This design comes from an exercise in tuning for small area, a short achievable clock period and few clock cycles per item on the open sky130 flow, not from production work. At most, simulation tests tie the RTL to the original design; equivalence was not proved. Not every run is shown, and edits may drop behaviour that the tests do not exercise. For runs 1 and 14, only the layout was checked, not whether the RTL still works.

Figure 1. Metal layers overlaid (run 1).
Scale bar: 50 um.
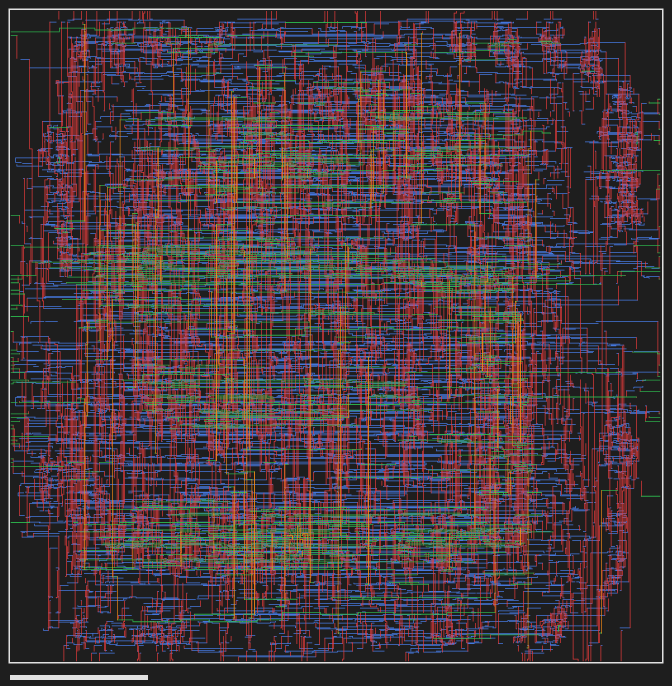
Figure 2. Routing congestion (run 1).
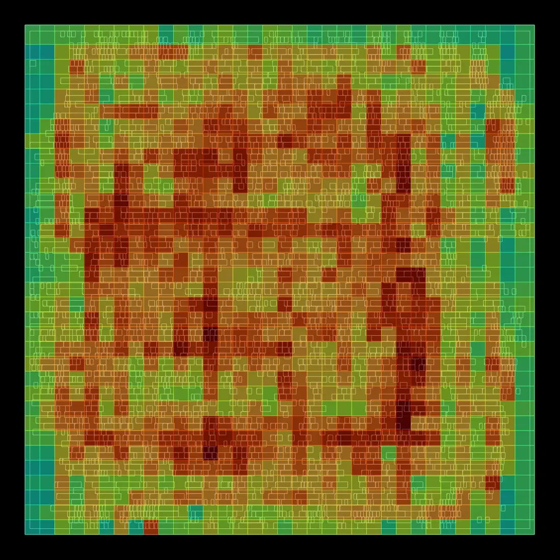
Figure 3. M2 wires (run 1).
Scale bar: 50 um.
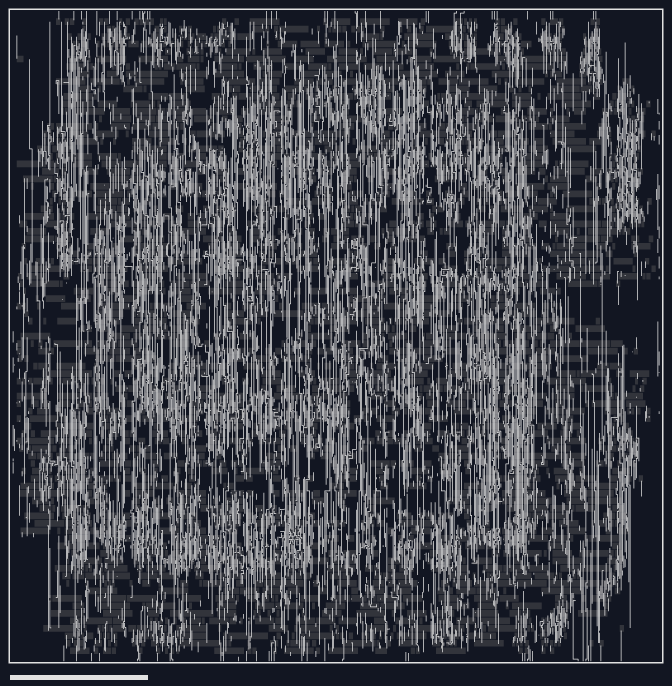
Figure 4. A small window of the routed layout (run 1).
Window x 34 to 84, y 34 to 84 um. Cells in grey, sequential cells in the stronger grey; small squares are vias.
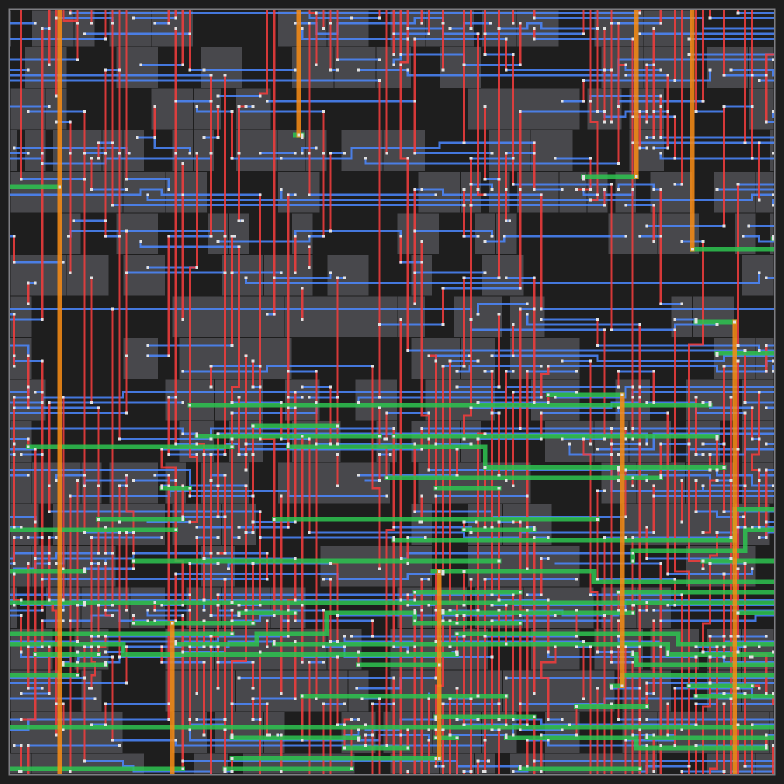
### flow/flow/run.sh
#!/bin/bash
# Standard layout, except that the port buffers are sky130_fd_sc_hd__buf_2 instead of the
# delay buffer buffer_ports picks by default. Full tool output goes to standard.log.
set -euo pipefail
export BUFFER_PORTS_ARGS="-buffer_cell sky130_fd_sc_hd__buf_2"
bash standard.sh > standard.log 2>&1
### flow/standard.sh
#!/bin/bash
# synth_recipe.tcl (not shown) runs the flow's synth.tcl, then flattens the netlist and writes it again
# the make line also repeats each setting of config.mk as NAME=value (left out here)
make -C /OpenROAD-flow-scripts/flow DESIGN_CONFIG=/design/flow/config.mk WORK_HOME=/design/flow/orfs CLKGATE_MAP_FILE= SYNTH_SCRIPT=/design/flow/synth_recipe.tcl "${@:-finish}"
### flow/config.mk
export PLATFORM = sky130hd
export DESIGN_NAME = Booth_v1
export DESIGN_NICKNAME = Booth_v1
export VERILOG_FILES = /design/flow/design.v
export SDC_FILE = /design/flow/constraint.sdc
export NUM_CORES = 4
export LEC_CHECK = 0
export ABC_AREA = 1
export CAP_MARGIN = 20
export CORE_MARGIN = 2
export CORE_UTILIZATION = 50
export SLEW_MARGIN = 20
### flow/constraint.sdc
create_clock -name core_clock -period 5.0 [get_ports {clk}]
set_input_delay 1.0000 -clock core_clock [delete_from_list [all_inputs] [get_ports {clk}]]
set_output_delay 1.0000 -clock core_clock [all_outputs]
set_load 0.01 [all_outputs]
### flow/design.v
module Booth_v1 #(parameter WIDTH=32)(clk, rst, start, multiplier, multiplicand, product, done);
    input clk, rst, start;
    input [WIDTH-1:0] multiplier, multiplicand;
    output [2*WIDTH-1:0] product;
    output reg done;
    wire [31:0] x = multiplicand;
    wire [31:0] y = multiplier;
    wire [63:0] p;
    wire one0 = y[0] ^ 1'b0;
    wire two0 = (y[1] & ~y[0] & ~1'b0) | (~y[1] & y[0] & 1'b0);
    wire neg0 = y[1];
    wire [32:0] pp0;
    assign pp0[0] = ((one0 & x[0]) | (two0 & 1'b0)) ^ neg0;
    assign pp0[1] = ((one0 & x[1]) | (two0 & x[0])) ^ neg0;
    assign pp0[2] = ((one0 & x[2]) | (two0 & x[1])) ^ neg0;
    assign pp0[3] = ((one0 & x[3]) | (two0 & x[2])) ^ neg0;
    assign pp0[4] = ((one0 & x[4]) | (two0 & x[3])) ^ neg0;
    assign pp0[5] = ((one0 & x[5]) | (two0 & x[4])) ^ neg0;
    assign pp0[6] = ((one0 & x[6]) | (two0 & x[5])) ^ neg0;
    assign pp0[7] = ((one0 & x[7]) | (two0 & x[6])) ^ neg0;
    assign pp0[8] = ((one0 & x[8]) | (two0 & x[7])) ^ neg0;
    assign pp0[9] = ((one0 & x[9]) | (two0 & x[8])) ^ neg0;
    assign pp0[10] = ((one0 & x[10]) | (two0 & x[9])) ^ neg0;
    assign pp0[11] = ((one0 & x[11]) | (two0 & x[10])) ^ neg0;
    assign pp0[12] = ((one0 & x[12]) | (two0 & x[11])) ^ neg0;
    assign pp0[13] = ((one0 & x[13]) | (two0 & x[12])) ^ neg0;
    assign pp0[14] = ((one0 & x[14]) | (two0 & x[13])) ^ neg0;
    assign pp0[15] = ((one0 & x[15]) | (two0 & x[14])) ^ neg0;
    assign pp0[16] = ((one0 & x[16]) | (two0 & x[15])) ^ neg0;
    assign pp0[17] = ((one0 & x[17]) | (two0 & x[16])) ^ neg0;
    assign pp0[18] = ((one0 & x[18]) | (two0 & x[17])) ^ neg0;
    assign pp0[19] = ((one0 & x[19]) | (two0 & x[18])) ^ neg0;
    assign pp0[20] = ((one0 & x[20]) | (two0 & x[19])) ^ neg0;
    assign pp0[21] = ((one0 & x[21]) | (two0 & x[20])) ^ neg0;
    assign pp0[22] = ((one0 & x[22]) | (two0 & x[21])) ^ neg0;
    assign pp0[23] = ((one0 & x[23]) | (two0 & x[22])) ^ neg0;
    assign pp0[24] = ((one0 & x[24]) | (two0 & x[23])) ^ neg0;
    assign pp0[25] = ((one0 & x[25]) | (two0 & x[24])) ^ neg0;
    assign pp0[26] = ((one0 & x[26]) | (two0 & x[25])) ^ neg0;
    assign pp0[27] = ((one0 & x[27]) | (two0 & x[26])) ^ neg0;
    assign pp0[28] = ((one0 & x[28]) | (two0 & x[27])) ^ neg0;
    assign pp0[29] = ((one0 & x[29]) | (two0 & x[28])) ^ neg0;
    assign pp0[30] = ((one0 & x[30]) | (two0 & x[29])) ^ neg0;
    assign pp0[31] = ((one0 & x[31]) | (two0 & x[30])) ^ neg0;
    assign pp0[32] = ((one0 & x[31]) | (two0 & x[31])) ^ neg0;
    wire one1 = y[2] ^ y[1];
    wire two1 = (y[3] & ~y[2] & ~y[1]) | (~y[3] & y[2] & y[1]);
    wire neg1 = y[3];
    wire [32:0] pp1;
    assign pp1[0] = ((one1 & x[0]) | (two1 & 1'b0)) ^ neg1;
    assign pp1[1] = ((one1 & x[1]) | (two1 & x[0])) ^ neg1;
    assign pp1[2] = ((one1 & x[2]) | (two1 & x[1])) ^ neg1;
    assign pp1[3] = ((one1 & x[3]) | (two1 & x[2])) ^ neg1;
    assign pp1[4] = ((one1 & x[4]) | (two1 & x[3])) ^ neg1;
    assign pp1[5] = ((one1 & x[5]) | (two1 & x[4])) ^ neg1;
    assign pp1[6] = ((one1 & x[6]) | (two1 & x[5])) ^ neg1;
    assign pp1[7] = ((one1 & x[7]) | (two1 & x[6])) ^ neg1;
    assign pp1[8] = ((one1 & x[8]) | (two1 & x[7])) ^ neg1;
    assign pp1[9] = ((one1 & x[9]) | (two1 & x[8])) ^ neg1;
    assign pp1[10] = ((one1 & x[10]) | (two1 & x[9])) ^ neg1;
    assign pp1[11] = ((one1 & x[11]) | (two1 & x[10])) ^ neg1;
    assign pp1[12] = ((one1 & x[12]) | (two1 & x[11])) ^ neg1;
    assign pp1[13] = ((one1 & x[13]) | (two1 & x[12])) ^ neg1;
    assign pp1[14] = ((one1 & x[14]) | (two1 & x[13])) ^ neg1;
    assign pp1[15] = ((one1 & x[15]) | (two1 & x[14])) ^ neg1;
    assign pp1[16] = ((one1 & x[16]) | (two1 & x[15])) ^ neg1;
    assign pp1[17] = ((one1 & x[17]) | (two1 & x[16])) ^ neg1;
    assign pp1[18] = ((one1 & x[18]) | (two1 & x[17])) ^ neg1;
    assign pp1[19] = ((one1 & x[19]) | (two1 & x[18])) ^ neg1;
    assign pp1[20] = ((one1 & x[20]) | (two1 & x[19])) ^ neg1;
    assign pp1[21] = ((one1 & x[21]) | (two1 & x[20])) ^ neg1;
    assign pp1[22] = ((one1 & x[22]) | (two1 & x[21])) ^ neg1;
    assign pp1[23] = ((one1 & x[23]) | (two1 & x[22])) ^ neg1;
    assign pp1[24] = ((one1 & x[24]) | (two1 & x[23])) ^ neg1;
    assign pp1[25] = ((one1 & x[25]) | (two1 & x[24])) ^ neg1;
    assign pp1[26] = ((one1 & x[26]) | (two1 & x[25])) ^ neg1;
    assign pp1[27] = ((one1 & x[27]) | (two1 & x[26])) ^ neg1;
    assign pp1[28] = ((one1 & x[28]) | (two1 & x[27])) ^ neg1;
    assign pp1[29] = ((one1 & x[29]) | (two1 & x[28])) ^ neg1;
    assign pp1[30] = ((one1 & x[30]) | (two1 & x[29])) ^ neg1;
    assign pp1[31] = ((one1 & x[31]) | (two1 & x[30])) ^ neg1;
    assign pp1[32] = ((one1 & x[31]) | (two1 & x[31])) ^ neg1;
    wire one2 = y[4] ^ y[3];
    wire two2 = (y[5] & ~y[4] & ~y[3]) | (~y[5] & y[4] & y[3]);
    wire neg2 = y[5];
    wire [32:0] pp2;
    assign pp2[0] = ((one2 & x[0]) | (two2 & 1'b0)) ^ neg2;
    assign pp2[1] = ((one2 & x[1]) | (two2 & x[0])) ^ neg2;
    assign pp2[2] = ((one2 & x[2]) | (two2 & x[1])) ^ neg2;
    assign pp2[3] = ((one2 & x[3]) | (two2 & x[2])) ^ neg2;
    assign pp2[4] = ((one2 & x[4]) | (two2 & x[3])) ^ neg2;
    assign pp2[5] = ((one2 & x[5]) | (two2 & x[4])) ^ neg2;
    assign pp2[6] = ((one2 & x[6]) | (two2 & x[5])) ^ neg2;
    assign pp2[7] = ((one2 & x[7]) | (two2 & x[6])) ^ neg2;
    assign pp2[8] = ((one2 & x[8]) | (two2 & x[7])) ^ neg2;
    assign pp2[9] = ((one2 & x[9]) | (two2 & x[8])) ^ neg2;
    assign pp2[10] = ((one2 & x[10]) | (two2 & x[9])) ^ neg2;
    assign pp2[11] = ((one2 & x[11]) | (two2 & x[10])) ^ neg2;
    assign pp2[12] = ((one2 & x[12]) | (two2 & x[11])) ^ neg2;
    assign pp2[13] = ((one2 & x[13]) | (two2 & x[12])) ^ neg2;
    assign pp2[14] = ((one2 & x[14]) | (two2 & x[13])) ^ neg2;
    assign pp2[15] = ((one2 & x[15]) | (two2 & x[14])) ^ neg2;
    assign pp2[16] = ((one2 & x[16]) | (two2 & x[15])) ^ neg2;
    assign pp2[17] = ((one2 & x[17]) | (two2 & x[16])) ^ neg2;
    assign pp2[18] = ((one2 & x[18]) | (two2 & x[17])) ^ neg2;
    assign pp2[19] = ((one2 & x[19]) | (two2 & x[18])) ^ neg2;
    assign pp2[20] = ((one2 & x[20]) | (two2 & x[19])) ^ neg2;
    assign pp2[21] = ((one2 & x[21]) | (two2 & x[20])) ^ neg2;
    assign pp2[22] = ((one2 & x[22]) | (two2 & x[21])) ^ neg2;
    assign pp2[23] = ((one2 & x[23]) | (two2 & x[22])) ^ neg2;
    assign pp2[24] = ((one2 & x[24]) | (two2 & x[23])) ^ neg2;
    assign pp2[25] = ((one2 & x[25]) | (two2 & x[24])) ^ neg2;
    assign pp2[26] = ((one2 & x[26]) | (two2 & x[25])) ^ neg2;
    assign pp2[27] = ((one2 & x[27]) | (two2 & x[26])) ^ neg2;
    assign pp2[28] = ((one2 & x[28]) | (two2 & x[27])) ^ neg2;
    assign pp2[29] = ((one2 & x[29]) | (two2 & x[28])) ^ neg2;
    assign pp2[30] = ((one2 & x[30]) | (two2 & x[29])) ^ neg2;
    assign pp2[31] = ((one2 & x[31]) | (two2 & x[30])) ^ neg2;
    assign pp2[32] = ((one2 & x[31]) | (two2 & x[31])) ^ neg2;
    wire one3 = y[6] ^ y[5];
    wire two3 = (y[7] & ~y[6] & ~y[5]) | (~y[7] & y[6] & y[5]);
    wire neg3 = y[7];
    wire [32:0] pp3;
    assign pp3[0] = ((one3 & x[0]) | (two3 & 1'b0)) ^ neg3;
    assign pp3[1] = ((one3 & x[1]) | (two3 & x[0])) ^ neg3;
    assign pp3[2] = ((one3 & x[2]) | (two3 & x[1])) ^ neg3;
    assign pp3[3] = ((one3 & x[3]) | (two3 & x[2])) ^ neg3;
    assign pp3[4] = ((one3 & x[4]) | (two3 & x[3])) ^ neg3;
    assign pp3[5] = ((one3 & x[5]) | (two3 & x[4])) ^ neg3;
    assign pp3[6] = ((one3 & x[6]) | (two3 & x[5])) ^ neg3;
    assign pp3[7] = ((one3 & x[7]) | (two3 & x[6])) ^ neg3;
    assign pp3[8] = ((one3 & x[8]) | (two3 & x[7])) ^ neg3;
    assign pp3[9] = ((one3 & x[9]) | (two3 & x[8])) ^ neg3;
    assign pp3[10] = ((one3 & x[10]) | (two3 & x[9])) ^ neg3;
    assign pp3[11] = ((one3 & x[11]) | (two3 & x[10])) ^ neg3;
    assign pp3[12] = ((one3 & x[12]) | (two3 & x[11])) ^ neg3;
    assign pp3[13] = ((one3 & x[13]) | (two3 & x[12])) ^ neg3;
    assign pp3[14] = ((one3 & x[14]) | (two3 & x[13])) ^ neg3;
    assign pp3[15] = ((one3 & x[15]) | (two3 & x[14])) ^ neg3;
    assign pp3[16] = ((one3 & x[16]) | (two3 & x[15])) ^ neg3;
    assign pp3[17] = ((one3 & x[17]) | (two3 & x[16])) ^ neg3;
    assign pp3[18] = ((one3 & x[18]) | (two3 & x[17])) ^ neg3;
    assign pp3[19] = ((one3 & x[19]) | (two3 & x[18])) ^ neg3;
    assign pp3[20] = ((one3 & x[20]) | (two3 & x[19])) ^ neg3;
    assign pp3[21] = ((one3 & x[21]) | (two3 & x[20])) ^ neg3;
    assign pp3[22] = ((one3 & x[22]) | (two3 & x[21])) ^ neg3;
    assign pp3[23] = ((one3 & x[23]) | (two3 & x[22])) ^ neg3;
    assign pp3[24] = ((one3 & x[24]) | (two3 & x[23])) ^ neg3;
    assign pp3[25] = ((one3 & x[25]) | (two3 & x[24])) ^ neg3;
    assign pp3[26] = ((one3 & x[26]) | (two3 & x[25])) ^ neg3;
    assign pp3[27] = ((one3 & x[27]) | (two3 & x[26])) ^ neg3;
    assign pp3[28] = ((one3 & x[28]) | (two3 & x[27])) ^ neg3;
    assign pp3[29] = ((one3 & x[29]) | (two3 & x[28])) ^ neg3;
    assign pp3[30] = ((one3 & x[30]) | (two3 & x[29])) ^ neg3;
    assign pp3[31] = ((one3 & x[31]) | (two3 & x[30])) ^ neg3;
    assign pp3[32] = ((one3 & x[31]) | (two3 & x[31])) ^ neg3;
    wire one4 = y[8] ^ y[7];
    wire two4 = (y[9] & ~y[8] & ~y[7]) | (~y[9] & y[8] & y[7]);
    wire neg4 = y[9];
    wire [32:0] pp4;
    assign pp4[0] = ((one4 & x[0]) | (two4 & 1'b0)) ^ neg4;
    assign pp4[1] = ((one4 & x[1]) | (two4 & x[0])) ^ neg4;
    assign pp4[2] = ((one4 & x[2]) | (two4 & x[1])) ^ neg4;
    assign pp4[3] = ((one4 & x[3]) | (two4 & x[2])) ^ neg4;
    assign pp4[4] = ((one4 & x[4]) | (two4 & x[3])) ^ neg4;
    assign pp4[5] = ((one4 & x[5]) | (two4 & x[4])) ^ neg4;
    assign pp4[6] = ((one4 & x[6]) | (two4 & x[5])) ^ neg4;
    assign pp4[7] = ((one4 & x[7]) | (two4 & x[6])) ^ neg4;
    assign pp4[8] = ((one4 & x[8]) | (two4 & x[7])) ^ neg4;
    assign pp4[9] = ((one4 & x[9]) | (two4 & x[8])) ^ neg4;
    assign pp4[10] = ((one4 & x[10]) | (two4 & x[9])) ^ neg4;
    assign pp4[11] = ((one4 & x[11]) | (two4 & x[10])) ^ neg4;
    assign pp4[12] = ((one4 & x[12]) | (two4 & x[11])) ^ neg4;
    assign pp4[13] = ((one4 & x[13]) | (two4 & x[12])) ^ neg4;
    assign pp4[14] = ((one4 & x[14]) | (two4 & x[13])) ^ neg4;
    assign pp4[15] = ((one4 & x[15]) | (two4 & x[14])) ^ neg4;
    assign pp4[16] = ((one4 & x[16]) | (two4 & x[15])) ^ neg4;
    assign pp4[17] = ((one4 & x[17]) | (two4 & x[16])) ^ neg4;
    assign pp4[18] = ((one4 & x[18]) | (two4 & x[17])) ^ neg4;
    assign pp4[19] = ((one4 & x[19]) | (two4 & x[18])) ^ neg4;
    assign pp4[20] = ((one4 & x[20]) | (two4 & x[19])) ^ neg4;
    assign pp4[21] = ((one4 & x[21]) | (two4 & x[20])) ^ neg4;
    assign pp4[22] = ((one4 & x[22]) | (two4 & x[21])) ^ neg4;
    assign pp4[23] = ((one4 & x[23]) | (two4 & x[22])) ^ neg4;
    assign pp4[24] = ((one4 & x[24]) | (two4 & x[23])) ^ neg4;
    assign pp4[25] = ((one4 & x[25]) | (two4 & x[24])) ^ neg4;
    assign pp4[26] = ((one4 & x[26]) | (two4 & x[25])) ^ neg4;
    assign pp4[27] = ((one4 & x[27]) | (two4 & x[26])) ^ neg4;
    assign pp4[28] = ((one4 & x[28]) | (two4 & x[27])) ^ neg4;
    assign pp4[29] = ((one4 & x[29]) | (two4 & x[28])) ^ neg4;
    assign pp4[30] = ((one4 & x[30]) | (two4 & x[29])) ^ neg4;
    assign pp4[31] = ((one4 & x[31]) | (two4 & x[30])) ^ neg4;
    assign pp4[32] = ((one4 & x[31]) | (two4 & x[31])) ^ neg4;
    wire one5 = y[10] ^ y[9];
    wire two5 = (y[11] & ~y[10] & ~y[9]) | (~y[11] & y[10] & y[9]);
    wire neg5 = y[11];
    wire [32:0] pp5;
    assign pp5[0] = ((one5 & x[0]) | (two5 & 1'b0)) ^ neg5;
    assign pp5[1] = ((one5 & x[1]) | (two5 & x[0])) ^ neg5;
    assign pp5[2] = ((one5 & x[2]) | (two5 & x[1])) ^ neg5;
    assign pp5[3] = ((one5 & x[3]) | (two5 & x[2])) ^ neg5;
    assign pp5[4] = ((one5 & x[4]) | (two5 & x[3])) ^ neg5;
    assign pp5[5] = ((one5 & x[5]) | (two5 & x[4])) ^ neg5;
    assign pp5[6] = ((one5 & x[6]) | (two5 & x[5])) ^ neg5;
    assign pp5[7] = ((one5 & x[7]) | (two5 & x[6])) ^ neg5;
    assign pp5[8] = ((one5 & x[8]) | (two5 & x[7])) ^ neg5;
    assign pp5[9] = ((one5 & x[9]) | (two5 & x[8])) ^ neg5;
    assign pp5[10] = ((one5 & x[10]) | (two5 & x[9])) ^ neg5;
    assign pp5[11] = ((one5 & x[11]) | (two5 & x[10])) ^ neg5;
    assign pp5[12] = ((one5 & x[12]) | (two5 & x[11])) ^ neg5;
    assign pp5[13] = ((one5 & x[13]) | (two5 & x[12])) ^ neg5;
    assign pp5[14] = ((one5 & x[14]) | (two5 & x[13])) ^ neg5;
    assign pp5[15] = ((one5 & x[15]) | (two5 & x[14])) ^ neg5;
    assign pp5[16] = ((one5 & x[16]) | (two5 & x[15])) ^ neg5;
    assign pp5[17] = ((one5 & x[17]) | (two5 & x[16])) ^ neg5;
    assign pp5[18] = ((one5 & x[18]) | (two5 & x[17])) ^ neg5;
    assign pp5[19] = ((one5 & x[19]) | (two5 & x[18])) ^ neg5;
    assign pp5[20] = ((one5 & x[20]) | (two5 & x[19])) ^ neg5;
    assign pp5[21] = ((one5 & x[21]) | (two5 & x[20])) ^ neg5;
    assign pp5[22] = ((one5 & x[22]) | (two5 & x[21])) ^ neg5;
    assign pp5[23] = ((one5 & x[23]) | (two5 & x[22])) ^ neg5;
    assign pp5[24] = ((one5 & x[24]) | (two5 & x[23])) ^ neg5;
    assign pp5[25] = ((one5 & x[25]) | (two5 & x[24])) ^ neg5;
    assign pp5[26] = ((one5 & x[26]) | (two5 & x[25])) ^ neg5;
    assign pp5[27] = ((one5 & x[27]) | (two5 & x[26])) ^ neg5;
    assign pp5[28] = ((one5 & x[28]) | (two5 & x[27])) ^ neg5;
    assign pp5[29] = ((one5 & x[29]) | (two5 & x[28])) ^ neg5;
    assign pp5[30] = ((one5 & x[30]) | (two5 & x[29])) ^ neg5;
    assign pp5[31] = ((one5 & x[31]) | (two5 & x[30])) ^ neg5;
    assign pp5[32] = ((one5 & x[31]) | (two5 & x[31])) ^ neg5;
    wire one6 = y[12] ^ y[11];
    wire two6 = (y[13] & ~y[12] & ~y[11]) | (~y[13] & y[12] & y[11]);
    wire neg6 = y[13];
    wire [32:0] pp6;
    assign pp6[0] = ((one6 & x[0]) | (two6 & 1'b0)) ^ neg6;
    assign pp6[1] = ((one6 & x[1]) | (two6 & x[0])) ^ neg6;
    assign pp6[2] = ((one6 & x[2]) | (two6 & x[1])) ^ neg6;
    assign pp6[3] = ((one6 & x[3]) | (two6 & x[2])) ^ neg6;
    assign pp6[4] = ((one6 & x[4]) | (two6 & x[3])) ^ neg6;
    assign pp6[5] = ((one6 & x[5]) | (two6 & x[4])) ^ neg6;
    assign pp6[6] = ((one6 & x[6]) | (two6 & x[5])) ^ neg6;
    assign pp6[7] = ((one6 & x[7]) | (two6 & x[6])) ^ neg6;
    assign pp6[8] = ((one6 & x[8]) | (two6 & x[7])) ^ neg6;
    assign pp6[9] = ((one6 & x[9]) | (two6 & x[8])) ^ neg6;
    assign pp6[10] = ((one6 & x[10]) | (two6 & x[9])) ^ neg6;
    assign pp6[11] = ((one6 & x[11]) | (two6 & x[10])) ^ neg6;
    assign pp6[12] = ((one6 & x[12]) | (two6 & x[11])) ^ neg6;
    assign pp6[13] = ((one6 & x[13]) | (two6 & x[12])) ^ neg6;
    assign pp6[14] = ((one6 & x[14]) | (two6 & x[13])) ^ neg6;
    assign pp6[15] = ((one6 & x[15]) | (two6 & x[14])) ^ neg6;
    assign pp6[16] = ((one6 & x[16]) | (two6 & x[15])) ^ neg6;
    assign pp6[17] = ((one6 & x[17]) | (two6 & x[16])) ^ neg6;
    assign pp6[18] = ((one6 & x[18]) | (two6 & x[17])) ^ neg6;
    assign pp6[19] = ((one6 & x[19]) | (two6 & x[18])) ^ neg6;
    assign pp6[20] = ((one6 & x[20]) | (two6 & x[19])) ^ neg6;
    assign pp6[21] = ((one6 & x[21]) | (two6 & x[20])) ^ neg6;
    assign pp6[22] = ((one6 & x[22]) | (two6 & x[21])) ^ neg6;
    assign pp6[23] = ((one6 & x[23]) | (two6 & x[22])) ^ neg6;
    assign pp6[24] = ((one6 & x[24]) | (two6 & x[23])) ^ neg6;
    assign pp6[25] = ((one6 & x[25]) | (two6 & x[24])) ^ neg6;
    assign pp6[26] = ((one6 & x[26]) | (two6 & x[25])) ^ neg6;
    assign pp6[27] = ((one6 & x[27]) | (two6 & x[26])) ^ neg6;
    assign pp6[28] = ((one6 & x[28]) | (two6 & x[27])) ^ neg6;
    assign pp6[29] = ((one6 & x[29]) | (two6 & x[28])) ^ neg6;
    assign pp6[30] = ((one6 & x[30]) | (two6 & x[29])) ^ neg6;
    assign pp6[31] = ((one6 & x[31]) | (two6 & x[30])) ^ neg6;
    assign pp6[32] = ((one6 & x[31]) | (two6 & x[31])) ^ neg6;
    wire one7 = y[14] ^ y[13];
    wire two7 = (y[15] & ~y[14] & ~y[13]) | (~y[15] & y[14] & y[13]);
    wire neg7 = y[15];
    wire [32:0] pp7;
    assign pp7[0] = ((one7 & x[0]) | (two7 & 1'b0)) ^ neg7;
    assign pp7[1] = ((one7 & x[1]) | (two7 & x[0])) ^ neg7;
    assign pp7[2] = ((one7 & x[2]) | (two7 & x[1])) ^ neg7;
    assign pp7[3] = ((one7 & x[3]) | (two7 & x[2])) ^ neg7;
    assign pp7[4] = ((one7 & x[4]) | (two7 & x[3])) ^ neg7;
    assign pp7[5] = ((one7 & x[5]) | (two7 & x[4])) ^ neg7;
    assign pp7[6] = ((one7 & x[6]) | (two7 & x[5])) ^ neg7;
    assign pp7[7] = ((one7 & x[7]) | (two7 & x[6])) ^ neg7;
    assign pp7[8] = ((one7 & x[8]) | (two7 & x[7])) ^ neg7;
    assign pp7[9] = ((one7 & x[9]) | (two7 & x[8])) ^ neg7;
    assign pp7[10] = ((one7 & x[10]) | (two7 & x[9])) ^ neg7;
    assign pp7[11] = ((one7 & x[11]) | (two7 & x[10])) ^ neg7;
    assign pp7[12] = ((one7 & x[12]) | (two7 & x[11])) ^ neg7;
    assign pp7[13] = ((one7 & x[13]) | (two7 & x[12])) ^ neg7;
    assign pp7[14] = ((one7 & x[14]) | (two7 & x[13])) ^ neg7;
    assign pp7[15] = ((one7 & x[15]) | (two7 & x[14])) ^ neg7;
    assign pp7[16] = ((one7 & x[16]) | (two7 & x[15])) ^ neg7;
    assign pp7[17] = ((one7 & x[17]) | (two7 & x[16])) ^ neg7;
    assign pp7[18] = ((one7 & x[18]) | (two7 & x[17])) ^ neg7;
    assign pp7[19] = ((one7 & x[19]) | (two7 & x[18])) ^ neg7;
    assign pp7[20] = ((one7 & x[20]) | (two7 & x[19])) ^ neg7;
    assign pp7[21] = ((one7 & x[21]) | (two7 & x[20])) ^ neg7;
    assign pp7[22] = ((one7 & x[22]) | (two7 & x[21])) ^ neg7;
    assign pp7[23] = ((one7 & x[23]) | (two7 & x[22])) ^ neg7;
    assign pp7[24] = ((one7 & x[24]) | (two7 & x[23])) ^ neg7;
    assign pp7[25] = ((one7 & x[25]) | (two7 & x[24])) ^ neg7;
    assign pp7[26] = ((one7 & x[26]) | (two7 & x[25])) ^ neg7;
    assign pp7[27] = ((one7 & x[27]) | (two7 & x[26])) ^ neg7;
    assign pp7[28] = ((one7 & x[28]) | (two7 & x[27])) ^ neg7;
    assign pp7[29] = ((one7 & x[29]) | (two7 & x[28])) ^ neg7;
    assign pp7[30] = ((one7 & x[30]) | (two7 & x[29])) ^ neg7;
    assign pp7[31] = ((one7 & x[31]) | (two7 & x[30])) ^ neg7;
    assign pp7[32] = ((one7 & x[31]) | (two7 & x[31])) ^ neg7;
    wire one8 = y[16] ^ y[15];
    wire two8 = (y[17] & ~y[16] & ~y[15]) | (~y[17] & y[16] & y[15]);
    wire neg8 = y[17];
    wire [32:0] pp8;
    assign pp8[0] = ((one8 & x[0]) | (two8 & 1'b0)) ^ neg8;
    assign pp8[1] = ((one8 & x[1]) | (two8 & x[0])) ^ neg8;
    assign pp8[2] = ((one8 & x[2]) | (two8 & x[1])) ^ neg8;
    assign pp8[3] = ((one8 & x[3]) | (two8 & x[2])) ^ neg8;
    assign pp8[4] = ((one8 & x[4]) | (two8 & x[3])) ^ neg8;
    assign pp8[5] = ((one8 & x[5]) | (two8 & x[4])) ^ neg8;
    assign pp8[6] = ((one8 & x[6]) | (two8 & x[5])) ^ neg8;
    assign pp8[7] = ((one8 & x[7]) | (two8 & x[6])) ^ neg8;
    assign pp8[8] = ((one8 & x[8]) | (two8 & x[7])) ^ neg8;
    assign pp8[9] = ((one8 & x[9]) | (two8 & x[8])) ^ neg8;
    assign pp8[10] = ((one8 & x[10]) | (two8 & x[9])) ^ neg8;
    assign pp8[11] = ((one8 & x[11]) | (two8 & x[10])) ^ neg8;
    assign pp8[12] = ((one8 & x[12]) | (two8 & x[11])) ^ neg8;
    assign pp8[13] = ((one8 & x[13]) | (two8 & x[12])) ^ neg8;
    assign pp8[14] = ((one8 & x[14]) | (two8 & x[13])) ^ neg8;
    assign pp8[15] = ((one8 & x[15]) | (two8 & x[14])) ^ neg8;
    assign pp8[16] = ((one8 & x[16]) | (two8 & x[15])) ^ neg8;
    assign pp8[17] = ((one8 & x[17]) | (two8 & x[16])) ^ neg8;
    assign pp8[18] = ((one8 & x[18]) | (two8 & x[17])) ^ neg8;
    assign pp8[19] = ((one8 & x[19]) | (two8 & x[18])) ^ neg8;
    assign pp8[20] = ((one8 & x[20]) | (two8 & x[19])) ^ neg8;
    assign pp8[21] = ((one8 & x[21]) | (two8 & x[20])) ^ neg8;
    assign pp8[22] = ((one8 & x[22]) | (two8 & x[21])) ^ neg8;
    assign pp8[23] = ((one8 & x[23]) | (two8 & x[22])) ^ neg8;
    assign pp8[24] = ((one8 & x[24]) | (two8 & x[23])) ^ neg8;
    assign pp8[25] = ((one8 & x[25]) | (two8 & x[24])) ^ neg8;
    assign pp8[26] = ((one8 & x[26]) | (two8 & x[25])) ^ neg8;
    assign pp8[27] = ((one8 & x[27]) | (two8 & x[26])) ^ neg8;
    assign pp8[28] = ((one8 & x[28]) | (two8 & x[27])) ^ neg8;
    assign pp8[29] = ((one8 & x[29]) | (two8 & x[28])) ^ neg8;
    assign pp8[30] = ((one8 & x[30]) | (two8 & x[29])) ^ neg8;
    assign pp8[31] = ((one8 & x[31]) | (two8 & x[30])) ^ neg8;
    assign pp8[32] = ((one8 & x[31]) | (two8 & x[31])) ^ neg8;
    wire one9 = y[18] ^ y[17];
    wire two9 = (y[19] & ~y[18] & ~y[17]) | (~y[19] & y[18] & y[17]);
    wire neg9 = y[19];
    wire [32:0] pp9;
    assign pp9[0] = ((one9 & x[0]) | (two9 & 1'b0)) ^ neg9;
    assign pp9[1] = ((one9 & x[1]) | (two9 & x[0])) ^ neg9;
    assign pp9[2] = ((one9 & x[2]) | (two9 & x[1])) ^ neg9;
    assign pp9[3] = ((one9 & x[3]) | (two9 & x[2])) ^ neg9;
    assign pp9[4] = ((one9 & x[4]) | (two9 & x[3])) ^ neg9;
    assign pp9[5] = ((one9 & x[5]) | (two9 & x[4])) ^ neg9;
    assign pp9[6] = ((one9 & x[6]) | (two9 & x[5])) ^ neg9;
    assign pp9[7] = ((one9 & x[7]) | (two9 & x[6])) ^ neg9;
    assign pp9[8] = ((one9 & x[8]) | (two9 & x[7])) ^ neg9;
    assign pp9[9] = ((one9 & x[9]) | (two9 & x[8])) ^ neg9;
    assign pp9[10] = ((one9 & x[10]) | (two9 & x[9])) ^ neg9;
    assign pp9[11] = ((one9 & x[11]) | (two9 & x[10])) ^ neg9;
    assign pp9[12] = ((one9 & x[12]) | (two9 & x[11])) ^ neg9;
    assign pp9[13] = ((one9 & x[13]) | (two9 & x[12])) ^ neg9;
    assign pp9[14] = ((one9 & x[14]) | (two9 & x[13])) ^ neg9;
    assign pp9[15] = ((one9 & x[15]) | (two9 & x[14])) ^ neg9;
    assign pp9[16] = ((one9 & x[16]) | (two9 & x[15])) ^ neg9;
    assign pp9[17] = ((one9 & x[17]) | (two9 & x[16])) ^ neg9;
    assign pp9[18] = ((one9 & x[18]) | (two9 & x[17])) ^ neg9;
    assign pp9[19] = ((one9 & x[19]) | (two9 & x[18])) ^ neg9;
    assign pp9[20] = ((one9 & x[20]) | (two9 & x[19])) ^ neg9;
    assign pp9[21] = ((one9 & x[21]) | (two9 & x[20])) ^ neg9;
    assign pp9[22] = ((one9 & x[22]) | (two9 & x[21])) ^ neg9;
    assign pp9[23] = ((one9 & x[23]) | (two9 & x[22])) ^ neg9;
    assign pp9[24] = ((one9 & x[24]) | (two9 & x[23])) ^ neg9;
    assign pp9[25] = ((one9 & x[25]) | (two9 & x[24])) ^ neg9;
    assign pp9[26] = ((one9 & x[26]) | (two9 & x[25])) ^ neg9;
    assign pp9[27] = ((one9 & x[27]) | (two9 & x[26])) ^ neg9;
    assign pp9[28] = ((one9 & x[28]) | (two9 & x[27])) ^ neg9;
    assign pp9[29] = ((one9 & x[29]) | (two9 & x[28])) ^ neg9;
    assign pp9[30] = ((one9 & x[30]) | (two9 & x[29])) ^ neg9;
    assign pp9[31] = ((one9 & x[31]) | (two9 & x[30])) ^ neg9;
    assign pp9[32] = ((one9 & x[31]) | (two9 & x[31])) ^ neg9;
    wire one10 = y[20] ^ y[19];
    wire two10 = (y[21] & ~y[20] & ~y[19]) | (~y[21] & y[20] & y[19]);
    wire neg10 = y[21];
    wire [32:0] pp10;
    assign pp10[0] = ((one10 & x[0]) | (two10 & 1'b0)) ^ neg10;
    assign pp10[1] = ((one10 & x[1]) | (two10 & x[0])) ^ neg10;
    assign pp10[2] = ((one10 & x[2]) | (two10 & x[1])) ^ neg10;
    assign pp10[3] = ((one10 & x[3]) | (two10 & x[2])) ^ neg10;
    assign pp10[4] = ((one10 & x[4]) | (two10 & x[3])) ^ neg10;
    assign pp10[5] = ((one10 & x[5]) | (two10 & x[4])) ^ neg10;
    assign pp10[6] = ((one10 & x[6]) | (two10 & x[5])) ^ neg10;
    assign pp10[7] = ((one10 & x[7]) | (two10 & x[6])) ^ neg10;
    assign pp10[8] = ((one10 & x[8]) | (two10 & x[7])) ^ neg10;
    assign pp10[9] = ((one10 & x[9]) | (two10 & x[8])) ^ neg10;
    assign pp10[10] = ((one10 & x[10]) | (two10 & x[9])) ^ neg10;
    assign pp10[11] = ((one10 & x[11]) | (two10 & x[10])) ^ neg10;
    assign pp10[12] = ((one10 & x[12]) | (two10 & x[11])) ^ neg10;
    assign pp10[13] = ((one10 & x[13]) | (two10 & x[12])) ^ neg10;
    assign pp10[14] = ((one10 & x[14]) | (two10 & x[13])) ^ neg10;
    assign pp10[15] = ((one10 & x[15]) | (two10 & x[14])) ^ neg10;
    assign pp10[16] = ((one10 & x[16]) | (two10 & x[15])) ^ neg10;
    assign pp10[17] = ((one10 & x[17]) | (two10 & x[16])) ^ neg10;
    assign pp10[18] = ((one10 & x[18]) | (two10 & x[17])) ^ neg10;
    assign pp10[19] = ((one10 & x[19]) | (two10 & x[18])) ^ neg10;
    assign pp10[20] = ((one10 & x[20]) | (two10 & x[19])) ^ neg10;
    assign pp10[21] = ((one10 & x[21]) | (two10 & x[20])) ^ neg10;
    assign pp10[22] = ((one10 & x[22]) | (two10 & x[21])) ^ neg10;
    assign pp10[23] = ((one10 & x[23]) | (two10 & x[22])) ^ neg10;
    assign pp10[24] = ((one10 & x[24]) | (two10 & x[23])) ^ neg10;
    assign pp10[25] = ((one10 & x[25]) | (two10 & x[24])) ^ neg10;
    assign pp10[26] = ((one10 & x[26]) | (two10 & x[25])) ^ neg10;
    assign pp10[27] = ((one10 & x[27]) | (two10 & x[26])) ^ neg10;
    assign pp10[28] = ((one10 & x[28]) | (two10 & x[27])) ^ neg10;
    assign pp10[29] = ((one10 & x[29]) | (two10 & x[28])) ^ neg10;
    assign pp10[30] = ((one10 & x[30]) | (two10 & x[29])) ^ neg10;
    assign pp10[31] = ((one10 & x[31]) | (two10 & x[30])) ^ neg10;
    assign pp10[32] = ((one10 & x[31]) | (two10 & x[31])) ^ neg10;
    wire one11 = y[22] ^ y[21];
    wire two11 = (y[23] & ~y[22] & ~y[21]) | (~y[23] & y[22] & y[21]);
    wire neg11 = y[23];
    wire [32:0] pp11;
    assign pp11[0] = ((one11 & x[0]) | (two11 & 1'b0)) ^ neg11;
    assign pp11[1] = ((one11 & x[1]) | (two11 & x[0])) ^ neg11;
    assign pp11[2] = ((one11 & x[2]) | (two11 & x[1])) ^ neg11;
    assign pp11[3] = ((one11 & x[3]) | (two11 & x[2])) ^ neg11;
    assign pp11[4] = ((one11 & x[4]) | (two11 & x[3])) ^ neg11;
    assign pp11[5] = ((one11 & x[5]) | (two11 & x[4])) ^ neg11;
    assign pp11[6] = ((one11 & x[6]) | (two11 & x[5])) ^ neg11;
    assign pp11[7] = ((one11 & x[7]) | (two11 & x[6])) ^ neg11;
    assign pp11[8] = ((one11 & x[8]) | (two11 & x[7])) ^ neg11;
    assign pp11[9] = ((one11 & x[9]) | (two11 & x[8])) ^ neg11;
    assign pp11[10] = ((one11 & x[10]) | (two11 & x[9])) ^ neg11;
    assign pp11[11] = ((one11 & x[11]) | (two11 & x[10])) ^ neg11;
    assign pp11[12] = ((one11 & x[12]) | (two11 & x[11])) ^ neg11;
    assign pp11[13] = ((one11 & x[13]) | (two11 & x[12])) ^ neg11;
    assign pp11[14] = ((one11 & x[14]) | (two11 & x[13])) ^ neg11;
    assign pp11[15] = ((one11 & x[15]) | (two11 & x[14])) ^ neg11;
    assign pp11[16] = ((one11 & x[16]) | (two11 & x[15])) ^ neg11;
    assign pp11[17] = ((one11 & x[17]) | (two11 & x[16])) ^ neg11;
    assign pp11[18] = ((one11 & x[18]) | (two11 & x[17])) ^ neg11;
    assign pp11[19] = ((one11 & x[19]) | (two11 & x[18])) ^ neg11;
    assign pp11[20] = ((one11 & x[20]) | (two11 & x[19])) ^ neg11;
    assign pp11[21] = ((one11 & x[21]) | (two11 & x[20])) ^ neg11;
    assign pp11[22] = ((one11 & x[22]) | (two11 & x[21])) ^ neg11;
    assign pp11[23] = ((one11 & x[23]) | (two11 & x[22])) ^ neg11;
    assign pp11[24] = ((one11 & x[24]) | (two11 & x[23])) ^ neg11;
    assign pp11[25] = ((one11 & x[25]) | (two11 & x[24])) ^ neg11;
    assign pp11[26] = ((one11 & x[26]) | (two11 & x[25])) ^ neg11;
    assign pp11[27] = ((one11 & x[27]) | (two11 & x[26])) ^ neg11;
    assign pp11[28] = ((one11 & x[28]) | (two11 & x[27])) ^ neg11;
    assign pp11[29] = ((one11 & x[29]) | (two11 & x[28])) ^ neg11;
    assign pp11[30] = ((one11 & x[30]) | (two11 & x[29])) ^ neg11;
    assign pp11[31] = ((one11 & x[31]) | (two11 & x[30])) ^ neg11;
    assign pp11[32] = ((one11 & x[31]) | (two11 & x[31])) ^ neg11;
    wire one12 = y[24] ^ y[23];
    wire two12 = (y[25] & ~y[24] & ~y[23]) | (~y[25] & y[24] & y[23]);
    wire neg12 = y[25];
    wire [32:0] pp12;
    assign pp12[0] = ((one12 & x[0]) | (two12 & 1'b0)) ^ neg12;
    assign pp12[1] = ((one12 & x[1]) | (two12 & x[0])) ^ neg12;
    assign pp12[2] = ((one12 & x[2]) | (two12 & x[1])) ^ neg12;
    assign pp12[3] = ((one12 & x[3]) | (two12 & x[2])) ^ neg12;
    assign pp12[4] = ((one12 & x[4]) | (two12 & x[3])) ^ neg12;
    assign pp12[5] = ((one12 & x[5]) | (two12 & x[4])) ^ neg12;
    assign pp12[6] = ((one12 & x[6]) | (two12 & x[5])) ^ neg12;
    assign pp12[7] = ((one12 & x[7]) | (two12 & x[6])) ^ neg12;
    assign pp12[8] = ((one12 & x[8]) | (two12 & x[7])) ^ neg12;
    assign pp12[9] = ((one12 & x[9]) | (two12 & x[8])) ^ neg12;
    assign pp12[10] = ((one12 & x[10]) | (two12 & x[9])) ^ neg12;
    assign pp12[11] = ((one12 & x[11]) | (two12 & x[10])) ^ neg12;
    assign pp12[12] = ((one12 & x[12]) | (two12 & x[11])) ^ neg12;
    assign pp12[13] = ((one12 & x[13]) | (two12 & x[12])) ^ neg12;
    assign pp12[14] = ((one12 & x[14]) | (two12 & x[13])) ^ neg12;
    assign pp12[15] = ((one12 & x[15]) | (two12 & x[14])) ^ neg12;
    assign pp12[16] = ((one12 & x[16]) | (two12 & x[15])) ^ neg12;
    assign pp12[17] = ((one12 & x[17]) | (two12 & x[16])) ^ neg12;
    assign pp12[18] = ((one12 & x[18]) | (two12 & x[17])) ^ neg12;
    assign pp12[19] = ((one12 & x[19]) | (two12 & x[18])) ^ neg12;
    assign pp12[20] = ((one12 & x[20]) | (two12 & x[19])) ^ neg12;
    assign pp12[21] = ((one12 & x[21]) | (two12 & x[20])) ^ neg12;
    assign pp12[22] = ((one12 & x[22]) | (two12 & x[21])) ^ neg12;
    assign pp12[23] = ((one12 & x[23]) | (two12 & x[22])) ^ neg12;
    assign pp12[24] = ((one12 & x[24]) | (two12 & x[23])) ^ neg12;
    assign pp12[25] = ((one12 & x[25]) | (two12 & x[24])) ^ neg12;
    assign pp12[26] = ((one12 & x[26]) | (two12 & x[25])) ^ neg12;
    assign pp12[27] = ((one12 & x[27]) | (two12 & x[26])) ^ neg12;
    assign pp12[28] = ((one12 & x[28]) | (two12 & x[27])) ^ neg12;
    assign pp12[29] = ((one12 & x[29]) | (two12 & x[28])) ^ neg12;
    assign pp12[30] = ((one12 & x[30]) | (two12 & x[29])) ^ neg12;
    assign pp12[31] = ((one12 & x[31]) | (two12 & x[30])) ^ neg12;
    assign pp12[32] = ((one12 & x[31]) | (two12 & x[31])) ^ neg12;
    wire one13 = y[26] ^ y[25];
    wire two13 = (y[27] & ~y[26] & ~y[25]) | (~y[27] & y[26] & y[25]);
    wire neg13 = y[27];
    wire [32:0] pp13;
    assign pp13[0] = ((one13 & x[0]) | (two13 & 1'b0)) ^ neg13;
    assign pp13[1] = ((one13 & x[1]) | (two13 & x[0])) ^ neg13;
    assign pp13[2] = ((one13 & x[2]) | (two13 & x[1])) ^ neg13;
    assign pp13[3] = ((one13 & x[3]) | (two13 & x[2])) ^ neg13;
    assign pp13[4] = ((one13 & x[4]) | (two13 & x[3])) ^ neg13;
    assign pp13[5] = ((one13 & x[5]) | (two13 & x[4])) ^ neg13;
    assign pp13[6] = ((one13 & x[6]) | (two13 & x[5])) ^ neg13;
    assign pp13[7] = ((one13 & x[7]) | (two13 & x[6])) ^ neg13;
    assign pp13[8] = ((one13 & x[8]) | (two13 & x[7])) ^ neg13;
    assign pp13[9] = ((one13 & x[9]) | (two13 & x[8])) ^ neg13;
    assign pp13[10] = ((one13 & x[10]) | (two13 & x[9])) ^ neg13;
    assign pp13[11] = ((one13 & x[11]) | (two13 & x[10])) ^ neg13;
    assign pp13[12] = ((one13 & x[12]) | (two13 & x[11])) ^ neg13;
    assign pp13[13] = ((one13 & x[13]) | (two13 & x[12])) ^ neg13;
    assign pp13[14] = ((one13 & x[14]) | (two13 & x[13])) ^ neg13;
    assign pp13[15] = ((one13 & x[15]) | (two13 & x[14])) ^ neg13;
    assign pp13[16] = ((one13 & x[16]) | (two13 & x[15])) ^ neg13;
    assign pp13[17] = ((one13 & x[17]) | (two13 & x[16])) ^ neg13;
    assign pp13[18] = ((one13 & x[18]) | (two13 & x[17])) ^ neg13;
    assign pp13[19] = ((one13 & x[19]) | (two13 & x[18])) ^ neg13;
    assign pp13[20] = ((one13 & x[20]) | (two13 & x[19])) ^ neg13;
    assign pp13[21] = ((one13 & x[21]) | (two13 & x[20])) ^ neg13;
    assign pp13[22] = ((one13 & x[22]) | (two13 & x[21])) ^ neg13;
    assign pp13[23] = ((one13 & x[23]) | (two13 & x[22])) ^ neg13;
    assign pp13[24] = ((one13 & x[24]) | (two13 & x[23])) ^ neg13;
    assign pp13[25] = ((one13 & x[25]) | (two13 & x[24])) ^ neg13;
    assign pp13[26] = ((one13 & x[26]) | (two13 & x[25])) ^ neg13;
    assign pp13[27] = ((one13 & x[27]) | (two13 & x[26])) ^ neg13;
    assign pp13[28] = ((one13 & x[28]) | (two13 & x[27])) ^ neg13;
    assign pp13[29] = ((one13 & x[29]) | (two13 & x[28])) ^ neg13;
    assign pp13[30] = ((one13 & x[30]) | (two13 & x[29])) ^ neg13;
    assign pp13[31] = ((one13 & x[31]) | (two13 & x[30])) ^ neg13;
    assign pp13[32] = ((one13 & x[31]) | (two13 & x[31])) ^ neg13;
    wire one14 = y[28] ^ y[27];
    wire two14 = (y[29] & ~y[28] & ~y[27]) | (~y[29] & y[28] & y[27]);
    wire neg14 = y[29];
    wire [32:0] pp14;
    assign pp14[0] = ((one14 & x[0]) | (two14 & 1'b0)) ^ neg14;
    assign pp14[1] = ((one14 & x[1]) | (two14 & x[0])) ^ neg14;
    assign pp14[2] = ((one14 & x[2]) | (two14 & x[1])) ^ neg14;
    assign pp14[3] = ((one14 & x[3]) | (two14 & x[2])) ^ neg14;
    assign pp14[4] = ((one14 & x[4]) | (two14 & x[3])) ^ neg14;
    assign pp14[5] = ((one14 & x[5]) | (two14 & x[4])) ^ neg14;
    assign pp14[6] = ((one14 & x[6]) | (two14 & x[5])) ^ neg14;
    assign pp14[7] = ((one14 & x[7]) | (two14 & x[6])) ^ neg14;
    assign pp14[8] = ((one14 & x[8]) | (two14 & x[7])) ^ neg14;
    assign pp14[9] = ((one14 & x[9]) | (two14 & x[8])) ^ neg14;
    assign pp14[10] = ((one14 & x[10]) | (two14 & x[9])) ^ neg14;
    assign pp14[11] = ((one14 & x[11]) | (two14 & x[10])) ^ neg14;
    assign pp14[12] = ((one14 & x[12]) | (two14 & x[11])) ^ neg14;
    assign pp14[13] = ((one14 & x[13]) | (two14 & x[12])) ^ neg14;
    assign pp14[14] = ((one14 & x[14]) | (two14 & x[13])) ^ neg14;
    assign pp14[15] = ((one14 & x[15]) | (two14 & x[14])) ^ neg14;
    assign pp14[16] = ((one14 & x[16]) | (two14 & x[15])) ^ neg14;
    assign pp14[17] = ((one14 & x[17]) | (two14 & x[16])) ^ neg14;
    assign pp14[18] = ((one14 & x[18]) | (two14 & x[17])) ^ neg14;
    assign pp14[19] = ((one14 & x[19]) | (two14 & x[18])) ^ neg14;
    assign pp14[20] = ((one14 & x[20]) | (two14 & x[19])) ^ neg14;
    assign pp14[21] = ((one14 & x[21]) | (two14 & x[20])) ^ neg14;
    assign pp14[22] = ((one14 & x[22]) | (two14 & x[21])) ^ neg14;
    assign pp14[23] = ((one14 & x[23]) | (two14 & x[22])) ^ neg14;
    assign pp14[24] = ((one14 & x[24]) | (two14 & x[23])) ^ neg14;
    assign pp14[25] = ((one14 & x[25]) | (two14 & x[24])) ^ neg14;
    assign pp14[26] = ((one14 & x[26]) | (two14 & x[25])) ^ neg14;
    assign pp14[27] = ((one14 & x[27]) | (two14 & x[26])) ^ neg14;
    assign pp14[28] = ((one14 & x[28]) | (two14 & x[27])) ^ neg14;
    assign pp14[29] = ((one14 & x[29]) | (two14 & x[28])) ^ neg14;
    assign pp14[30] = ((one14 & x[30]) | (two14 & x[29])) ^ neg14;
    assign pp14[31] = ((one14 & x[31]) | (two14 & x[30])) ^ neg14;
    assign pp14[32] = ((one14 & x[31]) | (two14 & x[31])) ^ neg14;
    wire one15 = y[30] ^ y[29];
    wire two15 = (y[31] & ~y[30] & ~y[29]) | (~y[31] & y[30] & y[29]);
    wire neg15 = y[31];
    wire [32:0] pp15;
    assign pp15[0] = ((one15 & x[0]) | (two15 & 1'b0)) ^ neg15;
    assign pp15[1] = ((one15 & x[1]) | (two15 & x[0])) ^ neg15;
    assign pp15[2] = ((one15 & x[2]) | (two15 & x[1])) ^ neg15;
    assign pp15[3] = ((one15 & x[3]) | (two15 & x[2])) ^ neg15;
    assign pp15[4] = ((one15 & x[4]) | (two15 & x[3])) ^ neg15;
    assign pp15[5] = ((one15 & x[5]) | (two15 & x[4])) ^ neg15;
    assign pp15[6] = ((one15 & x[6]) | (two15 & x[5])) ^ neg15;
    assign pp15[7] = ((one15 & x[7]) | (two15 & x[6])) ^ neg15;
    assign pp15[8] = ((one15 & x[8]) | (two15 & x[7])) ^ neg15;
    assign pp15[9] = ((one15 & x[9]) | (two15 & x[8])) ^ neg15;
    assign pp15[10] = ((one15 & x[10]) | (two15 & x[9])) ^ neg15;
    assign pp15[11] = ((one15 & x[11]) | (two15 & x[10])) ^ neg15;
    assign pp15[12] = ((one15 & x[12]) | (two15 & x[11])) ^ neg15;
    assign pp15[13] = ((one15 & x[13]) | (two15 & x[12])) ^ neg15;
    assign pp15[14] = ((one15 & x[14]) | (two15 & x[13])) ^ neg15;
    assign pp15[15] = ((one15 & x[15]) | (two15 & x[14])) ^ neg15;
    assign pp15[16] = ((one15 & x[16]) | (two15 & x[15])) ^ neg15;
    assign pp15[17] = ((one15 & x[17]) | (two15 & x[16])) ^ neg15;
    assign pp15[18] = ((one15 & x[18]) | (two15 & x[17])) ^ neg15;
    assign pp15[19] = ((one15 & x[19]) | (two15 & x[18])) ^ neg15;
    assign pp15[20] = ((one15 & x[20]) | (two15 & x[19])) ^ neg15;
    assign pp15[21] = ((one15 & x[21]) | (two15 & x[20])) ^ neg15;
    assign pp15[22] = ((one15 & x[22]) | (two15 & x[21])) ^ neg15;
    assign pp15[23] = ((one15 & x[23]) | (two15 & x[22])) ^ neg15;
    assign pp15[24] = ((one15 & x[24]) | (two15 & x[23])) ^ neg15;
    assign pp15[25] = ((one15 & x[25]) | (two15 & x[24])) ^ neg15;
    assign pp15[26] = ((one15 & x[26]) | (two15 & x[25])) ^ neg15;
    assign pp15[27] = ((one15 & x[27]) | (two15 & x[26])) ^ neg15;
    assign pp15[28] = ((one15 & x[28]) | (two15 & x[27])) ^ neg15;
    assign pp15[29] = ((one15 & x[29]) | (two15 & x[28])) ^ neg15;
    assign pp15[30] = ((one15 & x[30]) | (two15 & x[29])) ^ neg15;
    assign pp15[31] = ((one15 & x[31]) | (two15 & x[30])) ^ neg15;
    assign pp15[32] = ((one15 & x[31]) | (two15 & x[31])) ^ neg15;
    wire s1 = neg12 ^ pp0[24];
    wire c2 = neg12 & pp0[24];
    wire s3 = pp0[25] ^ pp1[23];
    wire c4 = pp0[25] & pp1[23];
    wire s5, c6;
    assign {c6, s5} = {neg13} + {pp0[26]} + {pp1[24]};
    wire s7 = pp2[22] ^ pp3[20];
    wire c8 = pp2[22] & pp3[20];
    wire s9, c10;
    assign {c10, s9} = {pp0[27]} + {pp1[25]} + {pp2[23]};
    wire s11 = pp3[21] ^ pp4[19];
    wire c12 = pp3[21] & pp4[19];
    wire s13, c14;
    assign {c14, s13} = {neg14} + {pp0[28]} + {pp1[26]};
    wire s15, c16;
    assign {c16, s15} = {pp2[24]} + {pp3[22]} + {pp4[20]};
    wire s17 = pp5[18] ^ pp6[16];
    wire c18 = pp5[18] & pp6[16];
    wire s19, c20;
    assign {c20, s19} = {pp0[29]} + {pp1[27]} + {pp2[25]};
    wire s21, c22;
    assign {c22, s21} = {pp3[23]} + {pp4[21]} + {pp5[19]};
    wire s23 = pp6[17] ^ pp7[15];
    wire c24 = pp6[17] & pp7[15];
    wire s25, c26;
    assign {c26, s25} = {neg15} + {pp0[30]} + {pp1[28]};
    wire s27, c28;
    assign {c28, s27} = {pp2[26]} + {pp3[24]} + {pp4[22]};
    wire s29, c30;
    assign {c30, s29} = {pp5[20]} + {pp6[18]} + {pp7[16]};
    wire s31 = pp8[14] ^ pp9[12];
    wire c32 = pp8[14] & pp9[12];
    wire s33, c34;
    assign {c34, s33} = {pp0[31]} + {pp1[29]} + {pp2[27]};
    wire s35, c36;
    assign {c36, s35} = {pp3[25]} + {pp4[23]} + {pp5[21]};
    wire s37, c38;
    assign {c38, s37} = {pp6[19]} + {pp7[17]} + {pp8[15]};
    wire s39 = pp9[13] ^ pp10[11];
    wire c40 = pp9[13] & pp10[11];
    wire s41 = ~(pp1[30] ^ pp2[28]);
    wire c42 = pp1[30] | pp2[28];
    wire s43, c44;
    assign {c44, s43} = {pp3[26]} + {pp4[24]} + {pp5[22]};
    wire s45, c46;
    assign {c46, s45} = {pp6[20]} + {pp7[18]} + {pp8[16]};
    wire s47, c48;
    assign {c48, s47} = {pp9[14]} + {pp10[12]} + {pp11[10]};
    wire s49 = ~(pp1[31] ^ pp2[29]);
    wire c50 = pp1[31] | pp2[29];
    wire s51, c52;
    assign {c52, s51} = {pp3[27]} + {pp4[25]} + {pp5[23]};
    wire s53, c54;
    assign {c54, s53} = {pp6[21]} + {pp7[19]} + {pp8[17]};
    wire s55 = pp9[15] ^ pp10[13];
    wire c56 = pp9[15] & pp10[13];
    wire s57, c58;
    assign {c58, s57} = {pp2[30]} + {pp3[28]} + {pp4[26]};
    wire s59, c60;
    assign {c60, s59} = {pp5[24]} + {pp6[22]} + {pp7[20]};
    wire s61, c62;
    assign {c62, s61} = {pp8[18]} + {pp9[16]} + {pp10[14]};
    wire s63 = ~(pp2[31] ^ pp3[29]);
    wire c64 = pp2[31] | pp3[29];
    wire s65, c66;
    assign {c66, s65} = {pp4[27]} + {pp5[25]} + {pp6[23]};
    wire s67 = pp7[21] ^ pp8[19];
    wire c68 = pp7[21] & pp8[19];
    wire s69, c70;
    assign {c70, s69} = {pp3[30]} + {pp4[28]} + {pp5[26]};
    wire s71, c72;
    assign {c72, s71} = {pp6[24]} + {pp7[22]} + {pp8[20]};
    wire s73 = ~(pp3[31] ^ pp4[29]);
    wire c74 = pp3[31] | pp4[29];
    wire s75 = pp5[27] ^ pp6[25];
    wire c76 = pp5[27] & pp6[25];
    wire s77, c78;
    assign {c78, s77} = {pp4[30]} + {pp5[28]} + {pp6[26]};
    wire s79 = ~pp4[31];
    wire c80 = pp4[31];
    wire s81 = neg8 ^ pp0[16];
    wire c82 = neg8 & pp0[16];
    wire s83 = pp0[17] ^ pp1[15];
    wire c84 = pp0[17] & pp1[15];
    wire s85, c86;
    assign {c86, s85} = {neg9} + {pp0[18]} + {pp1[16]};
    wire s87 = pp2[14] ^ pp3[12];
    wire c88 = pp2[14] & pp3[12];
    wire s89, c90;
    assign {c90, s89} = {pp0[19]} + {pp1[17]} + {pp2[15]};
    wire s91 = pp3[13] ^ pp4[11];
    wire c92 = pp3[13] & pp4[11];
    wire s93, c94;
    assign {c94, s93} = {neg10} + {pp0[20]} + {pp1[18]};
    wire s95, c96;
    assign {c96, s95} = {pp2[16]} + {pp3[14]} + {pp4[12]};
    wire s97 = pp5[10] ^ pp6[8];
    wire c98 = pp5[10] & pp6[8];
    wire s99, c100;
    assign {c100, s99} = {pp0[21]} + {pp1[19]} + {pp2[17]};
    wire s101, c102;
    assign {c102, s101} = {pp3[15]} + {pp4[13]} + {pp5[11]};
    wire s103 = pp6[9] ^ pp7[7];
    wire c104 = pp6[9] & pp7[7];
    wire s105, c106;
    assign {c106, s105} = {neg11} + {pp0[22]} + {pp1[20]};
    wire s107, c108;
    assign {c108, s107} = {pp2[18]} + {pp3[16]} + {pp4[14]};
    wire s109, c110;
    assign {c110, s109} = {pp5[12]} + {pp6[10]} + {pp7[8]};
    wire s111 = pp8[6] ^ pp9[4];
    wire c112 = pp8[6] & pp9[4];
    wire s113, c114;
    assign {c114, s113} = {pp0[23]} + {pp1[21]} + {pp2[19]};
    wire s115, c116;
    assign {c116, s115} = {pp3[17]} + {pp4[15]} + {pp5[13]};
    wire s117, c118;
    assign {c118, s117} = {pp6[11]} + {pp7[9]} + {pp8[7]};
    wire s119 = pp9[5] ^ pp10[3];
    wire c120 = pp9[5] & pp10[3];
    wire s121, c122;
    assign {c122, s121} = {pp1[22]} + {pp2[20]} + {pp3[18]};
    wire s123, c124;
    assign {c124, s123} = {pp4[16]} + {pp5[14]} + {pp6[12]};
    wire s125, c126;
    assign {c126, s125} = {pp7[10]} + {pp8[8]} + {pp9[6]};
    wire s127, c128;
    assign {c128, s127} = {pp10[4]} + {pp11[2]} + {pp12[0]};
    wire s129, c130;
    assign {c130, s129} = {pp2[21]} + {pp3[19]} + {pp4[17]};
    wire s131, c132;
    assign {c132, s131} = {pp5[15]} + {pp6[13]} + {pp7[11]};
    wire s133, c134;
    assign {c134, s133} = {pp8[9]} + {pp9[7]} + {pp10[5]};
    wire s135, c136;
    assign {c136, s135} = {pp11[3]} + {pp12[1]} + {c2};
    wire s137, c138;
    assign {c138, s137} = {pp4[18]} + {pp5[16]} + {pp6[14]};
    wire s139, c140;
    assign {c140, s139} = {pp7[12]} + {pp8[10]} + {pp9[8]};
    wire s141, c142;
    assign {c142, s141} = {pp10[6]} + {pp11[4]} + {pp12[2]};
    wire s143, c144;
    assign {c144, s143} = {pp13[0]} + {c4} + {s7};
    wire s145, c146;
    assign {c146, s145} = {pp5[17]} + {pp6[15]} + {pp7[13]};
    wire s147, c148;
    assign {c148, s147} = {pp8[11]} + {pp9[9]} + {pp10[7]};
    wire s149, c150;
    assign {c150, s149} = {pp11[5]} + {pp12[3]} + {pp13[1]};
    wire s151, c152;
    assign {c152, s151} = {c8} + {s11} + {c6};
    wire s153, c154;
    assign {c154, s153} = {pp7[14]} + {pp8[12]} + {pp9[10]};
    wire s155, c156;
    assign {c156, s155} = {pp10[8]} + {pp11[6]} + {pp12[4]};
    wire s157, c158;
    assign {c158, s157} = {pp13[2]} + {pp14[0]} + {c12};
    wire s159, c160;
    assign {c160, s159} = {s17} + {c10} + {s13};
    wire s161, c162;
    assign {c162, s161} = {pp8[13]} + {pp9[11]} + {pp10[9]};
    wire s163, c164;
    assign {c164, s163} = {pp11[7]} + {pp12[5]} + {pp13[3]};
    wire s165, c166;
    assign {c166, s165} = {pp14[1]} + {c18} + {s23};
    wire s167, c168;
    assign {c168, s167} = {c14} + {c16} + {s19};
    wire s169, c170;
    assign {c170, s169} = {pp10[10]} + {pp11[8]} + {pp12[6]};
    wire s171, c172;
    assign {c172, s171} = {pp13[4]} + {pp14[2]} + {pp15[0]};
    wire s173, c174;
    assign {c174, s173} = {c24} + {s31} + {c20};
    wire s175, c176;
    assign {c176, s175} = {c22} + {s25} + {s27};
    wire s177, c178;
    assign {c178, s177} = {pp11[9]} + {pp12[7]} + {pp13[5]};
    wire s179, c180;
    assign {c180, s179} = {pp14[3]} + {pp15[1]} + {c32};
    wire s181, c182;
    assign {c182, s181} = {s39} + {c26} + {c28};
    wire s183, c184;
    assign {c184, s183} = {c30} + {s33} + {s35};
    wire s185, c186;
    assign {c186, s185} = {pp12[8]} + {pp13[6]} + {pp14[4]};
    wire s187, c188;
    assign {c188, s187} = {pp15[2]} + {~pp0[32]} + {c40};
    wire s189, c190;
    assign {c190, s189} = {c34} + {c36} + {c38};
    wire s191, c192;
    assign {c192, s191} = {s41} + {s43} + {s45};
    wire s193, c194;
    assign {c194, s193} = {pp11[11]} + {pp12[9]} + {pp13[7]};
    wire s195, c196;
    assign {c196, s195} = {pp14[5]} + {pp15[3]} + {s55};
    wire s197, c198;
    assign {c198, s197} = {c42} + {c44} + {c46};
    wire s199, c200;
    assign {c200, s199} = {c48} + {s49} + {s51};
    wire s201, c202;
    assign {c202, s201} = {pp11[12]} + {pp12[10]} + {pp13[8]};
    wire s203, c204;
    assign {c204, s203} = {pp14[6]} + {pp15[4]} + {~pp1[32]};
    wire s205, c206;
    assign {c206, s205} = {c56} + {c50} + {c52};
    wire s207, c208;
    assign {c208, s207} = {c54} + {s57} + {s59};
    wire s209, c210;
    assign {c210, s209} = {pp9[17]} + {pp10[15]} + {pp11[13]};
    wire s211, c212;
    assign {c212, s211} = {pp12[11]} + {pp13[9]} + {pp14[7]};
    wire s213, c214;
    assign {c214, s213} = {pp15[5]} + {s67} + {c58};
    wire s215, c216;
    assign {c216, s215} = {c60} + {c62} + {s63};
    wire s217, c218;
    assign {c218, s217} = {pp9[18]} + {pp10[16]} + {pp11[14]};
    wire s219, c220;
    assign {c220, s219} = {pp12[12]} + {pp13[10]} + {pp14[8]};
    wire s221, c222;
    assign {c222, s221} = {pp15[6]} + {~pp2[32]} + {c68};
    wire s223, c224;
    assign {c224, s223} = {c64} + {c66} + {s69};
    wire s225, c226;
    assign {c226, s225} = {pp7[23]} + {pp8[21]} + {pp9[19]};
    wire s227, c228;
    assign {c228, s227} = {pp10[17]} + {pp11[15]} + {pp12[13]};
    wire s229, c230;
    assign {c230, s229} = {pp13[11]} + {pp14[9]} + {pp15[7]};
    wire s231, c232;
    assign {c232, s231} = {s75} + {c70} + {c72};
    wire s233, c234;
    assign {c234, s233} = {pp7[24]} + {pp8[22]} + {pp9[20]};
    wire s235, c236;
    assign {c236, s235} = {pp10[18]} + {pp11[16]} + {pp12[14]};
    wire s237, c238;
    assign {c238, s237} = {pp13[12]} + {pp14[10]} + {pp15[8]};
    wire s239, c240;
    assign {c240, s239} = {~pp3[32]} + {c76} + {c74};
    wire s241, c242;
    assign {c242, s241} = {pp5[29]} + {pp6[27]} + {pp7[25]};
    wire s243, c244;
    assign {c244, s243} = {pp8[23]} + {pp9[21]} + {pp10[19]};
    wire s245, c246;
    assign {c246, s245} = {pp11[17]} + {pp12[15]} + {pp13[13]};
    wire s247, c248;
    assign {c248, s247} = {pp14[11]} + {pp15[9]} + {s79};
    wire s249, c250;
    assign {c250, s249} = {pp5[30]} + {pp6[28]} + {pp7[26]};
    wire s251, c252;
    assign {c252, s251} = {pp8[24]} + {pp9[22]} + {pp10[20]};
    wire s253, c254;
    assign {c254, s253} = {pp11[18]} + {pp12[16]} + {pp13[14]};
    wire s255, c256;
    assign {c256, s255} = {pp14[12]} + {pp15[10]} + {~pp4[32]};
    wire s257 = ~(pp5[31] ^ pp6[29]);
    wire c258 = pp5[31] | pp6[29];
    wire s259, c260;
    assign {c260, s259} = {pp7[27]} + {pp8[25]} + {pp9[23]};
    wire s261, c262;
    assign {c262, s261} = {pp10[21]} + {pp11[19]} + {pp12[17]};
    wire s263 = pp13[15] ^ pp14[13];
    wire c264 = pp13[15] & pp14[13];
    wire s265, c266;
    assign {c266, s265} = {pp6[30]} + {pp7[28]} + {pp8[26]};
    wire s267, c268;
    assign {c268, s267} = {pp9[24]} + {pp10[22]} + {pp11[20]};
    wire s269, c270;
    assign {c270, s269} = {pp12[18]} + {pp13[16]} + {pp14[14]};
    wire s271 = ~(pp6[31] ^ pp7[29]);
    wire c272 = pp6[31] | pp7[29];
    wire s273, c274;
    assign {c274, s273} = {pp8[27]} + {pp9[25]} + {pp10[23]};
    wire s275 = pp11[21] ^ pp12[19];
    wire c276 = pp11[21] & pp12[19];
    wire s277, c278;
    assign {c278, s277} = {pp7[30]} + {pp8[28]} + {pp9[26]};
    wire s279, c280;
    assign {c280, s279} = {pp10[24]} + {pp11[22]} + {pp12[20]};
    wire s281 = ~(pp7[31] ^ pp8[29]);
    wire c282 = pp7[31] | pp8[29];
    wire s283 = pp9[27] ^ pp10[25];
    wire c284 = pp9[27] & pp10[25];
    wire s285, c286;
    assign {c286, s285} = {pp8[30]} + {pp9[28]} + {pp10[26]};
    wire s287 = ~pp8[31];
    wire c288 = pp8[31];
    wire s289 = neg5 ^ pp0[10];
    wire c290 = neg5 & pp0[10];
    wire s291 = pp0[11] ^ pp1[9];
    wire c292 = pp0[11] & pp1[9];
    wire s293, c294;
    assign {c294, s293} = {neg6} + {pp0[12]} + {pp1[10]};
    wire s295 = pp2[8] ^ pp3[6];
    wire c296 = pp2[8] & pp3[6];
    wire s297, c298;
    assign {c298, s297} = {pp0[13]} + {pp1[11]} + {pp2[9]};
    wire s299 = pp3[7] ^ pp4[5];
    wire c300 = pp3[7] & pp4[5];
    wire s301, c302;
    assign {c302, s301} = {neg7} + {pp0[14]} + {pp1[12]};
    wire s303, c304;
    assign {c304, s303} = {pp2[10]} + {pp3[8]} + {pp4[6]};
    wire s305 = pp5[4] ^ pp6[2];
    wire c306 = pp5[4] & pp6[2];
    wire s307, c308;
    assign {c308, s307} = {pp0[15]} + {pp1[13]} + {pp2[11]};
    wire s309, c310;
    assign {c310, s309} = {pp3[9]} + {pp4[7]} + {pp5[5]};
    wire s311 = pp6[3] ^ pp7[1];
    wire c312 = pp6[3] & pp7[1];
    wire s313, c314;
    assign {c314, s313} = {pp1[14]} + {pp2[12]} + {pp3[10]};
    wire s315, c316;
    assign {c316, s315} = {pp4[8]} + {pp5[6]} + {pp6[4]};
    wire s317, c318;
    assign {c318, s317} = {pp7[2]} + {pp8[0]} + {s81};
    wire s319, c320;
    assign {c320, s319} = {pp2[13]} + {pp3[11]} + {pp4[9]};
    wire s321, c322;
    assign {c322, s321} = {pp5[7]} + {pp6[5]} + {pp7[3]};
    wire s323, c324;
    assign {c324, s323} = {pp8[1]} + {c82} + {s83};
    wire s325, c326;
    assign {c326, s325} = {pp4[10]} + {pp5[8]} + {pp6[6]};
    wire s327, c328;
    assign {c328, s327} = {pp7[4]} + {pp8[2]} + {pp9[0]};
    wire s329, c330;
    assign {c330, s329} = {c84} + {s87} + {s85};
    wire s331, c332;
    assign {c332, s331} = {pp5[9]} + {pp6[7]} + {pp7[5]};
    wire s333, c334;
    assign {c334, s333} = {pp8[3]} + {pp9[1]} + {c88};
    wire s335, c336;
    assign {c336, s335} = {s91} + {c86} + {s89};
    wire s337, c338;
    assign {c338, s337} = {pp7[6]} + {pp8[4]} + {pp9[2]};
    wire s339, c340;
    assign {c340, s339} = {pp10[0]} + {c92} + {s97};
    wire s341, c342;
    assign {c342, s341} = {c90} + {s93} + {s95};
    wire s343, c344;
    assign {c344, s343} = {pp8[5]} + {pp9[3]} + {pp10[1]};
    wire s345, c346;
    assign {c346, s345} = {c98} + {s103} + {c94};
    wire s347, c348;
    assign {c348, s347} = {c96} + {s99} + {s101};
    wire s349, c350;
    assign {c350, s349} = {pp10[2]} + {pp11[0]} + {c104};
    wire s351, c352;
    assign {c352, s351} = {s111} + {c100} + {c102};
    wire s353, c354;
    assign {c354, s353} = {s105} + {s107} + {s109};
    wire s355, c356;
    assign {c356, s355} = {pp11[1]} + {c112} + {s119};
    wire s357, c358;
    assign {c358, s357} = {c106} + {c108} + {c110};
    wire s359, c360;
    assign {c360, s359} = {s113} + {s115} + {s117};
    wire s361, c362;
    assign {c362, s361} = {c120} + {s1} + {c114};
    wire s363, c364;
    assign {c364, s363} = {c116} + {c118} + {s121};
    wire s365, c366;
    assign {c366, s365} = {s123} + {s125} + {s127};
    wire s367, c368;
    assign {c368, s367} = {s3} + {c122} + {c124};
    wire s369, c370;
    assign {c370, s369} = {c126} + {c128} + {s129};
    wire s371, c372;
    assign {c372, s371} = {s131} + {s133} + {s135};
    wire s373, c374;
    assign {c374, s373} = {c130} + {c132} + {c134};
    wire s375, c376;
    assign {c376, s375} = {s137} + {s139} + {s141};
    wire s377, c378;
    assign {c378, s377} = {s5} + {c136} + {s143};
    wire s379, c380;
    assign {c380, s379} = {c138} + {c140} + {c142};
    wire s381, c382;
    assign {c382, s381} = {s145} + {s147} + {s149};
    wire s383, c384;
    assign {c384, s383} = {s9} + {c144} + {s151};
    wire s385, c386;
    assign {c386, s385} = {c146} + {c148} + {c150};
    wire s387, c388;
    assign {c388, s387} = {s153} + {s155} + {s15};
    wire s389, c390;
    assign {c390, s389} = {s157} + {c152} + {s159};
    wire s391, c392;
    assign {c392, s391} = {c154} + {c156} + {s161};
    wire s393, c394;
    assign {c394, s393} = {s163} + {s21} + {c158};
    wire s395, c396;
    assign {c396, s395} = {s165} + {c160} + {s167};
    wire s397, c398;
    assign {c398, s397} = {c162} + {c164} + {s169};
    wire s399, c400;
    assign {c400, s399} = {s171} + {s29} + {c166};
    wire s401, c402;
    assign {c402, s401} = {c168} + {s173} + {s175};
    wire s403, c404;
    assign {c404, s403} = {c170} + {c172} + {s177};
    wire s405, c406;
    assign {c406, s405} = {s37} + {s179} + {c174};
    wire s407, c408;
    assign {c408, s407} = {c176} + {s181} + {s183};
    wire s409, c410;
    assign {c410, s409} = {c178} + {s185} + {s47};
    wire s411, c412;
    assign {c412, s411} = {c180} + {s187} + {c182};
    wire s413, c414;
    assign {c414, s413} = {c184} + {s189} + {s191};
    wire s415, c416;
    assign {c416, s415} = {c186} + {s193} + {s53};
    wire s417, c418;
    assign {c418, s417} = {c188} + {s195} + {c190};
    wire s419, c420;
    assign {c420, s419} = {c192} + {s197} + {s199};
    wire s421, c422;
    assign {c422, s421} = {c194} + {s201} + {s61};
    wire s423, c424;
    assign {c424, s423} = {s203} + {c196} + {c198};
    wire s425, c426;
    assign {c426, s425} = {c200} + {s205} + {s207};
    wire s427, c428;
    assign {c428, s427} = {c202} + {s209} + {s211};
    wire s429, c430;
    assign {c430, s429} = {s65} + {c204} + {c206};
    wire s431, c432;
    assign {c432, s431} = {c208} + {s213} + {s215};
    wire s433, c434;
    assign {c434, s433} = {c210} + {c212} + {s217};
    wire s435, c436;
    assign {c436, s435} = {s219} + {s71} + {s221};
    wire s437, c438;
    assign {c438, s437} = {c214} + {c216} + {s223};
    wire s439, c440;
    assign {c440, s439} = {c218} + {c220} + {s225};
    wire s441, c442;
    assign {c442, s441} = {s227} + {s229} + {s73};
    wire s443, c444;
    assign {c444, s443} = {c222} + {c224} + {s231};
    wire s445, c446;
    assign {c446, s445} = {c226} + {c228} + {c230};
    wire s447, c448;
    assign {c448, s447} = {s233} + {s235} + {s237};
    wire s449, c450;
    assign {c450, s449} = {s77} + {c232} + {s239};
    wire s451, c452;
    assign {c452, s451} = {c234} + {c236} + {c238};
    wire s453, c454;
    assign {c454, s453} = {s241} + {s243} + {s245};
    wire s455, c456;
    assign {c456, s455} = {c78} + {s247} + {c240};
    wire s457, c458;
    assign {c458, s457} = {c80} + {c242} + {c244};
    wire s459, c460;
    assign {c460, s459} = {c246} + {s249} + {s251};
    wire s461, c462;
    assign {c462, s461} = {s253} + {s255} + {c248};
    wire s463, c464;
    assign {c464, s463} = {pp15[11]} + {s263} + {c250};
    wire s465, c466;
    assign {c466, s465} = {c252} + {c254} + {s257};
    wire s467, c468;
    assign {c468, s467} = {s259} + {s261} + {c256};
    wire s469, c470;
    assign {c470, s469} = {pp15[12]} + {~pp5[32]} + {c264};
    wire s471, c472;
    assign {c472, s471} = {c258} + {c260} + {c262};
    wire s473, c474;
    assign {c474, s473} = {s265} + {s267} + {s269};
    wire s475, c476;
    assign {c476, s475} = {pp13[17]} + {pp14[15]} + {pp15[13]};
    wire s477, c478;
    assign {c478, s477} = {s275} + {c266} + {c268};
    wire s479, c480;
    assign {c480, s479} = {c270} + {s271} + {s273};
    wire s481, c482;
    assign {c482, s481} = {pp13[18]} + {pp14[16]} + {pp15[14]};
    wire s483, c484;
    assign {c484, s483} = {~pp6[32]} + {c276} + {c272};
    wire s485, c486;
    assign {c486, s485} = {c274} + {s277} + {s279};
    wire s487, c488;
    assign {c488, s487} = {pp11[23]} + {pp12[21]} + {pp13[19]};
    wire s489, c490;
    assign {c490, s489} = {pp14[17]} + {pp15[15]} + {s283};
    wire s491, c492;
    assign {c492, s491} = {c278} + {c280} + {s281};
    wire s493, c494;
    assign {c494, s493} = {pp11[24]} + {pp12[22]} + {pp13[20]};
    wire s495, c496;
    assign {c496, s495} = {pp14[18]} + {pp15[16]} + {~pp7[32]};
    wire s497, c498;
    assign {c498, s497} = {c284} + {c282} + {s285};
    wire s499, c500;
    assign {c500, s499} = {pp9[29]} + {pp10[27]} + {pp11[25]};
    wire s501, c502;
    assign {c502, s501} = {pp12[23]} + {pp13[21]} + {pp14[19]};
    wire s503, c504;
    assign {c504, s503} = {pp15[17]} + {s287} + {c286};
    wire s505, c506;
    assign {c506, s505} = {pp9[30]} + {pp10[28]} + {pp11[26]};
    wire s507, c508;
    assign {c508, s507} = {pp12[24]} + {pp13[22]} + {pp14[20]};
    wire s509, c510;
    assign {c510, s509} = {pp15[18]} + {~pp8[32]} + {c288};
    wire s511 = ~(pp9[31] ^ pp10[29]);
    wire c512 = pp9[31] | pp10[29];
    wire s513, c514;
    assign {c514, s513} = {pp11[27]} + {pp12[25]} + {pp13[23]};
    wire s515 = pp14[21] ^ pp15[19];
    wire c516 = pp14[21] & pp15[19];
    wire s517, c518;
    assign {c518, s517} = {pp10[30]} + {pp11[28]} + {pp12[26]};
    wire s519, c520;
    assign {c520, s519} = {pp13[24]} + {pp14[22]} + {pp15[20]};
    wire s521 = ~(pp10[31] ^ pp11[29]);
    wire c522 = pp10[31] | pp11[29];
    wire s523 = pp12[27] ^ pp13[25];
    wire c524 = pp12[27] & pp13[25];
    wire s525, c526;
    assign {c526, s525} = {pp11[30]} + {pp12[28]} + {pp13[26]};
    wire s527 = ~pp11[31];
    wire c528 = pp11[31];
    wire s529 = neg3 ^ pp0[6];
    wire c530 = neg3 & pp0[6];
    wire s531 = pp0[7] ^ pp1[5];
    wire c532 = pp0[7] & pp1[5];
    wire s533, c534;
    assign {c534, s533} = {neg4} + {pp0[8]} + {pp1[6]};
    wire s535 = pp2[4] ^ pp3[2];
    wire c536 = pp2[4] & pp3[2];
    wire s537, c538;
    assign {c538, s537} = {pp0[9]} + {pp1[7]} + {pp2[5]};
    wire s539 = pp3[3] ^ pp4[1];
    wire c540 = pp3[3] & pp4[1];
    wire s541, c542;
    assign {c542, s541} = {pp1[8]} + {pp2[6]} + {pp3[4]};
    wire s543, c544;
    assign {c544, s543} = {pp4[2]} + {pp5[0]} + {s289};
    wire s545, c546;
    assign {c546, s545} = {pp2[7]} + {pp3[5]} + {pp4[3]};
    wire s547, c548;
    assign {c548, s547} = {pp5[1]} + {c290} + {s291};
    wire s549, c550;
    assign {c550, s549} = {pp4[4]} + {pp5[2]} + {pp6[0]};
    wire s551, c552;
    assign {c552, s551} = {c292} + {s295} + {s293};
    wire s553, c554;
    assign {c554, s553} = {pp5[3]} + {pp6[1]} + {c296};
    wire s555, c556;
    assign {c556, s555} = {s299} + {c294} + {s297};
    wire s557, c558;
    assign {c558, s557} = {pp7[0]} + {c300} + {s305};
    wire s559, c560;
    assign {c560, s559} = {c298} + {s301} + {s303};
    wire s561, c562;
    assign {c562, s561} = {c306} + {s311} + {c302};
    wire s563, c564;
    assign {c564, s563} = {c304} + {s307} + {s309};
    wire s565, c566;
    assign {c566, s565} = {c312} + {c308} + {c310};
    wire s567, c568;
    assign {c568, s567} = {s313} + {s315} + {s317};
    wire s569, c570;
    assign {c570, s569} = {c314} + {c316} + {s319};
    wire s571, c572;
    assign {c572, s571} = {s321} + {c318} + {s323};
    wire s573, c574;
    assign {c574, s573} = {c320} + {c322} + {s325};
    wire s575, c576;
    assign {c576, s575} = {s327} + {c324} + {s329};
    wire s577, c578;
    assign {c578, s577} = {c326} + {c328} + {s331};
    wire s579, c580;
    assign {c580, s579} = {s333} + {c330} + {s335};
    wire s581, c582;
    assign {c582, s581} = {c332} + {s337} + {c334};
    wire s583, c584;
    assign {c584, s583} = {s339} + {c336} + {s341};
    wire s585, c586;
    assign {c586, s585} = {c338} + {s343} + {c340};
    wire s587, c588;
    assign {c588, s587} = {c342} + {s345} + {s347};
    wire s589, c590;
    assign {c590, s589} = {c344} + {s349} + {c346};
    wire s591, c592;
    assign {c592, s591} = {c348} + {s351} + {s353};
    wire s593, c594;
    assign {c594, s593} = {c350} + {s355} + {c352};
    wire s595, c596;
    assign {c596, s595} = {c354} + {s357} + {s359};
    wire s597, c598;
    assign {c598, s597} = {c356} + {c358} + {c360};
    wire s599, c600;
    assign {c600, s599} = {s361} + {s363} + {s365};
    wire s601, c602;
    assign {c602, s601} = {c362} + {c364} + {c366};
    wire s603, c604;
    assign {c604, s603} = {s367} + {s369} + {s371};
    wire s605, c606;
    assign {c606, s605} = {c368} + {c370} + {s373};
    wire s607, c608;
    assign {c608, s607} = {s375} + {c372} + {s377};
    wire s609, c610;
    assign {c610, s609} = {c374} + {c376} + {s379};
    wire s611, c612;
    assign {c612, s611} = {s381} + {c378} + {s383};
    wire s613, c614;
    assign {c614, s613} = {c380} + {c382} + {s385};
    wire s615, c616;
    assign {c616, s615} = {s387} + {c384} + {s389};
    wire s617, c618;
    assign {c618, s617} = {c386} + {c388} + {s391};
    wire s619, c620;
    assign {c620, s619} = {s393} + {c390} + {s395};
    wire s621, c622;
    assign {c622, s621} = {c392} + {s397} + {c394};
    wire s623, c624;
    assign {c624, s623} = {s399} + {c396} + {s401};
    wire s625, c626;
    assign {c626, s625} = {c398} + {s403} + {c400};
    wire s627, c628;
    assign {c628, s627} = {c402} + {s405} + {s407};
    wire s629, c630;
    assign {c630, s629} = {c404} + {s409} + {c406};
    wire s631, c632;
    assign {c632, s631} = {c408} + {s411} + {s413};
    wire s633, c634;
    assign {c634, s633} = {c410} + {s415} + {c412};
    wire s635, c636;
    assign {c636, s635} = {c414} + {s417} + {s419};
    wire s637, c638;
    assign {c638, s637} = {c416} + {s421} + {c418};
    wire s639, c640;
    assign {c640, s639} = {c420} + {s423} + {s425};
    wire s641, c642;
    assign {c642, s641} = {c422} + {s427} + {c424};
    wire s643, c644;
    assign {c644, s643} = {c426} + {s429} + {s431};
    wire s645, c646;
    assign {c646, s645} = {c428} + {s433} + {s435};
    wire s647, c648;
    assign {c648, s647} = {c430} + {c432} + {s437};
    wire s649, c650;
    assign {c650, s649} = {c434} + {s439} + {s441};
    wire s651, c652;
    assign {c652, s651} = {c436} + {c438} + {s443};
    wire s653, c654;
    assign {c654, s653} = {c440} + {c442} + {s445};
    wire s655, c656;
    assign {c656, s655} = {s447} + {c444} + {s449};
    wire s657, c658;
    assign {c658, s657} = {c446} + {c448} + {s451};
    wire s659, c660;
    assign {c660, s659} = {s453} + {c450} + {s455};
    wire s661, c662;
    assign {c662, s661} = {c452} + {c454} + {s457};
    wire s663, c664;
    assign {c664, s663} = {s459} + {s461} + {c456};
    wire s665, c666;
    assign {c666, s665} = {c458} + {c460} + {s463};
    wire s667, c668;
    assign {c668, s667} = {s465} + {s467} + {c462};
    wire s669, c670;
    assign {c670, s669} = {s469} + {c464} + {c466};
    wire s671, c672;
    assign {c672, s671} = {s471} + {s473} + {c468};
    wire s673, c674;
    assign {c674, s673} = {s475} + {c470} + {c472};
    wire s675, c676;
    assign {c676, s675} = {c474} + {s477} + {s479};
    wire s677, c678;
    assign {c678, s677} = {c476} + {s481} + {c478};
    wire s679, c680;
    assign {c680, s679} = {c480} + {s483} + {s485};
    wire s681, c682;
    assign {c682, s681} = {c482} + {s487} + {s489};
    wire s683, c684;
    assign {c684, s683} = {c484} + {c486} + {s491};
    wire s685, c686;
    assign {c686, s685} = {c488} + {s493} + {s495};
    wire s687, c688;
    assign {c688, s687} = {c490} + {c492} + {s497};
    wire s689, c690;
    assign {c690, s689} = {c494} + {s499} + {s501};
    wire s691, c692;
    assign {c692, s691} = {c496} + {c498} + {s503};
    wire s693, c694;
    assign {c694, s693} = {c500} + {c502} + {s505};
    wire s695, c696;
    assign {c696, s695} = {s507} + {s509} + {c504};
    wire s697, c698;
    assign {c698, s697} = {s515} + {c506} + {c508};
    wire s699, c700;
    assign {c700, s699} = {s511} + {s513} + {c510};
    wire s701, c702;
    assign {c702, s701} = {~pp9[32]} + {c516} + {c512};
    wire s703, c704;
    assign {c704, s703} = {c514} + {s517} + {s519};
    wire s705, c706;
    assign {c706, s705} = {pp14[23]} + {pp15[21]} + {s523};
    wire s707, c708;
    assign {c708, s707} = {c518} + {c520} + {s521};
    wire s709, c710;
    assign {c710, s709} = {pp14[24]} + {pp15[22]} + {~pp10[32]};
    wire s711, c712;
    assign {c712, s711} = {c524} + {c522} + {s525};
    wire s713, c714;
    assign {c714, s713} = {pp12[29]} + {pp13[27]} + {pp14[25]};
    wire s715, c716;
    assign {c716, s715} = {pp15[23]} + {s527} + {c526};
    wire s717, c718;
    assign {c718, s717} = {pp12[30]} + {pp13[28]} + {pp14[26]};
    wire s719, c720;
    assign {c720, s719} = {pp15[24]} + {~pp11[32]} + {c528};
    wire s721 = ~(pp12[31] ^ pp13[29]);
    wire c722 = pp12[31] | pp13[29];
    wire s723 = pp14[27] ^ pp15[25];
    wire c724 = pp14[27] & pp15[25];
    wire s725, c726;
    assign {c726, s725} = {pp13[30]} + {pp14[28]} + {pp15[26]};
    wire s727 = ~pp13[31];
    wire c728 = pp13[31];
    wire s729 = neg2 ^ pp0[4];
    wire c730 = neg2 & pp0[4];
    wire s731 = pp0[5] ^ pp1[3];
    wire c732 = pp0[5] & pp1[3];
    wire s733, c734;
    assign {c734, s733} = {pp1[4]} + {pp2[2]} + {pp3[0]};
    wire s735, c736;
    assign {c736, s735} = {pp2[3]} + {pp3[1]} + {c530};
    wire s737, c738;
    assign {c738, s737} = {pp4[0]} + {c532} + {s535};
    wire s739, c740;
    assign {c740, s739} = {c536} + {s539} + {c534};
    wire s741, c742;
    assign {c742, s741} = {c540} + {c538} + {s541};
    wire s743, c744;
    assign {c744, s743} = {c542} + {s545} + {c544};
    wire s745, c746;
    assign {c746, s745} = {c546} + {s549} + {c548};
    wire s747, c748;
    assign {c748, s747} = {c550} + {s553} + {c552};
    wire s749, c750;
    assign {c750, s749} = {c554} + {s557} + {c556};
    wire s751, c752;
    assign {c752, s751} = {c558} + {c560} + {s561};
    wire s753, c754;
    assign {c754, s753} = {c562} + {c564} + {s565};
    wire s755, c756;
    assign {c756, s755} = {c566} + {s569} + {c568};
    wire s757, c758;
    assign {c758, s757} = {c570} + {s573} + {c572};
    wire s759, c760;
    assign {c760, s759} = {c574} + {s577} + {c576};
    wire s761, c762;
    assign {c762, s761} = {c578} + {s581} + {c580};
    wire s763, c764;
    assign {c764, s763} = {c582} + {s585} + {c584};
    wire s765, c766;
    assign {c766, s765} = {c586} + {c588} + {s589};
    wire s767, c768;
    assign {c768, s767} = {c590} + {c592} + {s593};
    wire s769, c770;
    assign {c770, s769} = {c594} + {c596} + {s597};
    wire s771, c772;
    assign {c772, s771} = {c598} + {c600} + {s601};
    wire s773, c774;
    assign {c774, s773} = {c602} + {s605} + {c604};
    wire s775, c776;
    assign {c776, s775} = {c606} + {s609} + {c608};
    wire s777, c778;
    assign {c778, s777} = {c610} + {s613} + {c612};
    wire s779, c780;
    assign {c780, s779} = {c614} + {s617} + {c616};
    wire s781, c782;
    assign {c782, s781} = {c618} + {s621} + {c620};
    wire s783, c784;
    assign {c784, s783} = {c622} + {s625} + {c624};
    wire s785, c786;
    assign {c786, s785} = {c626} + {c628} + {s629};
    wire s787, c788;
    assign {c788, s787} = {c630} + {c632} + {s633};
    wire s789, c790;
    assign {c790, s789} = {c634} + {c636} + {s637};
    wire s791, c792;
    assign {c792, s791} = {c638} + {c640} + {s641};
    wire s793, c794;
    assign {c794, s793} = {s645} + {c642} + {c644};
    wire s795, c796;
    assign {c796, s795} = {s649} + {c646} + {c648};
    wire s797, c798;
    assign {c798, s797} = {c650} + {s653} + {c652};
    wire s799, c800;
    assign {c800, s799} = {c654} + {s657} + {c656};
    wire s801, c802;
    assign {c802, s801} = {c658} + {s661} + {c660};
    wire s803, c804;
    assign {c804, s803} = {c662} + {s665} + {s667};
    wire s805, c806;
    assign {c806, s805} = {c666} + {s669} + {s671};
    wire s807, c808;
    assign {c808, s807} = {c670} + {s673} + {s675};
    wire s809, c810;
    assign {c810, s809} = {c674} + {c676} + {s677};
    wire s811, c812;
    assign {c812, s811} = {s681} + {c678} + {c680};
    wire s813, c814;
    assign {c814, s813} = {s685} + {c682} + {c684};
    wire s815, c816;
    assign {c816, s815} = {s689} + {c686} + {c688};
    wire s817, c818;
    assign {c818, s817} = {c690} + {s693} + {c692};
    wire s819, c820;
    assign {c820, s819} = {c694} + {s697} + {s699};
    wire s821, c822;
    assign {c822, s821} = {c698} + {s701} + {s703};
    wire s823, c824;
    assign {c824, s823} = {s705} + {c702} + {c704};
    wire s825, c826;
    assign {c826, s825} = {s709} + {c706} + {c708};
    wire s827, c828;
    assign {c828, s827} = {s713} + {c710} + {c712};
    wire s829, c830;
    assign {c830, s829} = {c714} + {s717} + {s719};
    wire s831, c832;
    assign {c832, s831} = {s723} + {c718} + {s721};
    wire s833, c834;
    assign {c834, s833} = {~pp12[32]} + {c724} + {c722};
    wire s835, c836;
    assign {c836, s835} = {pp14[29]} + {pp15[27]} + {s727};
    wire s837, c838;
    assign {c838, s837} = {pp14[30]} + {pp15[28]} + {~pp13[32]};
    wire s839 = ~pp14[31];
    wire c840 = pp14[31];
    wire s841 = neg1 ^ pp0[2];
    wire c842 = neg1 & pp0[2];
    wire s843 = pp0[3] ^ pp1[1];
    wire c844 = pp0[3] & pp1[1];
    wire s845, c846;
    assign {c846, s845} = {pp1[2]} + {pp2[0]} + {s729};
    wire s847, c848;
    assign {c848, s847} = {pp2[1]} + {c730} + {s731};
    wire s849, c850;
    assign {c850, s849} = {c732} + {s529} + {s733};
    wire s851, c852;
    assign {c852, s851} = {s531} + {c734} + {s735};
    wire s853, c854;
    assign {c854, s853} = {s533} + {c736} + {s737};
    wire s855, c856;
    assign {c856, s855} = {s537} + {c738} + {s739};
    wire s857, c858;
    assign {c858, s857} = {s543} + {c740} + {s741};
    wire s859, c860;
    assign {c860, s859} = {s547} + {c742} + {s743};
    wire s861, c862;
    assign {c862, s861} = {s551} + {c744} + {s745};
    wire s863, c864;
    assign {c864, s863} = {s555} + {c746} + {s747};
    wire s865, c866;
    assign {c866, s865} = {s559} + {c748} + {s749};
    wire s867, c868;
    assign {c868, s867} = {s563} + {c750} + {s751};
    wire s869, c870;
    assign {c870, s869} = {s567} + {c752} + {s753};
    wire s871, c872;
    assign {c872, s871} = {s571} + {c754} + {s755};
    wire s873, c874;
    assign {c874, s873} = {s575} + {c756} + {s757};
    wire s875, c876;
    assign {c876, s875} = {s579} + {c758} + {s759};
    wire s877, c878;
    assign {c878, s877} = {s583} + {c760} + {s761};
    wire s879, c880;
    assign {c880, s879} = {s587} + {c762} + {s763};
    wire s881, c882;
    assign {c882, s881} = {s591} + {c764} + {s765};
    wire s883, c884;
    assign {c884, s883} = {s595} + {c766} + {s767};
    wire s885, c886;
    assign {c886, s885} = {s599} + {c768} + {s769};
    wire s887, c888;
    assign {c888, s887} = {s603} + {c770} + {s771};
    wire s889, c890;
    assign {c890, s889} = {s607} + {c772} + {s773};
    wire s891, c892;
    assign {c892, s891} = {s611} + {c774} + {s775};
    wire s893, c894;
    assign {c894, s893} = {s615} + {c776} + {s777};
    wire s895, c896;
    assign {c896, s895} = {s619} + {c778} + {s779};
    wire s897, c898;
    assign {c898, s897} = {s623} + {c780} + {s781};
    wire s899, c900;
    assign {c900, s899} = {s627} + {c782} + {s783};
    wire s901, c902;
    assign {c902, s901} = {s631} + {c784} + {s785};
    wire s903, c904;
    assign {c904, s903} = {s635} + {c786} + {s787};
    wire s905, c906;
    assign {c906, s905} = {s639} + {c788} + {s789};
    wire s907, c908;
    assign {c908, s907} = {s643} + {c790} + {s791};
    wire s909, c910;
    assign {c910, s909} = {s647} + {c792} + {s793};
    wire s911, c912;
    assign {c912, s911} = {s651} + {c794} + {s795};
    wire s913, c914;
    assign {c914, s913} = {s655} + {c796} + {s797};
    wire s915, c916;
    assign {c916, s915} = {s659} + {c798} + {s799};
    wire s917, c918;
    assign {c918, s917} = {s663} + {c800} + {s801};
    wire s919, c920;
    assign {c920, s919} = {c664} + {s803} + {c802};
    wire s921, c922;
    assign {c922, s921} = {c668} + {s805} + {c804};
    wire s923, c924;
    assign {c924, s923} = {c672} + {s807} + {c806};
    wire s925, c926;
    assign {c926, s925} = {s679} + {c808} + {s809};
    wire s927, c928;
    assign {c928, s927} = {s683} + {c810} + {s811};
    wire s929, c930;
    assign {c930, s929} = {s687} + {c812} + {s813};
    wire s931, c932;
    assign {c932, s931} = {s691} + {c814} + {s815};
    wire s933, c934;
    assign {c934, s933} = {s695} + {c816} + {s817};
    wire s935, c936;
    assign {c936, s935} = {c696} + {s819} + {c818};
    wire s937, c938;
    assign {c938, s937} = {c700} + {s821} + {c820};
    wire s939, c940;
    assign {c940, s939} = {s707} + {c822} + {s823};
    wire s941, c942;
    assign {c942, s941} = {s711} + {c824} + {s825};
    wire s943, c944;
    assign {c944, s943} = {s715} + {c826} + {s827};
    wire s945, c946;
    assign {c946, s945} = {c716} + {s829} + {c828};
    wire s947, c948;
    assign {c948, s947} = {c720} + {s831} + {c830};
    wire s949, c950;
    assign {c950, s949} = {s725} + {c832} + {s833};
    wire s951, c952;
    assign {c952, s951} = {c726} + {s835} + {c834};
    wire s953, c954;
    assign {c954, s953} = {c728} + {s837} + {c836};
    wire s955, c956;
    assign {c956, s955} = {pp15[29]} + {s839} + {c838};
    wire s957, c958;
    assign {c958, s957} = {pp15[30]} + {~pp14[32]} + {c840};
    wire s959 = ~pp15[31];
    wire c960 = pp15[31];
    reg qa0;
    reg qa1;
    reg qa2;
    reg qa3;
    reg qa4;
    reg qa5;
    reg qa6;
    reg qa7;
    reg qa8;
    reg qa9;
    reg qa10;
    reg qa11;
    reg qa12;
    reg qa13;
    reg qa14;
    reg qa15;
    reg qa16;
    reg qa17;
    reg qa18;
    reg qa19;
    reg qa20;
    reg qa21;
    reg qa22;
    reg qa23;
    reg qa24;
    reg qa25;
    reg qa26;
    reg qa27;
    reg qa28;
    reg qa29;
    reg qa30;
    reg qa31;
    reg qa32;
    reg qa33;
    reg qa34;
    reg qa35;
    reg qa36;
    reg qa37;
    reg qa38;
    reg qa39;
    reg qa40;
    reg qa41;
    reg qa42;
    reg qa43;
    reg qa44;
    reg qa45;
    reg qa46;
    reg qa47;
    reg qa48;
    reg qa49;
    reg qa50;
    reg qa51;
    reg qa52;
    reg qa53;
    reg qa54;
    reg qa55;
    reg qa56;
    reg qa57;
    reg qa58;
    reg qa59;
    reg qa60;
    reg qa61;
    reg qa62;
    reg qb0;
    reg qb2;
    reg qb3;
    reg qb4;
    reg qb5;
    reg qb6;
    reg qb7;
    reg qb8;
    reg qb9;
    reg qb10;
    reg qb11;
    reg qb12;
    reg qb13;
    reg qb14;
    reg qb15;
    reg qb16;
    reg qb17;
    reg qb18;
    reg qb19;
    reg qb20;
    reg qb21;
    reg qb22;
    reg qb23;
    reg qb24;
    reg qb25;
    reg qb26;
    reg qb27;
    reg qb28;
    reg qb29;
    reg qb30;
    reg qb31;
    reg qb32;
    reg qb33;
    reg qb34;
    reg qb35;
    reg qb36;
    reg qb37;
    reg qb38;
    reg qb39;
    reg qb40;
    reg qb41;
    reg qb42;
    reg qb43;
    reg qb44;
    reg qb45;
    reg qb46;
    reg qb47;
    reg qb48;
    reg qb49;
    reg qb50;
    reg qb51;
    reg qb52;
    reg qb53;
    reg qb54;
    reg qb55;
    reg qb56;
    reg qb57;
    reg qb58;
    reg qb59;
    reg qb60;
    reg qb61;
    reg qb62;
    wire [63:0] ra = {1'b1, qa62, qa61, qa60, qa59, qa58, qa57, qa56, qa55, qa54, qa53, qa52, qa51, qa50, qa49, qa48, qa47, qa46, qa45, qa44, qa43, qa42, qa41, qa40, qa39, qa38, qa37, qa36, qa35, qa34, qa33, qa32, qa31, qa30, qa29, qa28, qa27, qa26, qa25, qa24, qa23, qa22, qa21, qa20, qa19, qa18, qa17, qa16, qa15, qa14, qa13, qa12, qa11, qa10, qa9, qa8, qa7, qa6, qa5, qa4, qa3, qa2, qa1, qa0};
    wire [63:0] rb = {1'b0, qb62, qb61, qb60, qb59, qb58, qb57, qb56, qb55, qb54, qb53, qb52, qb51, qb50, qb49, qb48, qb47, qb46, qb45, qb44, qb43, qb42, qb41, qb40, qb39, qb38, qb37, qb36, qb35, qb34, qb33, qb32, qb31, qb30, qb29, qb28, qb27, qb26, qb25, qb24, qb23, qb22, qb21, qb20, qb19, qb18, qb17, qb16, qb15, qb14, qb13, qb12, qb11, qb10, qb9, qb8, qb7, qb6, qb5, qb4, qb3, qb2, 1'b0, qb0};
    wire [63:0] g0 = ra & rb;
    wire [63:0] p0 = ra ^ rb;
    wire G961 = g0[1] | (p0[1] & g0[0]);
    wire P962 = p0[1] & p0[0];
    wire G963 = g0[3] | (p0[3] & g0[2]);
    wire P964 = p0[3] & p0[2];
    wire G965 = g0[5] | (p0[5] & g0[4]);
    wire P966 = p0[5] & p0[4];
    wire G967 = g0[7] | (p0[7] & g0[6]);
    wire P968 = p0[7] & p0[6];
    wire G969 = g0[9] | (p0[9] & g0[8]);
    wire P970 = p0[9] & p0[8];
    wire G971 = g0[11] | (p0[11] & g0[10]);
    wire P972 = p0[11] & p0[10];
    wire G973 = g0[13] | (p0[13] & g0[12]);
    wire P974 = p0[13] & p0[12];
    wire G975 = g0[15] | (p0[15] & g0[14]);
    wire P976 = p0[15] & p0[14];
    wire G977 = g0[17] | (p0[17] & g0[16]);
    wire P978 = p0[17] & p0[16];
    wire G979 = g0[19] | (p0[19] & g0[18]);
    wire P980 = p0[19] & p0[18];
    wire G981 = g0[21] | (p0[21] & g0[20]);
    wire P982 = p0[21] & p0[20];
    wire G983 = g0[23] | (p0[23] & g0[22]);
    wire P984 = p0[23] & p0[22];
    wire G985 = g0[25] | (p0[25] & g0[24]);
    wire P986 = p0[25] & p0[24];
    wire G987 = g0[27] | (p0[27] & g0[26]);
    wire P988 = p0[27] & p0[26];
    wire G989 = g0[29] | (p0[29] & g0[28]);
    wire P990 = p0[29] & p0[28];
    wire G991 = g0[31] | (p0[31] & g0[30]);
    wire P992 = p0[31] & p0[30];
    wire G993 = g0[33] | (p0[33] & g0[32]);
    wire P994 = p0[33] & p0[32];
    wire G995 = g0[35] | (p0[35] & g0[34]);
    wire P996 = p0[35] & p0[34];
    wire G997 = g0[37] | (p0[37] & g0[36]);
    wire P998 = p0[37] & p0[36];
    wire G999 = g0[39] | (p0[39] & g0[38]);
    wire P1000 = p0[39] & p0[38];
    wire G1001 = g0[41] | (p0[41] & g0[40]);
    wire P1002 = p0[41] & p0[40];
    wire G1003 = g0[43] | (p0[43] & g0[42]);
    wire P1004 = p0[43] & p0[42];
    wire G1005 = g0[45] | (p0[45] & g0[44]);
    wire P1006 = p0[45] & p0[44];
    wire G1007 = g0[47] | (p0[47] & g0[46]);
    wire P1008 = p0[47] & p0[46];
    wire G1009 = g0[49] | (p0[49] & g0[48]);
    wire P1010 = p0[49] & p0[48];
    wire G1011 = g0[51] | (p0[51] & g0[50]);
    wire P1012 = p0[51] & p0[50];
    wire G1013 = g0[53] | (p0[53] & g0[52]);
    wire P1014 = p0[53] & p0[52];
    wire G1015 = g0[55] | (p0[55] & g0[54]);
    wire P1016 = p0[55] & p0[54];
    wire G1017 = g0[57] | (p0[57] & g0[56]);
    wire P1018 = p0[57] & p0[56];
    wire G1019 = g0[59] | (p0[59] & g0[58]);
    wire P1020 = p0[59] & p0[58];
    wire G1021 = g0[61] | (p0[61] & g0[60]);
    wire P1022 = p0[61] & p0[60];
    wire G1023 = g0[63] | (p0[63] & g0[62]);
    wire P1024 = p0[63] & p0[62];
    wire G1025 = g0[2] | (p0[2] & G961);
    wire P1026 = p0[2] & P962;
    wire G1027 = G963 | (P964 & G961);
    wire P1028 = P964 & P962;
    wire G1029 = g0[6] | (p0[6] & G965);
    wire P1030 = p0[6] & P966;
    wire G1031 = G967 | (P968 & G965);
    wire P1032 = P968 & P966;
    wire G1033 = g0[10] | (p0[10] & G969);
    wire P1034 = p0[10] & P970;
    wire G1035 = G971 | (P972 & G969);
    wire P1036 = P972 & P970;
    wire G1037 = g0[14] | (p0[14] & G973);
    wire P1038 = p0[14] & P974;
    wire G1039 = G975 | (P976 & G973);
    wire P1040 = P976 & P974;
    wire G1041 = g0[18] | (p0[18] & G977);
    wire P1042 = p0[18] & P978;
    wire G1043 = G979 | (P980 & G977);
    wire P1044 = P980 & P978;
    wire G1045 = g0[22] | (p0[22] & G981);
    wire P1046 = p0[22] & P982;
    wire G1047 = G983 | (P984 & G981);
    wire P1048 = P984 & P982;
    wire G1049 = g0[26] | (p0[26] & G985);
    wire P1050 = p0[26] & P986;
    wire G1051 = G987 | (P988 & G985);
    wire P1052 = P988 & P986;
    wire G1053 = g0[30] | (p0[30] & G989);
    wire P1054 = p0[30] & P990;
    wire G1055 = G991 | (P992 & G989);
    wire P1056 = P992 & P990;
    wire G1057 = g0[34] | (p0[34] & G993);
    wire P1058 = p0[34] & P994;
    wire G1059 = G995 | (P996 & G993);
    wire P1060 = P996 & P994;
    wire G1061 = g0[38] | (p0[38] & G997);
    wire P1062 = p0[38] & P998;
    wire G1063 = G999 | (P1000 & G997);
    wire P1064 = P1000 & P998;
    wire G1065 = g0[42] | (p0[42] & G1001);
    wire P1066 = p0[42] & P1002;
    wire G1067 = G1003 | (P1004 & G1001);
    wire P1068 = P1004 & P1002;
    wire G1069 = g0[46] | (p0[46] & G1005);
    wire P1070 = p0[46] & P1006;
    wire G1071 = G1007 | (P1008 & G1005);
    wire P1072 = P1008 & P1006;
    wire G1073 = g0[50] | (p0[50] & G1009);
    wire P1074 = p0[50] & P1010;
    wire G1075 = G1011 | (P1012 & G1009);
    wire P1076 = P1012 & P1010;
    wire G1077 = g0[54] | (p0[54] & G1013);
    wire P1078 = p0[54] & P1014;
    wire G1079 = G1015 | (P1016 & G1013);
    wire P1080 = P1016 & P1014;
    wire G1081 = g0[58] | (p0[58] & G1017);
    wire P1082 = p0[58] & P1018;
    wire G1083 = G1019 | (P1020 & G1017);
    wire P1084 = P1020 & P1018;
    wire G1085 = g0[62] | (p0[62] & G1021);
    wire P1086 = p0[62] & P1022;
    wire G1087 = G1023 | (P1024 & G1021);
    wire P1088 = P1024 & P1022;
    wire G1089 = g0[4] | (p0[4] & G1027);
    wire P1090 = p0[4] & P1028;
    wire G1091 = G965 | (P966 & G1027);
    wire P1092 = P966 & P1028;
    wire G1093 = G1029 | (P1030 & G1027);
    wire P1094 = P1030 & P1028;
    wire G1095 = G1031 | (P1032 & G1027);
    wire P1096 = P1032 & P1028;
    wire G1097 = g0[12] | (p0[12] & G1035);
    wire P1098 = p0[12] & P1036;
    wire G1099 = G973 | (P974 & G1035);
    wire P1100 = P974 & P1036;
    wire G1101 = G1037 | (P1038 & G1035);
    wire P1102 = P1038 & P1036;
    wire G1103 = G1039 | (P1040 & G1035);
    wire P1104 = P1040 & P1036;
    wire G1105 = g0[20] | (p0[20] & G1043);
    wire P1106 = p0[20] & P1044;
    wire G1107 = G981 | (P982 & G1043);
    wire P1108 = P982 & P1044;
    wire G1109 = G1045 | (P1046 & G1043);
    wire P1110 = P1046 & P1044;
    wire G1111 = G1047 | (P1048 & G1043);
    wire P1112 = P1048 & P1044;
    wire G1113 = g0[28] | (p0[28] & G1051);
    wire P1114 = p0[28] & P1052;
    wire G1115 = G989 | (P990 & G1051);
    wire P1116 = P990 & P1052;
    wire G1117 = G1053 | (P1054 & G1051);
    wire P1118 = P1054 & P1052;
    wire G1119 = G1055 | (P1056 & G1051);
    wire P1120 = P1056 & P1052;
    wire G1121 = g0[36] | (p0[36] & G1059);
    wire P1122 = p0[36] & P1060;
    wire G1123 = G997 | (P998 & G1059);
    wire P1124 = P998 & P1060;
    wire G1125 = G1061 | (P1062 & G1059);
    wire P1126 = P1062 & P1060;
    wire G1127 = G1063 | (P1064 & G1059);
    wire P1128 = P1064 & P1060;
    wire G1129 = g0[44] | (p0[44] & G1067);
    wire P1130 = p0[44] & P1068;
    wire G1131 = G1005 | (P1006 & G1067);
    wire P1132 = P1006 & P1068;
    wire G1133 = G1069 | (P1070 & G1067);
    wire P1134 = P1070 & P1068;
    wire G1135 = G1071 | (P1072 & G1067);
    wire P1136 = P1072 & P1068;
    wire G1137 = g0[52] | (p0[52] & G1075);
    wire P1138 = p0[52] & P1076;
    wire G1139 = G1013 | (P1014 & G1075);
    wire P1140 = P1014 & P1076;
    wire G1141 = G1077 | (P1078 & G1075);
    wire P1142 = P1078 & P1076;
    wire G1143 = G1079 | (P1080 & G1075);
    wire P1144 = P1080 & P1076;
    wire G1145 = g0[60] | (p0[60] & G1083);
    wire P1146 = p0[60] & P1084;
    wire G1147 = G1021 | (P1022 & G1083);
    wire P1148 = P1022 & P1084;
    wire G1149 = G1085 | (P1086 & G1083);
    wire P1150 = P1086 & P1084;
    wire G1151 = G1087 | (P1088 & G1083);
    wire P1152 = P1088 & P1084;
    wire G1153 = g0[8] | (p0[8] & G1095);
    wire P1154 = p0[8] & P1096;
    wire G1155 = G969 | (P970 & G1095);
    wire P1156 = P970 & P1096;
    wire G1157 = G1033 | (P1034 & G1095);
    wire P1158 = P1034 & P1096;
    wire G1159 = G1035 | (P1036 & G1095);
    wire P1160 = P1036 & P1096;
    wire G1161 = G1097 | (P1098 & G1095);
    wire P1162 = P1098 & P1096;
    wire G1163 = G1099 | (P1100 & G1095);
    wire P1164 = P1100 & P1096;
    wire G1165 = G1101 | (P1102 & G1095);
    wire P1166 = P1102 & P1096;
    wire G1167 = G1103 | (P1104 & G1095);
    wire P1168 = P1104 & P1096;
    wire G1169 = g0[24] | (p0[24] & G1111);
    wire P1170 = p0[24] & P1112;
    wire G1171 = G985 | (P986 & G1111);
    wire P1172 = P986 & P1112;
    wire G1173 = G1049 | (P1050 & G1111);
    wire P1174 = P1050 & P1112;
    wire G1175 = G1051 | (P1052 & G1111);
    wire P1176 = P1052 & P1112;
    wire G1177 = G1113 | (P1114 & G1111);
    wire P1178 = P1114 & P1112;
    wire G1179 = G1115 | (P1116 & G1111);
    wire P1180 = P1116 & P1112;
    wire G1181 = G1117 | (P1118 & G1111);
    wire P1182 = P1118 & P1112;
    wire G1183 = G1119 | (P1120 & G1111);
    wire P1184 = P1120 & P1112;
    wire G1185 = g0[40] | (p0[40] & G1127);
    wire P1186 = p0[40] & P1128;
    wire G1187 = G1001 | (P1002 & G1127);
    wire P1188 = P1002 & P1128;
    wire G1189 = G1065 | (P1066 & G1127);
    wire P1190 = P1066 & P1128;
    wire G1191 = G1067 | (P1068 & G1127);
    wire P1192 = P1068 & P1128;
    wire G1193 = G1129 | (P1130 & G1127);
    wire P1194 = P1130 & P1128;
    wire G1195 = G1131 | (P1132 & G1127);
    wire P1196 = P1132 & P1128;
    wire G1197 = G1133 | (P1134 & G1127);
    wire P1198 = P1134 & P1128;
    wire G1199 = G1135 | (P1136 & G1127);
    wire P1200 = P1136 & P1128;
    wire G1201 = g0[56] | (p0[56] & G1143);
    wire P1202 = p0[56] & P1144;
    wire G1203 = G1017 | (P1018 & G1143);
    wire P1204 = P1018 & P1144;
    wire G1205 = G1081 | (P1082 & G1143);
    wire P1206 = P1082 & P1144;
    wire G1207 = G1083 | (P1084 & G1143);
    wire P1208 = P1084 & P1144;
    wire G1209 = G1145 | (P1146 & G1143);
    wire P1210 = P1146 & P1144;
    wire G1211 = G1147 | (P1148 & G1143);
    wire P1212 = P1148 & P1144;
    wire G1213 = G1149 | (P1150 & G1143);
    wire P1214 = P1150 & P1144;
    wire G1215 = G1151 | (P1152 & G1143);
    wire P1216 = P1152 & P1144;
    wire G1217 = g0[16] | (p0[16] & G1167);
    wire P1218 = p0[16] & P1168;
    wire G1219 = G977 | (P978 & G1167);
    wire P1220 = P978 & P1168;
    wire G1221 = G1041 | (P1042 & G1167);
    wire P1222 = P1042 & P1168;
    wire G1223 = G1043 | (P1044 & G1167);
    wire P1224 = P1044 & P1168;
    wire G1225 = G1105 | (P1106 & G1167);
    wire P1226 = P1106 & P1168;
    wire G1227 = G1107 | (P1108 & G1167);
    wire P1228 = P1108 & P1168;
    wire G1229 = G1109 | (P1110 & G1167);
    wire P1230 = P1110 & P1168;
    wire G1231 = G1111 | (P1112 & G1167);
    wire P1232 = P1112 & P1168;
    wire G1233 = G1169 | (P1170 & G1167);
    wire P1234 = P1170 & P1168;
    wire G1235 = G1171 | (P1172 & G1167);
    wire P1236 = P1172 & P1168;
    wire G1237 = G1173 | (P1174 & G1167);
    wire P1238 = P1174 & P1168;
    wire G1239 = G1175 | (P1176 & G1167);
    wire P1240 = P1176 & P1168;
    wire G1241 = G1177 | (P1178 & G1167);
    wire P1242 = P1178 & P1168;
    wire G1243 = G1179 | (P1180 & G1167);
    wire P1244 = P1180 & P1168;
    wire G1245 = G1181 | (P1182 & G1167);
    wire P1246 = P1182 & P1168;
    wire G1247 = G1183 | (P1184 & G1167);
    wire P1248 = P1184 & P1168;
    wire G1249 = g0[48] | (p0[48] & G1199);
    wire P1250 = p0[48] & P1200;
    wire G1251 = G1009 | (P1010 & G1199);
    wire P1252 = P1010 & P1200;
    wire G1253 = G1073 | (P1074 & G1199);
    wire P1254 = P1074 & P1200;
    wire G1255 = G1075 | (P1076 & G1199);
    wire P1256 = P1076 & P1200;
    wire G1257 = G1137 | (P1138 & G1199);
    wire P1258 = P1138 & P1200;
    wire G1259 = G1139 | (P1140 & G1199);
    wire P1260 = P1140 & P1200;
    wire G1261 = G1141 | (P1142 & G1199);
    wire P1262 = P1142 & P1200;
    wire G1263 = G1143 | (P1144 & G1199);
    wire P1264 = P1144 & P1200;
    wire G1265 = G1201 | (P1202 & G1199);
    wire P1266 = P1202 & P1200;
    wire G1267 = G1203 | (P1204 & G1199);
    wire P1268 = P1204 & P1200;
    wire G1269 = G1205 | (P1206 & G1199);
    wire P1270 = P1206 & P1200;
    wire G1271 = G1207 | (P1208 & G1199);
    wire P1272 = P1208 & P1200;
    wire G1273 = G1209 | (P1210 & G1199);
    wire P1274 = P1210 & P1200;
    wire G1275 = G1211 | (P1212 & G1199);
    wire P1276 = P1212 & P1200;
    wire G1277 = G1213 | (P1214 & G1199);
    wire P1278 = P1214 & P1200;
    wire G1279 = G1215 | (P1216 & G1199);
    wire P1280 = P1216 & P1200;
    wire G1281 = g0[32] | (p0[32] & G1247);
    wire P1282 = p0[32] & P1248;
    wire G1283 = G993 | (P994 & G1247);
    wire P1284 = P994 & P1248;
    wire G1285 = G1057 | (P1058 & G1247);
    wire P1286 = P1058 & P1248;
    wire G1287 = G1059 | (P1060 & G1247);
    wire P1288 = P1060 & P1248;
    wire G1289 = G1121 | (P1122 & G1247);
    wire P1290 = P1122 & P1248;
    wire G1291 = G1123 | (P1124 & G1247);
    wire P1292 = P1124 & P1248;
    wire G1293 = G1125 | (P1126 & G1247);
    wire P1294 = P1126 & P1248;
    wire G1295 = G1127 | (P1128 & G1247);
    wire P1296 = P1128 & P1248;
    wire G1297 = G1185 | (P1186 & G1247);
    wire P1298 = P1186 & P1248;
    wire G1299 = G1187 | (P1188 & G1247);
    wire P1300 = P1188 & P1248;
    wire G1301 = G1189 | (P1190 & G1247);
    wire P1302 = P1190 & P1248;
    wire G1303 = G1191 | (P1192 & G1247);
    wire P1304 = P1192 & P1248;
    wire G1305 = G1193 | (P1194 & G1247);
    wire P1306 = P1194 & P1248;
    wire G1307 = G1195 | (P1196 & G1247);
    wire P1308 = P1196 & P1248;
    wire G1309 = G1197 | (P1198 & G1247);
    wire P1310 = P1198 & P1248;
    wire G1311 = G1199 | (P1200 & G1247);
    wire P1312 = P1200 & P1248;
    wire G1313 = G1249 | (P1250 & G1247);
    wire P1314 = P1250 & P1248;
    wire G1315 = G1251 | (P1252 & G1247);
    wire P1316 = P1252 & P1248;
    wire G1317 = G1253 | (P1254 & G1247);
    wire P1318 = P1254 & P1248;
    wire G1319 = G1255 | (P1256 & G1247);
    wire P1320 = P1256 & P1248;
    wire G1321 = G1257 | (P1258 & G1247);
    wire P1322 = P1258 & P1248;
    wire G1323 = G1259 | (P1260 & G1247);
    wire P1324 = P1260 & P1248;
    wire G1325 = G1261 | (P1262 & G1247);
    wire P1326 = P1262 & P1248;
    wire G1327 = G1263 | (P1264 & G1247);
    wire P1328 = P1264 & P1248;
    wire G1329 = G1265 | (P1266 & G1247);
    wire P1330 = P1266 & P1248;
    wire G1331 = G1267 | (P1268 & G1247);
    wire P1332 = P1268 & P1248;
    wire G1333 = G1269 | (P1270 & G1247);
    wire P1334 = P1270 & P1248;
    wire G1335 = G1271 | (P1272 & G1247);
    wire P1336 = P1272 & P1248;
    wire G1337 = G1273 | (P1274 & G1247);
    wire P1338 = P1274 & P1248;
    wire G1339 = G1275 | (P1276 & G1247);
    wire P1340 = P1276 & P1248;
    wire G1341 = G1277 | (P1278 & G1247);
    wire P1342 = P1278 & P1248;
    wire G1343 = G1279 | (P1280 & G1247);
    wire P1344 = P1280 & P1248;
    assign p[0] = p0[0];
    assign p[1] = p0[1] ^ g0[0];
    assign p[2] = p0[2] ^ G961;
    assign p[3] = p0[3] ^ G1025;
    assign p[4] = p0[4] ^ G1027;
    assign p[5] = p0[5] ^ G1089;
    assign p[6] = p0[6] ^ G1091;
    assign p[7] = p0[7] ^ G1093;
    assign p[8] = p0[8] ^ G1095;
    assign p[9] = p0[9] ^ G1153;
    assign p[10] = p0[10] ^ G1155;
    assign p[11] = p0[11] ^ G1157;
    assign p[12] = p0[12] ^ G1159;
    assign p[13] = p0[13] ^ G1161;
    assign p[14] = p0[14] ^ G1163;
    assign p[15] = p0[15] ^ G1165;
    assign p[16] = p0[16] ^ G1167;
    assign p[17] = p0[17] ^ G1217;
    assign p[18] = p0[18] ^ G1219;
    assign p[19] = p0[19] ^ G1221;
    assign p[20] = p0[20] ^ G1223;
    assign p[21] = p0[21] ^ G1225;
    assign p[22] = p0[22] ^ G1227;
    assign p[23] = p0[23] ^ G1229;
    assign p[24] = p0[24] ^ G1231;
    assign p[25] = p0[25] ^ G1233;
    assign p[26] = p0[26] ^ G1235;
    assign p[27] = p0[27] ^ G1237;
    assign p[28] = p0[28] ^ G1239;
    assign p[29] = p0[29] ^ G1241;
    assign p[30] = p0[30] ^ G1243;
    assign p[31] = p0[31] ^ G1245;
    assign p[32] = p0[32] ^ G1247;
    assign p[33] = p0[33] ^ G1281;
    assign p[34] = p0[34] ^ G1283;
    assign p[35] = p0[35] ^ G1285;
    assign p[36] = p0[36] ^ G1287;
    assign p[37] = p0[37] ^ G1289;
    assign p[38] = p0[38] ^ G1291;
    assign p[39] = p0[39] ^ G1293;
    assign p[40] = p0[40] ^ G1295;
    assign p[41] = p0[41] ^ G1297;
    assign p[42] = p0[42] ^ G1299;
    assign p[43] = p0[43] ^ G1301;
    assign p[44] = p0[44] ^ G1303;
    assign p[45] = p0[45] ^ G1305;
    assign p[46] = p0[46] ^ G1307;
    assign p[47] = p0[47] ^ G1309;
    assign p[48] = p0[48] ^ G1311;
    assign p[49] = p0[49] ^ G1313;
    assign p[50] = p0[50] ^ G1315;
    assign p[51] = p0[51] ^ G1317;
    assign p[52] = p0[52] ^ G1319;
    assign p[53] = p0[53] ^ G1321;
    assign p[54] = p0[54] ^ G1323;
    assign p[55] = p0[55] ^ G1325;
    assign p[56] = p0[56] ^ G1327;
    assign p[57] = p0[57] ^ G1329;
    assign p[58] = p0[58] ^ G1331;
    assign p[59] = p0[59] ^ G1333;
    assign p[60] = p0[60] ^ G1335;
    assign p[61] = p0[61] ^ G1337;
    assign p[62] = p0[62] ^ G1339;
    assign p[63] = p0[63] ^ G1341;
    always @(posedge clk) begin
        if (rst)
            done <= 1'b0;
        else if (start)
            done <= 1'b1;
        if (start) begin
            qa0 <= neg0;
            qa1 <= pp0[1];
            qa2 <= s841;
            qa3 <= c842;
            qa4 <= c844;
            qa5 <= c846;
            qa6 <= c848;
            qa7 <= c850;
            qa8 <= c852;
            qa9 <= c854;
            qa10 <= c856;
            qa11 <= c858;
            qa12 <= c860;
            qa13 <= c862;
            qa14 <= c864;
            qa15 <= c866;
            qa16 <= c868;
            qa17 <= c870;
            qa18 <= c872;
            qa19 <= c874;
            qa20 <= c876;
            qa21 <= c878;
            qa22 <= c880;
            qa23 <= c882;
            qa24 <= c884;
            qa25 <= c886;
            qa26 <= c888;
            qa27 <= c890;
            qa28 <= c892;
            qa29 <= c894;
            qa30 <= c896;
            qa31 <= c898;
            qa32 <= c900;
            qa33 <= c902;
            qa34 <= c904;
            qa35 <= c906;
            qa36 <= c908;
            qa37 <= c910;
            qa38 <= c912;
            qa39 <= c914;
            qa40 <= c916;
            qa41 <= c918;
            qa42 <= c920;
            qa43 <= c922;
            qa44 <= c924;
            qa45 <= c926;
            qa46 <= c928;
            qa47 <= c930;
            qa48 <= c932;
            qa49 <= c934;
            qa50 <= c936;
            qa51 <= c938;
            qa52 <= c940;
            qa53 <= c942;
            qa54 <= c944;
            qa55 <= c946;
            qa56 <= c948;
            qa57 <= c950;
            qa58 <= c952;
            qa59 <= c954;
            qa60 <= c956;
            qa61 <= c958;
            qa62 <= c960;
            qb0 <= pp0[0];
            qb2 <= pp1[0];
            qb3 <= s843;
            qb4 <= s845;
            qb5 <= s847;
            qb6 <= s849;
            qb7 <= s851;
            qb8 <= s853;
            qb9 <= s855;
            qb10 <= s857;
            qb11 <= s859;
            qb12 <= s861;
            qb13 <= s863;
            qb14 <= s865;
            qb15 <= s867;
            qb16 <= s869;
            qb17 <= s871;
            qb18 <= s873;
            qb19 <= s875;
            qb20 <= s877;
            qb21 <= s879;
            qb22 <= s881;
            qb23 <= s883;
            qb24 <= s885;
            qb25 <= s887;
            qb26 <= s889;
            qb27 <= s891;
            qb28 <= s893;
            qb29 <= s895;
            qb30 <= s897;
            qb31 <= s899;
            qb32 <= s901;
            qb33 <= s903;
            qb34 <= s905;
            qb35 <= s907;
            qb36 <= s909;
            qb37 <= s911;
            qb38 <= s913;
            qb39 <= s915;
            qb40 <= s917;
            qb41 <= s919;
            qb42 <= s921;
            qb43 <= s923;
            qb44 <= s925;
            qb45 <= s927;
            qb46 <= s929;
            qb47 <= s931;
            qb48 <= s933;
            qb49 <= s935;
            qb50 <= s937;
            qb51 <= s939;
            qb52 <= s941;
            qb53 <= s943;
            qb54 <= s945;
            qb55 <= s947;
            qb56 <= s949;
            qb57 <= s951;
            qb58 <= s953;
            qb59 <= s955;
            qb60 <= s957;
            qb61 <= s959;
            qb62 <= ~pp15[32];
        end
    end
    assign product = p;
endmodule
==> impl_metrics.yaml, run 1 <==
drt:
  vias: 23410
  route.detailed.drc: 0
  routed_wl_um: 94470
  ant_nets: 0
  avgRoutedWirePerCell_um: 24.13
synth:
  synth_edf_count: 125
  netlist_area_um2: 27090
  async_flop_share_pct: 0
  synth_top_area_cell: "fa_1"
  netlist_instances: 3016
  synth_ff_type: "edfxtp_1"
placement:
  portBuffers: 131
  post-place-ws_ps: -418.8
  placedCellCount: 3884
critical_path:
  rr_worst_depth: 2
  reg2reg_slack_ps: 4450
  crit_fanout: 10
  cp_num_cells: 16
  r2r-start: "done"
  criticalPathCategory: "primary input to flop"
timing:
  rsz0062_at_grt: "no"
  hold_viol: 0
  final.setup.tns_ps: 0
  setup_viol_count_final: 0
  slew_violations: 0
  hold_ws_ps: 477.2
floorplanning:
  num_rows: 85
  pin_count: 132
  start_util_pct: 50.43
finish:
  fill_cells: 4733
  final_nets: 3816
  final_cell_area_um2: 30800
  layout-drive-gt1-share_pct: 16.46
grt:
  grt_pass1_wl_um: 144900
hold_path:
  min_path_type: "flop to flop"
  min-delay-start: "done"
status:
  status: "no timing/DRC/antenna violations"
-- Figure 1 (at the start) --
layer	colour	wire length
metal 3	green	10700 um
metal 4	orange	3620 um
metal 1	blue	39.1 mm
metal 2	red	41.0 mm

-- Figure 2 (at the start) --
met2 usage: 50.55%
met1 usage: 48.20%
met3 GRT Util: 10.12%
most crowded layer after global routing: met2
total global-route track usage: 34.52%

-- Figure 3 (at the start) --
nets with wire on the layer	3194
share of all routed wire	43%
wire length on this layer	41.0 mm

-- Figure 4 (at the start) --
layer	colour
metal 3	green
metal 4	orange
metal 1	blue
metal 2	red
cells with their middle in the window	200
most frequent	o22ai_1 (48), xor2_1 (42), buf_4 (41)
sequential cells in the window	0

run 1: cell families after synthesis:
kind of cell | synth area share, %
fa+ha+maj | 36.95
compound gates | 13.81
xor+xnor | 17.20
buf+inv | 10.50
simple gates | 7.599
flops | 13.93
run 1: worst min-delay path by stage:
stage | endpoint | cells past startpoint
detailed placement | done | 2
global route | done | 2
CTS | done | 2
finish | done | 2
floorplan | done | 2
global placement | done | 2
run 1: Yosys cell counts (11+ instances only):
library cell / number
xor2_1: 525
nand3_1: 53
ha_1: 112
buf_2: 92
nand2_1: 310
fa_1: 430
nor3_1: 11
buf_1: 49
nor2_1: 86
a21oi_1: 57
clkbuf_1: 105
nand2_2: 18
inv_2: 12
o21ai_1: 15
inv_1: 446
edfxtp_1: 125
o22ai_1: 495
run 1: final cells by class:
cell class / count / area, um2 / area share, %
Timing Repair Buffer: 427 / 3331 / 10.81
Inverter: 460 / 1728 / 5.610
Sequential cell: 126 / 3774 / 12.25
Multi-Input combinational cell: 2175 / 20550 / 66.72
Clock buffer: 18 / 429.2 / 1.393
Tap cell: 696 / 870.8 / 2.827
Clock inverter: 13 / 117.6 / 0.3818
run 1: worst min-delay path: cells and delay by family, from the launching register on:
kind / cells / cell delay (ps)
AND/OR/NAND/NOR: 2 / 120
flip-flops: 1 / 330
run 1: metal layers:
layer	wire (um)	GRT usage [%]
met4	3622	13.60
met1	39120	48.20
met3	10730	10.12
met5	0	0
met2	41010	50.55
run 1: what timing repair did:
action | in CTS | in global routing
setup buffers | 0 | 0
setup endpoints to repair | 0 | 10
resized for setup | 0 | 2
endpoints found under the hold margin | 0 | 0
==> run 2: too many edits to list; what changed since run 1 <==
flow/design.v: 2272 -> 2238 lines; modules unchanged: 0
  Booth_v1: edited, 2272 -> 2226 lines
  Booth_fa: new, 6 lines
  Booth_ha: new, 6 lines
==> module Booth_ha as of run 2 <==
module Booth_ha(a, b, s, co);
    input a, b;
    output s, co;
    assign s = a ^ b;
    assign co = a & b;
endmodule
==> module Booth_fa as of run 2 <==
module Booth_fa(a, b, c, s, co);
    input a, b, c;
    output s, co;
    assign s = a ^ b ^ c;
    assign co = (a & b) | (a & c) | (b & c);
endmodule
--- a/flow/config.mk
+++ b/flow/config.mk
@@ -7,6 +7,7 @@
 export LEC_CHECK = 0
 export ABC_AREA = 1
-export CAP_MARGIN = 20
+export CAP_MARGIN = 0
 export CORE_MARGIN = 2
 export CORE_UTILIZATION = 50
-export SLEW_MARGIN = 20
+export SLEW_MARGIN = 0
+export SYNTH_HIERARCHICAL = 1
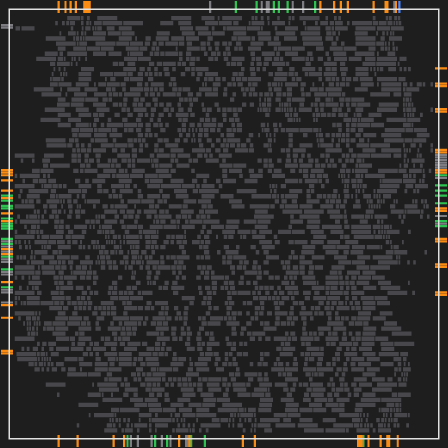
Figure 5: run 2, ports around the boundary.
Pins as bars across the die edge, other pins in grey.
port	colour	pins	direction	edge
done	blue	1	output	top
multiplier	green	32	input	13 left, 7 right, 6 bottom, 6 top
product	orange	64	output	17 right, 16 bottom, 16 top, 15 left

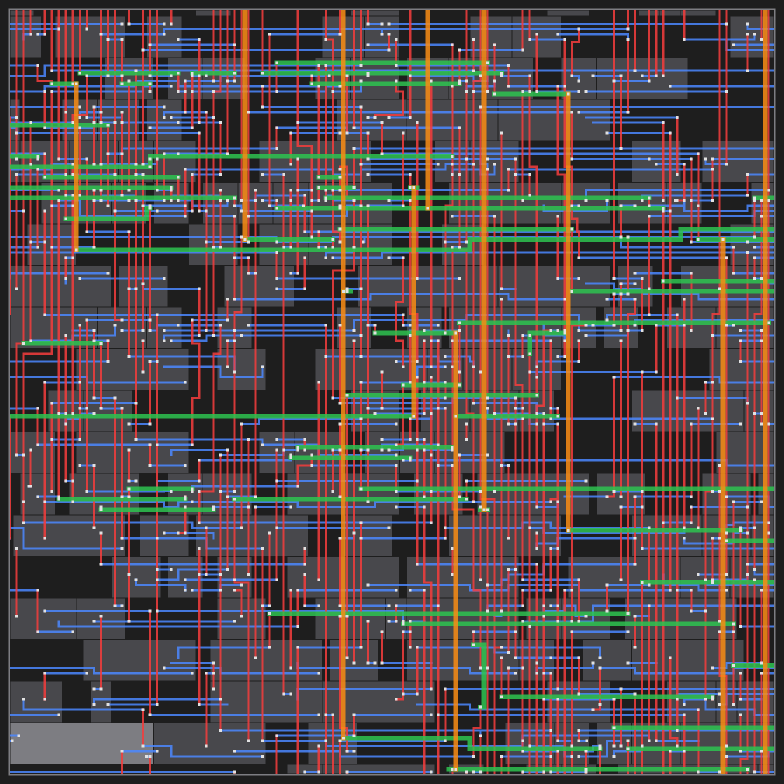
Figure 6: run 2, a small window of the routed layout.
Window x 32 to 82, y 32 to 82 um. Cells in grey, sequential cells in the stronger grey; small squares are vias.

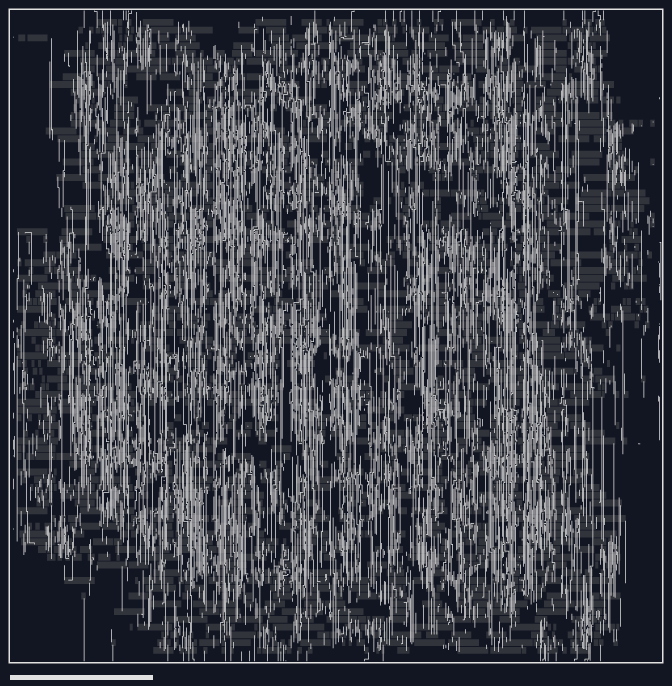
Figure 7: run 2, M2 wires.
Scale bar: 50 um.
wire length on this layer	36.7 mm
nets with wire on the layer	2772
share of all routed wire	44%

==> run 2 against run 1 <==
  * Non-clock buffer count shrank 27
  * Hold slack is essentially flat
  * Sequential cell count shrank 14
  * Worst setup slack lost 34 ps
  * Fmax shrank 0.70%
  * Still clean on timing, DRC and antenna
  * Die area shrank 6.7%
  * Via count shrank 14%
  * Largest cell class unchanged
  * Critical path depth shrank 3
  * Utilization shrank 0.82 points
==> impl_metrics.yaml, run 2 <==
status:
  status: "no timing/DRC/antenna violations"
finish:
  layout-drive-gt1-share_pct: 17.37
  seqCellArea_um2: 3353
  fill_cells: 4406
  multi_input_area_um2: 19780
  final_nets: 3221
  area_growth_pct: 11.85
drt:
  drtIter0Drc: 1779
  route.detailed.drc: 0
  ant_nets: 0
  met1Wirelength_um: 34010
  avgRoutedWirePerCell_um: 25.46
  routed_wl_um: 83200
  wl_met2_um: 36740
  maxUsedRoutingLayer: "met5"
  vias: 20030
  met3_length_um: 9296
hold_path:
  min_path_type: "flop to flop"
critical_path:
  worst_ep_required_time_ps: 5130
  criticalPathCategory: "primary input to flop"
  end_kind: "flop"
  crit_fanout: 7
  critical-path-slowest-cell: "fa_1"
clocking:
  cts-htree-levels: 3
  cts_made_buffers: 9
  post-cts-setup-buffers: 0
  cts_sinks: 112
  ctsLongestPathBuffers: 2
  insertion_delay_ps: 410
synth:
  synth_xor_area_share_pct: 18.87
  ys_seq_elements: 112
  netlist_instances: 2500
  synth_fa_ha_area_share_pct: 41.33
  yosys.area_share.simple_pct: 3.394
  synth_ff_type: "edfxtp_1"
  synth_top_family_by_area: "adder cells"
  async_flop_share_pct: 0
  synthMuxAreaShare_pct: 0
  netlist_area_um2: 25260
  synth_compound_area_share_pct: 14.40
  synth_edf_count: 111
  netlist_top_cells_count: "xor2_1, o22ai_1, fa_1"
  synth_top_area_cell: "fa_1"
  synth.area.top_cells: "fa_1, xor2_1, edfxtp_1"
  synth.top_cell.area_share_pct: 35.83
  synth_most_common_cell: "xor2_1"
run:
  cap_violations: 0
timing:
  slew_violations: 0
  setup_viol_count_final: 0
  hold_ws_ps: 476.9
  tightest_slew_ps: 668.2
  hold_viol: 0
  rsz0062_at_grt: "no"
  finalCriticalPeriod_ps: 4849
floorplanning:
  start_util_pct: 50.55
  num_rows: 82
  die_h_um: 228.7
  pin_count: 132
  die_width_um: 228.7
grt:
  grt_pass1_wl_um: 127000
  met3_usage_pct: 9.968
  grt.busiest_layer: "met2"
  grt_usage_pct: 32.31
  antenna_found_initial: 1
  grt.met1_usage_pct: 43.90
  met2_usage_pct: 48.42
placement:
  place.gp.congestion: 0.9370
  post-place-ws_ps: -318.5
  placedCellCount: 3252
  portBuffers: 131
Testbench counts for the RTL of run 2, summed over its fixed seeds: cycles 2,400, items 2,400.
==> run 2: cell types whose count changed after synthesis, moves of 14 or more <==
| cell | previous run | this run |
|---|---|---|
| nand3_1 | 53 | 15 |
| a21oi_1 | 57 | 37 |
| nand2_1 | 310 | 129 |
| fa_1 | 430 | 452 |
| inv_1 | 446 | 163 |
| buf_1 | 49 | 31 |
| nor2_1 | 86 | 48 |
| buf_2 | 92 | 110 |
| buf_4 | 6 | 64 |
| edfxtp_1 | 125 | 111 |
==> run 2: modules after synthesis, one instance, submodules excluded <==
module	times used	cells inside	cell area [um2]
Booth_fa	425	1	20.02
Booth_ha	39	1	12.51
Booth_v1	1	2036	16260
==> run 2: metrics by stage <==
stage	util [%]	cell area [um2]	TNS (ps)
after floorplan	-	25260	0
after global placement	55.89	27930	-8462
after detailed placement	55.89	27930	-8392
after CTS	56.48	28220	0
after global routing	56.53	28250	0
final	56.53	28250	0
==> run 2: final timing paths <==
path	slack, ps	cells after the start	start	to
worst max register to register	4450	2	done	done
worst min register to register	480	2	done	done
worst min-delay path	480	2	done	done
worst max-delay path	150	13	multiplier[3]	qb37
==> run 2: what timing repair did <==
action | in CTS | in global routing
gates resized for setup | 0 | 5
endpoints found under the hold margin | 0 | 0
hold buffers | 0 | 0
setup endpoints to repair | 0 | 11
==> run 2: cell families after synthesis <==
group / Yosys count
and+or+nand+nor: 209
AOI/OAI and AO/OA: 585
adders and majority gates: 563
xor gates and xnor gates: 544
buffers and inverters: 487
DFF: 112
==> run 2: cell type report <==
| type | count | share of cell area [%] |
|---|---|---|
| multi-input combinational | 1901 | 70.02 |
| sequential | 112 | 11.87 |
| timing repair buffer | 400 | 11.87 |
| tap | 672 | 2.977 |
| inverter | 167 | 2.219 |
| clock buffer | 9 | 0.7973 |
| clock inverter | 7 | 0.2481 |
==> run 2: worst max-delay path, delay by kind of cell <==
kind,cells,cell delay [ps]
buffers and inverters,3,340
AOI/OAI and AO/OA,1,80
and+or+nand+nor,2,460
xor gates and xnor gates,1,170
adders and majority gates,6,2930
==> run 3: changes to the inputs <==
--- a/flow/config.mk
+++ b/flow/config.mk
@@ -6,8 +6,9 @@
 export NUM_CORES = 4
 export LEC_CHECK = 0
 export ABC_AREA = 1
-export CAP_MARGIN = 0
+export CAP_MARGIN = 20
 export CORE_MARGIN = 2
 export CORE_UTILIZATION = 50
-export SLEW_MARGIN = 0
+export SETUP_SLACK_MARGIN = 0.5
+export SLEW_MARGIN = 20
 export SYNTH_HIERARCHICAL = 1
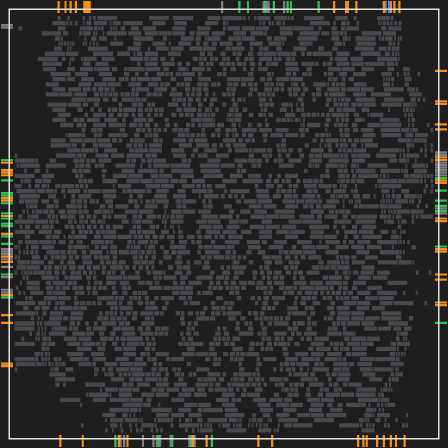
Figure 8: run 3, ports around the boundary.
Pins as bars across the die edge, other pins in grey.
IO buf count: 131
die height: 228.7 um
die extent in x: 228.7 um

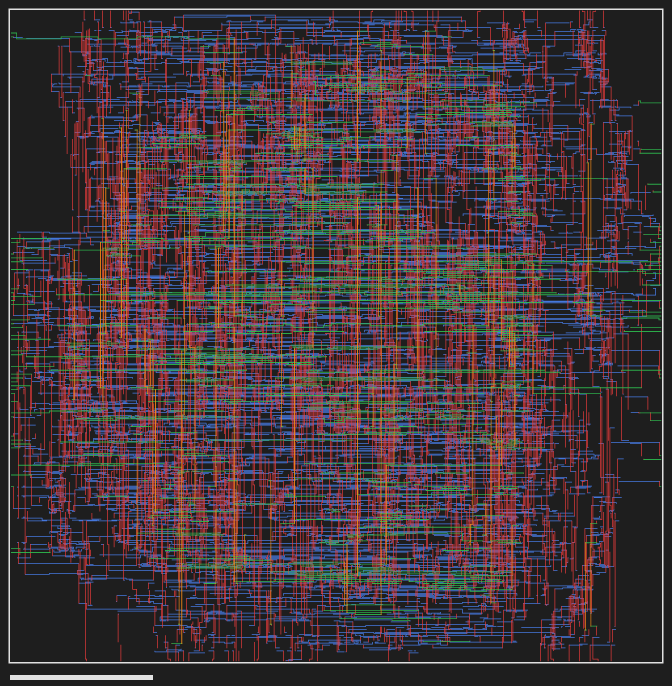
Figure 9: run 3, metal layers overlaid.
Scale bar: 50 um.
layer	colour	wire length
metal 2	red	37.3 mm
metal 3	green	9010 um
metal 1	blue	35.1 mm
metal 4	orange	3530 um

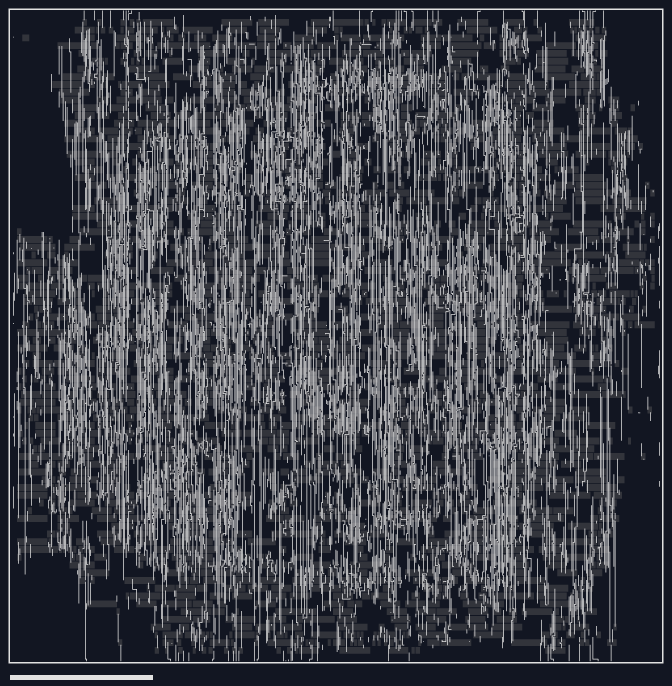
Figure 10: run 3, M2 wires.
Scale bar: 50 um.
main direction	vertical
nets with wire on the layer	2766
longest straight run	73.6 um
wire length on this layer	37.3 mm

==> run 3 against run 2 <==
  * Still clean on timing, DRC and antenna
  * Synthesized cell count did not move
  * Critical path depth fell by 1
  * Sequential share of layout area fell by 0.50 points
  * Sequential cell count did not move
  * Count of clock-buffer cells in the layout did not move
  * Cell count fell by 0.70%
==> impl_metrics.yaml, run 3 <==
status:
  status: "no timing/DRC/antenna violations"
synth:
  avgSynthCellArea_um2: 10.10
  ys_seq_elements: 112
  ys_types: 33
  synth.area.top_cells: "fa_1, xor2_1, edfxtp_1"
  synth_edf_count: 111
  synth.top_cell.area_share_pct: 35.83
  async_flop_share_pct: 0
  synth_most_common_cell: "xor2_1"
  synth_ff_type: "edfxtp_1"
  netlist_area_um2: 25260
  netlist_top_cells_count: "xor2_1, o22ai_1, fa_1"
  synth_nets: 3130
  netlist_instances: 2500
  synth-seq-area-share_pct: 13.28
  synth_top_area_cell: "fa_1"
finish:
  diodes: 0
  final_cell_area_um2: 29490
  layout-drive-gt1-share_pct: 24.52
  layout_common_cells: "xor2_1, o22ai_1, fa_1"
  area_growth_pct: 16.77
  final_common_cell: "xor2_1"
  final_nets: 3198
critical_path:
  r2r-start: "done"
  reg2reg_slack_ps: 4450
  criticalPathCategory: "primary input to flop"
  r2r_end: "done"
  crit_fanout: 6
  start_kind: "primary input"
  end_kind: "flop"
  crit_start: "multiplier[11]"
  path_cells: "buf_8 > inv_4 > o21ai_4 > buf_12 > o22ai_4 > xor2_2 > fa_2 > fa_1 > fa_2 > fa_2 > fa_1 > fa_1"
  critical-path-slowest-cell: "fa_2"
  worst_ep_required_time_ps: 5140
  rr_worst_depth: 2
placement:
  hpwl_um: 64540
  place.gp.congestion: 0.9372
  dpl_cell_area_um2: 27970
timing:
  hold_viol: 0
  tightest_slew_ps: 636.3
  setup_viol_count_final: 0
  rsz0062_at_grt: "yes"
  final.setup.tns_ps: 0
  slew_violations: 0
  finalCriticalPeriod_ps: 4615
  period_share_pct: 92.29
grt:
  antenna_found_initial: 0
  met3_usage_pct: 6.462
  grt.busiest_layer: "met2"
  grt_pass1_wl_um: 128800
  overflow: 0
  grt.met1_usage_pct: 45.99
  grt_max_degree: 41
  grt_usage_pct: 32.45
  met2_usage_pct: 48.74
clocking:
  post-cts-setup-buffers: 4
  cts-resized-gates: 41
  cts_sinks: 112
  cts-root-buf: "clkbuf_16"
  insertion_delay_ps: 400
  hold_buffers: 0
  cts-htree-levels: 3
  ctsLongestPathBuffers: 2
  cts_made_buffers: 9
drt:
  route.detailed.drc: 0
  wl_met2_um: 37260
  routed_wl_um: 84950
  drtIter0Drc: 2158
  met1Wirelength_um: 35140
  ant_nets: 0
  avgRoutedWirePerCell_um: 26.18
  vias_per_cell: 6.225
  met3_length_um: 9011
  vias: 20200
  maxUsedRoutingLayer: "met4"
  dr.pass1.iters: 8
floorplanning:
  num_rows: 82
  pin_count: 132
  start_util_pct: 50.55
hold_path:
  min-delay-start: "done"
  hold_end: "done"
  whs_path_depth: 2
  min_path_type: "flop to flop"
run:
  cap_violations: 0
## run 3: cell types whose count changed in the layout (fill, tap and decap cells not counted), sizes merged
cell | before | now
bufinv | 0 | 1
nand2 | 140 | 143
inv | 171 | 170
clkbuf | 9 | 16
bufbuf | 0 | 1
clkinv | 3 | 2
clkinvlp | 0 | 1
buf | 400 | 366
## run 3: logic make-up after synthesis
family / synth area share [%]
compound gates: 14.40
fa+ha+maj: 41.33
xor+xnor: 18.87
buf+inv: 8.734
simple gates: 3.394
flops: 13.28
## run 3: metrics by stage
stage	setup slack, ps	util [%]	hold WS, ps	instances
2_1_floorplan	252.1	-	502.8	2500
3_3_place_gp	-104.2	55.97	445.2	3208
3_5_place_dp	-141.0	55.97	455.9	3208
4_1_cts	459.3	57.06	478.6	3229
5_1_grt	351.0	59.02	495.8	3245
6_report	385.3	59.02	472.1	3245
## run 3: worst max-delay path by stage
stage            to  cells past startpoint
5_1_grt        qb37                     12
3_3_place_gp   qb30                     11
3_5_place_dp   qb30                     11
4_1_cts        qb31                     14
2_1_floorplan  qb33                     13
6_report       qb37                     12
## run 3: worst max-delay path: cells and delay by family
family | cells | cell delay [ps]
buffers and inverters | 3 | 340
adders and majority gates | 6 | 2890
xor gates and xnor gates | 1 | 190
AOI/OAI and AO/OA | 2 | 330
## run 3: modules after synthesis, one instance, submodules excluded
module | flops+latches | times used | cells | area (um2)
Booth_fa | 0 | 425 | 1 | 20.02
Booth_v1 | 112 | 1 | 2036 | 16260
Booth_ha | 0 | 39 | 1 | 12.51
## run 3: area by class of cell
cell class / instances / area [um2]
Inverter: 167 / 648.1
Multi-Input combinational cell: 1904 / 20870
Sequential cell: 112 / 3353
Fill cell: 4209 / 20470
Clock buffer: 9 / 225.2
Tap cell: 672 / 840.8
Clock inverter: 7 / 95.09
Timing Repair Buffer: 374 / 3462
==> run 4: changes to the inputs <==
--- a/flow/config.mk
+++ b/flow/config.mk
@@ -9,6 +9,5 @@
 export CAP_MARGIN = 20
 export CORE_MARGIN = 2
 export CORE_UTILIZATION = 50
-export SETUP_SLACK_MARGIN = 0.5
 export SLEW_MARGIN = 20
 export SYNTH_HIERARCHICAL = 1
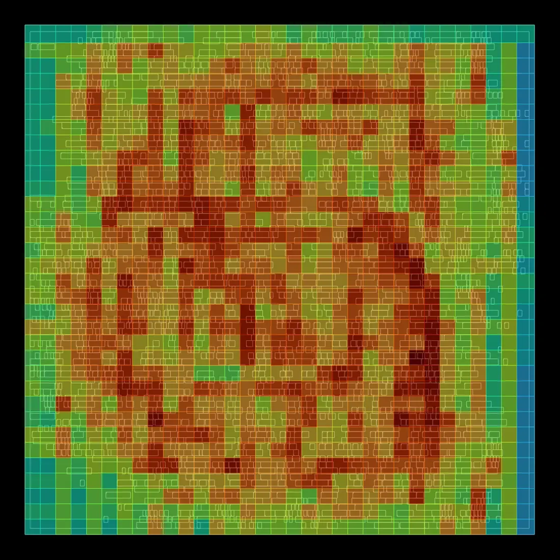
Figure 11: run 4, routing congestion.
DR WL/cell: 25.46 um
met3 GRT Util: 9.968%

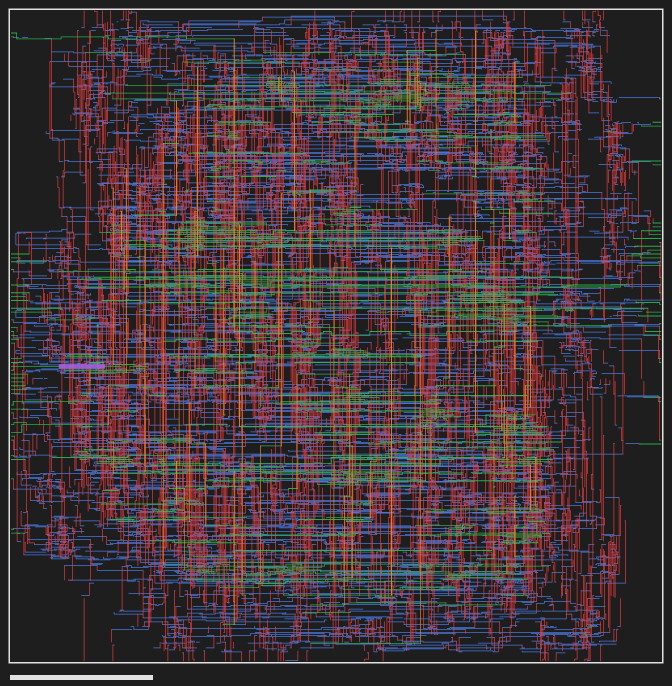
Figure 12: run 4, metal layers overlaid.
Scale bar: 50 um.
layer	colour	wire length
metal 3	green	9300 um
metal 5	purple	14.7 um
metal 1	blue	34.0 mm
metal 4	orange	3140 um
metal 2	red	36.7 mm

==> run 4 against run 3 <==
  * First-iteration DRC count is 18% lower
  * Utilization is 2.5 points lower
  * Non-clock buffer count is 26 higher
  * Synthesized area stayed put
  * Sequential cell count stayed put
  * Routed wire length is 2.1% lower
  * Hold slack better by 4.8 ps
  * Fmax is 4.8% lower
  * Count of clock-buffer cells in the layout stayed put
==> impl_metrics.yaml, run 4 <==
finish:
  final_nets: 3221
  final_cell_area_um2: 28250
  layout_common_cells: "xor2_1, o22ai_1, fa_1"
  area_growth_pct: 11.85
  stdcell_count: 3268
  final_common_cell: "xor2_1"
timing:
  finalCriticalPeriod_ps: 4849
  final.setup.tns_ps: 0
  period_share_pct: 96.99
  hold_ws_ps: 476.9
  slew_violations: 0
  rsz0062_at_grt: "no"
critical_path:
  critPathTopFamily: "adder cells"
  crit_fanout: 7
  r2r_end: "done"
  path_cells: "buf_2 > nor2_1 > inv_1 > nand2_1 > buf_12 > o22ai_1 > xor2_1 > fa_1 > fa_1 > fa_1 > fa_1 > fa_1 > fa_1"
  worst_ep_required_time_ps: 5130
  rr_worst_depth: 2
  critPathBufInv: 3
  end_kind: "flop"
  criticalPathCategory: "primary input to flop"
  start_kind: "primary input"
grt:
  grt_usage_pct: 32.31
  overflow: 0
  grt_max_degree: 113
  antenna_found_initial: 1
synth:
  synth_fa_ha_area_share_pct: 41.33
  synthMuxAreaShare_pct: 0
  synth-seq-area-share_pct: 13.28
  synth.top_cell.area_share_pct: 35.83
  synth_nets: 3130
  async_flop_share_pct: 0
  netlist_top_cells_count: "xor2_1, o22ai_1, fa_1"
  synth_most_common_cell: "xor2_1"
  netlist_area_um2: 25260
drt:
  vias: 20030
  routed_wl_um: 83200
  route.detailed.drc: 0
  ant_nets: 0
hold_path:
  min-delay-start: "done"
  hold_end: "done"
clocking:
  cts_made_buffers: 9
  cts_sinks: 112
  cts-root-buf: "clkbuf_16"
  hold_buffers: 0
placement:
  placedCellCount: 3252
  portBuffers: 131
  hpwl_um: 64630
  place.gp.congestion: 0.9370
status:
  status: "no timing/DRC/antenna violations"
run:
  cap_violations: 0
floorplanning:
  num_rows: 82
  die_width_um: 228.7
==> run 4: area by class of cell <==
class,count,share of cell area (%)
multi-input combinational,1901,70.02
tap,672,2.977
clock inverter,7,0.2481
clock buffer,9,0.7973
sequential,112,11.87
timing repair buffer,400,11.87
inverter,167,2.219
==> run 4: cell families (layout without fill, tap and decap cells) <==
group	count (synthesis)	count (layout)
AOI/OAI and AO/OA	585	585
xor gates and xnor gates	544	544
adders and majority gates	563	563
buffers and inverters	487	583
DFF	112	112
and+or+nand+nor	209	209
==> run 4: worst min-delay path: stages (launching register included) <==
cell and delay [ps]:
dfxtp_1 330, nor2_1 40, nor2_1 70
==> run 4: worst max path at each step <==
stage | slack [ps] | cells past startpoint | endpoint | startpoint
6_report | 150 | 13 | qb37 | multiplier[3]
3_3_place_gp | -310 | 12 | qb30 | multiplier[15]
2_1_floorplan | 30 | 13 | qb35 | multiplier[5]
3_5_place_dp | -320 | 11 | qb33 | multiplier[15]
4_1_cts | 120 | 11 | qb33 | multiplier[15]
5_1_grt | 30 | 16 | ql13 | multiplier[7]
==> run 4: modules after synthesis (local to each module, per instance) <==
module,flops+latches,times used,cells inside
Booth_ha,0,39,1
Booth_v1,112,1,2036
Booth_fa,0,425,1
==> run 4: repair_timing <==
item                                   4_1_cts  5_1_grt
gates resized for setup                      0        5
endpoints found under the hold margin        0        0
setup endpoints to repair                    0       11
buffers inserted                             0        0
==> run 4: stage by stage <==
stage	worst slack, ps	util, %
after floorplan	34.17	-
after global placement	-314.8	55.89
after detailed placement	-318.5	55.89
after CTS	118.5	56.48
after global routing	31.98	56.53
final	150.5	56.53
==> run 4: metal layers <==
layer  part of all wire [%]  track usage, %
met5                  0.017               0
met4                    3.8           12.62
met3                     11           9.968
met2                     44           48.42
met1                     41           43.90
==> run 5: changes to the inputs <==
--- a/flow/config.mk
+++ b/flow/config.mk
@@ -9,5 +9,6 @@
 export CAP_MARGIN = 20
 export CORE_MARGIN = 2
 export CORE_UTILIZATION = 50
+export SETUP_SLACK_MARGIN = 0.35
 export SLEW_MARGIN = 20
 export SYNTH_HIERARCHICAL = 1
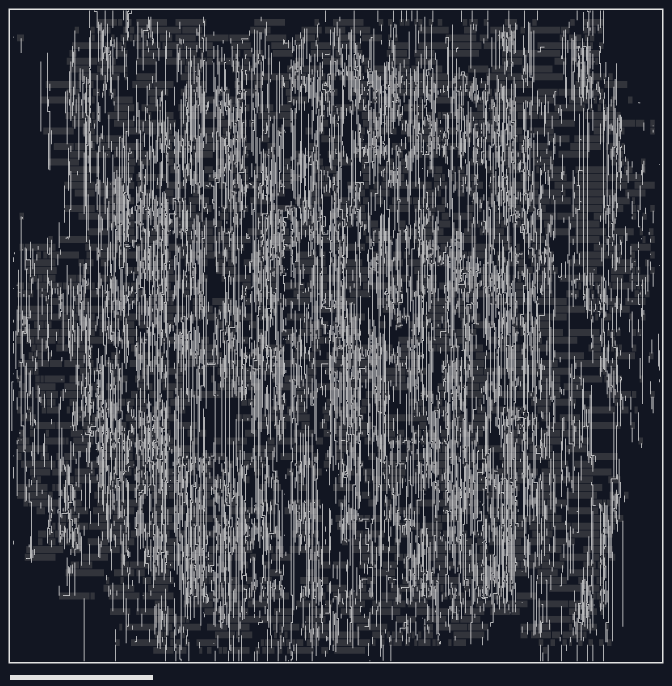
Figure 13: run 5, M2 wires.
Scale bar: 50 um.
longest straight run	81.6 um
main direction	vertical
share of all routed wire	44%
wire length on this layer	37.0 mm
nets with wire on the layer	2775

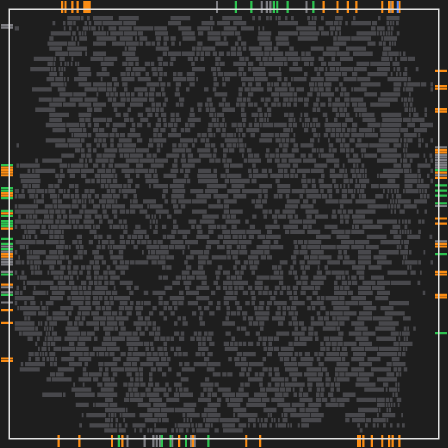
Figure 14: run 5, ports around the boundary.
Pins as bars across the die edge, other pins in grey.
port	colour	pins	direction	edge
done	blue	1	output	top
multiplier	green	32	input	14 left, 7 right, 6 top, 5 bottom
product	orange	64	output	17 right, 16 bottom, 16 top, 15 left
all pins by edge	40 left, 34 right, 29 top, 29 bottom

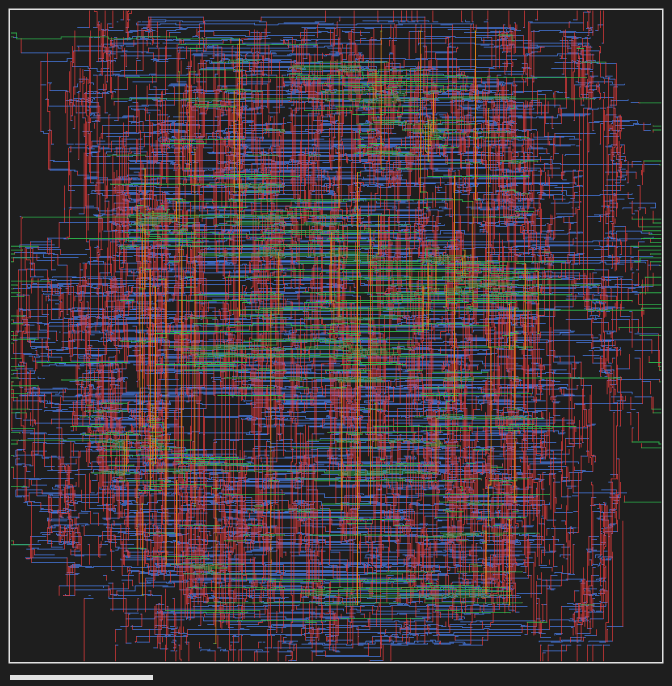
Figure 15: run 5, metal layers overlaid.
Scale bar: 50 um.
DR WL/cell: 25.74 um
Via Count: 20170
Post-Route WL: 83570 um
total global-route track usage: 32.38%

==> run 5 against run 4 <==
  * Still clean
  * Sequential cell count stayed put
  * Via count grew 0.70%
  * Register-to-register slack about the same
  * Critical endpoint is now qb35
  * Highest routed layer is now met4
==> impl_metrics.yaml, run 5 <==
synth:
  async_flop_share_pct: 0
  ys_types: 33
  avgSynthCellArea_um2: 10.10
  synth_edf_count: 111
  synth_fa_ha_area_share_pct: 41.33
  ys_seq_elements: 112
  synth.area.top_cells: "fa_1, xor2_1, edfxtp_1"
  synth_most_common_cell: "xor2_1"
  synth-seq-area-share_pct: 13.28
  netlist_instances: 2500
  synth_compound_area_share_pct: 14.40
  synth.top_cell.area_share_pct: 35.83
  synth_ff_type: "edfxtp_1"
  synth_xor_area_share_pct: 18.87
  synthMuxAreaShare_pct: 0
  synth_top_area_cell: "fa_1"
  synth_nets: 3130
  yosys.area_share.simple_pct: 3.394
  netlist_top_cells_count: "xor2_1, o22ai_1, fa_1"
  netlist_area_um2: 25260
  synth_top_family_by_area: "adder cells"
grt:
  overflow: 0
  grt_max_degree: 42
  grt_pass1_wl_um: 128800
  grt_pass1_vias: 21190
  antenna_found_initial: 0
finish:
  layout-drive-gt1-share_pct: 22.02
  diodes: 0
  final_nets: 3200
  final_cell_area_um2: 28830
  fill_cells: 4297
  area_growth_pct: 14.13
  final_common_cell: "xor2_1"
  layout_common_cells: "xor2_1, o22ai_1, fa_1"
floorplanning:
  dieArea_um2: 52320
  num_rows: 82
  start_util_pct: 50.55
  die_width_um: 228.7
  pin_count: 132
  die_h_um: 228.7
drt:
  vias_per_cell: 6.211
  ant_nets: 0
  dr.pass1.iters: 6
  drtIter0Drc: 2103
  route.detailed.drc: 0
critical_path:
  end_kind: "flop"
  path_cells: "buf_2 > buf_4 > nand2_2 > nand2_2 > o21ai_4 > buf_12 > o22ai_2 > xor2_1 > fa_1 > fa_2 > fa_2 > fa_2 > fa_1 > fa_2"
  start_kind: "primary input"
  critPathBufInv: 3
  cp.arrival_ps: 4890
  crit_fanout: 6
  critPathTopFamily: "adder cells"
  path_common_cell: "fa_2"
  critical-path-slowest-cell: "fa_1"
  worst_ep_required_time_ps: 5150
  criticalPathCategory: "primary input to flop"
clocking:
  cts_made_buffers: 9
  cts_tree: "yes"
  cts-root-buf: "clkbuf_16"
  cts-htree-levels: 3
  insertion_delay_ps: 400
  ctsLongestPathBuffers: 2
  cts_sinks: 112
placement:
  place.gp.congestion: 0.9350
  post-place-ws_ps: -233.5
  portBuffers: 131
  hpwl_um: 63970
  dpl_cell_area_um2: 27780
timing:
  setup_viol_count_final: 0
  final.setup.tns_ps: 0
  tightest_slew_ps: 683.4
  rsz0062_at_grt: "yes"
  period_share_pct: 94.89
  skew_ps: 0
  fin_ws_ps: 255.5
  slew_violations: 0
  hold_ws_ps: 472.7
  relSlewSlack_pct: 54.44
  hold_viol: 0
  finalCriticalPeriod_ps: 4744
hold_path:
  min_path_type: "flop to flop"
status:
  status: "no timing/DRC/antenna violations"
run:
  cap_violations: 0
==> run 5: metrics by stage <==
step	std cells	util (%)
2_1_floorplan	2500	-
3_3_place_gp	3212	55.59
3_5_place_dp	3212	55.59
4_1_cts	3234	56.46
5_1_grt	3247	57.69
6_report	3247	57.69
==> run 5: modules after synthesis (local to each module, per instance) <==
module / flops+latches / times used / area, um2 / cells inside
Booth_v1: 112 / 1 / 16260 / 2036
Booth_ha: 0 / 39 / 12.51 / 1
Booth_fa: 0 / 425 / 20.02 / 1
==> run 5: routing by layer <==
| layer | wire length (um) | global-route usage [%] |
|---|---|---|
| met1 | 35560 | 46.14 |
| met2 | 37030 | 48.15 |
| met3 | 8593 | 8.520 |
| met4 | 2388 | 10.52 |
| met5 | 0 | 0 |
==> run 5: path summary, 6_finish.rpt <==
check                     start    to  slack [ps]  cells after the start
setup / recovery  multiplier[5]  qb35         260                     14
hold / removal             done  done         470                      2
setup reg to reg           done  done        4450                      2
hold reg to reg            done  done         470                      2
==> run 5: cell families after synthesis <==
kind of cell	count (synthesis)
compound gates	585
fa+ha+maj	563
xor+xnor	544
buf+inv	487
simple gates	209
flops	112
==> run 5: final cells by class <==
cell class | instances | area (um2) | share of cell area (%)
clock buffer | 10 | 229.0 | 0.7943
clock inverter | 6 | 58.81 | 0.2040
inverter | 167 | 640.6 | 2.222
multi-input combinational | 1902 | 20430 | 70.89
sequential | 112 | 3353 | 11.63
tap | 672 | 840.8 | 2.917
timing repair buffer | 378 | 3268 | 11.34
==> run 5: worst register-to-register path, cell delays in order (launching register included) <==
cell and delay, ps:
dfxtp_1 320, nor2_1 90, nor2_1 50
==> run 5: repair_timing <==
action                     CTS  global route
hold buffers                 0             0
pin swaps                    3            47
setup buffers                5            13
gates cloned                 1             0
setup endpoints to repair   32            46
resized for setup           20           107
==> run 6: changes to the inputs <==
--- a/flow/config.mk
+++ b/flow/config.mk
@@ -9,6 +9,6 @@
 export CAP_MARGIN = 20
 export CORE_MARGIN = 2
 export CORE_UTILIZATION = 50
-export SETUP_SLACK_MARGIN = 0.35
+export SETUP_SLACK_MARGIN = 0.25
 export SLEW_MARGIN = 20
 export SYNTH_HIERARCHICAL = 1
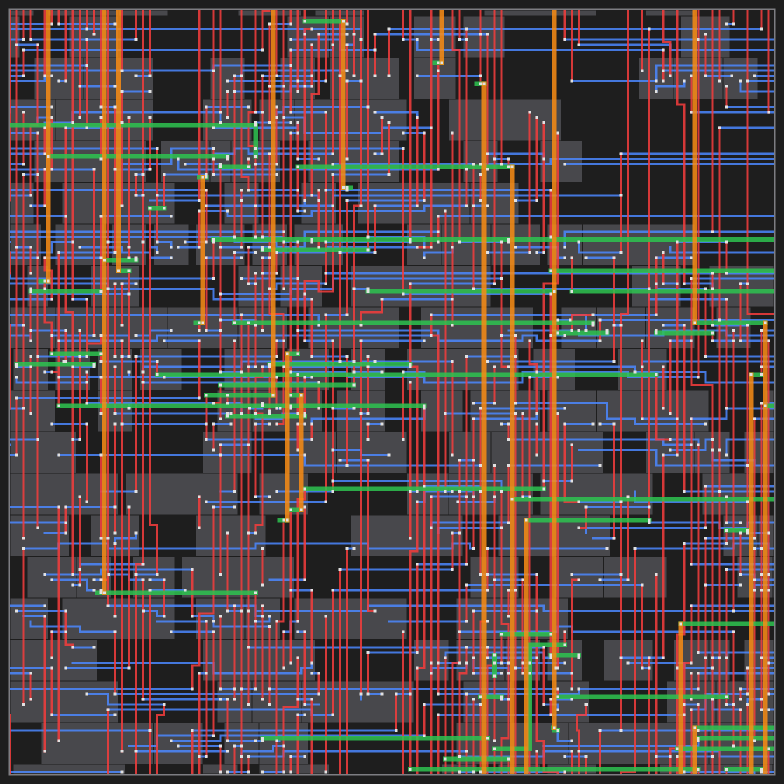
Figure 16: run 6, a small window of the routed layout.
Window x 32 to 82, y 32 to 82 um. Cells in grey, sequential cells in the stronger grey; small squares are vias.

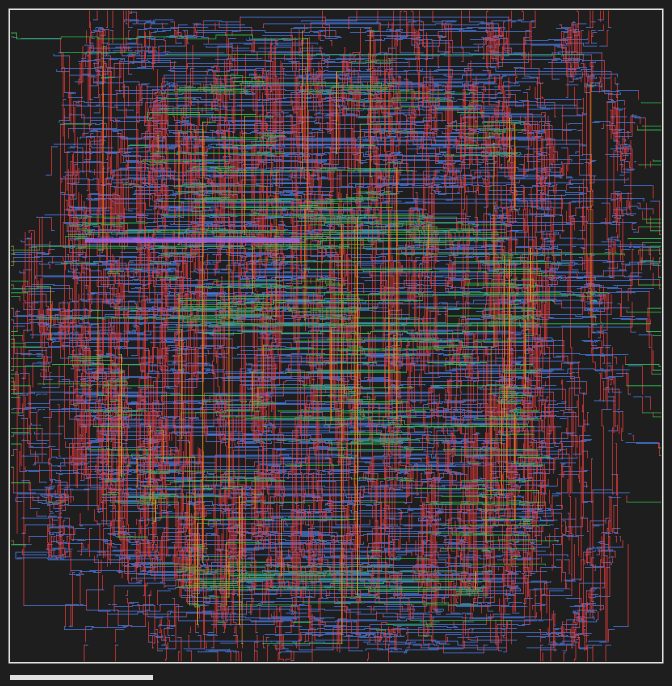
Figure 17: run 6, metal layers overlaid.
Scale bar: 50 um.
layer	colour	wire length
metal 3	green	8670 um
metal 4	orange	2510 um
metal 1	blue	36.4 mm
metal 5	purple	73.6 um
metal 2	red	37.5 mm

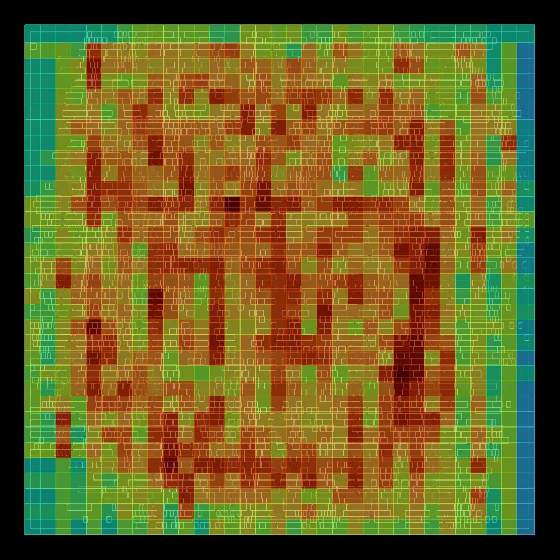
Figure 18: run 6, routing congestion.
final core utilization: 56.42%
met3 GRT Util: 7.934%

==> run 6 against run 5 <==
  * Global-route usage up 0.64 points
  * Count of clock-buffer cells in the layout down 1
  * Still clean
  * Synthesized cell count unchanged
==> impl_metrics.yaml, run 6 <==
finish:
  area_growth_pct: 11.63
  final_common_cell: "xor2_1"
  layout_common_cells: "xor2_1, o22ai_1, fa_1"
  seqCellArea_um2: 3353
  fill_cells: 4389
  final_nets: 3173
  final_cell_area_um2: 28190
  diodes: 0
critical_path:
  crit_start: "multiplier[19]"
  cp.arrival_ps: 4830
  criticalPathCategory: "primary input to flop"
  end_kind: "flop"
  start_kind: "primary input"
  r2r-start: "done"
  crit_fanout: 6
  worst_ep_required_time_ps: 5140
grt:
  overflow: 0
  grt_max_degree: 44
  grt_pass1_vias: 21340
  grt_pass1_wl_um: 130400
drt:
  ant_nets: 0
  vias_per_cell: 6.262
  vias: 20160
  route.detailed.drc: 0
  dr.pass1.iters: 5
  avgRoutedWirePerCell_um: 26.43
  routed_wl_um: 85110
clocking:
  insertion_delay_ps: 400
  cts-htree-levels: 3
  hold_buffers: 0
  cts_tree: "yes"
  ctsLongestPathBuffers: 2
  cts-root-buf: "clkbuf_16"
  cts_made_buffers: 9
timing:
  fin_ws_ps: 307.9
  setup_viol_count_final: 0
  tightest_slew_ps: 657.0
  relSlewSlack_pct: 56.05
  finalCriticalPeriod_ps: 4692
  period_share_pct: 93.84
  skew_ps: 0
  hold_viol: 0
  hold_ws_ps: 479.6
  final.setup.tns_ps: 0
floorplanning:
  pin_count: 132
  die_width_um: 228.7
  dieArea_um2: 52320
  die_h_um: 228.7
  start_util_pct: 50.55
placement:
  place.gp.congestion: 0.9247
  post-place-ws_ps: -166.2
  portBuffers: 131
  hpwl_um: 64710
synth:
  netlist_instances: 2500
  synth-seq-area-share_pct: 13.28
  synth_top_family_by_area: "adder cells"
  synth_fa_ha_area_share_pct: 41.33
  synth_nets: 3130
  synth_edf_count: 111
  synth_xor_area_share_pct: 18.87
  netlist_top_cells_count: "xor2_1, o22ai_1, fa_1"
  avgSynthCellArea_um2: 10.10
  netlist_area_um2: 25260
  yosys.area_share.simple_pct: 3.394
hold_path:
  min-delay-start: "done"
run:
  cap_violations: 0
status:
  status: "no timing/DRC/antenna violations"
-- run 6: changes by cell type in the layout (fill, tap and decap cells not counted), sizes merged --
cell and change:
buf -29, clkbuf +2, clkinv +1, clkinvlp -1
inv +1, o21ai -1
-- run 6: repair_timing --
item,4_1_cts,5_1_grt
endpoints found under the setup margin,2,34
resized for setup,1,32
setup buffers,0,1
pin swaps,0,10
-- run 6: layout make-up --
cell class	instances	share of cell area, %
clock buffer	9	0.7989
clock inverter	7	0.3018
inverter	167	2.232
multi-input combinational	1901	71.09
sequential	112	11.89
tap	672	2.982
timing repair buffer	352	10.70
-- run 6: cell families after synthesis --
family          count (synthesis)
simple gates                  209
fa+ha+maj                     563
xor+xnor                      544
compound gates                585
flops                         112
buf+inv                       487
-- run 6: final timing paths --
kind                              to  cells after the start
worst max-delay path            qb32                     15
worst min-delay path            done                      2
worst max register to register  done                      2
worst min register to register  done                      2
-- run 6: Yosys stat by module (local to each module, per instance) --
module / cells inside / flip-flops and latches / area [um2] / copies in the design
Booth_v1: 2036 / 112 / 16260 / 1
Booth_ha: 1 / 0 / 12.51 / 39
Booth_fa: 1 / 0 / 20.02 / 425
-- run 6: per-stage QoR --
stage	cells
floorplan	2500
CTS	3219
finish	3220
global placement	3203
global route	3220
detailed placement	3203
-- run 6: critical path, cell delays in order --
cell and delay (ps):
clkbuf_4 210, nor2_4 60, buf_4 130, inv_1 40, nand2_1 70, buf_4 160, buf_12 120, o22ai_1 170
xor2_1 230, ha_1 290, fa_1 580, fa_2 460, fa_2 370, fa_1 540, fa_1 410
-- run 6: metal layers --
metal / GRT usage, % / part of all wire (%)
met5: 0 / 0.086
met4: 11.07 / 2.9
met3: 7.934 / 10
met2: 49.26 / 44
met1: 47.29 / 43
==> run 7: changes to the inputs <==
--- a/flow/config.mk
+++ b/flow/config.mk
@@ -8,7 +8,7 @@
 export ABC_AREA = 1
 export CAP_MARGIN = 20
 export CORE_MARGIN = 2
-export CORE_UTILIZATION = 50
+export CORE_UTILIZATION = 65
 export SETUP_SLACK_MARGIN = 0.25
 export SLEW_MARGIN = 20
 export SYNTH_HIERARCHICAL = 1
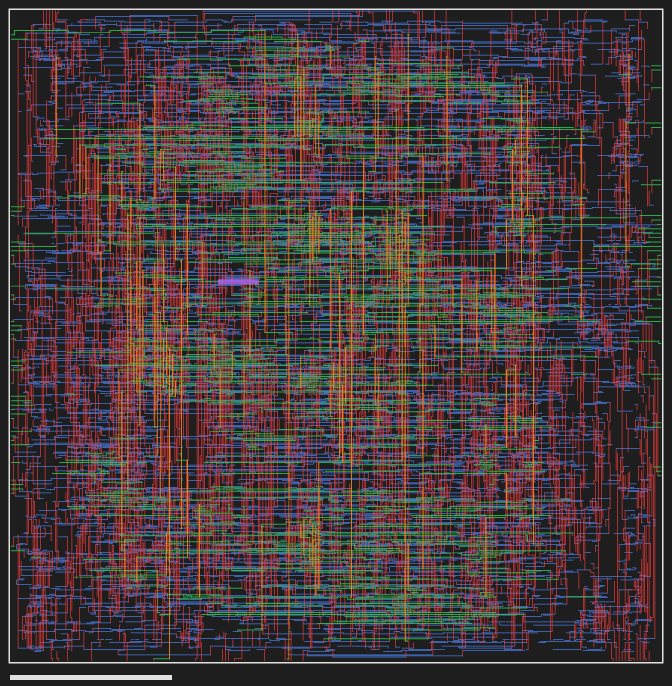
Figure 19: run 7, metal layers overlaid.
Scale bar: 50 um.
layer	colour	wire length
metal 4	orange	3530 um
metal 2	red	35.6 mm
metal 3	green	11000 um
metal 5	purple	11.0 um
metal 1	blue	31.9 mm

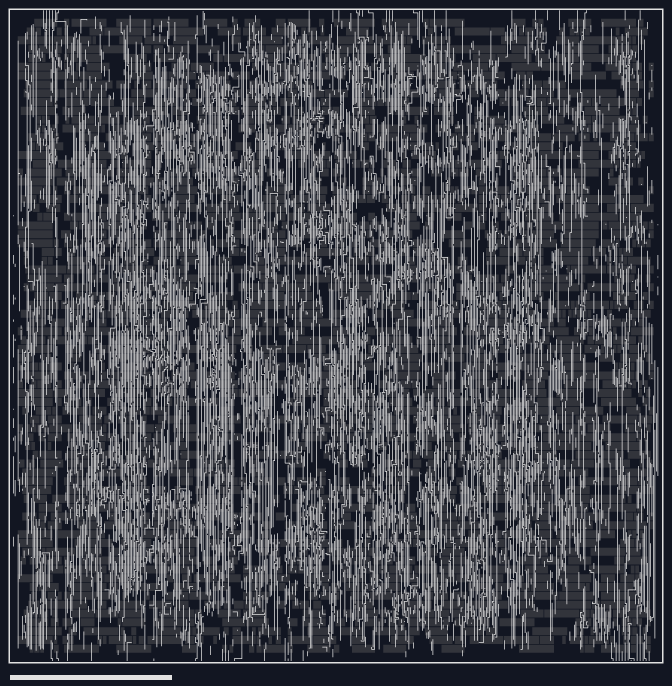
Figure 20: run 7, M2 wires.
Scale bar: 50 um.
longest straight run	69.0 um
nets with wire on the layer	2739
wire length on this layer	35.6 mm
main direction	vertical
share of all routed wire	43%

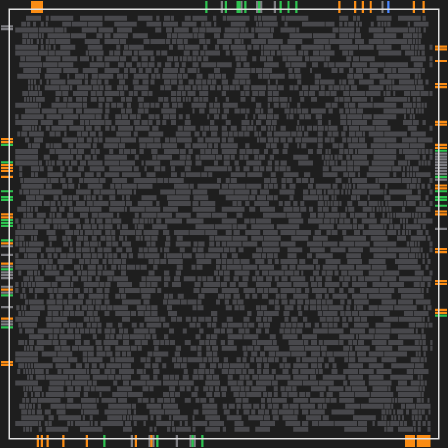
Figure 21: run 7, ports around the boundary.
Pins as bars across the die edge, other pins in grey.
die extent in x: 201.1 um
die height: 201.1 um

==> run 7 against run 6 <==
  * Still clean on timing, DRC and antenna
  * First-iteration DRC count rose by 51%
  * Non-clock buffer count is 5 higher
  * Sequential share of layout area grew 0.055 points
  * Routed wire length decreased by 3.5%
  * Synthesized cell count unchanged
  * Count of clock-buffer cells in the layout increased by 3
  * Register-to-register slack barely moved
  * Clock skew unchanged
  * Critical path type unchanged
  * Critical endpoint is now qb30
==> impl_metrics.yaml, run 7 <==
synth:
  synth.area.top_cells: "fa_1, xor2_1, edfxtp_1"
  synth_ff_type: "edfxtp_1"
  ys_types: 33
  avgSynthCellArea_um2: 10.10
  synth.top_cell.area_share_pct: 35.83
  netlist_area_um2: 25260
  synth-seq-area-share_pct: 13.28
  ys_seq_elements: 112
  synth_most_common_cell: "xor2_1"
  async_flop_share_pct: 0
  synth_nets: 3130
drt:
  avgRoutedWirePerCell_um: 26.71
  drtIter0Drc: 2629
  ant_nets: 0
  dr.pass1.iters: 6
  vias_per_cell: 6.686
  routed_wl_um: 82100
critical_path:
  critPathBufInv: 2
  max_stage_delay_ps: 610
  reg2reg_slack_ps: 4450
  criticalPathCategory: "primary input to flop"
  cp.arrival_ps: 4870
  critPathTopFamily: "adder cells"
  path_cells: "clkbuf_4 > inv_4 > o21ai_4 > o22ai_2 > xor2_1 > fa_1 > fa_1 > fa_1 > fa_2 > fa_1 > fa_1"
timing:
  finalCriticalPeriod_ps: 4736
  skew_ps: 0
  relSlewSlack_pct: 59.35
  slew_violations: 0
  period_share_pct: 94.73
  tightest_slew_ps: 607.5
placement:
  portBuffers: 131
finish:
  finish.utilization_pct: 72.95
  layout-drive-gt1-share_pct: 19.37
  final_common_cell: "xor2_1"
grt:
  grt.busiest_layer: "met2"
  met2_usage_pct: 59.74
  grt.met1_usage_pct: 57.41
  overflow: 0
  antenna_found_initial: 2
  grt_max_degree: 42
  grt_usage_pct: 40.97
floorplanning:
  start_util_pct: 65.66
  dieArea_um2: 40450
  num_rows: 72
clocking:
  insertion_delay_ps: 390
  cts_sinks: 112
  cts-root-buf: "clkbuf_16"
status:
  status: "no timing/DRC/antenna violations"
hold_path:
  min_path_type: "flop to flop"
## run 7: cell counts after synthesis
No cell type changed its count.
## run 7: final timing paths
| check | depth (start not counted) | startpoint | to |
|---|---|---|---|
| max | 11 | multiplier[5] | qb30 |
| min | 2 | done | done |
| max reg2reg | 2 | done | done |
| min reg2reg | 2 | done | done |
## run 7: cells by family (layout without fill, tap and decap cells)
kind of cell / Yosys count / in the layout / synth area share (%)
flip-flops: 112 / 112 / 13.28
buffers and inverters: 487 / 540 / 8.734
XOR/XNOR: 544 / 544 / 18.87
other: 0 / 1 / 0
AND/OR/NAND/NOR: 209 / 209 / 3.394
AO/OA/AOI/OAI: 585 / 587 / 14.40
adder cells (fa/ha/maj): 563 / 563 / 41.33
## run 7: cell type report
class | instances | area [um2]
antenna | 1 | 2.502
clock buffer | 12 | 246.5
clock inverter | 4 | 53.80
fill | 2833 | 10410
inverter | 167 | 640.6
multi-input combinational | 1903 | 20200
sequential | 112 | 3353
tap | 518 | 648.1
timing repair buffer | 357 | 2914
## run 7: metrics by stage
step	instances	instance area [um2]	setup slack (ps)
CTS	3054	27630	277.9
global route	3074	28060	213.8
finish	3074	28060	263.5
detailed placement	3038	27310	-349.5
global placement	3038	27310	-174.9
floorplan	2500	25670	217.2
## run 7: metal layers
metal	routed length (um)	vias to the layer above
met5	11	-
met4	3529	2
met3	11050	257
met2	35580	1614
met1	31930	10150
li1	-	8529
## run 7: modules after synthesis (local to each module, per instance)
module | flip-flops and latches | area [um2]
Booth_v1 | 112 | 16260
Booth_fa | 0 | 20.02
Booth_ha | 0 | 12.51
## run 7: what timing repair did
| item | CTS | global route |
|---|---|---|
| endpoints found under the setup margin | 7 | 33 |
| buffers inserted | 0 | 17 |
| resized for setup | 3 | 66 |
| endpoints found under the hold margin | 0 | 0 |
| gates cloned | 0 | 2 |
| pin swaps | 0 | 20 |
## run 7: worst reg2reg max path: stages, from the launching register on
cell and delay [ps]:
dfxtp_1 310, nor2_1 90, nor2_1 50
==> run 8: changes to the inputs <==
--- a/flow/config.mk
+++ b/flow/config.mk
@@ -8,7 +8,9 @@
 export ABC_AREA = 1
 export CAP_MARGIN = 20
 export CORE_MARGIN = 2
-export CORE_UTILIZATION = 65
+export CORE_UTILIZATION = 50
+export GPL_ROUTABILITY_DRIVEN = 0
+export PLACE_DENSITY = 0.8
 export SETUP_SLACK_MARGIN = 0.25
 export SLEW_MARGIN = 20
 export SYNTH_HIERARCHICAL = 1
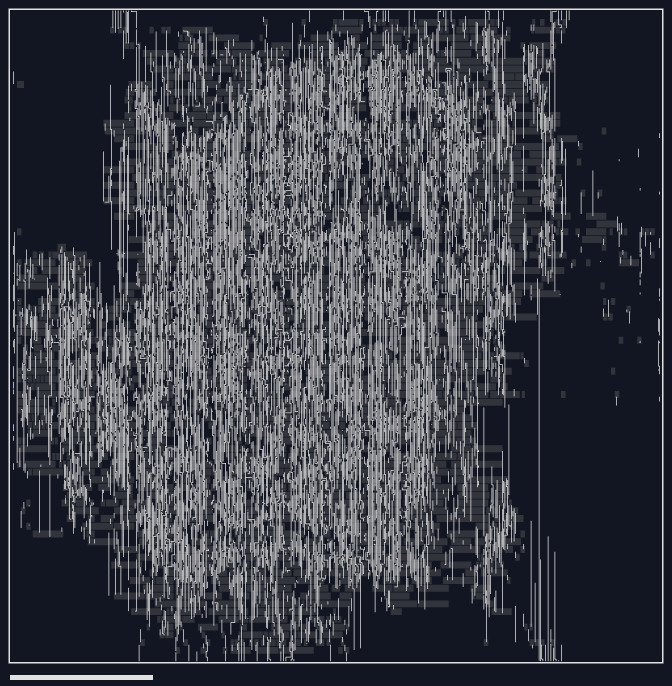
Figure 22: run 8, M2 wires.
Scale bar: 50 um.
share of all routed wire	44%
longest straight run	130 um

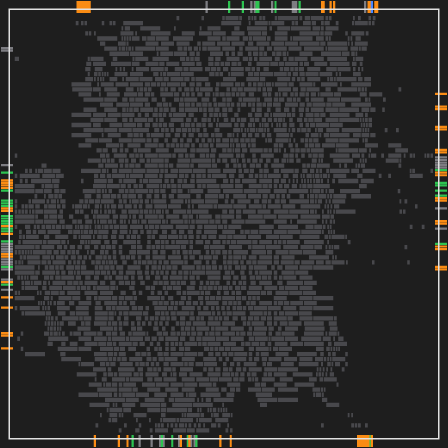
Figure 23: run 8, ports around the boundary.
Pins as bars across the die edge, other pins in grey.
port	colour	pins	direction	edge
product	orange	64	output	17 right, 16 left, 16 top, 15 bottom
done	blue	1	output	top
multiplier	green	32	input	14 left, 6 right, 6 bottom, 6 top

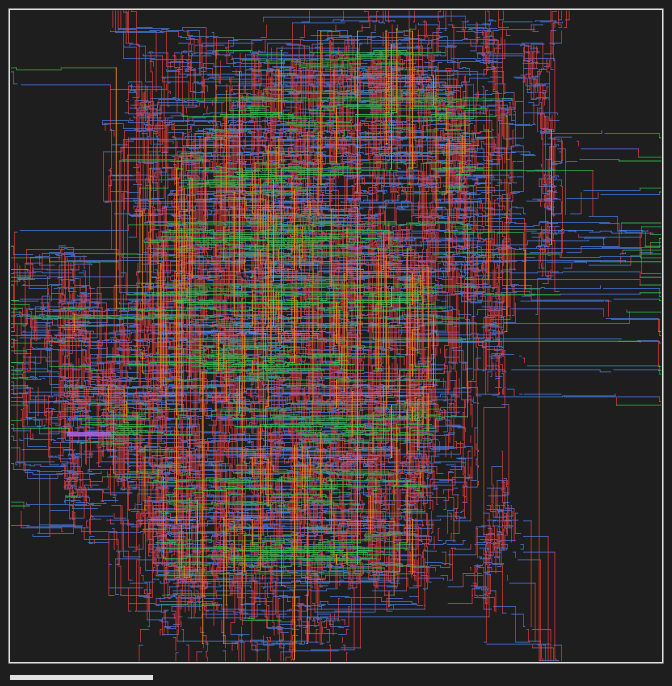
Figure 24: run 8, metal layers overlaid.
Scale bar: 50 um.
Via Count: 20870
DR WL/cell: 24.68 um
Post-Route WL: 78990 um

==> run 8 against run 7 <==
  * Highest routed layer unchanged
  * Critical path type unchanged
  * Count of clock-buffer cells in the layout decreased by 2
  * Clock skew unchanged
  * Register-to-register slack about the same
  * Via count increased by 1.5%
  * Utilization decreased by 17 points
  * Hold slack improved by 5.7 ps
==> impl_metrics.yaml, run 8 <==
synth:
  synth.top_cell.area_share_pct: 35.83
  synth_top_area_cell: "fa_1"
  ys_types: 33
  synth_compound_area_share_pct: 14.40
  synth-seq-area-share_pct: 13.28
  synth.area.top_cells: "fa_1, xor2_1, edfxtp_1"
  ys_seq_elements: 112
  netlist_area_um2: 25260
  yosys.area_share.simple_pct: 3.394
  avgSynthCellArea_um2: 10.10
  synth_most_common_cell: "xor2_1"
  synth_top_family_by_area: "adder cells"
  synth_nets: 3130
  netlist_top_cells_count: "xor2_1, o22ai_1, fa_1"
  synthMuxAreaShare_pct: 0
  async_flop_share_pct: 0
  netlist_instances: 2500
  synth_edf_count: 111
  synth_fa_ha_area_share_pct: 41.33
  synth_xor_area_share_pct: 18.87
  synth_ff_type: "edfxtp_1"
finish:
  final_common_cell: "xor2_1"
  layout-drive-gt1-share_pct: 17.53
  final_nets: 3152
  layout_common_cells: "xor2_1, o22ai_1, fa_1"
  final_cell_area_um2: 27770
  fill_cells: 4053
  area_growth_pct: 9.953
  finish.utilization_pct: 55.58
clocking:
  cts_made_buffers: 9
  cts_sinks: 112
  cts-htree-levels: 3
  cts-root-buf: "clkbuf_16"
  ctsLongestPathBuffers: 2
  cts_tree: "yes"
  hold_buffers: 0
  insertion_delay_ps: 410
drt:
  drtIter0Drc: 2996
  dr.pass1.iters: 9
  vias_per_cell: 6.519
  route.detailed.drc: 0
  ant_nets: 0
floorplanning:
  dieArea_um2: 52320
  die_width_um: 228.7
  start_util_pct: 50.55
  pin_count: 132
  num_rows: 82
  die_h_um: 228.7
grt:
  grt_pass1_wl_um: 122200
  antenna_found_initial: 4
  overflow: 0
  grt_pass1_vias: 21870
  grt_usage_pct: 30.17
  grt_max_degree: 42
timing:
  hold_viol: 0
  slew_violations: 0
  period_share_pct: 95.49
  finalCriticalPeriod_ps: 4775
  rsz0062_at_grt: "yes"
  tightest_slew_ps: 884.2
  hold_ws_ps: 474.3
  setup_viol_count_final: 0
  skew_ps: 0
  relSlewSlack_pct: 41.05
critical_path:
  worst_ep_required_time_ps: 5160
  r2r-start: "done"
  crit_fanout: 16
  path_cells: "buf_2 > buf_4 > inv_1 > nand2_1 > a21boi_0 > buf_4 > fa_1 > fa_1 > fa_2 > fa_2 > fa_1 > fa_1"
  start_kind: "primary input"
  max_stage_delay_ps: 560
  critPathTopFamily: "adder cells"
  critical-path-slowest-cell: "fa_1"
  critPathBufInv: 4
  criticalPathCategory: "primary input to flop"
  path_common_cell: "fa_1"
  end_kind: "flop"
  cp.arrival_ps: 4930
  crit_start: "multiplier[1]"
placement:
  dpl_cell_area_um2: 27370
  hpwl_um: 60090
  portBuffers: 131
run:
  cap_violations: 0
status:
  status: "no timing/DRC/antenna violations"
hold_path:
  min-delay-start: "done"
  min_path_type: "flop to flop"
run 8: through the flow:
| step | std cells | setup WS (ps) | setup TNS, ps |
|---|---|---|---|
| 6_report | 3201 | 225.5 | 0 |
| 5_1_grt | 3200 | 194.9 | 0 |
| 4_1_cts | 3197 | 253.5 | 0 |
| 3_5_place_dp | 3181 | -198.3 | -2908 |
| 3_3_place_gp | 3181 | -101.7 | -872.8 |
| 2_1_floorplan | 2500 | 217.2 | 0 |
run 8: logic make-up after synthesis:
| group | after synthesis |
|---|---|
| AO/OA/AOI/OAI | 585 |
| adder cells (fa/ha/maj) | 563 |
| XOR/XNOR | 544 |
| buffers and inverters | 487 |
| AND/OR/NAND/NOR | 209 |
| flip-flops | 112 |
run 8: area by class of cell:
class                      count  area [um2]  share of cell area (%)
multi-input combinational   1901       20010                   72.06
sequential                   112        3353                   12.08
timing repair buffer         331        2643                   9.516
tap                          672       840.8                   3.028
inverter                     167       629.4                   2.266
clock buffer                  10       229.0                  0.8245
clock inverter                 6       57.56                  0.2073
antenna                        2       5.005                 0.01802
run 8: timing repair:
item / 4_1_cts / 5_1_grt
setup buffers: 0 / 2
hold endpoints to repair: 0 / 0
endpoints found under the setup margin: 0 / 27
resized for setup: 0 / 18
run 8: path summary, 6_finish.rpt:
path | end | slack [ps] | cells past startpoint
setup reg to reg | done | 4450 | 2
hold reg to reg | done | 470 | 2
setup / recovery | qb32 | 230 | 12
hold / removal | done | 470 | 2
run 8: tightest hold or removal path, cell delays in order, from the launching register on:
cell     delay (ps)
dfxtp_1         330
nor2_1           50
nor2_1           60
run 8: layer usage:
metal	vias to the layer above	track usage [%]	wire, um
met5	-	0	13
met2	1847	45.42	34940
met3	443	9.568	10780
li1	8472	-	-
met1	10100	38.25	28250
met4	2	17.75	4998
run 8: modules after synthesis, one instance, submodules excluded:
| module | flops+latches | times used |
|---|---|---|
| Booth_ha | 0 | 39 |
| Booth_v1 | 112 | 1 |
| Booth_fa | 0 | 425 |
==> run 9: changes to the inputs <==
--- a/flow/config.mk
+++ b/flow/config.mk
@@ -9,7 +9,6 @@
 export CAP_MARGIN = 20
 export CORE_MARGIN = 2
 export CORE_UTILIZATION = 50
-export GPL_ROUTABILITY_DRIVEN = 0
 export PLACE_DENSITY = 0.8
 export SETUP_SLACK_MARGIN = 0.25
 export SLEW_MARGIN = 20
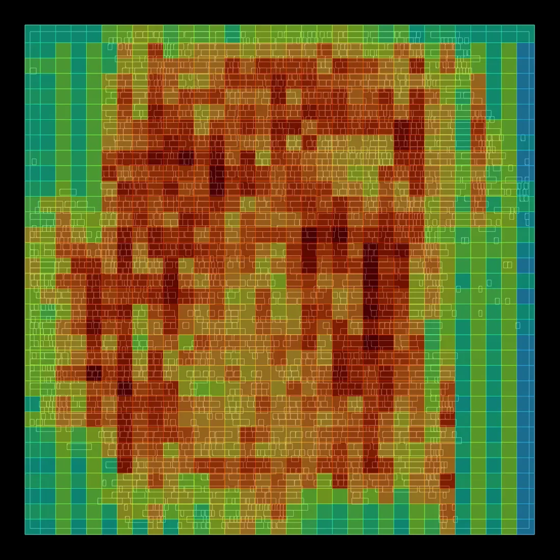
Figure 25: run 9, routing congestion.
met1 usage: 42.82%
met3 GRT Util: 8.071%
DR WL/cell: 26.04 um
met2 usage: 48.75%
final core utilization: 55.93%

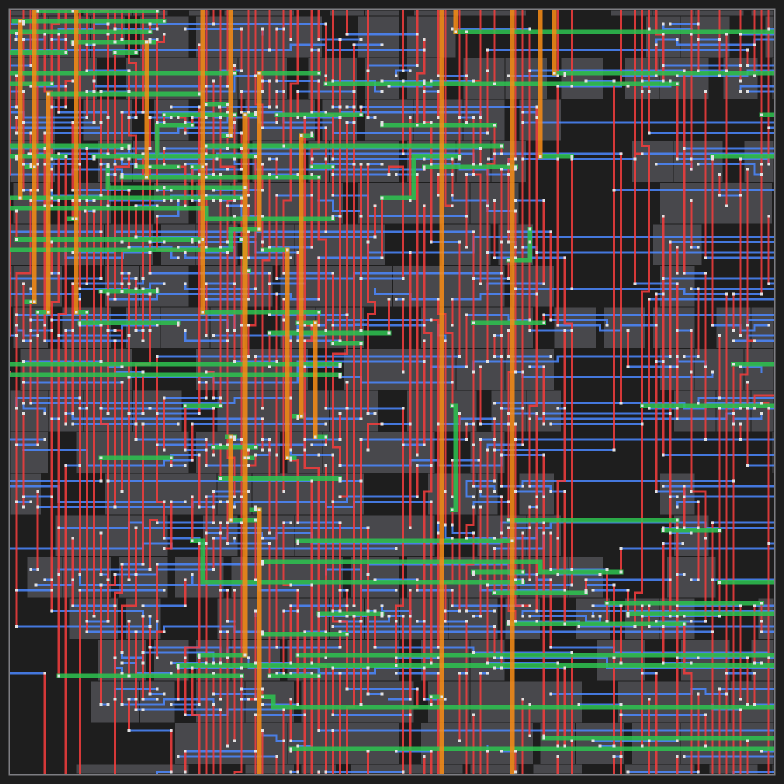
Figure 26: run 9, a small window of the routed layout.
Window x 32 to 82, y 32 to 82 um. Cells in grey, sequential cells in the stronger grey; small squares are vias.
layer	colour
metal 4	orange
metal 1	blue
metal 2	red
metal 3	green
cells with their middle in the window	166
most frequent	o22ai_1 (57), xor2_1 (55), fa_1 (29)
sequential cells in the window	0

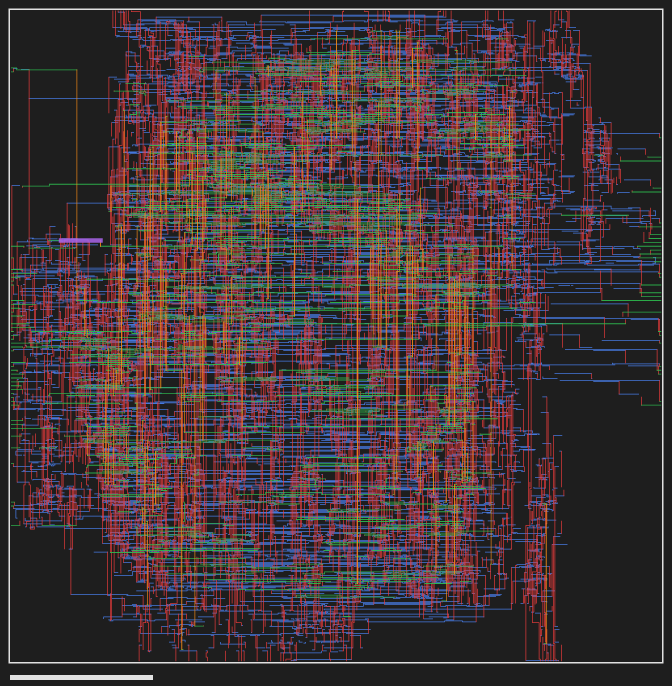
Figure 27: run 9, metal layers overlaid.
Scale bar: 50 um.
layer	colour	wire length
metal 1	blue	31.9 mm
metal 4	orange	4290 um
metal 2	red	37.2 mm
metal 3	green	9960 um
metal 5	purple	13.8 um

==> run 9 against run 8 <==
  * Global-route usage is 1.9 points higher
  * Routed wire length is 5.5% higher
  * Cell count stayed put
  * First-iteration DRC count is 12% lower
  * Non-clock buffer count stayed put
  * Register-to-register slack worse by 30 ps
  * Die area stayed put
  * Highest routed layer unchanged
==> impl_metrics.yaml, run 9 <==
timing:
  tightest_slew_ps: 644.1
  slew_violations: 0
  final.setup.tns_ps: 0
  hold_viol: 0
  hold_ws_ps: 499.2
  max_freq_ghz: 0.2139
  rsz0062_at_grt: "yes"
  period_share_pct: 93.52
  skew_ps: 0
  fin_ws_ps: 324.1
  finalCriticalPeriod_ps: 4676
  setup_viol_count_final: 0
  relSlewSlack_pct: 57.06
finish:
  final_nets: 3153
  seqCellArea_um2: 3353
  area_growth_pct: 10.65
  layout_common_cells: "xor2_1, o22ai_1, fa_1"
  layout-drive-gt1-share_pct: 18.04
  fill_cells: 4148
  final_common_cell: "xor2_1"
  multi_input_area_um2: 20120
  final_cell_area_um2: 27950
placement:
  portBuffers: 131
  post-place-ws_ps: -292.1
  place.gp.congestion: 0.9668
  dpl_cell_area_um2: 27430
  hpwl_um: 63010
synth:
  synth-seq-area-share_pct: 13.28
  synth.top_cell.area_share_pct: 35.83
  synth_most_common_cell: "xor2_1"
  async_flop_share_pct: 0
  netlist_top_cells_count: "xor2_1, o22ai_1, fa_1"
  synth_ff_type: "edfxtp_1"
  synth_nets: 3130
  netlist_instances: 2500
  synth_edf_count: 111
  avgSynthCellArea_um2: 10.10
  synth_top_area_cell: "fa_1"
  ys_seq_elements: 112
  yosys_warnings: 7
  netlist_area_um2: 25260
  synth.area.top_cells: "fa_1, xor2_1, edfxtp_1"
  ys_types: 33
grt:
  antenna_found_initial: 3
  grt_usage_pct: 32.08
  grt_pass1_vias: 22090
  grt_pass1_wl_um: 128300
  grt.busiest_layer: "met2"
  overflow: 0
  grt_max_degree: 42
run:
  cap_violations: 0
clocking:
  cts-htree-levels: 3
  cts_tree: "yes"
  cts-root-buf: "clkbuf_16"
  cts_made_buffers: 9
  cts_sinks: 112
  ctsLongestPathBuffers: 2
  path_clk_slew_ps: 90
  insertion_delay_ps: 410
floorplanning:
  core_area_um2: 49970
  dieArea_um2: 52320
  die_h_um: 228.7
  num_rows: 82
  die_width_um: 228.7
  pin_count: 132
  start_util_pct: 50.55
drt:
  routed_wl_um: 83350
  dr.pass1.iters: 5
  vias_per_cell: 6.462
  vias: 20690
  ant_nets: 0
  drtIter0Drc: 2626
  route.detailed.drc: 0
critical_path:
  critical-path-slowest-cell: "fa_1"
  worst_ep_required_time_ps: 5160
  path_common_cell: "fa_1"
  critPathTopFamily: "adder cells"
  max_stage_delay_ps: 570
  path_cells: "buf_2 > nor2_1 > nor2_1 > inv_2 > o22ai_1 > xor2_1 > fa_1 > fa_1 > fa_1 > fa_1 > fa_1"
  criticalPathCategory: "primary input to flop"
  start_kind: "primary input"
  critPathBufInv: 2
  end_kind: "flop"
  cp.arrival_ps: 4830
  crit_fanout: 15
hold_path:
  min_path_type: "flop to flop"
status:
  status: "no timing/DRC/antenna violations"
[run 9: cell count changes in the layout (fill, tap and decap cells not counted), sizes merged]
cell / delta
inv: -1
buf: -1
o21ai: +1
clkbuf: +1
diode: -1
clkinv: +1
[run 9: worst paths after layout]
kind                  startpoint  endpoint  slack [ps]  cells past startpoint
setup / recovery  multiplier[27]      qb37         320                     11
hold reg to reg             done      done         500                      2
setup reg to reg            done      done        4420                      2
hold / removal              done      done         500                      2
[run 9: through the flow]
step	utilization (%)	cells
after floorplan	-	2500
after global placement	54.90	3182
after detailed placement	54.90	3182
after CTS	55.59	3199
after global routing	55.93	3201
final	55.93	3201
[run 9: per-layer routing]
metal,up-vias,part of all wire [%]
met2,1563,45
met3,339,12
met5,-,0.016
met1,10300,38
li1,8482,-
met4,2,5.1
[run 9: layout make-up]
type / count / share of cell area [%]
Timing Repair Buffer: 331 / 9.635
Sequential cell: 112 / 12.00
Antenna cell: 1 / 0.008955
Multi-Input combinational cell: 1902 / 71.99
Clock inverter: 6 / 0.2507
Clock buffer: 10 / 0.8552
Inverter: 167 / 2.252
Tap cell: 672 / 3.009
[run 9: logic make-up (layout without fill, tap and decap cells)]
logic type	count (synthesis)	after routing	synth area share, %
buffers and inverters	487	514	8.734
other	0	1	0
XOR/XNOR	544	544	18.87
AND/OR/NAND/NOR	209	209	3.394
flip-flops	112	112	13.28
AO/OA/AOI/OAI	585	586	14.40
adder cells (fa/ha/maj)	563	563	41.33
[run 9: per-module statistics from Yosys (local to each module, per instance)]
module    times used  cell area [um2]  flops+latches
Booth_fa         425            20.02              0
Booth_ha          39            12.51              0
Booth_v1           1            16260            112
[run 9: repair_timing]
action                     in CTS  in global routing
hold buffers                    0                  0
pin swaps                       1                  3
resized for setup               3                 36
buffers inserted                1                  0
cloned                          0                  1
setup endpoints to repair      19                 27
[run 9: worst min-delay path, cell delays in order (launching register included)]
cell and delay (ps):
dfxtp_1 340, nor2_1 50, nor2_1 80
==> run 10: changes to the inputs <==
==> flow/flow/run.sh (replaced) <==
#!/bin/bash
# Standard layout, except that the port buffers are sky130_fd_sc_hd__buf_2 instead of the
# delay buffer buffer_ports picks by default, and that global routing's repair step downsizes
# gates on paths with positive slack (ORFS's RECOVER_POWER). Full tool output goes to
# standard.log; ORFS's own logs are under orfs/logs.
set -euo pipefail
export BUFFER_PORTS_ARGS="-buffer_cell sky130_fd_sc_hd__buf_2"
export RECOVER_POWER=100
bash standard.sh > standard.log 2>&1
--- a/flow/config.mk
+++ b/flow/config.mk
@@ -9,7 +9,5 @@
 export CAP_MARGIN = 20
 export CORE_MARGIN = 2
 export CORE_UTILIZATION = 50
-export PLACE_DENSITY = 0.8
-export SETUP_SLACK_MARGIN = 0.25
 export SLEW_MARGIN = 20
 export SYNTH_HIERARCHICAL = 1
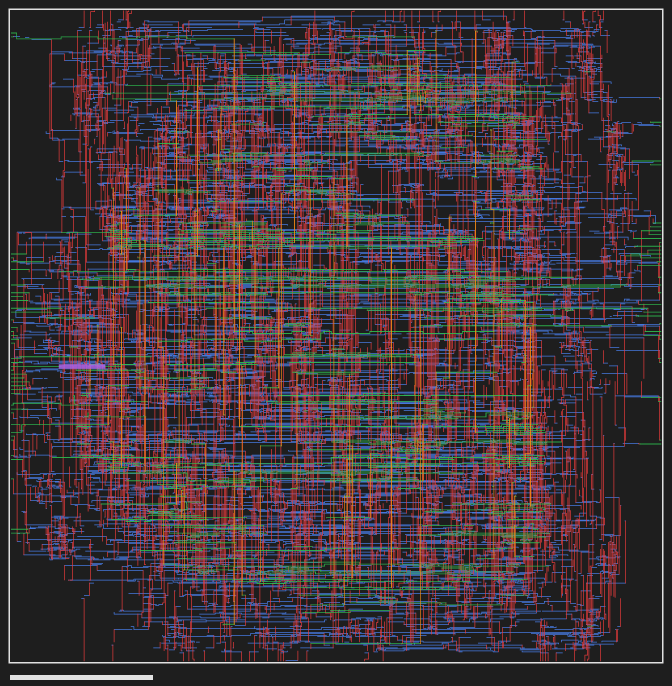
Figure 28: run 10, metal layers overlaid.
Scale bar: 50 um.
Via Count: 20020
DR WL/cell: 25.44 um
Post-Route WL: 83140 um

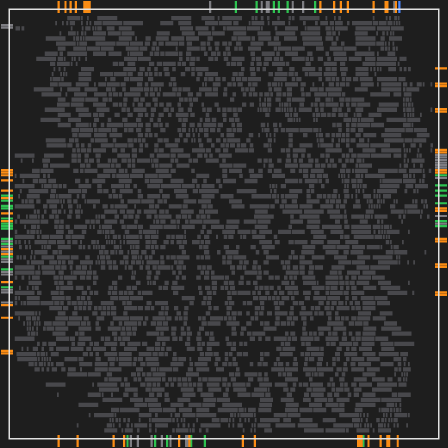
Figure 29: run 10, ports around the boundary.
Pins as bars across the die edge, other pins in grey.
port	colour	pins	direction	edge
done	blue	1	output	top
product	orange	64	output	17 right, 16 bottom, 16 top, 15 left
multiplier	green	32	input	13 left, 7 right, 6 bottom, 6 top

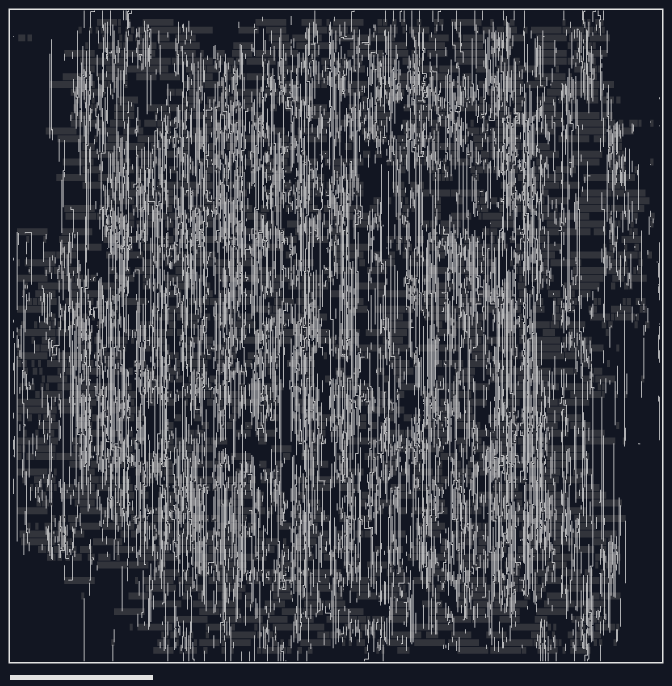
Figure 30: run 10, M2 wires.
Scale bar: 50 um.
met2 usage: 48.42%

==> run 10 against run 9 <==
  * The layout now fails its checks (capacitance limit, slew limit)
  * Die area unchanged
  * Design area increased by 0.58%
  * Synthesized area unchanged
  * First-iteration DRC count down 32%
  * Synthesized cell count did not move
  * Sequential share of layout area decreased by 0.069 points
  * Cell count increased by 2.1%
  * Sequential cell count stayed put
  * Critical endpoint is now qb32
  * Largest cell class unchanged
==> impl_metrics.yaml, run 10 <==
status:
  status: "finished with violations"
  so_faults: "capacitance limit, slew limit"
clocking:
  cts_sinks: 112
  cts_tree: "yes"
  path_clk_slew_ps: 90
  cts-root-buf: "clkbuf_16"
  hold_buffers: 0
  insertion_delay_ps: 410
  post-cts-setup-buffers: 0
  ctsLongestPathBuffers: 2
  cts_made_buffers: 9
  cts-htree-levels: 3
  cts-resized-gates: 0
timing:
  period_share_pct: 97.64
  setup_viol_count_final: 0
  slew_violations: 113
  relSlewSlack_pct: -104.1
  hold_ws_ps: 481.9
  tightest_slew_ps: 3061
  skew_ps: 0
  rsz0062_at_grt: "no"
  max_freq_ghz: 0.2048
  finalCriticalPeriod_ps: 4882
  hold_viol: 0
floorplanning:
  num_rows: 82
  die_h_um: 228.7
  die_width_um: 228.7
  core_area_um2: 49970
  dieArea_um2: 52320
  start_util_pct: 50.55
  pin_count: 132
finish:
  layout-drive-gt1-share_pct: 14.45
  final_nets: 3221
  final_cell_area_um2: 28110
  area_growth_pct: 11.29
  layout_common_cells: "xor2_1, o22ai_1, fa_1"
  diodes: 0
  fill_cells: 4437
  final_common_cell: "xor2_1"
synth:
  netlist_area_um2: 25260
  netlist_top_cells_count: "xor2_1, o22ai_1, fa_1"
  synth_nets: 3130
  synth.area.top_cells: "fa_1, xor2_1, edfxtp_1"
  synth_edf_count: 111
  async_flop_share_pct: 0
  synth.top_cell.area_share_pct: 35.83
  synth-seq-area-share_pct: 13.28
  ys_types: 33
  yosys_warnings: 7
  synth_top_area_cell: "fa_1"
  ys_seq_elements: 112
  netlist_instances: 2500
  synth_most_common_cell: "xor2_1"
  avgSynthCellArea_um2: 10.10
  synth_ff_type: "edfxtp_1"
hold_path:
  min_path_type: "flop to flop"
critical_path:
  criticalPathCategory: "primary input to flop"
  end_kind: "flop"
  cp.arrival_ps: 5030
  crit_fanout: 6
  start_kind: "primary input"
  worst_ep_required_time_ps: 5150
drt:
  ant_nets: 0
  dr.pass1.iters: 5
  vias_per_cell: 6.125
  drtIter0Drc: 1793
  route.detailed.drc: 0
grt:
  grt_max_degree: 113
  overflow: 0
  grt_pass1_vias: 20980
  grt_usage_pct: 32.31
  grt_pass1_wl_um: 127000
  antenna_found_initial: 1
placement:
  place.gp.congestion: 0.9370
  portBuffers: 131
  dpl_cell_area_um2: 27930
  hpwl_um: 64630
run:
  cap_violations: 1
[run 10: layer usage]
| layer | vias up | part of all wire [%] | global-route usage [%] |
|---|---|---|---|
| li1 | 8614 | - | - |
| met1 | 10120 | 41 | 43.90 |
| met2 | 1118 | 44 | 48.42 |
| met3 | 164 | 11 | 9.968 |
| met4 | 2 | 3.8 | 12.62 |
| met5 | - | 0.017 | 0 |
[run 10: per-module statistics from Yosys, one instance, submodules excluded]
module,times used,flops+latches
Booth_fa,425,0
Booth_ha,39,0
Booth_v1,1,112
[run 10: worst paths after layout]
| path | slack, ps | cells past startpoint | from | to |
|---|---|---|---|---|
| min | 480 | 2 | done | done |
| min reg2reg | 480 | 2 | done | done |
| max | 120 | 14 | multiplier[15] | qb32 |
| max reg2reg | 4390 | 2 | done | done |
[run 10: area by class of cell]
cell class	count	area, um2	area share [%]
clock inverter	7	70.07	0.2493
sequential	112	3353	11.93
multi-input combinational	1901	19760	70.29
clock buffer	9	225.2	0.8013
inverter	167	626.9	2.230
tap	672	840.8	2.991
timing repair buffer	400	3233	11.50
[run 10: kinds of logic (layout without fill, tap and decap cells)]
group | count (synthesis) | count (layout) | synth area share (%)
AOI/OAI and AO/OA | 585 | 585 | 14.40
adders and majority gates | 563 | 563 | 41.33
xor gates and xnor gates | 544 | 544 | 18.87
buffers and inverters | 487 | 583 | 8.734
and+or+nand+nor | 209 | 209 | 3.394
DFF | 112 | 112 | 13.28
[run 10: worst max-delay path, cell delays in order]
cell	delay, ps
clkbuf_2	200
nor2_1	190
clkbuf_1	160
o21ai_2	90
clkbuf_2	180
o22ai_1	240
buf_4	160
xor2_1	190
ha_1	290
fa_1	490
fa_1	430
fa_1	450
fa_1	540
fa_1	410
[run 10: through the flow]
step,std cells,worst slack (ps),setup TNS (ps),util (%)
6_report,3268,117.9,0,56.25
5_1_grt,3268,20.70,0,56.25
4_1_cts,3268,118.5,0,56.48
3_5_place_dp,3252,-318.5,-8392,55.89
3_3_place_gp,3252,-314.8,-8462,55.89
2_1_floorplan,2500,34.17,0,-
==> run 11: changes to the inputs <==
==> flow/flow/run.sh (replaced) <==
#!/bin/bash
# Standard layout, except that the port buffers are sky130_fd_sc_hd__buf_1 instead of the
# delay buffer buffer_ports picks by default. Full tool output goes to standard.log.
set -euo pipefail
export BUFFER_PORTS_ARGS="-buffer_cell sky130_fd_sc_hd__buf_1"
bash standard.sh > standard.log 2>&1
--- a/flow/config.mk
+++ b/flow/config.mk
@@ -9,5 +9,6 @@
 export CAP_MARGIN = 20
 export CORE_MARGIN = 2
 export CORE_UTILIZATION = 50
+export SETUP_SLACK_MARGIN = 0.25
 export SLEW_MARGIN = 20
 export SYNTH_HIERARCHICAL = 1
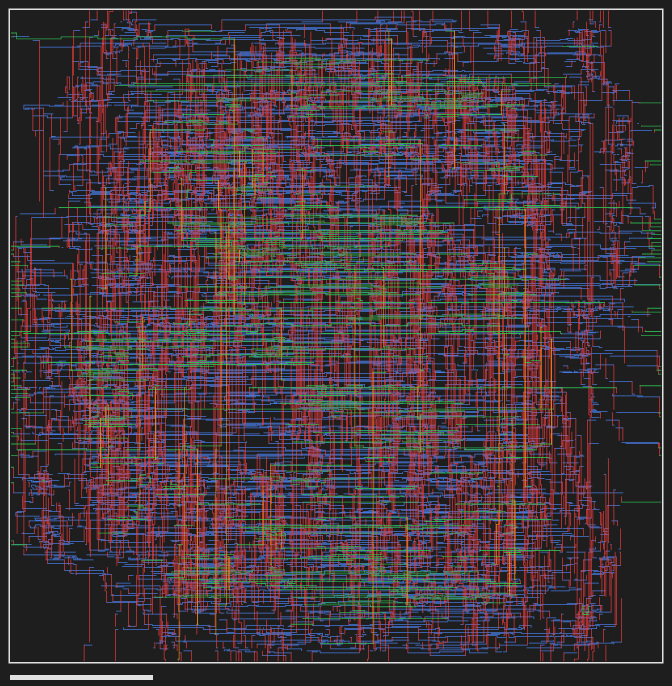
Figure 31: run 11, metal layers overlaid.
Scale bar: 50 um.
layer	colour	wire length
metal 2	red	37.8 mm
metal 4	orange	2130 um
metal 1	blue	36.3 mm
metal 3	green	9160 um

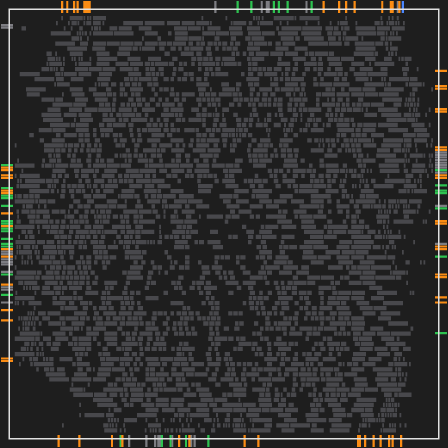
Figure 32: run 11, ports around the boundary.
Pins as bars across the die edge, other pins in grey.
port	colour	pins	direction	edge
multiplier	green	32	input	14 left, 7 right, 6 top, 5 bottom
done	blue	1	output	top
product	orange	64	output	17 right, 16 bottom, 16 top, 15 left

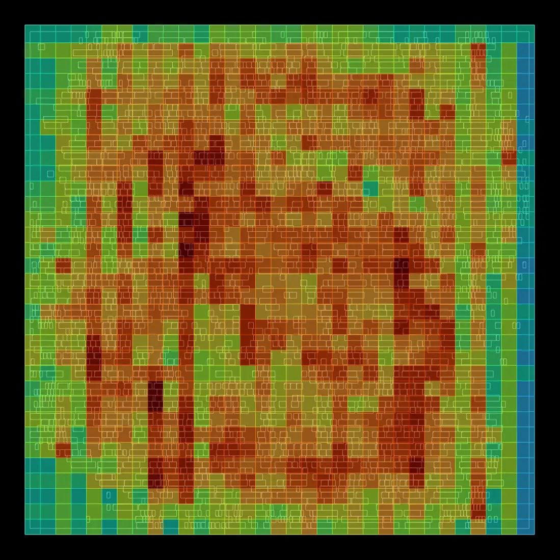
Figure 33: run 11, routing congestion.
met2 usage: 49.64%
final core utilization: 57.41%
met1 usage: 46.55%

==> run 11 against run 10 <==
  * The run now finishes clean
  * Synthesized area unchanged
  * Via count rose by 1.9%
  * Design area increased by 2.1%
  * Sequential cell count stayed put
  * Largest cell class unchanged
  * Count of clock-buffer cells in the layout is the same
  * Synthesized cell count is the same
==> impl_metrics.yaml, run 11 <==
status:
  status: "no timing/DRC/antenna violations"
critical_path:
  end_kind: "flop"
  critPathBufInv: 2
  cp.arrival_ps: 4910
  critical-path-slowest-cell: "fa_1"
  criticalPathCategory: "primary input to flop"
  crit_start: "multiplier[6]"
  path_cells: "clkbuf_4 > nor2_4 > o21ai_4 > buf_12 > o22ai_4 > xor2_1 > fa_1 > fa_1 > fa_1 > fa_2 > fa_1 > fa_2"
  crit_fanout: 11
  reg2reg_slack_ps: 4420
  cp_num_cells: 12
  start_kind: "primary input"
  worstSetupEndpoint: "qb37"
  worst_ep_required_time_ps: 5140
  r2r-start: "done"
  rr_worst_depth: 2
  r2r_end: "done"
floorplanning:
  dieArea_um2: 52320
  start_util_pct: 50.55
  die_h_um: 228.7
  pin_count: 132
  die_width_um: 228.7
  core_area_um2: 49970
  num_rows: 82
placement:
  hpwl_um: 65050
  post-place-ws_ps: -421.3
  portBuffers: 131
  placedCellCount: 3226
  dpl_cell_area_um2: 27690
  place.gp.congestion: 0.9439
grt:
  antenna_found_initial: 3
  overflow: 0
  grt_usage_pct: 32.49
  grt_pass1_wl_um: 129300
  grt_pass1_vias: 21080
timing:
  fin_ws_ps: 226.1
  hold_viol: 0
  tightest_slew_ps: 670.3
  setup_viol_count_final: 0
  rsz0062_at_grt: "yes"
  skew_ps: 0
  relSlewSlack_pct: 55.31
  final.setup.tns_ps: 0
  max_freq_ghz: 0.2095
  period_share_pct: 95.48
  slew_violations: 0
synth:
  synth_top_area_cell: "fa_1"
  netlist_area_um2: 25260
  ys_seq_elements: 112
  netlist_top_cells_count: "xor2_1, o22ai_1, fa_1"
  async_flop_share_pct: 0
  synth_xor_area_share_pct: 18.87
  synthMuxAreaShare_pct: 0
  netlist_instances: 2500
  synth_fa_ha_area_share_pct: 41.33
  synth_most_common_cell: "xor2_1"
  synth.area.top_cells: "fa_1, xor2_1, edfxtp_1"
  synth_edf_count: 111
  avgSynthCellArea_um2: 10.10
  synth_ff_type: "edfxtp_1"
  synth_compound_area_share_pct: 14.40
  yosys.area_share.simple_pct: 3.394
  synth_nets: 3130
  synth-seq-area-share_pct: 13.28
  synth_top_family_by_area: "adder cells"
  synth.top_cell.area_share_pct: 35.83
  ys_types: 33
  yosys_warnings: 7
finish:
  layout_common_cells: "xor2_1, o22ai_1, fa_1"
  final_common_cell: "xor2_1"
  multi_input_area_um2: 20300
  seqCellArea_um2: 3353
  final_nets: 3224
  layout-drive-gt1-share_pct: 17.28
  area_growth_pct: 13.57
  fill_cells: 4346
drt:
  met3_length_um: 9157
  avgRoutedWirePerCell_um: 26.08
  route.detailed.drc: 0
  met1Wirelength_um: 36260
  maxUsedRoutingLayer: "met4"
  vias: 20390
  vias_per_cell: 6.230
  routed_wl_um: 85370
  ant_nets: 0
  drtIter0Drc: 2065
  wl_met2_um: 37820
hold_path:
  min_path_type: "flop to flop"
  whs_path_depth: 2
clocking:
  cts_sinks: 112
  ctsLongestPathBuffers: 2
  cts-root-buf: "clkbuf_16"
  insertion_delay_ps: 400
  cts_tree: "yes"
  path_clk_slew_ps: 100
  cts_made_buffers: 9
run:
  cap_violations: 0
run 11: kinds of logic (layout without fill, tap and decap cells):
| logic type | Yosys count | in the layout |
|---|---|---|
| AOI/OAI and AO/OA | 585 | 586 |
| DFF | 112 | 112 |
| adders and majority gates | 563 | 563 |
| buffers and inverters | 487 | 584 |
| and+or+nand+nor | 209 | 210 |
| xor gates and xnor gates | 544 | 544 |
| other | 0 | 2 |
run 11: modules after synthesis, one instance, submodules excluded:
module | cell area (um2) | times used | flops+latches
Booth_v1 | 16260 | 1 | 112
Booth_ha | 12.51 | 39 | 0
Booth_fa | 20.02 | 425 | 0
run 11: worst min path at each step:
stage / startpoint / slack [ps] / endpoint
2_1_floorplan: done / 500 / done
3_3_place_gp: done / 450 / done
3_5_place_dp: done / 470 / done
4_1_cts: done / 490 / done
5_1_grt: done / 540 / done
6_report: done / 490 / done
run 11: layout make-up:
type	count	share of cell area [%]
timing repair buffer	401	11.29
inverter	167	2.233
antenna	2	0.01745
multi-input combinational	1903	70.76
clock inverter	7	0.2879
clock buffer	9	0.7852
sequential	112	11.69
tap	672	2.931
run 11: through the flow:
stage	utilization, %	hold slack, ps
2_1_floorplan	-	502.8
6_report	57.41	489.9
3_3_place_gp	55.43	447.9
4_1_cts	56.10	488.2
5_1_grt	57.40	538.2
3_5_place_dp	55.43	467.1
run 11: what timing repair did:
item	in CTS	in global routing
endpoints found under the setup margin	31	34
resized for setup	5	107
pin swaps	1	31
setup buffers	0	24
hold buffers	0	0
gates cloned	0	5
run 11: routing by layer:
metal | vias up | global-route usage, %
met5 | - | 0
met4 | 0 | 9.252
met3 | 142 | 7.260
met2 | 1213 | 49.64
met1 | 10420 | 46.55
li1 | 8620 | -
run 11: worst register-to-register path, cell delays in order, from the launching register on:
cell	delay [ps]
dfxtp_1	320
nor2_1	110
nor2_1	50
==> run 12: changes to the inputs <==
==> flow/flow/run.sh (replaced) <==
#!/bin/bash
# Standard layout, except that the port buffers are sky130_fd_sc_hd__buf_2 instead of the
# delay buffer buffer_ports picks by default, and that timing-driven global placement does not
# keep its trial buffering (GPL_KEEP_OVERFLOW=0); the later repair steps buffer and size as
# needed. Full tool output goes to standard.log; ORFS's own logs are under orfs/logs.
set -euo pipefail
export BUFFER_PORTS_ARGS="-buffer_cell sky130_fd_sc_hd__buf_2"
export GPL_KEEP_OVERFLOW=0
bash standard.sh > standard.log 2>&1
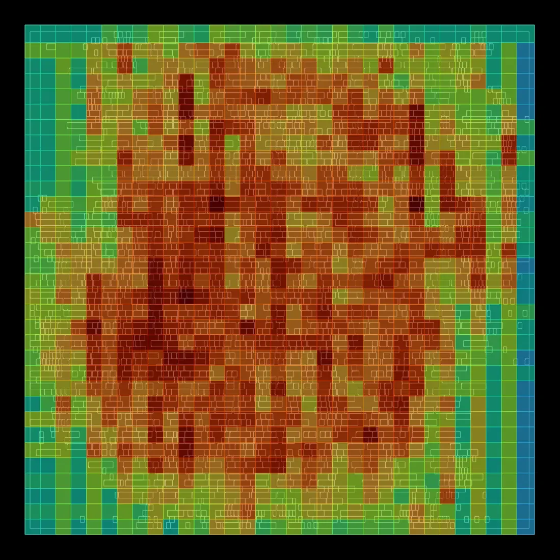
Figure 34: run 12, routing congestion.
DR WL/cell: 28.63 um
met3 GRT Util: 8.421%

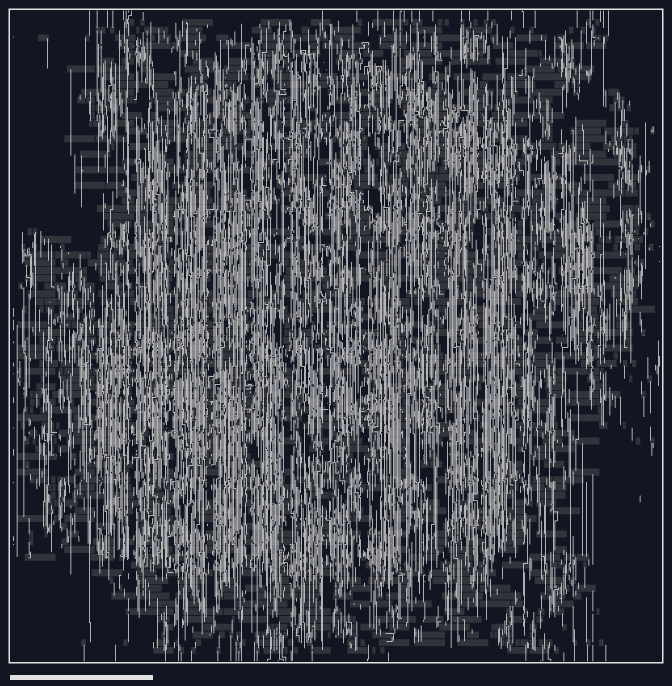
Figure 35: run 12, M2 wires.
Scale bar: 50 um.
nets with wire on the layer	2660
share of all routed wire	44%

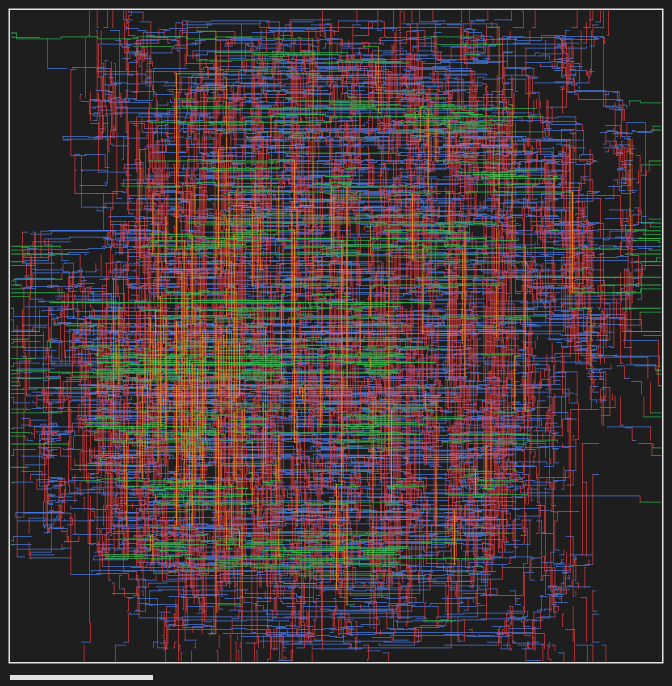
Figure 36: run 12, metal layers overlaid.
Scale bar: 50 um.
total global-route track usage: 32.79%
Post-Route WL: 89330 um
Via Count: 20870

==> run 12 against run 11 <==
  * Cell count fell by 4.7%
  * Synthesized cell count stayed put
  * Worst setup slack worse by 67 ps
  * Count of clock-buffer cells in the layout did not move
  * Sequential share of layout area grew 0.093 points
==> impl_metrics.yaml, run 12 <==
placement:
  dpl_cell_area_um2: 26010
  post-place-ws_ps: -1685
  hpwl_um: 54730
  placedCellCount: 3000
finish:
  final_cell_area_um2: 28460
  stdcell_count: 3120
  layout-drive-gt1-share_pct: 17.89
  final_nets: 3073
  seqCellArea_um2: 3353
  area_growth_pct: 12.68
  final_common_cell: "xor2_1"
  diodes: 0
  finish.utilization_pct: 56.95
grt:
  grt_max_degree: 72
  overflow: 0
  grt_pass1_vias: 21550
critical_path:
  crit_fanout: 19
  cp.arrival_ps: 5010
  worst_ep_required_time_ps: 5170
  start_kind: "primary input"
  criticalPathCategory: "primary input to flop"
synth:
  synth_top_area_cell: "fa_1"
  synth_ff_type: "edfxtp_1"
  netlist_instances: 2500
  yosys_warnings: 7
  synth-seq-area-share_pct: 13.28
  ys_types: 33
  avgSynthCellArea_um2: 10.10
  async_flop_share_pct: 0
  synth_nets: 3130
  synth.top_cell.area_share_pct: 35.83
  netlist_top_cells_count: "xor2_1, o22ai_1, fa_1"
  synth_most_common_cell: "xor2_1"
  synth_edf_count: 111
  ys_seq_elements: 112
  netlist_area_um2: 25260
clocking:
  cts_sinks: 112
  cts_tree: "yes"
  insertion_delay_ps: 410
  path_clk_slew_ps: 90
  ctsLongestPathBuffers: 2
  cts_made_buffers: 9
  cts-htree-levels: 3
  cts-root-buf: "clkbuf_16"
timing:
  final.setup.tns_ps: 0
  finalCriticalPeriod_ps: 4841
  hold_viol: 0
  hold_ws_ps: 469.7
  max_freq_ghz: 0.2066
  relSlewSlack_pct: 39.39
  period_share_pct: 96.81
  fin_ws_ps: 159.4
  setup_viol_count_final: 0
  skew_ps: 0
  tightest_slew_ps: 909.1
  rsz0062_at_grt: "yes"
  slew_violations: 0
floorplanning:
  start_util_pct: 50.55
  pin_count: 132
  die_width_um: 228.7
  dieArea_um2: 52320
  core_area_um2: 49970
  die_h_um: 228.7
hold_path:
  min_path_type: "flop to flop"
status:
  status: "no timing/DRC/antenna violations"
run:
  cap_violations: 0
drt:
  vias_per_cell: 6.689
  drtIter0Drc: 2444
  dr.pass1.iters: 6
  route.detailed.drc: 0
  ant_nets: 0
==> run 12: cell counts after synthesis <==
Identical to the previous run, type by type.
==> run 12: cells by family (layout without fill, tap and decap cells) <==
group	after synthesis	in the layout	share of synthesized area, %
buffers and inverters	487	425	8.734
adders and majority gates	563	563	41.33
DFF	112	112	13.28
and+or+nand+nor	209	216	3.394
AOI/OAI and AO/OA	585	588	14.40
xor gates and xnor gates	544	544	18.87
==> run 12: modules after synthesis, one instance, submodules excluded <==
module | flip-flops and latches | area (um2) | cells inside
Booth_v1 | 112 | 16260 | 2036
Booth_ha | 0 | 12.51 | 1
Booth_fa | 0 | 20.02 | 1
==> run 12: timing repair <==
| item | in CTS | in global routing |
|---|---|---|
| hold buffers | 0 | 0 |
| pin swaps | 20 | 30 |
| buffers inserted | 43 | 34 |
| gates resized for setup | 122 | 90 |
| setup endpoints to repair | 90 | 55 |
| cloned | 13 | 14 |
| endpoints found under the hold margin | 0 | 0 |
==> run 12: path summary, 6_finish.rpt <==
check                                    from  endpoint  slack (ps)  depth (start not counted)
worst max-delay path            multiplier[7]      qb37         160                         13
worst min register to register           done      done         470                          2
worst min-delay path                     done      done         470                          2
worst max register to register           done      done        4450                          2
==> run 12: worst max-delay path, stage by stage <==
cell and delay, ps:
buf_16 180, inv_4 90, nand2_2 100, o21ai_4 70, clkbuf_16 190, o22ai_1 250
xor2_1 280, fa_1 480, fa_1 550, fa_1 440, fa_1 400, fa_1 540
fa_2 430
==> run 12: final cells by class <==
class | instances | share of cell area (%)
sequential | 112 | 11.78
timing repair buffer | 241 | 9.172
timing repair inverter | 1 | 0.01759
inverter | 167 | 2.669
tap | 672 | 2.955
clock inverter | 7 | 0.2506
multi-input combinational | 1911 | 72.36
clock buffer | 9 | 0.7914
==> run 12: per-layer routing <==
metal / GRT usage (%) / wire (um)
met4: 14.42 / 4128
met1: 44.59 / 34830
met3: 8.421 / 10790
met2: 49.64 / 39580
met5: 0 / 0
==> run 13: changes to the inputs <==
==> flow/flow/run.sh (replaced) <==
#!/bin/bash
# Standard layout with two changes:
# - the port buffers are sky130_fd_sc_hd__buf_2 instead of the delay buffer buffer_ports
#   picks by default;
# - synthesis is the standard flow's own script (synth_recipe.tcl, run unchanged), except that Yosys's abc
#   call reads flow/abc_area_noup.script: ORFS's area script without its upsize/dnsize steps,
#   so gate sizing is left to OpenROAD's repair steps, which see the placement.
# Full tool output goes to standard.log; ORFS's own logs are under orfs/logs.
set -euo pipefail
export BUFFER_PORTS_ARGS="-buffer_cell sky130_fd_sc_hd__buf_2"
export MY_ABC_SCRIPT="$PWD/flow/abc_area_noup.script"
{
  echo 'proc abc {args} {'
  echo '  set i [lsearch -exact $args -script]'
  echo '  if {$i >= 0} { lset args [expr {$i + 1}] $::env(MY_ABC_SCRIPT) }'
  echo '  yosys abc {*}$args'
  echo '}'
  cat synth_recipe.tcl
} > flow_synth.tcl
grep -q 'SYNTH_SCRIPT=[^ ]*synth_recipe.tcl' standard.sh
sed "s#SYNTH_SCRIPT=[^ ]*synth_recipe.tcl#SYNTH_SCRIPT=$PWD/flow_synth.tcl#" standard.sh > flow_standard.sh
bash flow_standard.sh > standard.log 2>&1
==> flow/flow/abc_area_noup.script (new file) <==
strash
dch
map -B 0.9
topo
stime -c
buffer -c
--- a/flow/config.mk
+++ b/flow/config.mk
@@ -9,6 +9,7 @@
 export CAP_MARGIN = 20
 export CORE_MARGIN = 2
 export CORE_UTILIZATION = 50
+export PLACE_DENSITY = 0.8
 export SETUP_SLACK_MARGIN = 0.25
 export SLEW_MARGIN = 20
 export SYNTH_HIERARCHICAL = 1
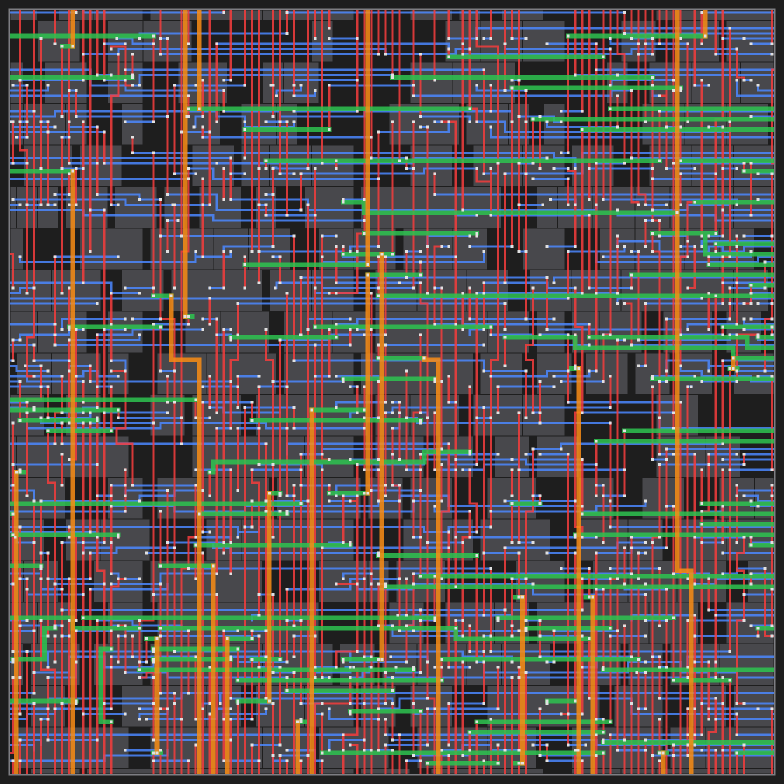
Figure 37: run 13, a small window of the routed layout.
Window x 35 to 85, y 35 to 85 um. Cells in grey, sequential cells in the stronger grey; small squares are vias.

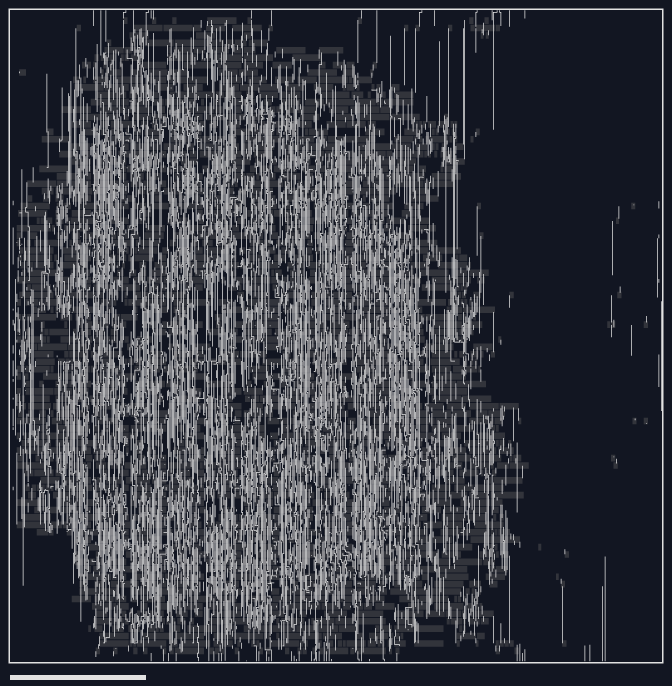
Figure 38: run 13, M2 wires.
Scale bar: 50 um.
nets with wire on the layer	2764
main direction	vertical
longest straight run	79.9 um
wire length on this layer	35.0 mm

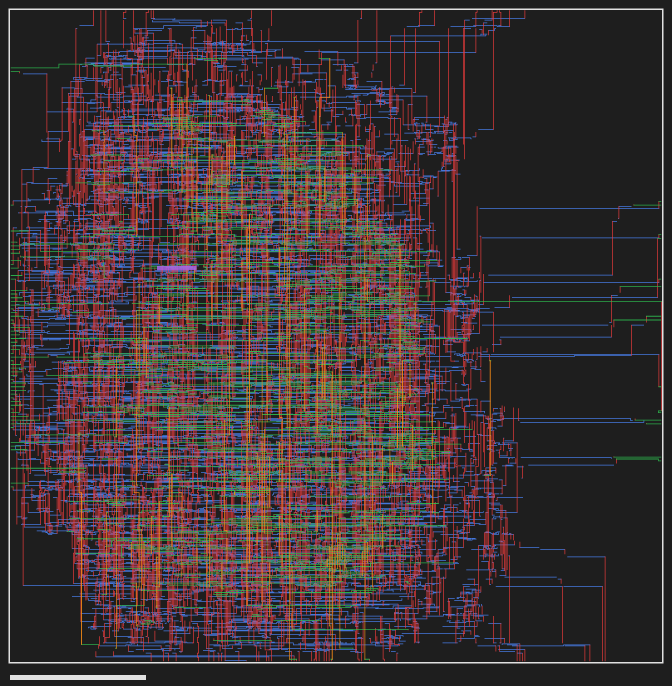
Figure 39: run 13, metal layers overlaid.
Scale bar: 50 um.
layer	colour	wire length
metal 5	purple	12.9 um
metal 2	red	35.0 mm
metal 3	green	10500 um
metal 4	orange	3650 um
metal 1	blue	29.7 mm

==> run 13 against run 12 <==
  * Critical path depth down 1
  * Clock skew unchanged
  * Global-route usage down 4.9 points
  * Highest routed layer is now met5
  * Routed wire length down 12%
  * Die area up 9.3%
  * Cell count up 5.2%
  * Still clean on timing, DRC and antenna
  * Hold slack worse by 2.5 ps
  * Sequential cell count unchanged
  * Via count down 1.4%
  * Sequential share of layout area up 0.10 points
==> impl_metrics.yaml, run 13 <==
status:
  status: "no timing/DRC/antenna violations"
grt:
  grt_pass1_vias: 20610
  grt_max_degree: 46
  grt_usage_pct: 27.84
  overflow: 0
  antenna_found_initial: 7
critical_path:
  crit_fanout: 9
  worst_ep_required_time_ps: 5150
  cp.arrival_ps: 4880
  criticalPathCategory: "primary input to flop"
timing:
  finalCriticalPeriod_ps: 4732
  hold_viol: 0
  fin_ws_ps: 267.9
  final.setup.tns_ps: 0
  relSlewSlack_pct: 55.75
  slew_violations: 0
  hold_ws_ps: 467.3
  tightest_slew_ps: 659.8
drt:
  drtIter0Drc: 2850
  ant_nets: 0
  vias: 20580
  dr.pass1.iters: 8
placement:
  place.gp.congestion: 1.006
  placedCellCount: 3246
  dpl_cell_area_um2: 27540
  hpwl_um: 60620
finish:
  final_nets: 3197
  stdcell_count: 3281
  layout-drive-gt1-share_pct: 18.83
synth:
  synth_xor_area_share_pct: 17.23
  synth_edf_count: 111
  synth.top_cell.area_share_pct: 32.72
  synth_most_common_cell: "xor2_1"
  ys_seq_elements: 112
  synth_top_family_by_area: "adder cells"
  avgSynthCellArea_um2: 11.06
  netlist_instances: 2500
  ys_types: 27
  synth_ff_type: "edfxtp_1"
floorplanning:
  pin_count: 132
  die_width_um: 239.2
  dieArea_um2: 57200
clocking:
  cts_sinks: 112
  insertion_delay_ps: 410
  cts-root-buf: "clkbuf_16"
  ctsLongestPathBuffers: 2
  hold_buffers: 0
run 13: repair_timing:
item | in CTS | in global routing
setup buffers | 0 | 12
setup endpoints to repair | 3 | 42
pin swaps | 0 | 19
resized for setup | 3 | 53
cloned | 0 | 2
run 13: area by class of cell:
cell class / count / area (um2)
antenna: 6 / 15.01
clock buffer: 9 / 225.2
clock inverter: 6 / 90.09
fill: 4777 / 26670
inverter: 167 / 640.6
multi-input combinational: 1903 / 20000
sequential: 112 / 3353
tap: 704 / 880.8
timing repair buffer: 374 / 3007
run 13: path summary, 6_finish.rpt:
check / start / endpoint / slack [ps] / depth (start not counted)
hold / removal: done / done / 470 / 2
hold reg to reg: done / done / 470 / 2
setup reg to reg: done / done / 4460 / 2
setup / recovery: multiplier[1] / qb30 / 270 / 12
run 13: worst max-delay path: stages:
cell and delay (ps):
buf_2 140, nor2_4 170, inv_1 90, nand2_4 150
o22ai_2 100, xor2_1 190, fa_1 540, fa_2 630
fa_2 480, fa_2 380, fa_1 500, fa_1 490
run 13: logic make-up after synthesis:
| group | after synthesis |
|---|---|
| AND/OR/NAND/NOR | 209 |
| AO/OA/AOI/OAI | 585 |
| flip-flops | 112 |
| adder cells (fa/ha/maj) | 563 |
| XOR/XNOR | 544 |
| buffers and inverters | 487 |
run 13: metal layers:
| layer | GRT usage (%) | wire (um) | vias to the layer above |
|---|---|---|---|
| met5 | 0 | 12 | - |
| met2 | 41.91 | 35010 | 1627 |
| met4 | 12.20 | 3646 | 2 |
| met3 | 7.376 | 10530 | 247 |
| met1 | 37.83 | 29710 | 10130 |
| li1 | - | - | 8580 |
run 13: per-module statistics from Yosys, one instance, submodules excluded:
module / cell area (um2) / flops+latches
Booth_v1: 18660 / 112
Booth_fa: 20.02 / 0
Booth_ha: 12.51 / 0
==> run 14: too many edits to list; what changed since run 13 <==
flow/design.v: 2238 -> 2228 lines; modules unchanged: 2
  Booth_v1: edited, 2226 -> 2216 lines
==> flow/flow/run.sh (replaced) <==
#!/bin/bash
# Standard layout, except that the port buffers are sky130_fd_sc_hd__buf_2 instead of the
# delay buffer buffer_ports picks by default. Full tool output goes to standard.log.
set -euo pipefail
export BUFFER_PORTS_ARGS="-buffer_cell sky130_fd_sc_hd__buf_2"
bash standard.sh > standard.log 2>&1
--- a/flow/config.mk
+++ b/flow/config.mk
@@ -10,5 +10,4 @@
 export CORE_MARGIN = 2
 export CORE_UTILIZATION = 50
-export PLACE_DENSITY = 0.8
 export SETUP_SLACK_MARGIN = 0.25
 export SLEW_MARGIN = 20
removed: flow/flow/abc_area_noup.script
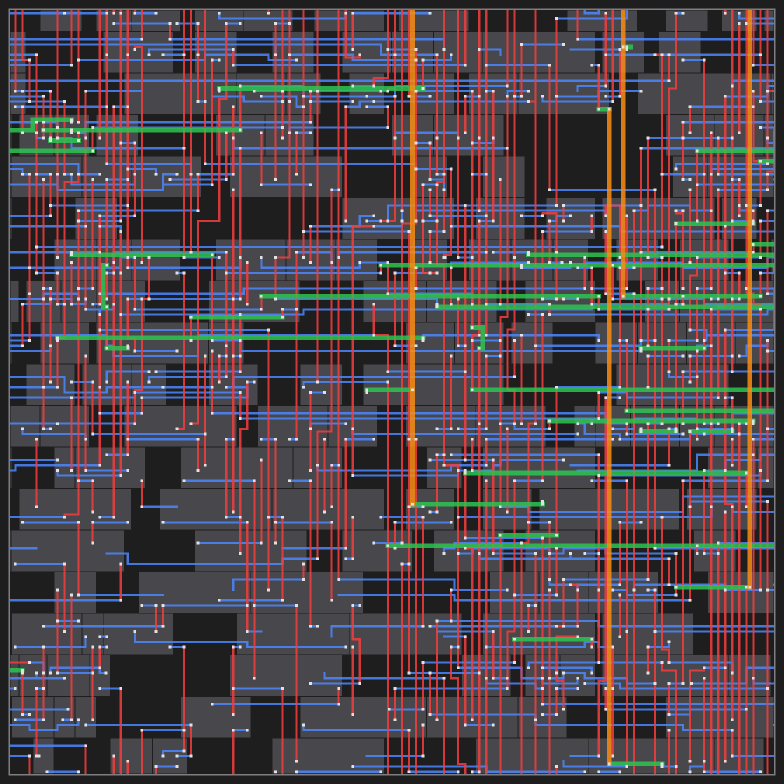
Figure 40: run 14, a small window of the routed layout.
Window x 33 to 83, y 33 to 83 um. Cells in grey, sequential cells in the stronger grey; small squares are vias.

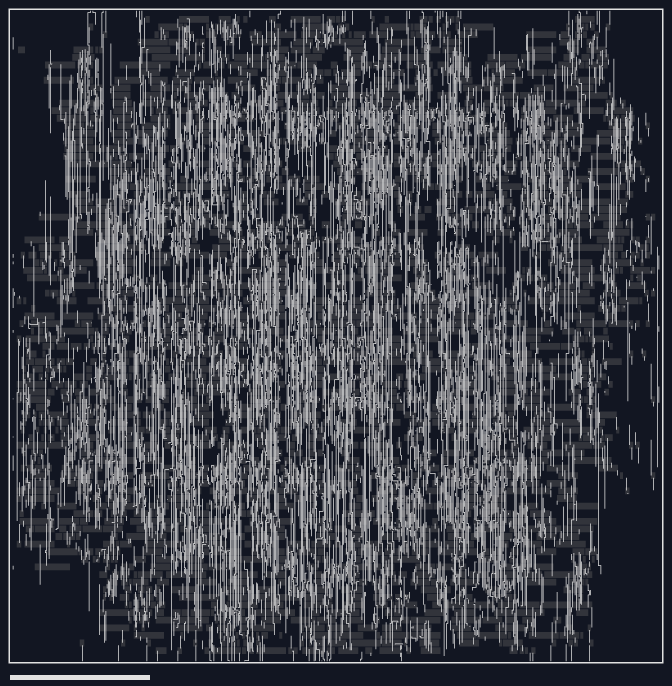
Figure 41: run 14, M2 wires.
Scale bar: 50 um.
met2 usage: 47.99%
Post-Route WL: 83740 um
Via Count: 20460

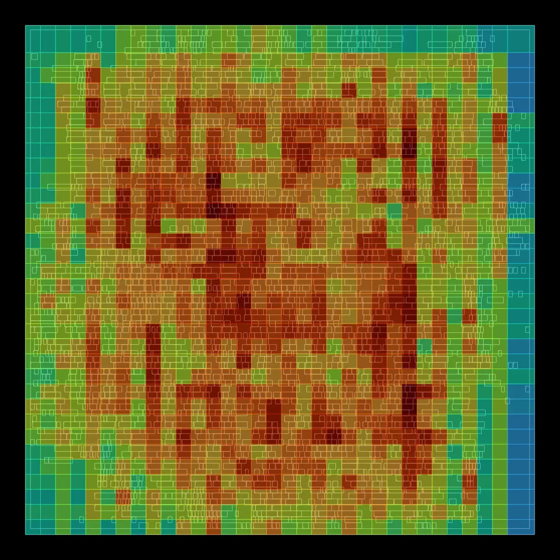
Figure 42: run 14, routing congestion.
DR WL/cell: 24.77 um
met3 GRT Util: 4.993%
met1 usage: 44.17%
final core utilization: 57.84%

==> run 14 against run 13 <==
  * Sequential share of layout area shrank 1.2 points
  * Cell count grew 3.0%
  * Sequential cell count shrank 4
  * Die area shrank 4.9%
  * Synthesized cell count grew 0.92%
  * Count of clock-buffer cells in the layout grew 2
  * Clock skew is the same
==> impl_metrics.yaml, run 14 <==
timing:
  finalCriticalPeriod_ps: 4777
  skew_ps: 0
  hold_viol: 0
  setup_viol_count_final: 0
  relSlewSlack_pct: 47.90
  max_freq_ghz: 0.2093
  period_share_pct: 95.54
  rsz0062_at_grt: "yes"
  slew_violations: 0
  fin_ws_ps: 222.9
  tightest_slew_ps: 781.5
finish:
  diodes: 0
  fill_cells: 4475
  final_common_cell: "xor2_1"
  final_cell_area_um2: 30210
  final_nets: 3317
  area_growth_pct: 15.03
  layout-drive-gt1-share_pct: 29.56
  layout_common_cells: "xor2_1, fa_1, o22ai_1"
synth:
  ys_seq_elements: 108
  synth.area.top_cells: "fa_1, xor2_1, edfxtp_1"
  netlist_top_cells_count: "xor2_1, fa_1, o22ai_1"
  synth_most_common_cell: "xor2_1"
  synth-seq-area-share_pct: 12.31
  async_flop_share_pct: 0
  netlist_instances: 2523
  ys_types: 34
  netlist_area_um2: 26270
  synth.top_cell.area_share_pct: 34.37
  avgSynthCellArea_um2: 10.41
  synth_edf_count: 107
  synth_top_area_cell: "fa_1"
  yosys_warnings: 7
  synth_nets: 3152
  synth_ff_type: "edfxtp_1"
placement:
  hpwl_um: 65810
  place.gp.congestion: 0.9741
  post-place-ws_ps: -396.3
  dpl_cell_area_um2: 29100
  portBuffers: 131
critical_path:
  rr_worst_depth: 2
  r2r-start: "done"
  crit_fanout: 10
  worst_ep_required_time_ps: 5160
  reg2reg_slack_ps: 4460
  criticalPathCategory: "primary input to flop"
  start_kind: "primary input"
  cp.arrival_ps: 4930
  crit_start: "multiplier[2]"
  end_kind: "flop"
  r2r_end: "done"
  worstSetupEndpoint: "qb32"
grt:
  overflow: 0
  grt_usage_pct: 31.35
  grt_pass1_wl_um: 128100
  antenna_found_initial: 1
  grt_max_degree: 61
  grt_pass1_vias: 21450
drt:
  drtIter0Drc: 1869
  maxUsedRoutingLayer: "met5"
  dr.pass1.iters: 7
  met1Wirelength_um: 35940
  vias_per_cell: 6.052
  route.detailed.drc: 0
  wl_met2_um: 37830
  met3_length_um: 6403
  ant_nets: 0
hold_path:
  min_path_type: "flop to flop"
  whs_path_depth: 2
clocking:
  ctsLongestPathBuffers: 2
  cts-htree-levels: 3
  cts_tree: "yes"
  cts-root-buf: "clkbuf_16"
  cts_made_buffers: 9
  cts_sinks: 108
  insertion_delay_ps: 400
  path_clk_slew_ps: 90
floorplanning:
  die_width_um: 233.2
  core_area_um2: 52240
  die_h_um: 233.2
  num_rows: 84
  pin_count: 132
  start_util_pct: 50.29
  dieArea_um2: 54380
run:
  cap_violations: 0
status:
  status: "no timing/DRC/antenna violations"
run 14: worst min-delay path by stage:
stage | startpoint | endpoint
after floorplan | done | done
after global placement | done | done
after detailed placement | done | done
after CTS | done | done
after global routing | done | done
final | done | done
run 14: modules after synthesis (local to each module, per instance):
module	times used	cells	area, um2
Booth_v1	1	2059	17270
Booth_fa	425	1	20.02
Booth_ha	39	1	12.51
run 14: area by class of cell:
cell class	count	area, um2	share of cell area, %
Sequential cell	108	3233	10.70
Timing Repair Buffer	474	3918	12.97
Inverter	179	690.7	2.286
Clock buffer	11	242.7	0.8034
Tap cell	688	860.8	2.849
Clock inverter	5	41.29	0.1367
Multi-Input combinational cell	1916	21230	70.26
run 14: critical path, cell delays in order:
cell     delay (ps)
buf_4           140
nor2_4          160
o21ai_4          90
buf_12          140
buf_6           160
o22ai_1         160
xor2_1          220
fa_2            480
fa_2            580
fa_2            460
fa_2            380
fa_2            540
fa_2            430
run 14: kinds of logic (layout without fill, tap and decap cells):
logic type | count (synthesis) | count (layout) | share of synthesized area, %
compound gates | 584 | 584 | 16.70
fa+ha+maj | 562 | 562 | 39.66
xor+xnor | 541 | 541 | 18.04
buf+inv | 499 | 669 | 9.403
simple gates | 229 | 229 | 3.887
flops | 108 | 108 | 12.31
run 14: repair_timing:
action,CTS,global route
buffers inserted,3,17
hold buffers,0,0
endpoints found under the setup margin,25,31
cloned,0,3
pin swaps,15,55
resized for setup,35,114
run 14: stage by stage:
| step | setup TNS, ps | instances | hold slack [ps] |
|---|---|---|---|
| after global placement | -8020 | 3342 | 444.5 |
| after CTS | 0 | 3361 | 477.3 |
| after detailed placement | -8890 | 3342 | 456.0 |
| after floorplan | -108.6 | 2523 | 502.8 |
| after global routing | 0 | 3381 | 528.2 |
| final | 0 | 3381 | 471.1 |
run 14: routing by layer:
metal,vias to the layer above,GRT usage (%)
met1,10460,44.17
met4,2,13.52
met5,-,0
li1,8802,-
met2,1039,47.99
met3,161,4.993

==> notes/layouts.md <==
Pictures saved along the way, in no particular order.

Routing congestion.
Plate I
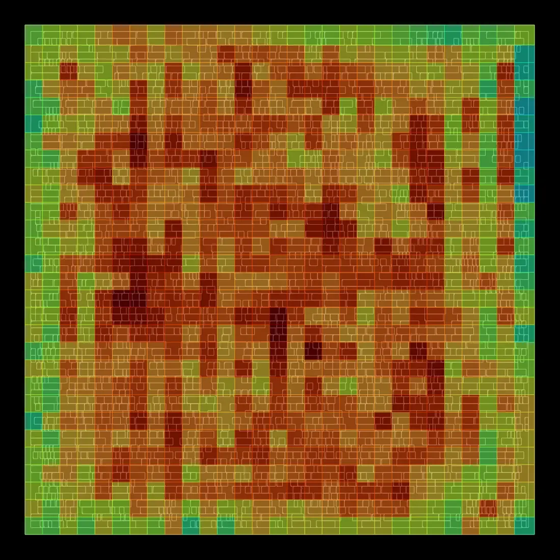
Plate II
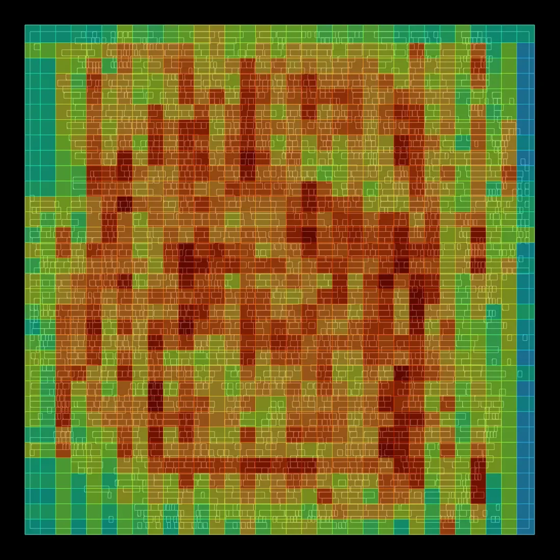
Plate III
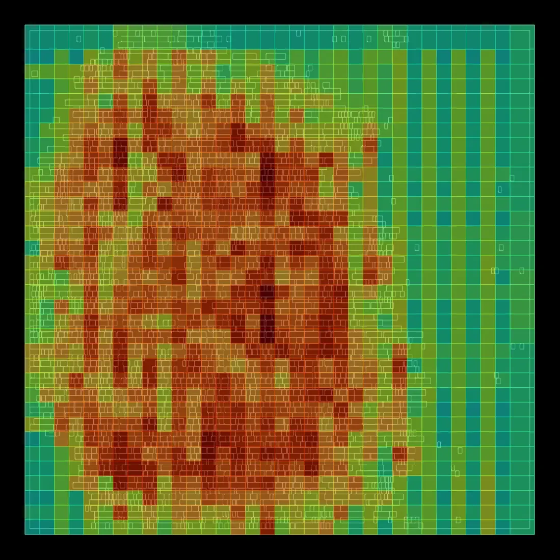
Plate IV
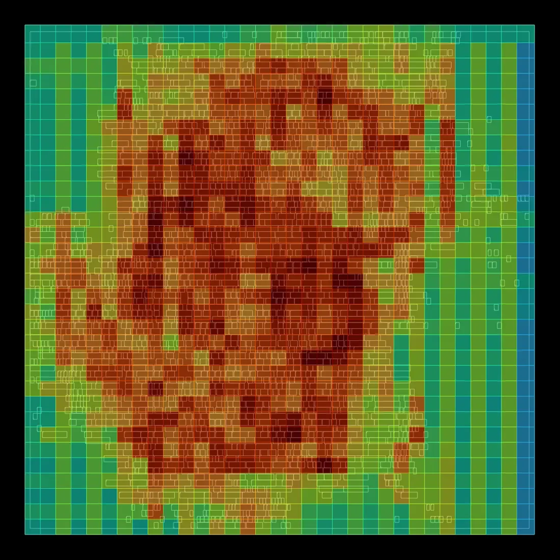
Plate V
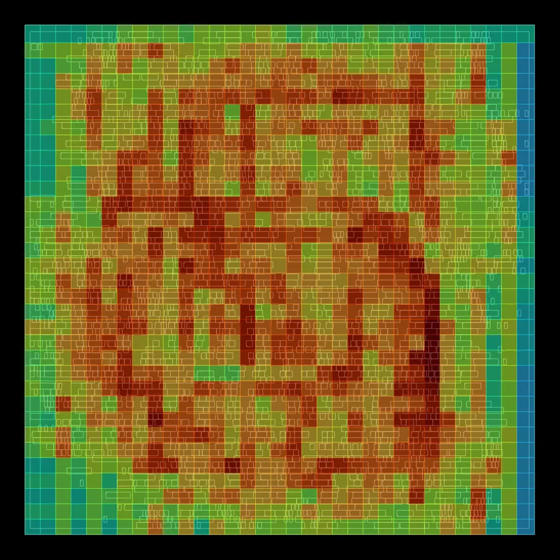
run 8: Plate IV
run 13: Plate III
run 10: Plate V
run 3: Plate II
run 7: Plate I

==> port drivers added, routing unchanged <==
How much do the figures lean on ideal ports? The routed layouts below were timed once more, with nothing changed but the port constraints. Step 1: set_driving_cell puts a clkbuf_16 on clk and a buf_2 on each other input, an assumption about the parent block. Step 2 moves the port delays by t, midway between the first and last clock arrival at a register: inputs arrive t later, outputs are due t later. That takes back most of the time a late clock gives input paths. a / b / c = ideal / step 1 / step 2; a / b = the first two.
run | t (ns) | setup WS [ns] | clock arrival spread, ns
run 1 | 0.559 | 0.184 / 0.209 / -0.350 | 0.015 / 0.015
run 2 | 0.467 | 0.151 / 0.188 / -0.278 | 0.018 / 0.017
run 3 | 0.463 | 0.385 / 0.384 / -0.079 | 0.014 / 0.013
run 4 | 0.467 | 0.151 / 0.188 / -0.278 | 0.018 / 0.017
run 5 | 0.457 | 0.256 / 0.292 / -0.164 | 0.020 / 0.019
run 6 | 0.460 | 0.308 / 0.336 / -0.123 | 0.021 / 0.021
run 7 | 0.454 | 0.264 / 0.293 / -0.160 | 0.025 / 0.025
run 8 | 0.481 | 0.225 / 0.257 / -0.224 | 0.037 / 0.036
run 9 | 0.464 | 0.324 / 0.332 / -0.131 | 0.017 / 0.017
run 10 | 0.467 | 0.118 / 0.152 / -0.315 | 0.018 / 0.018
run 11 | 0.469 | 0.226 / 0.262 / -0.206 | 0.026 / 0.027
run 12 | 0.471 | 0.159 / 0.035 / -0.436 | 0.022 / 0.022
run 13 | 0.473 | 0.268 / 0.288 / -0.184 | 0.029 / 0.029
run 14 | 0.457 | 0.223 / 0.253 / -0.203 | 0.019 / 0.019
The setup slack of run 12, which loses most, moves by -0.124 ns with the drivers and by -0.595 ns with both steps.
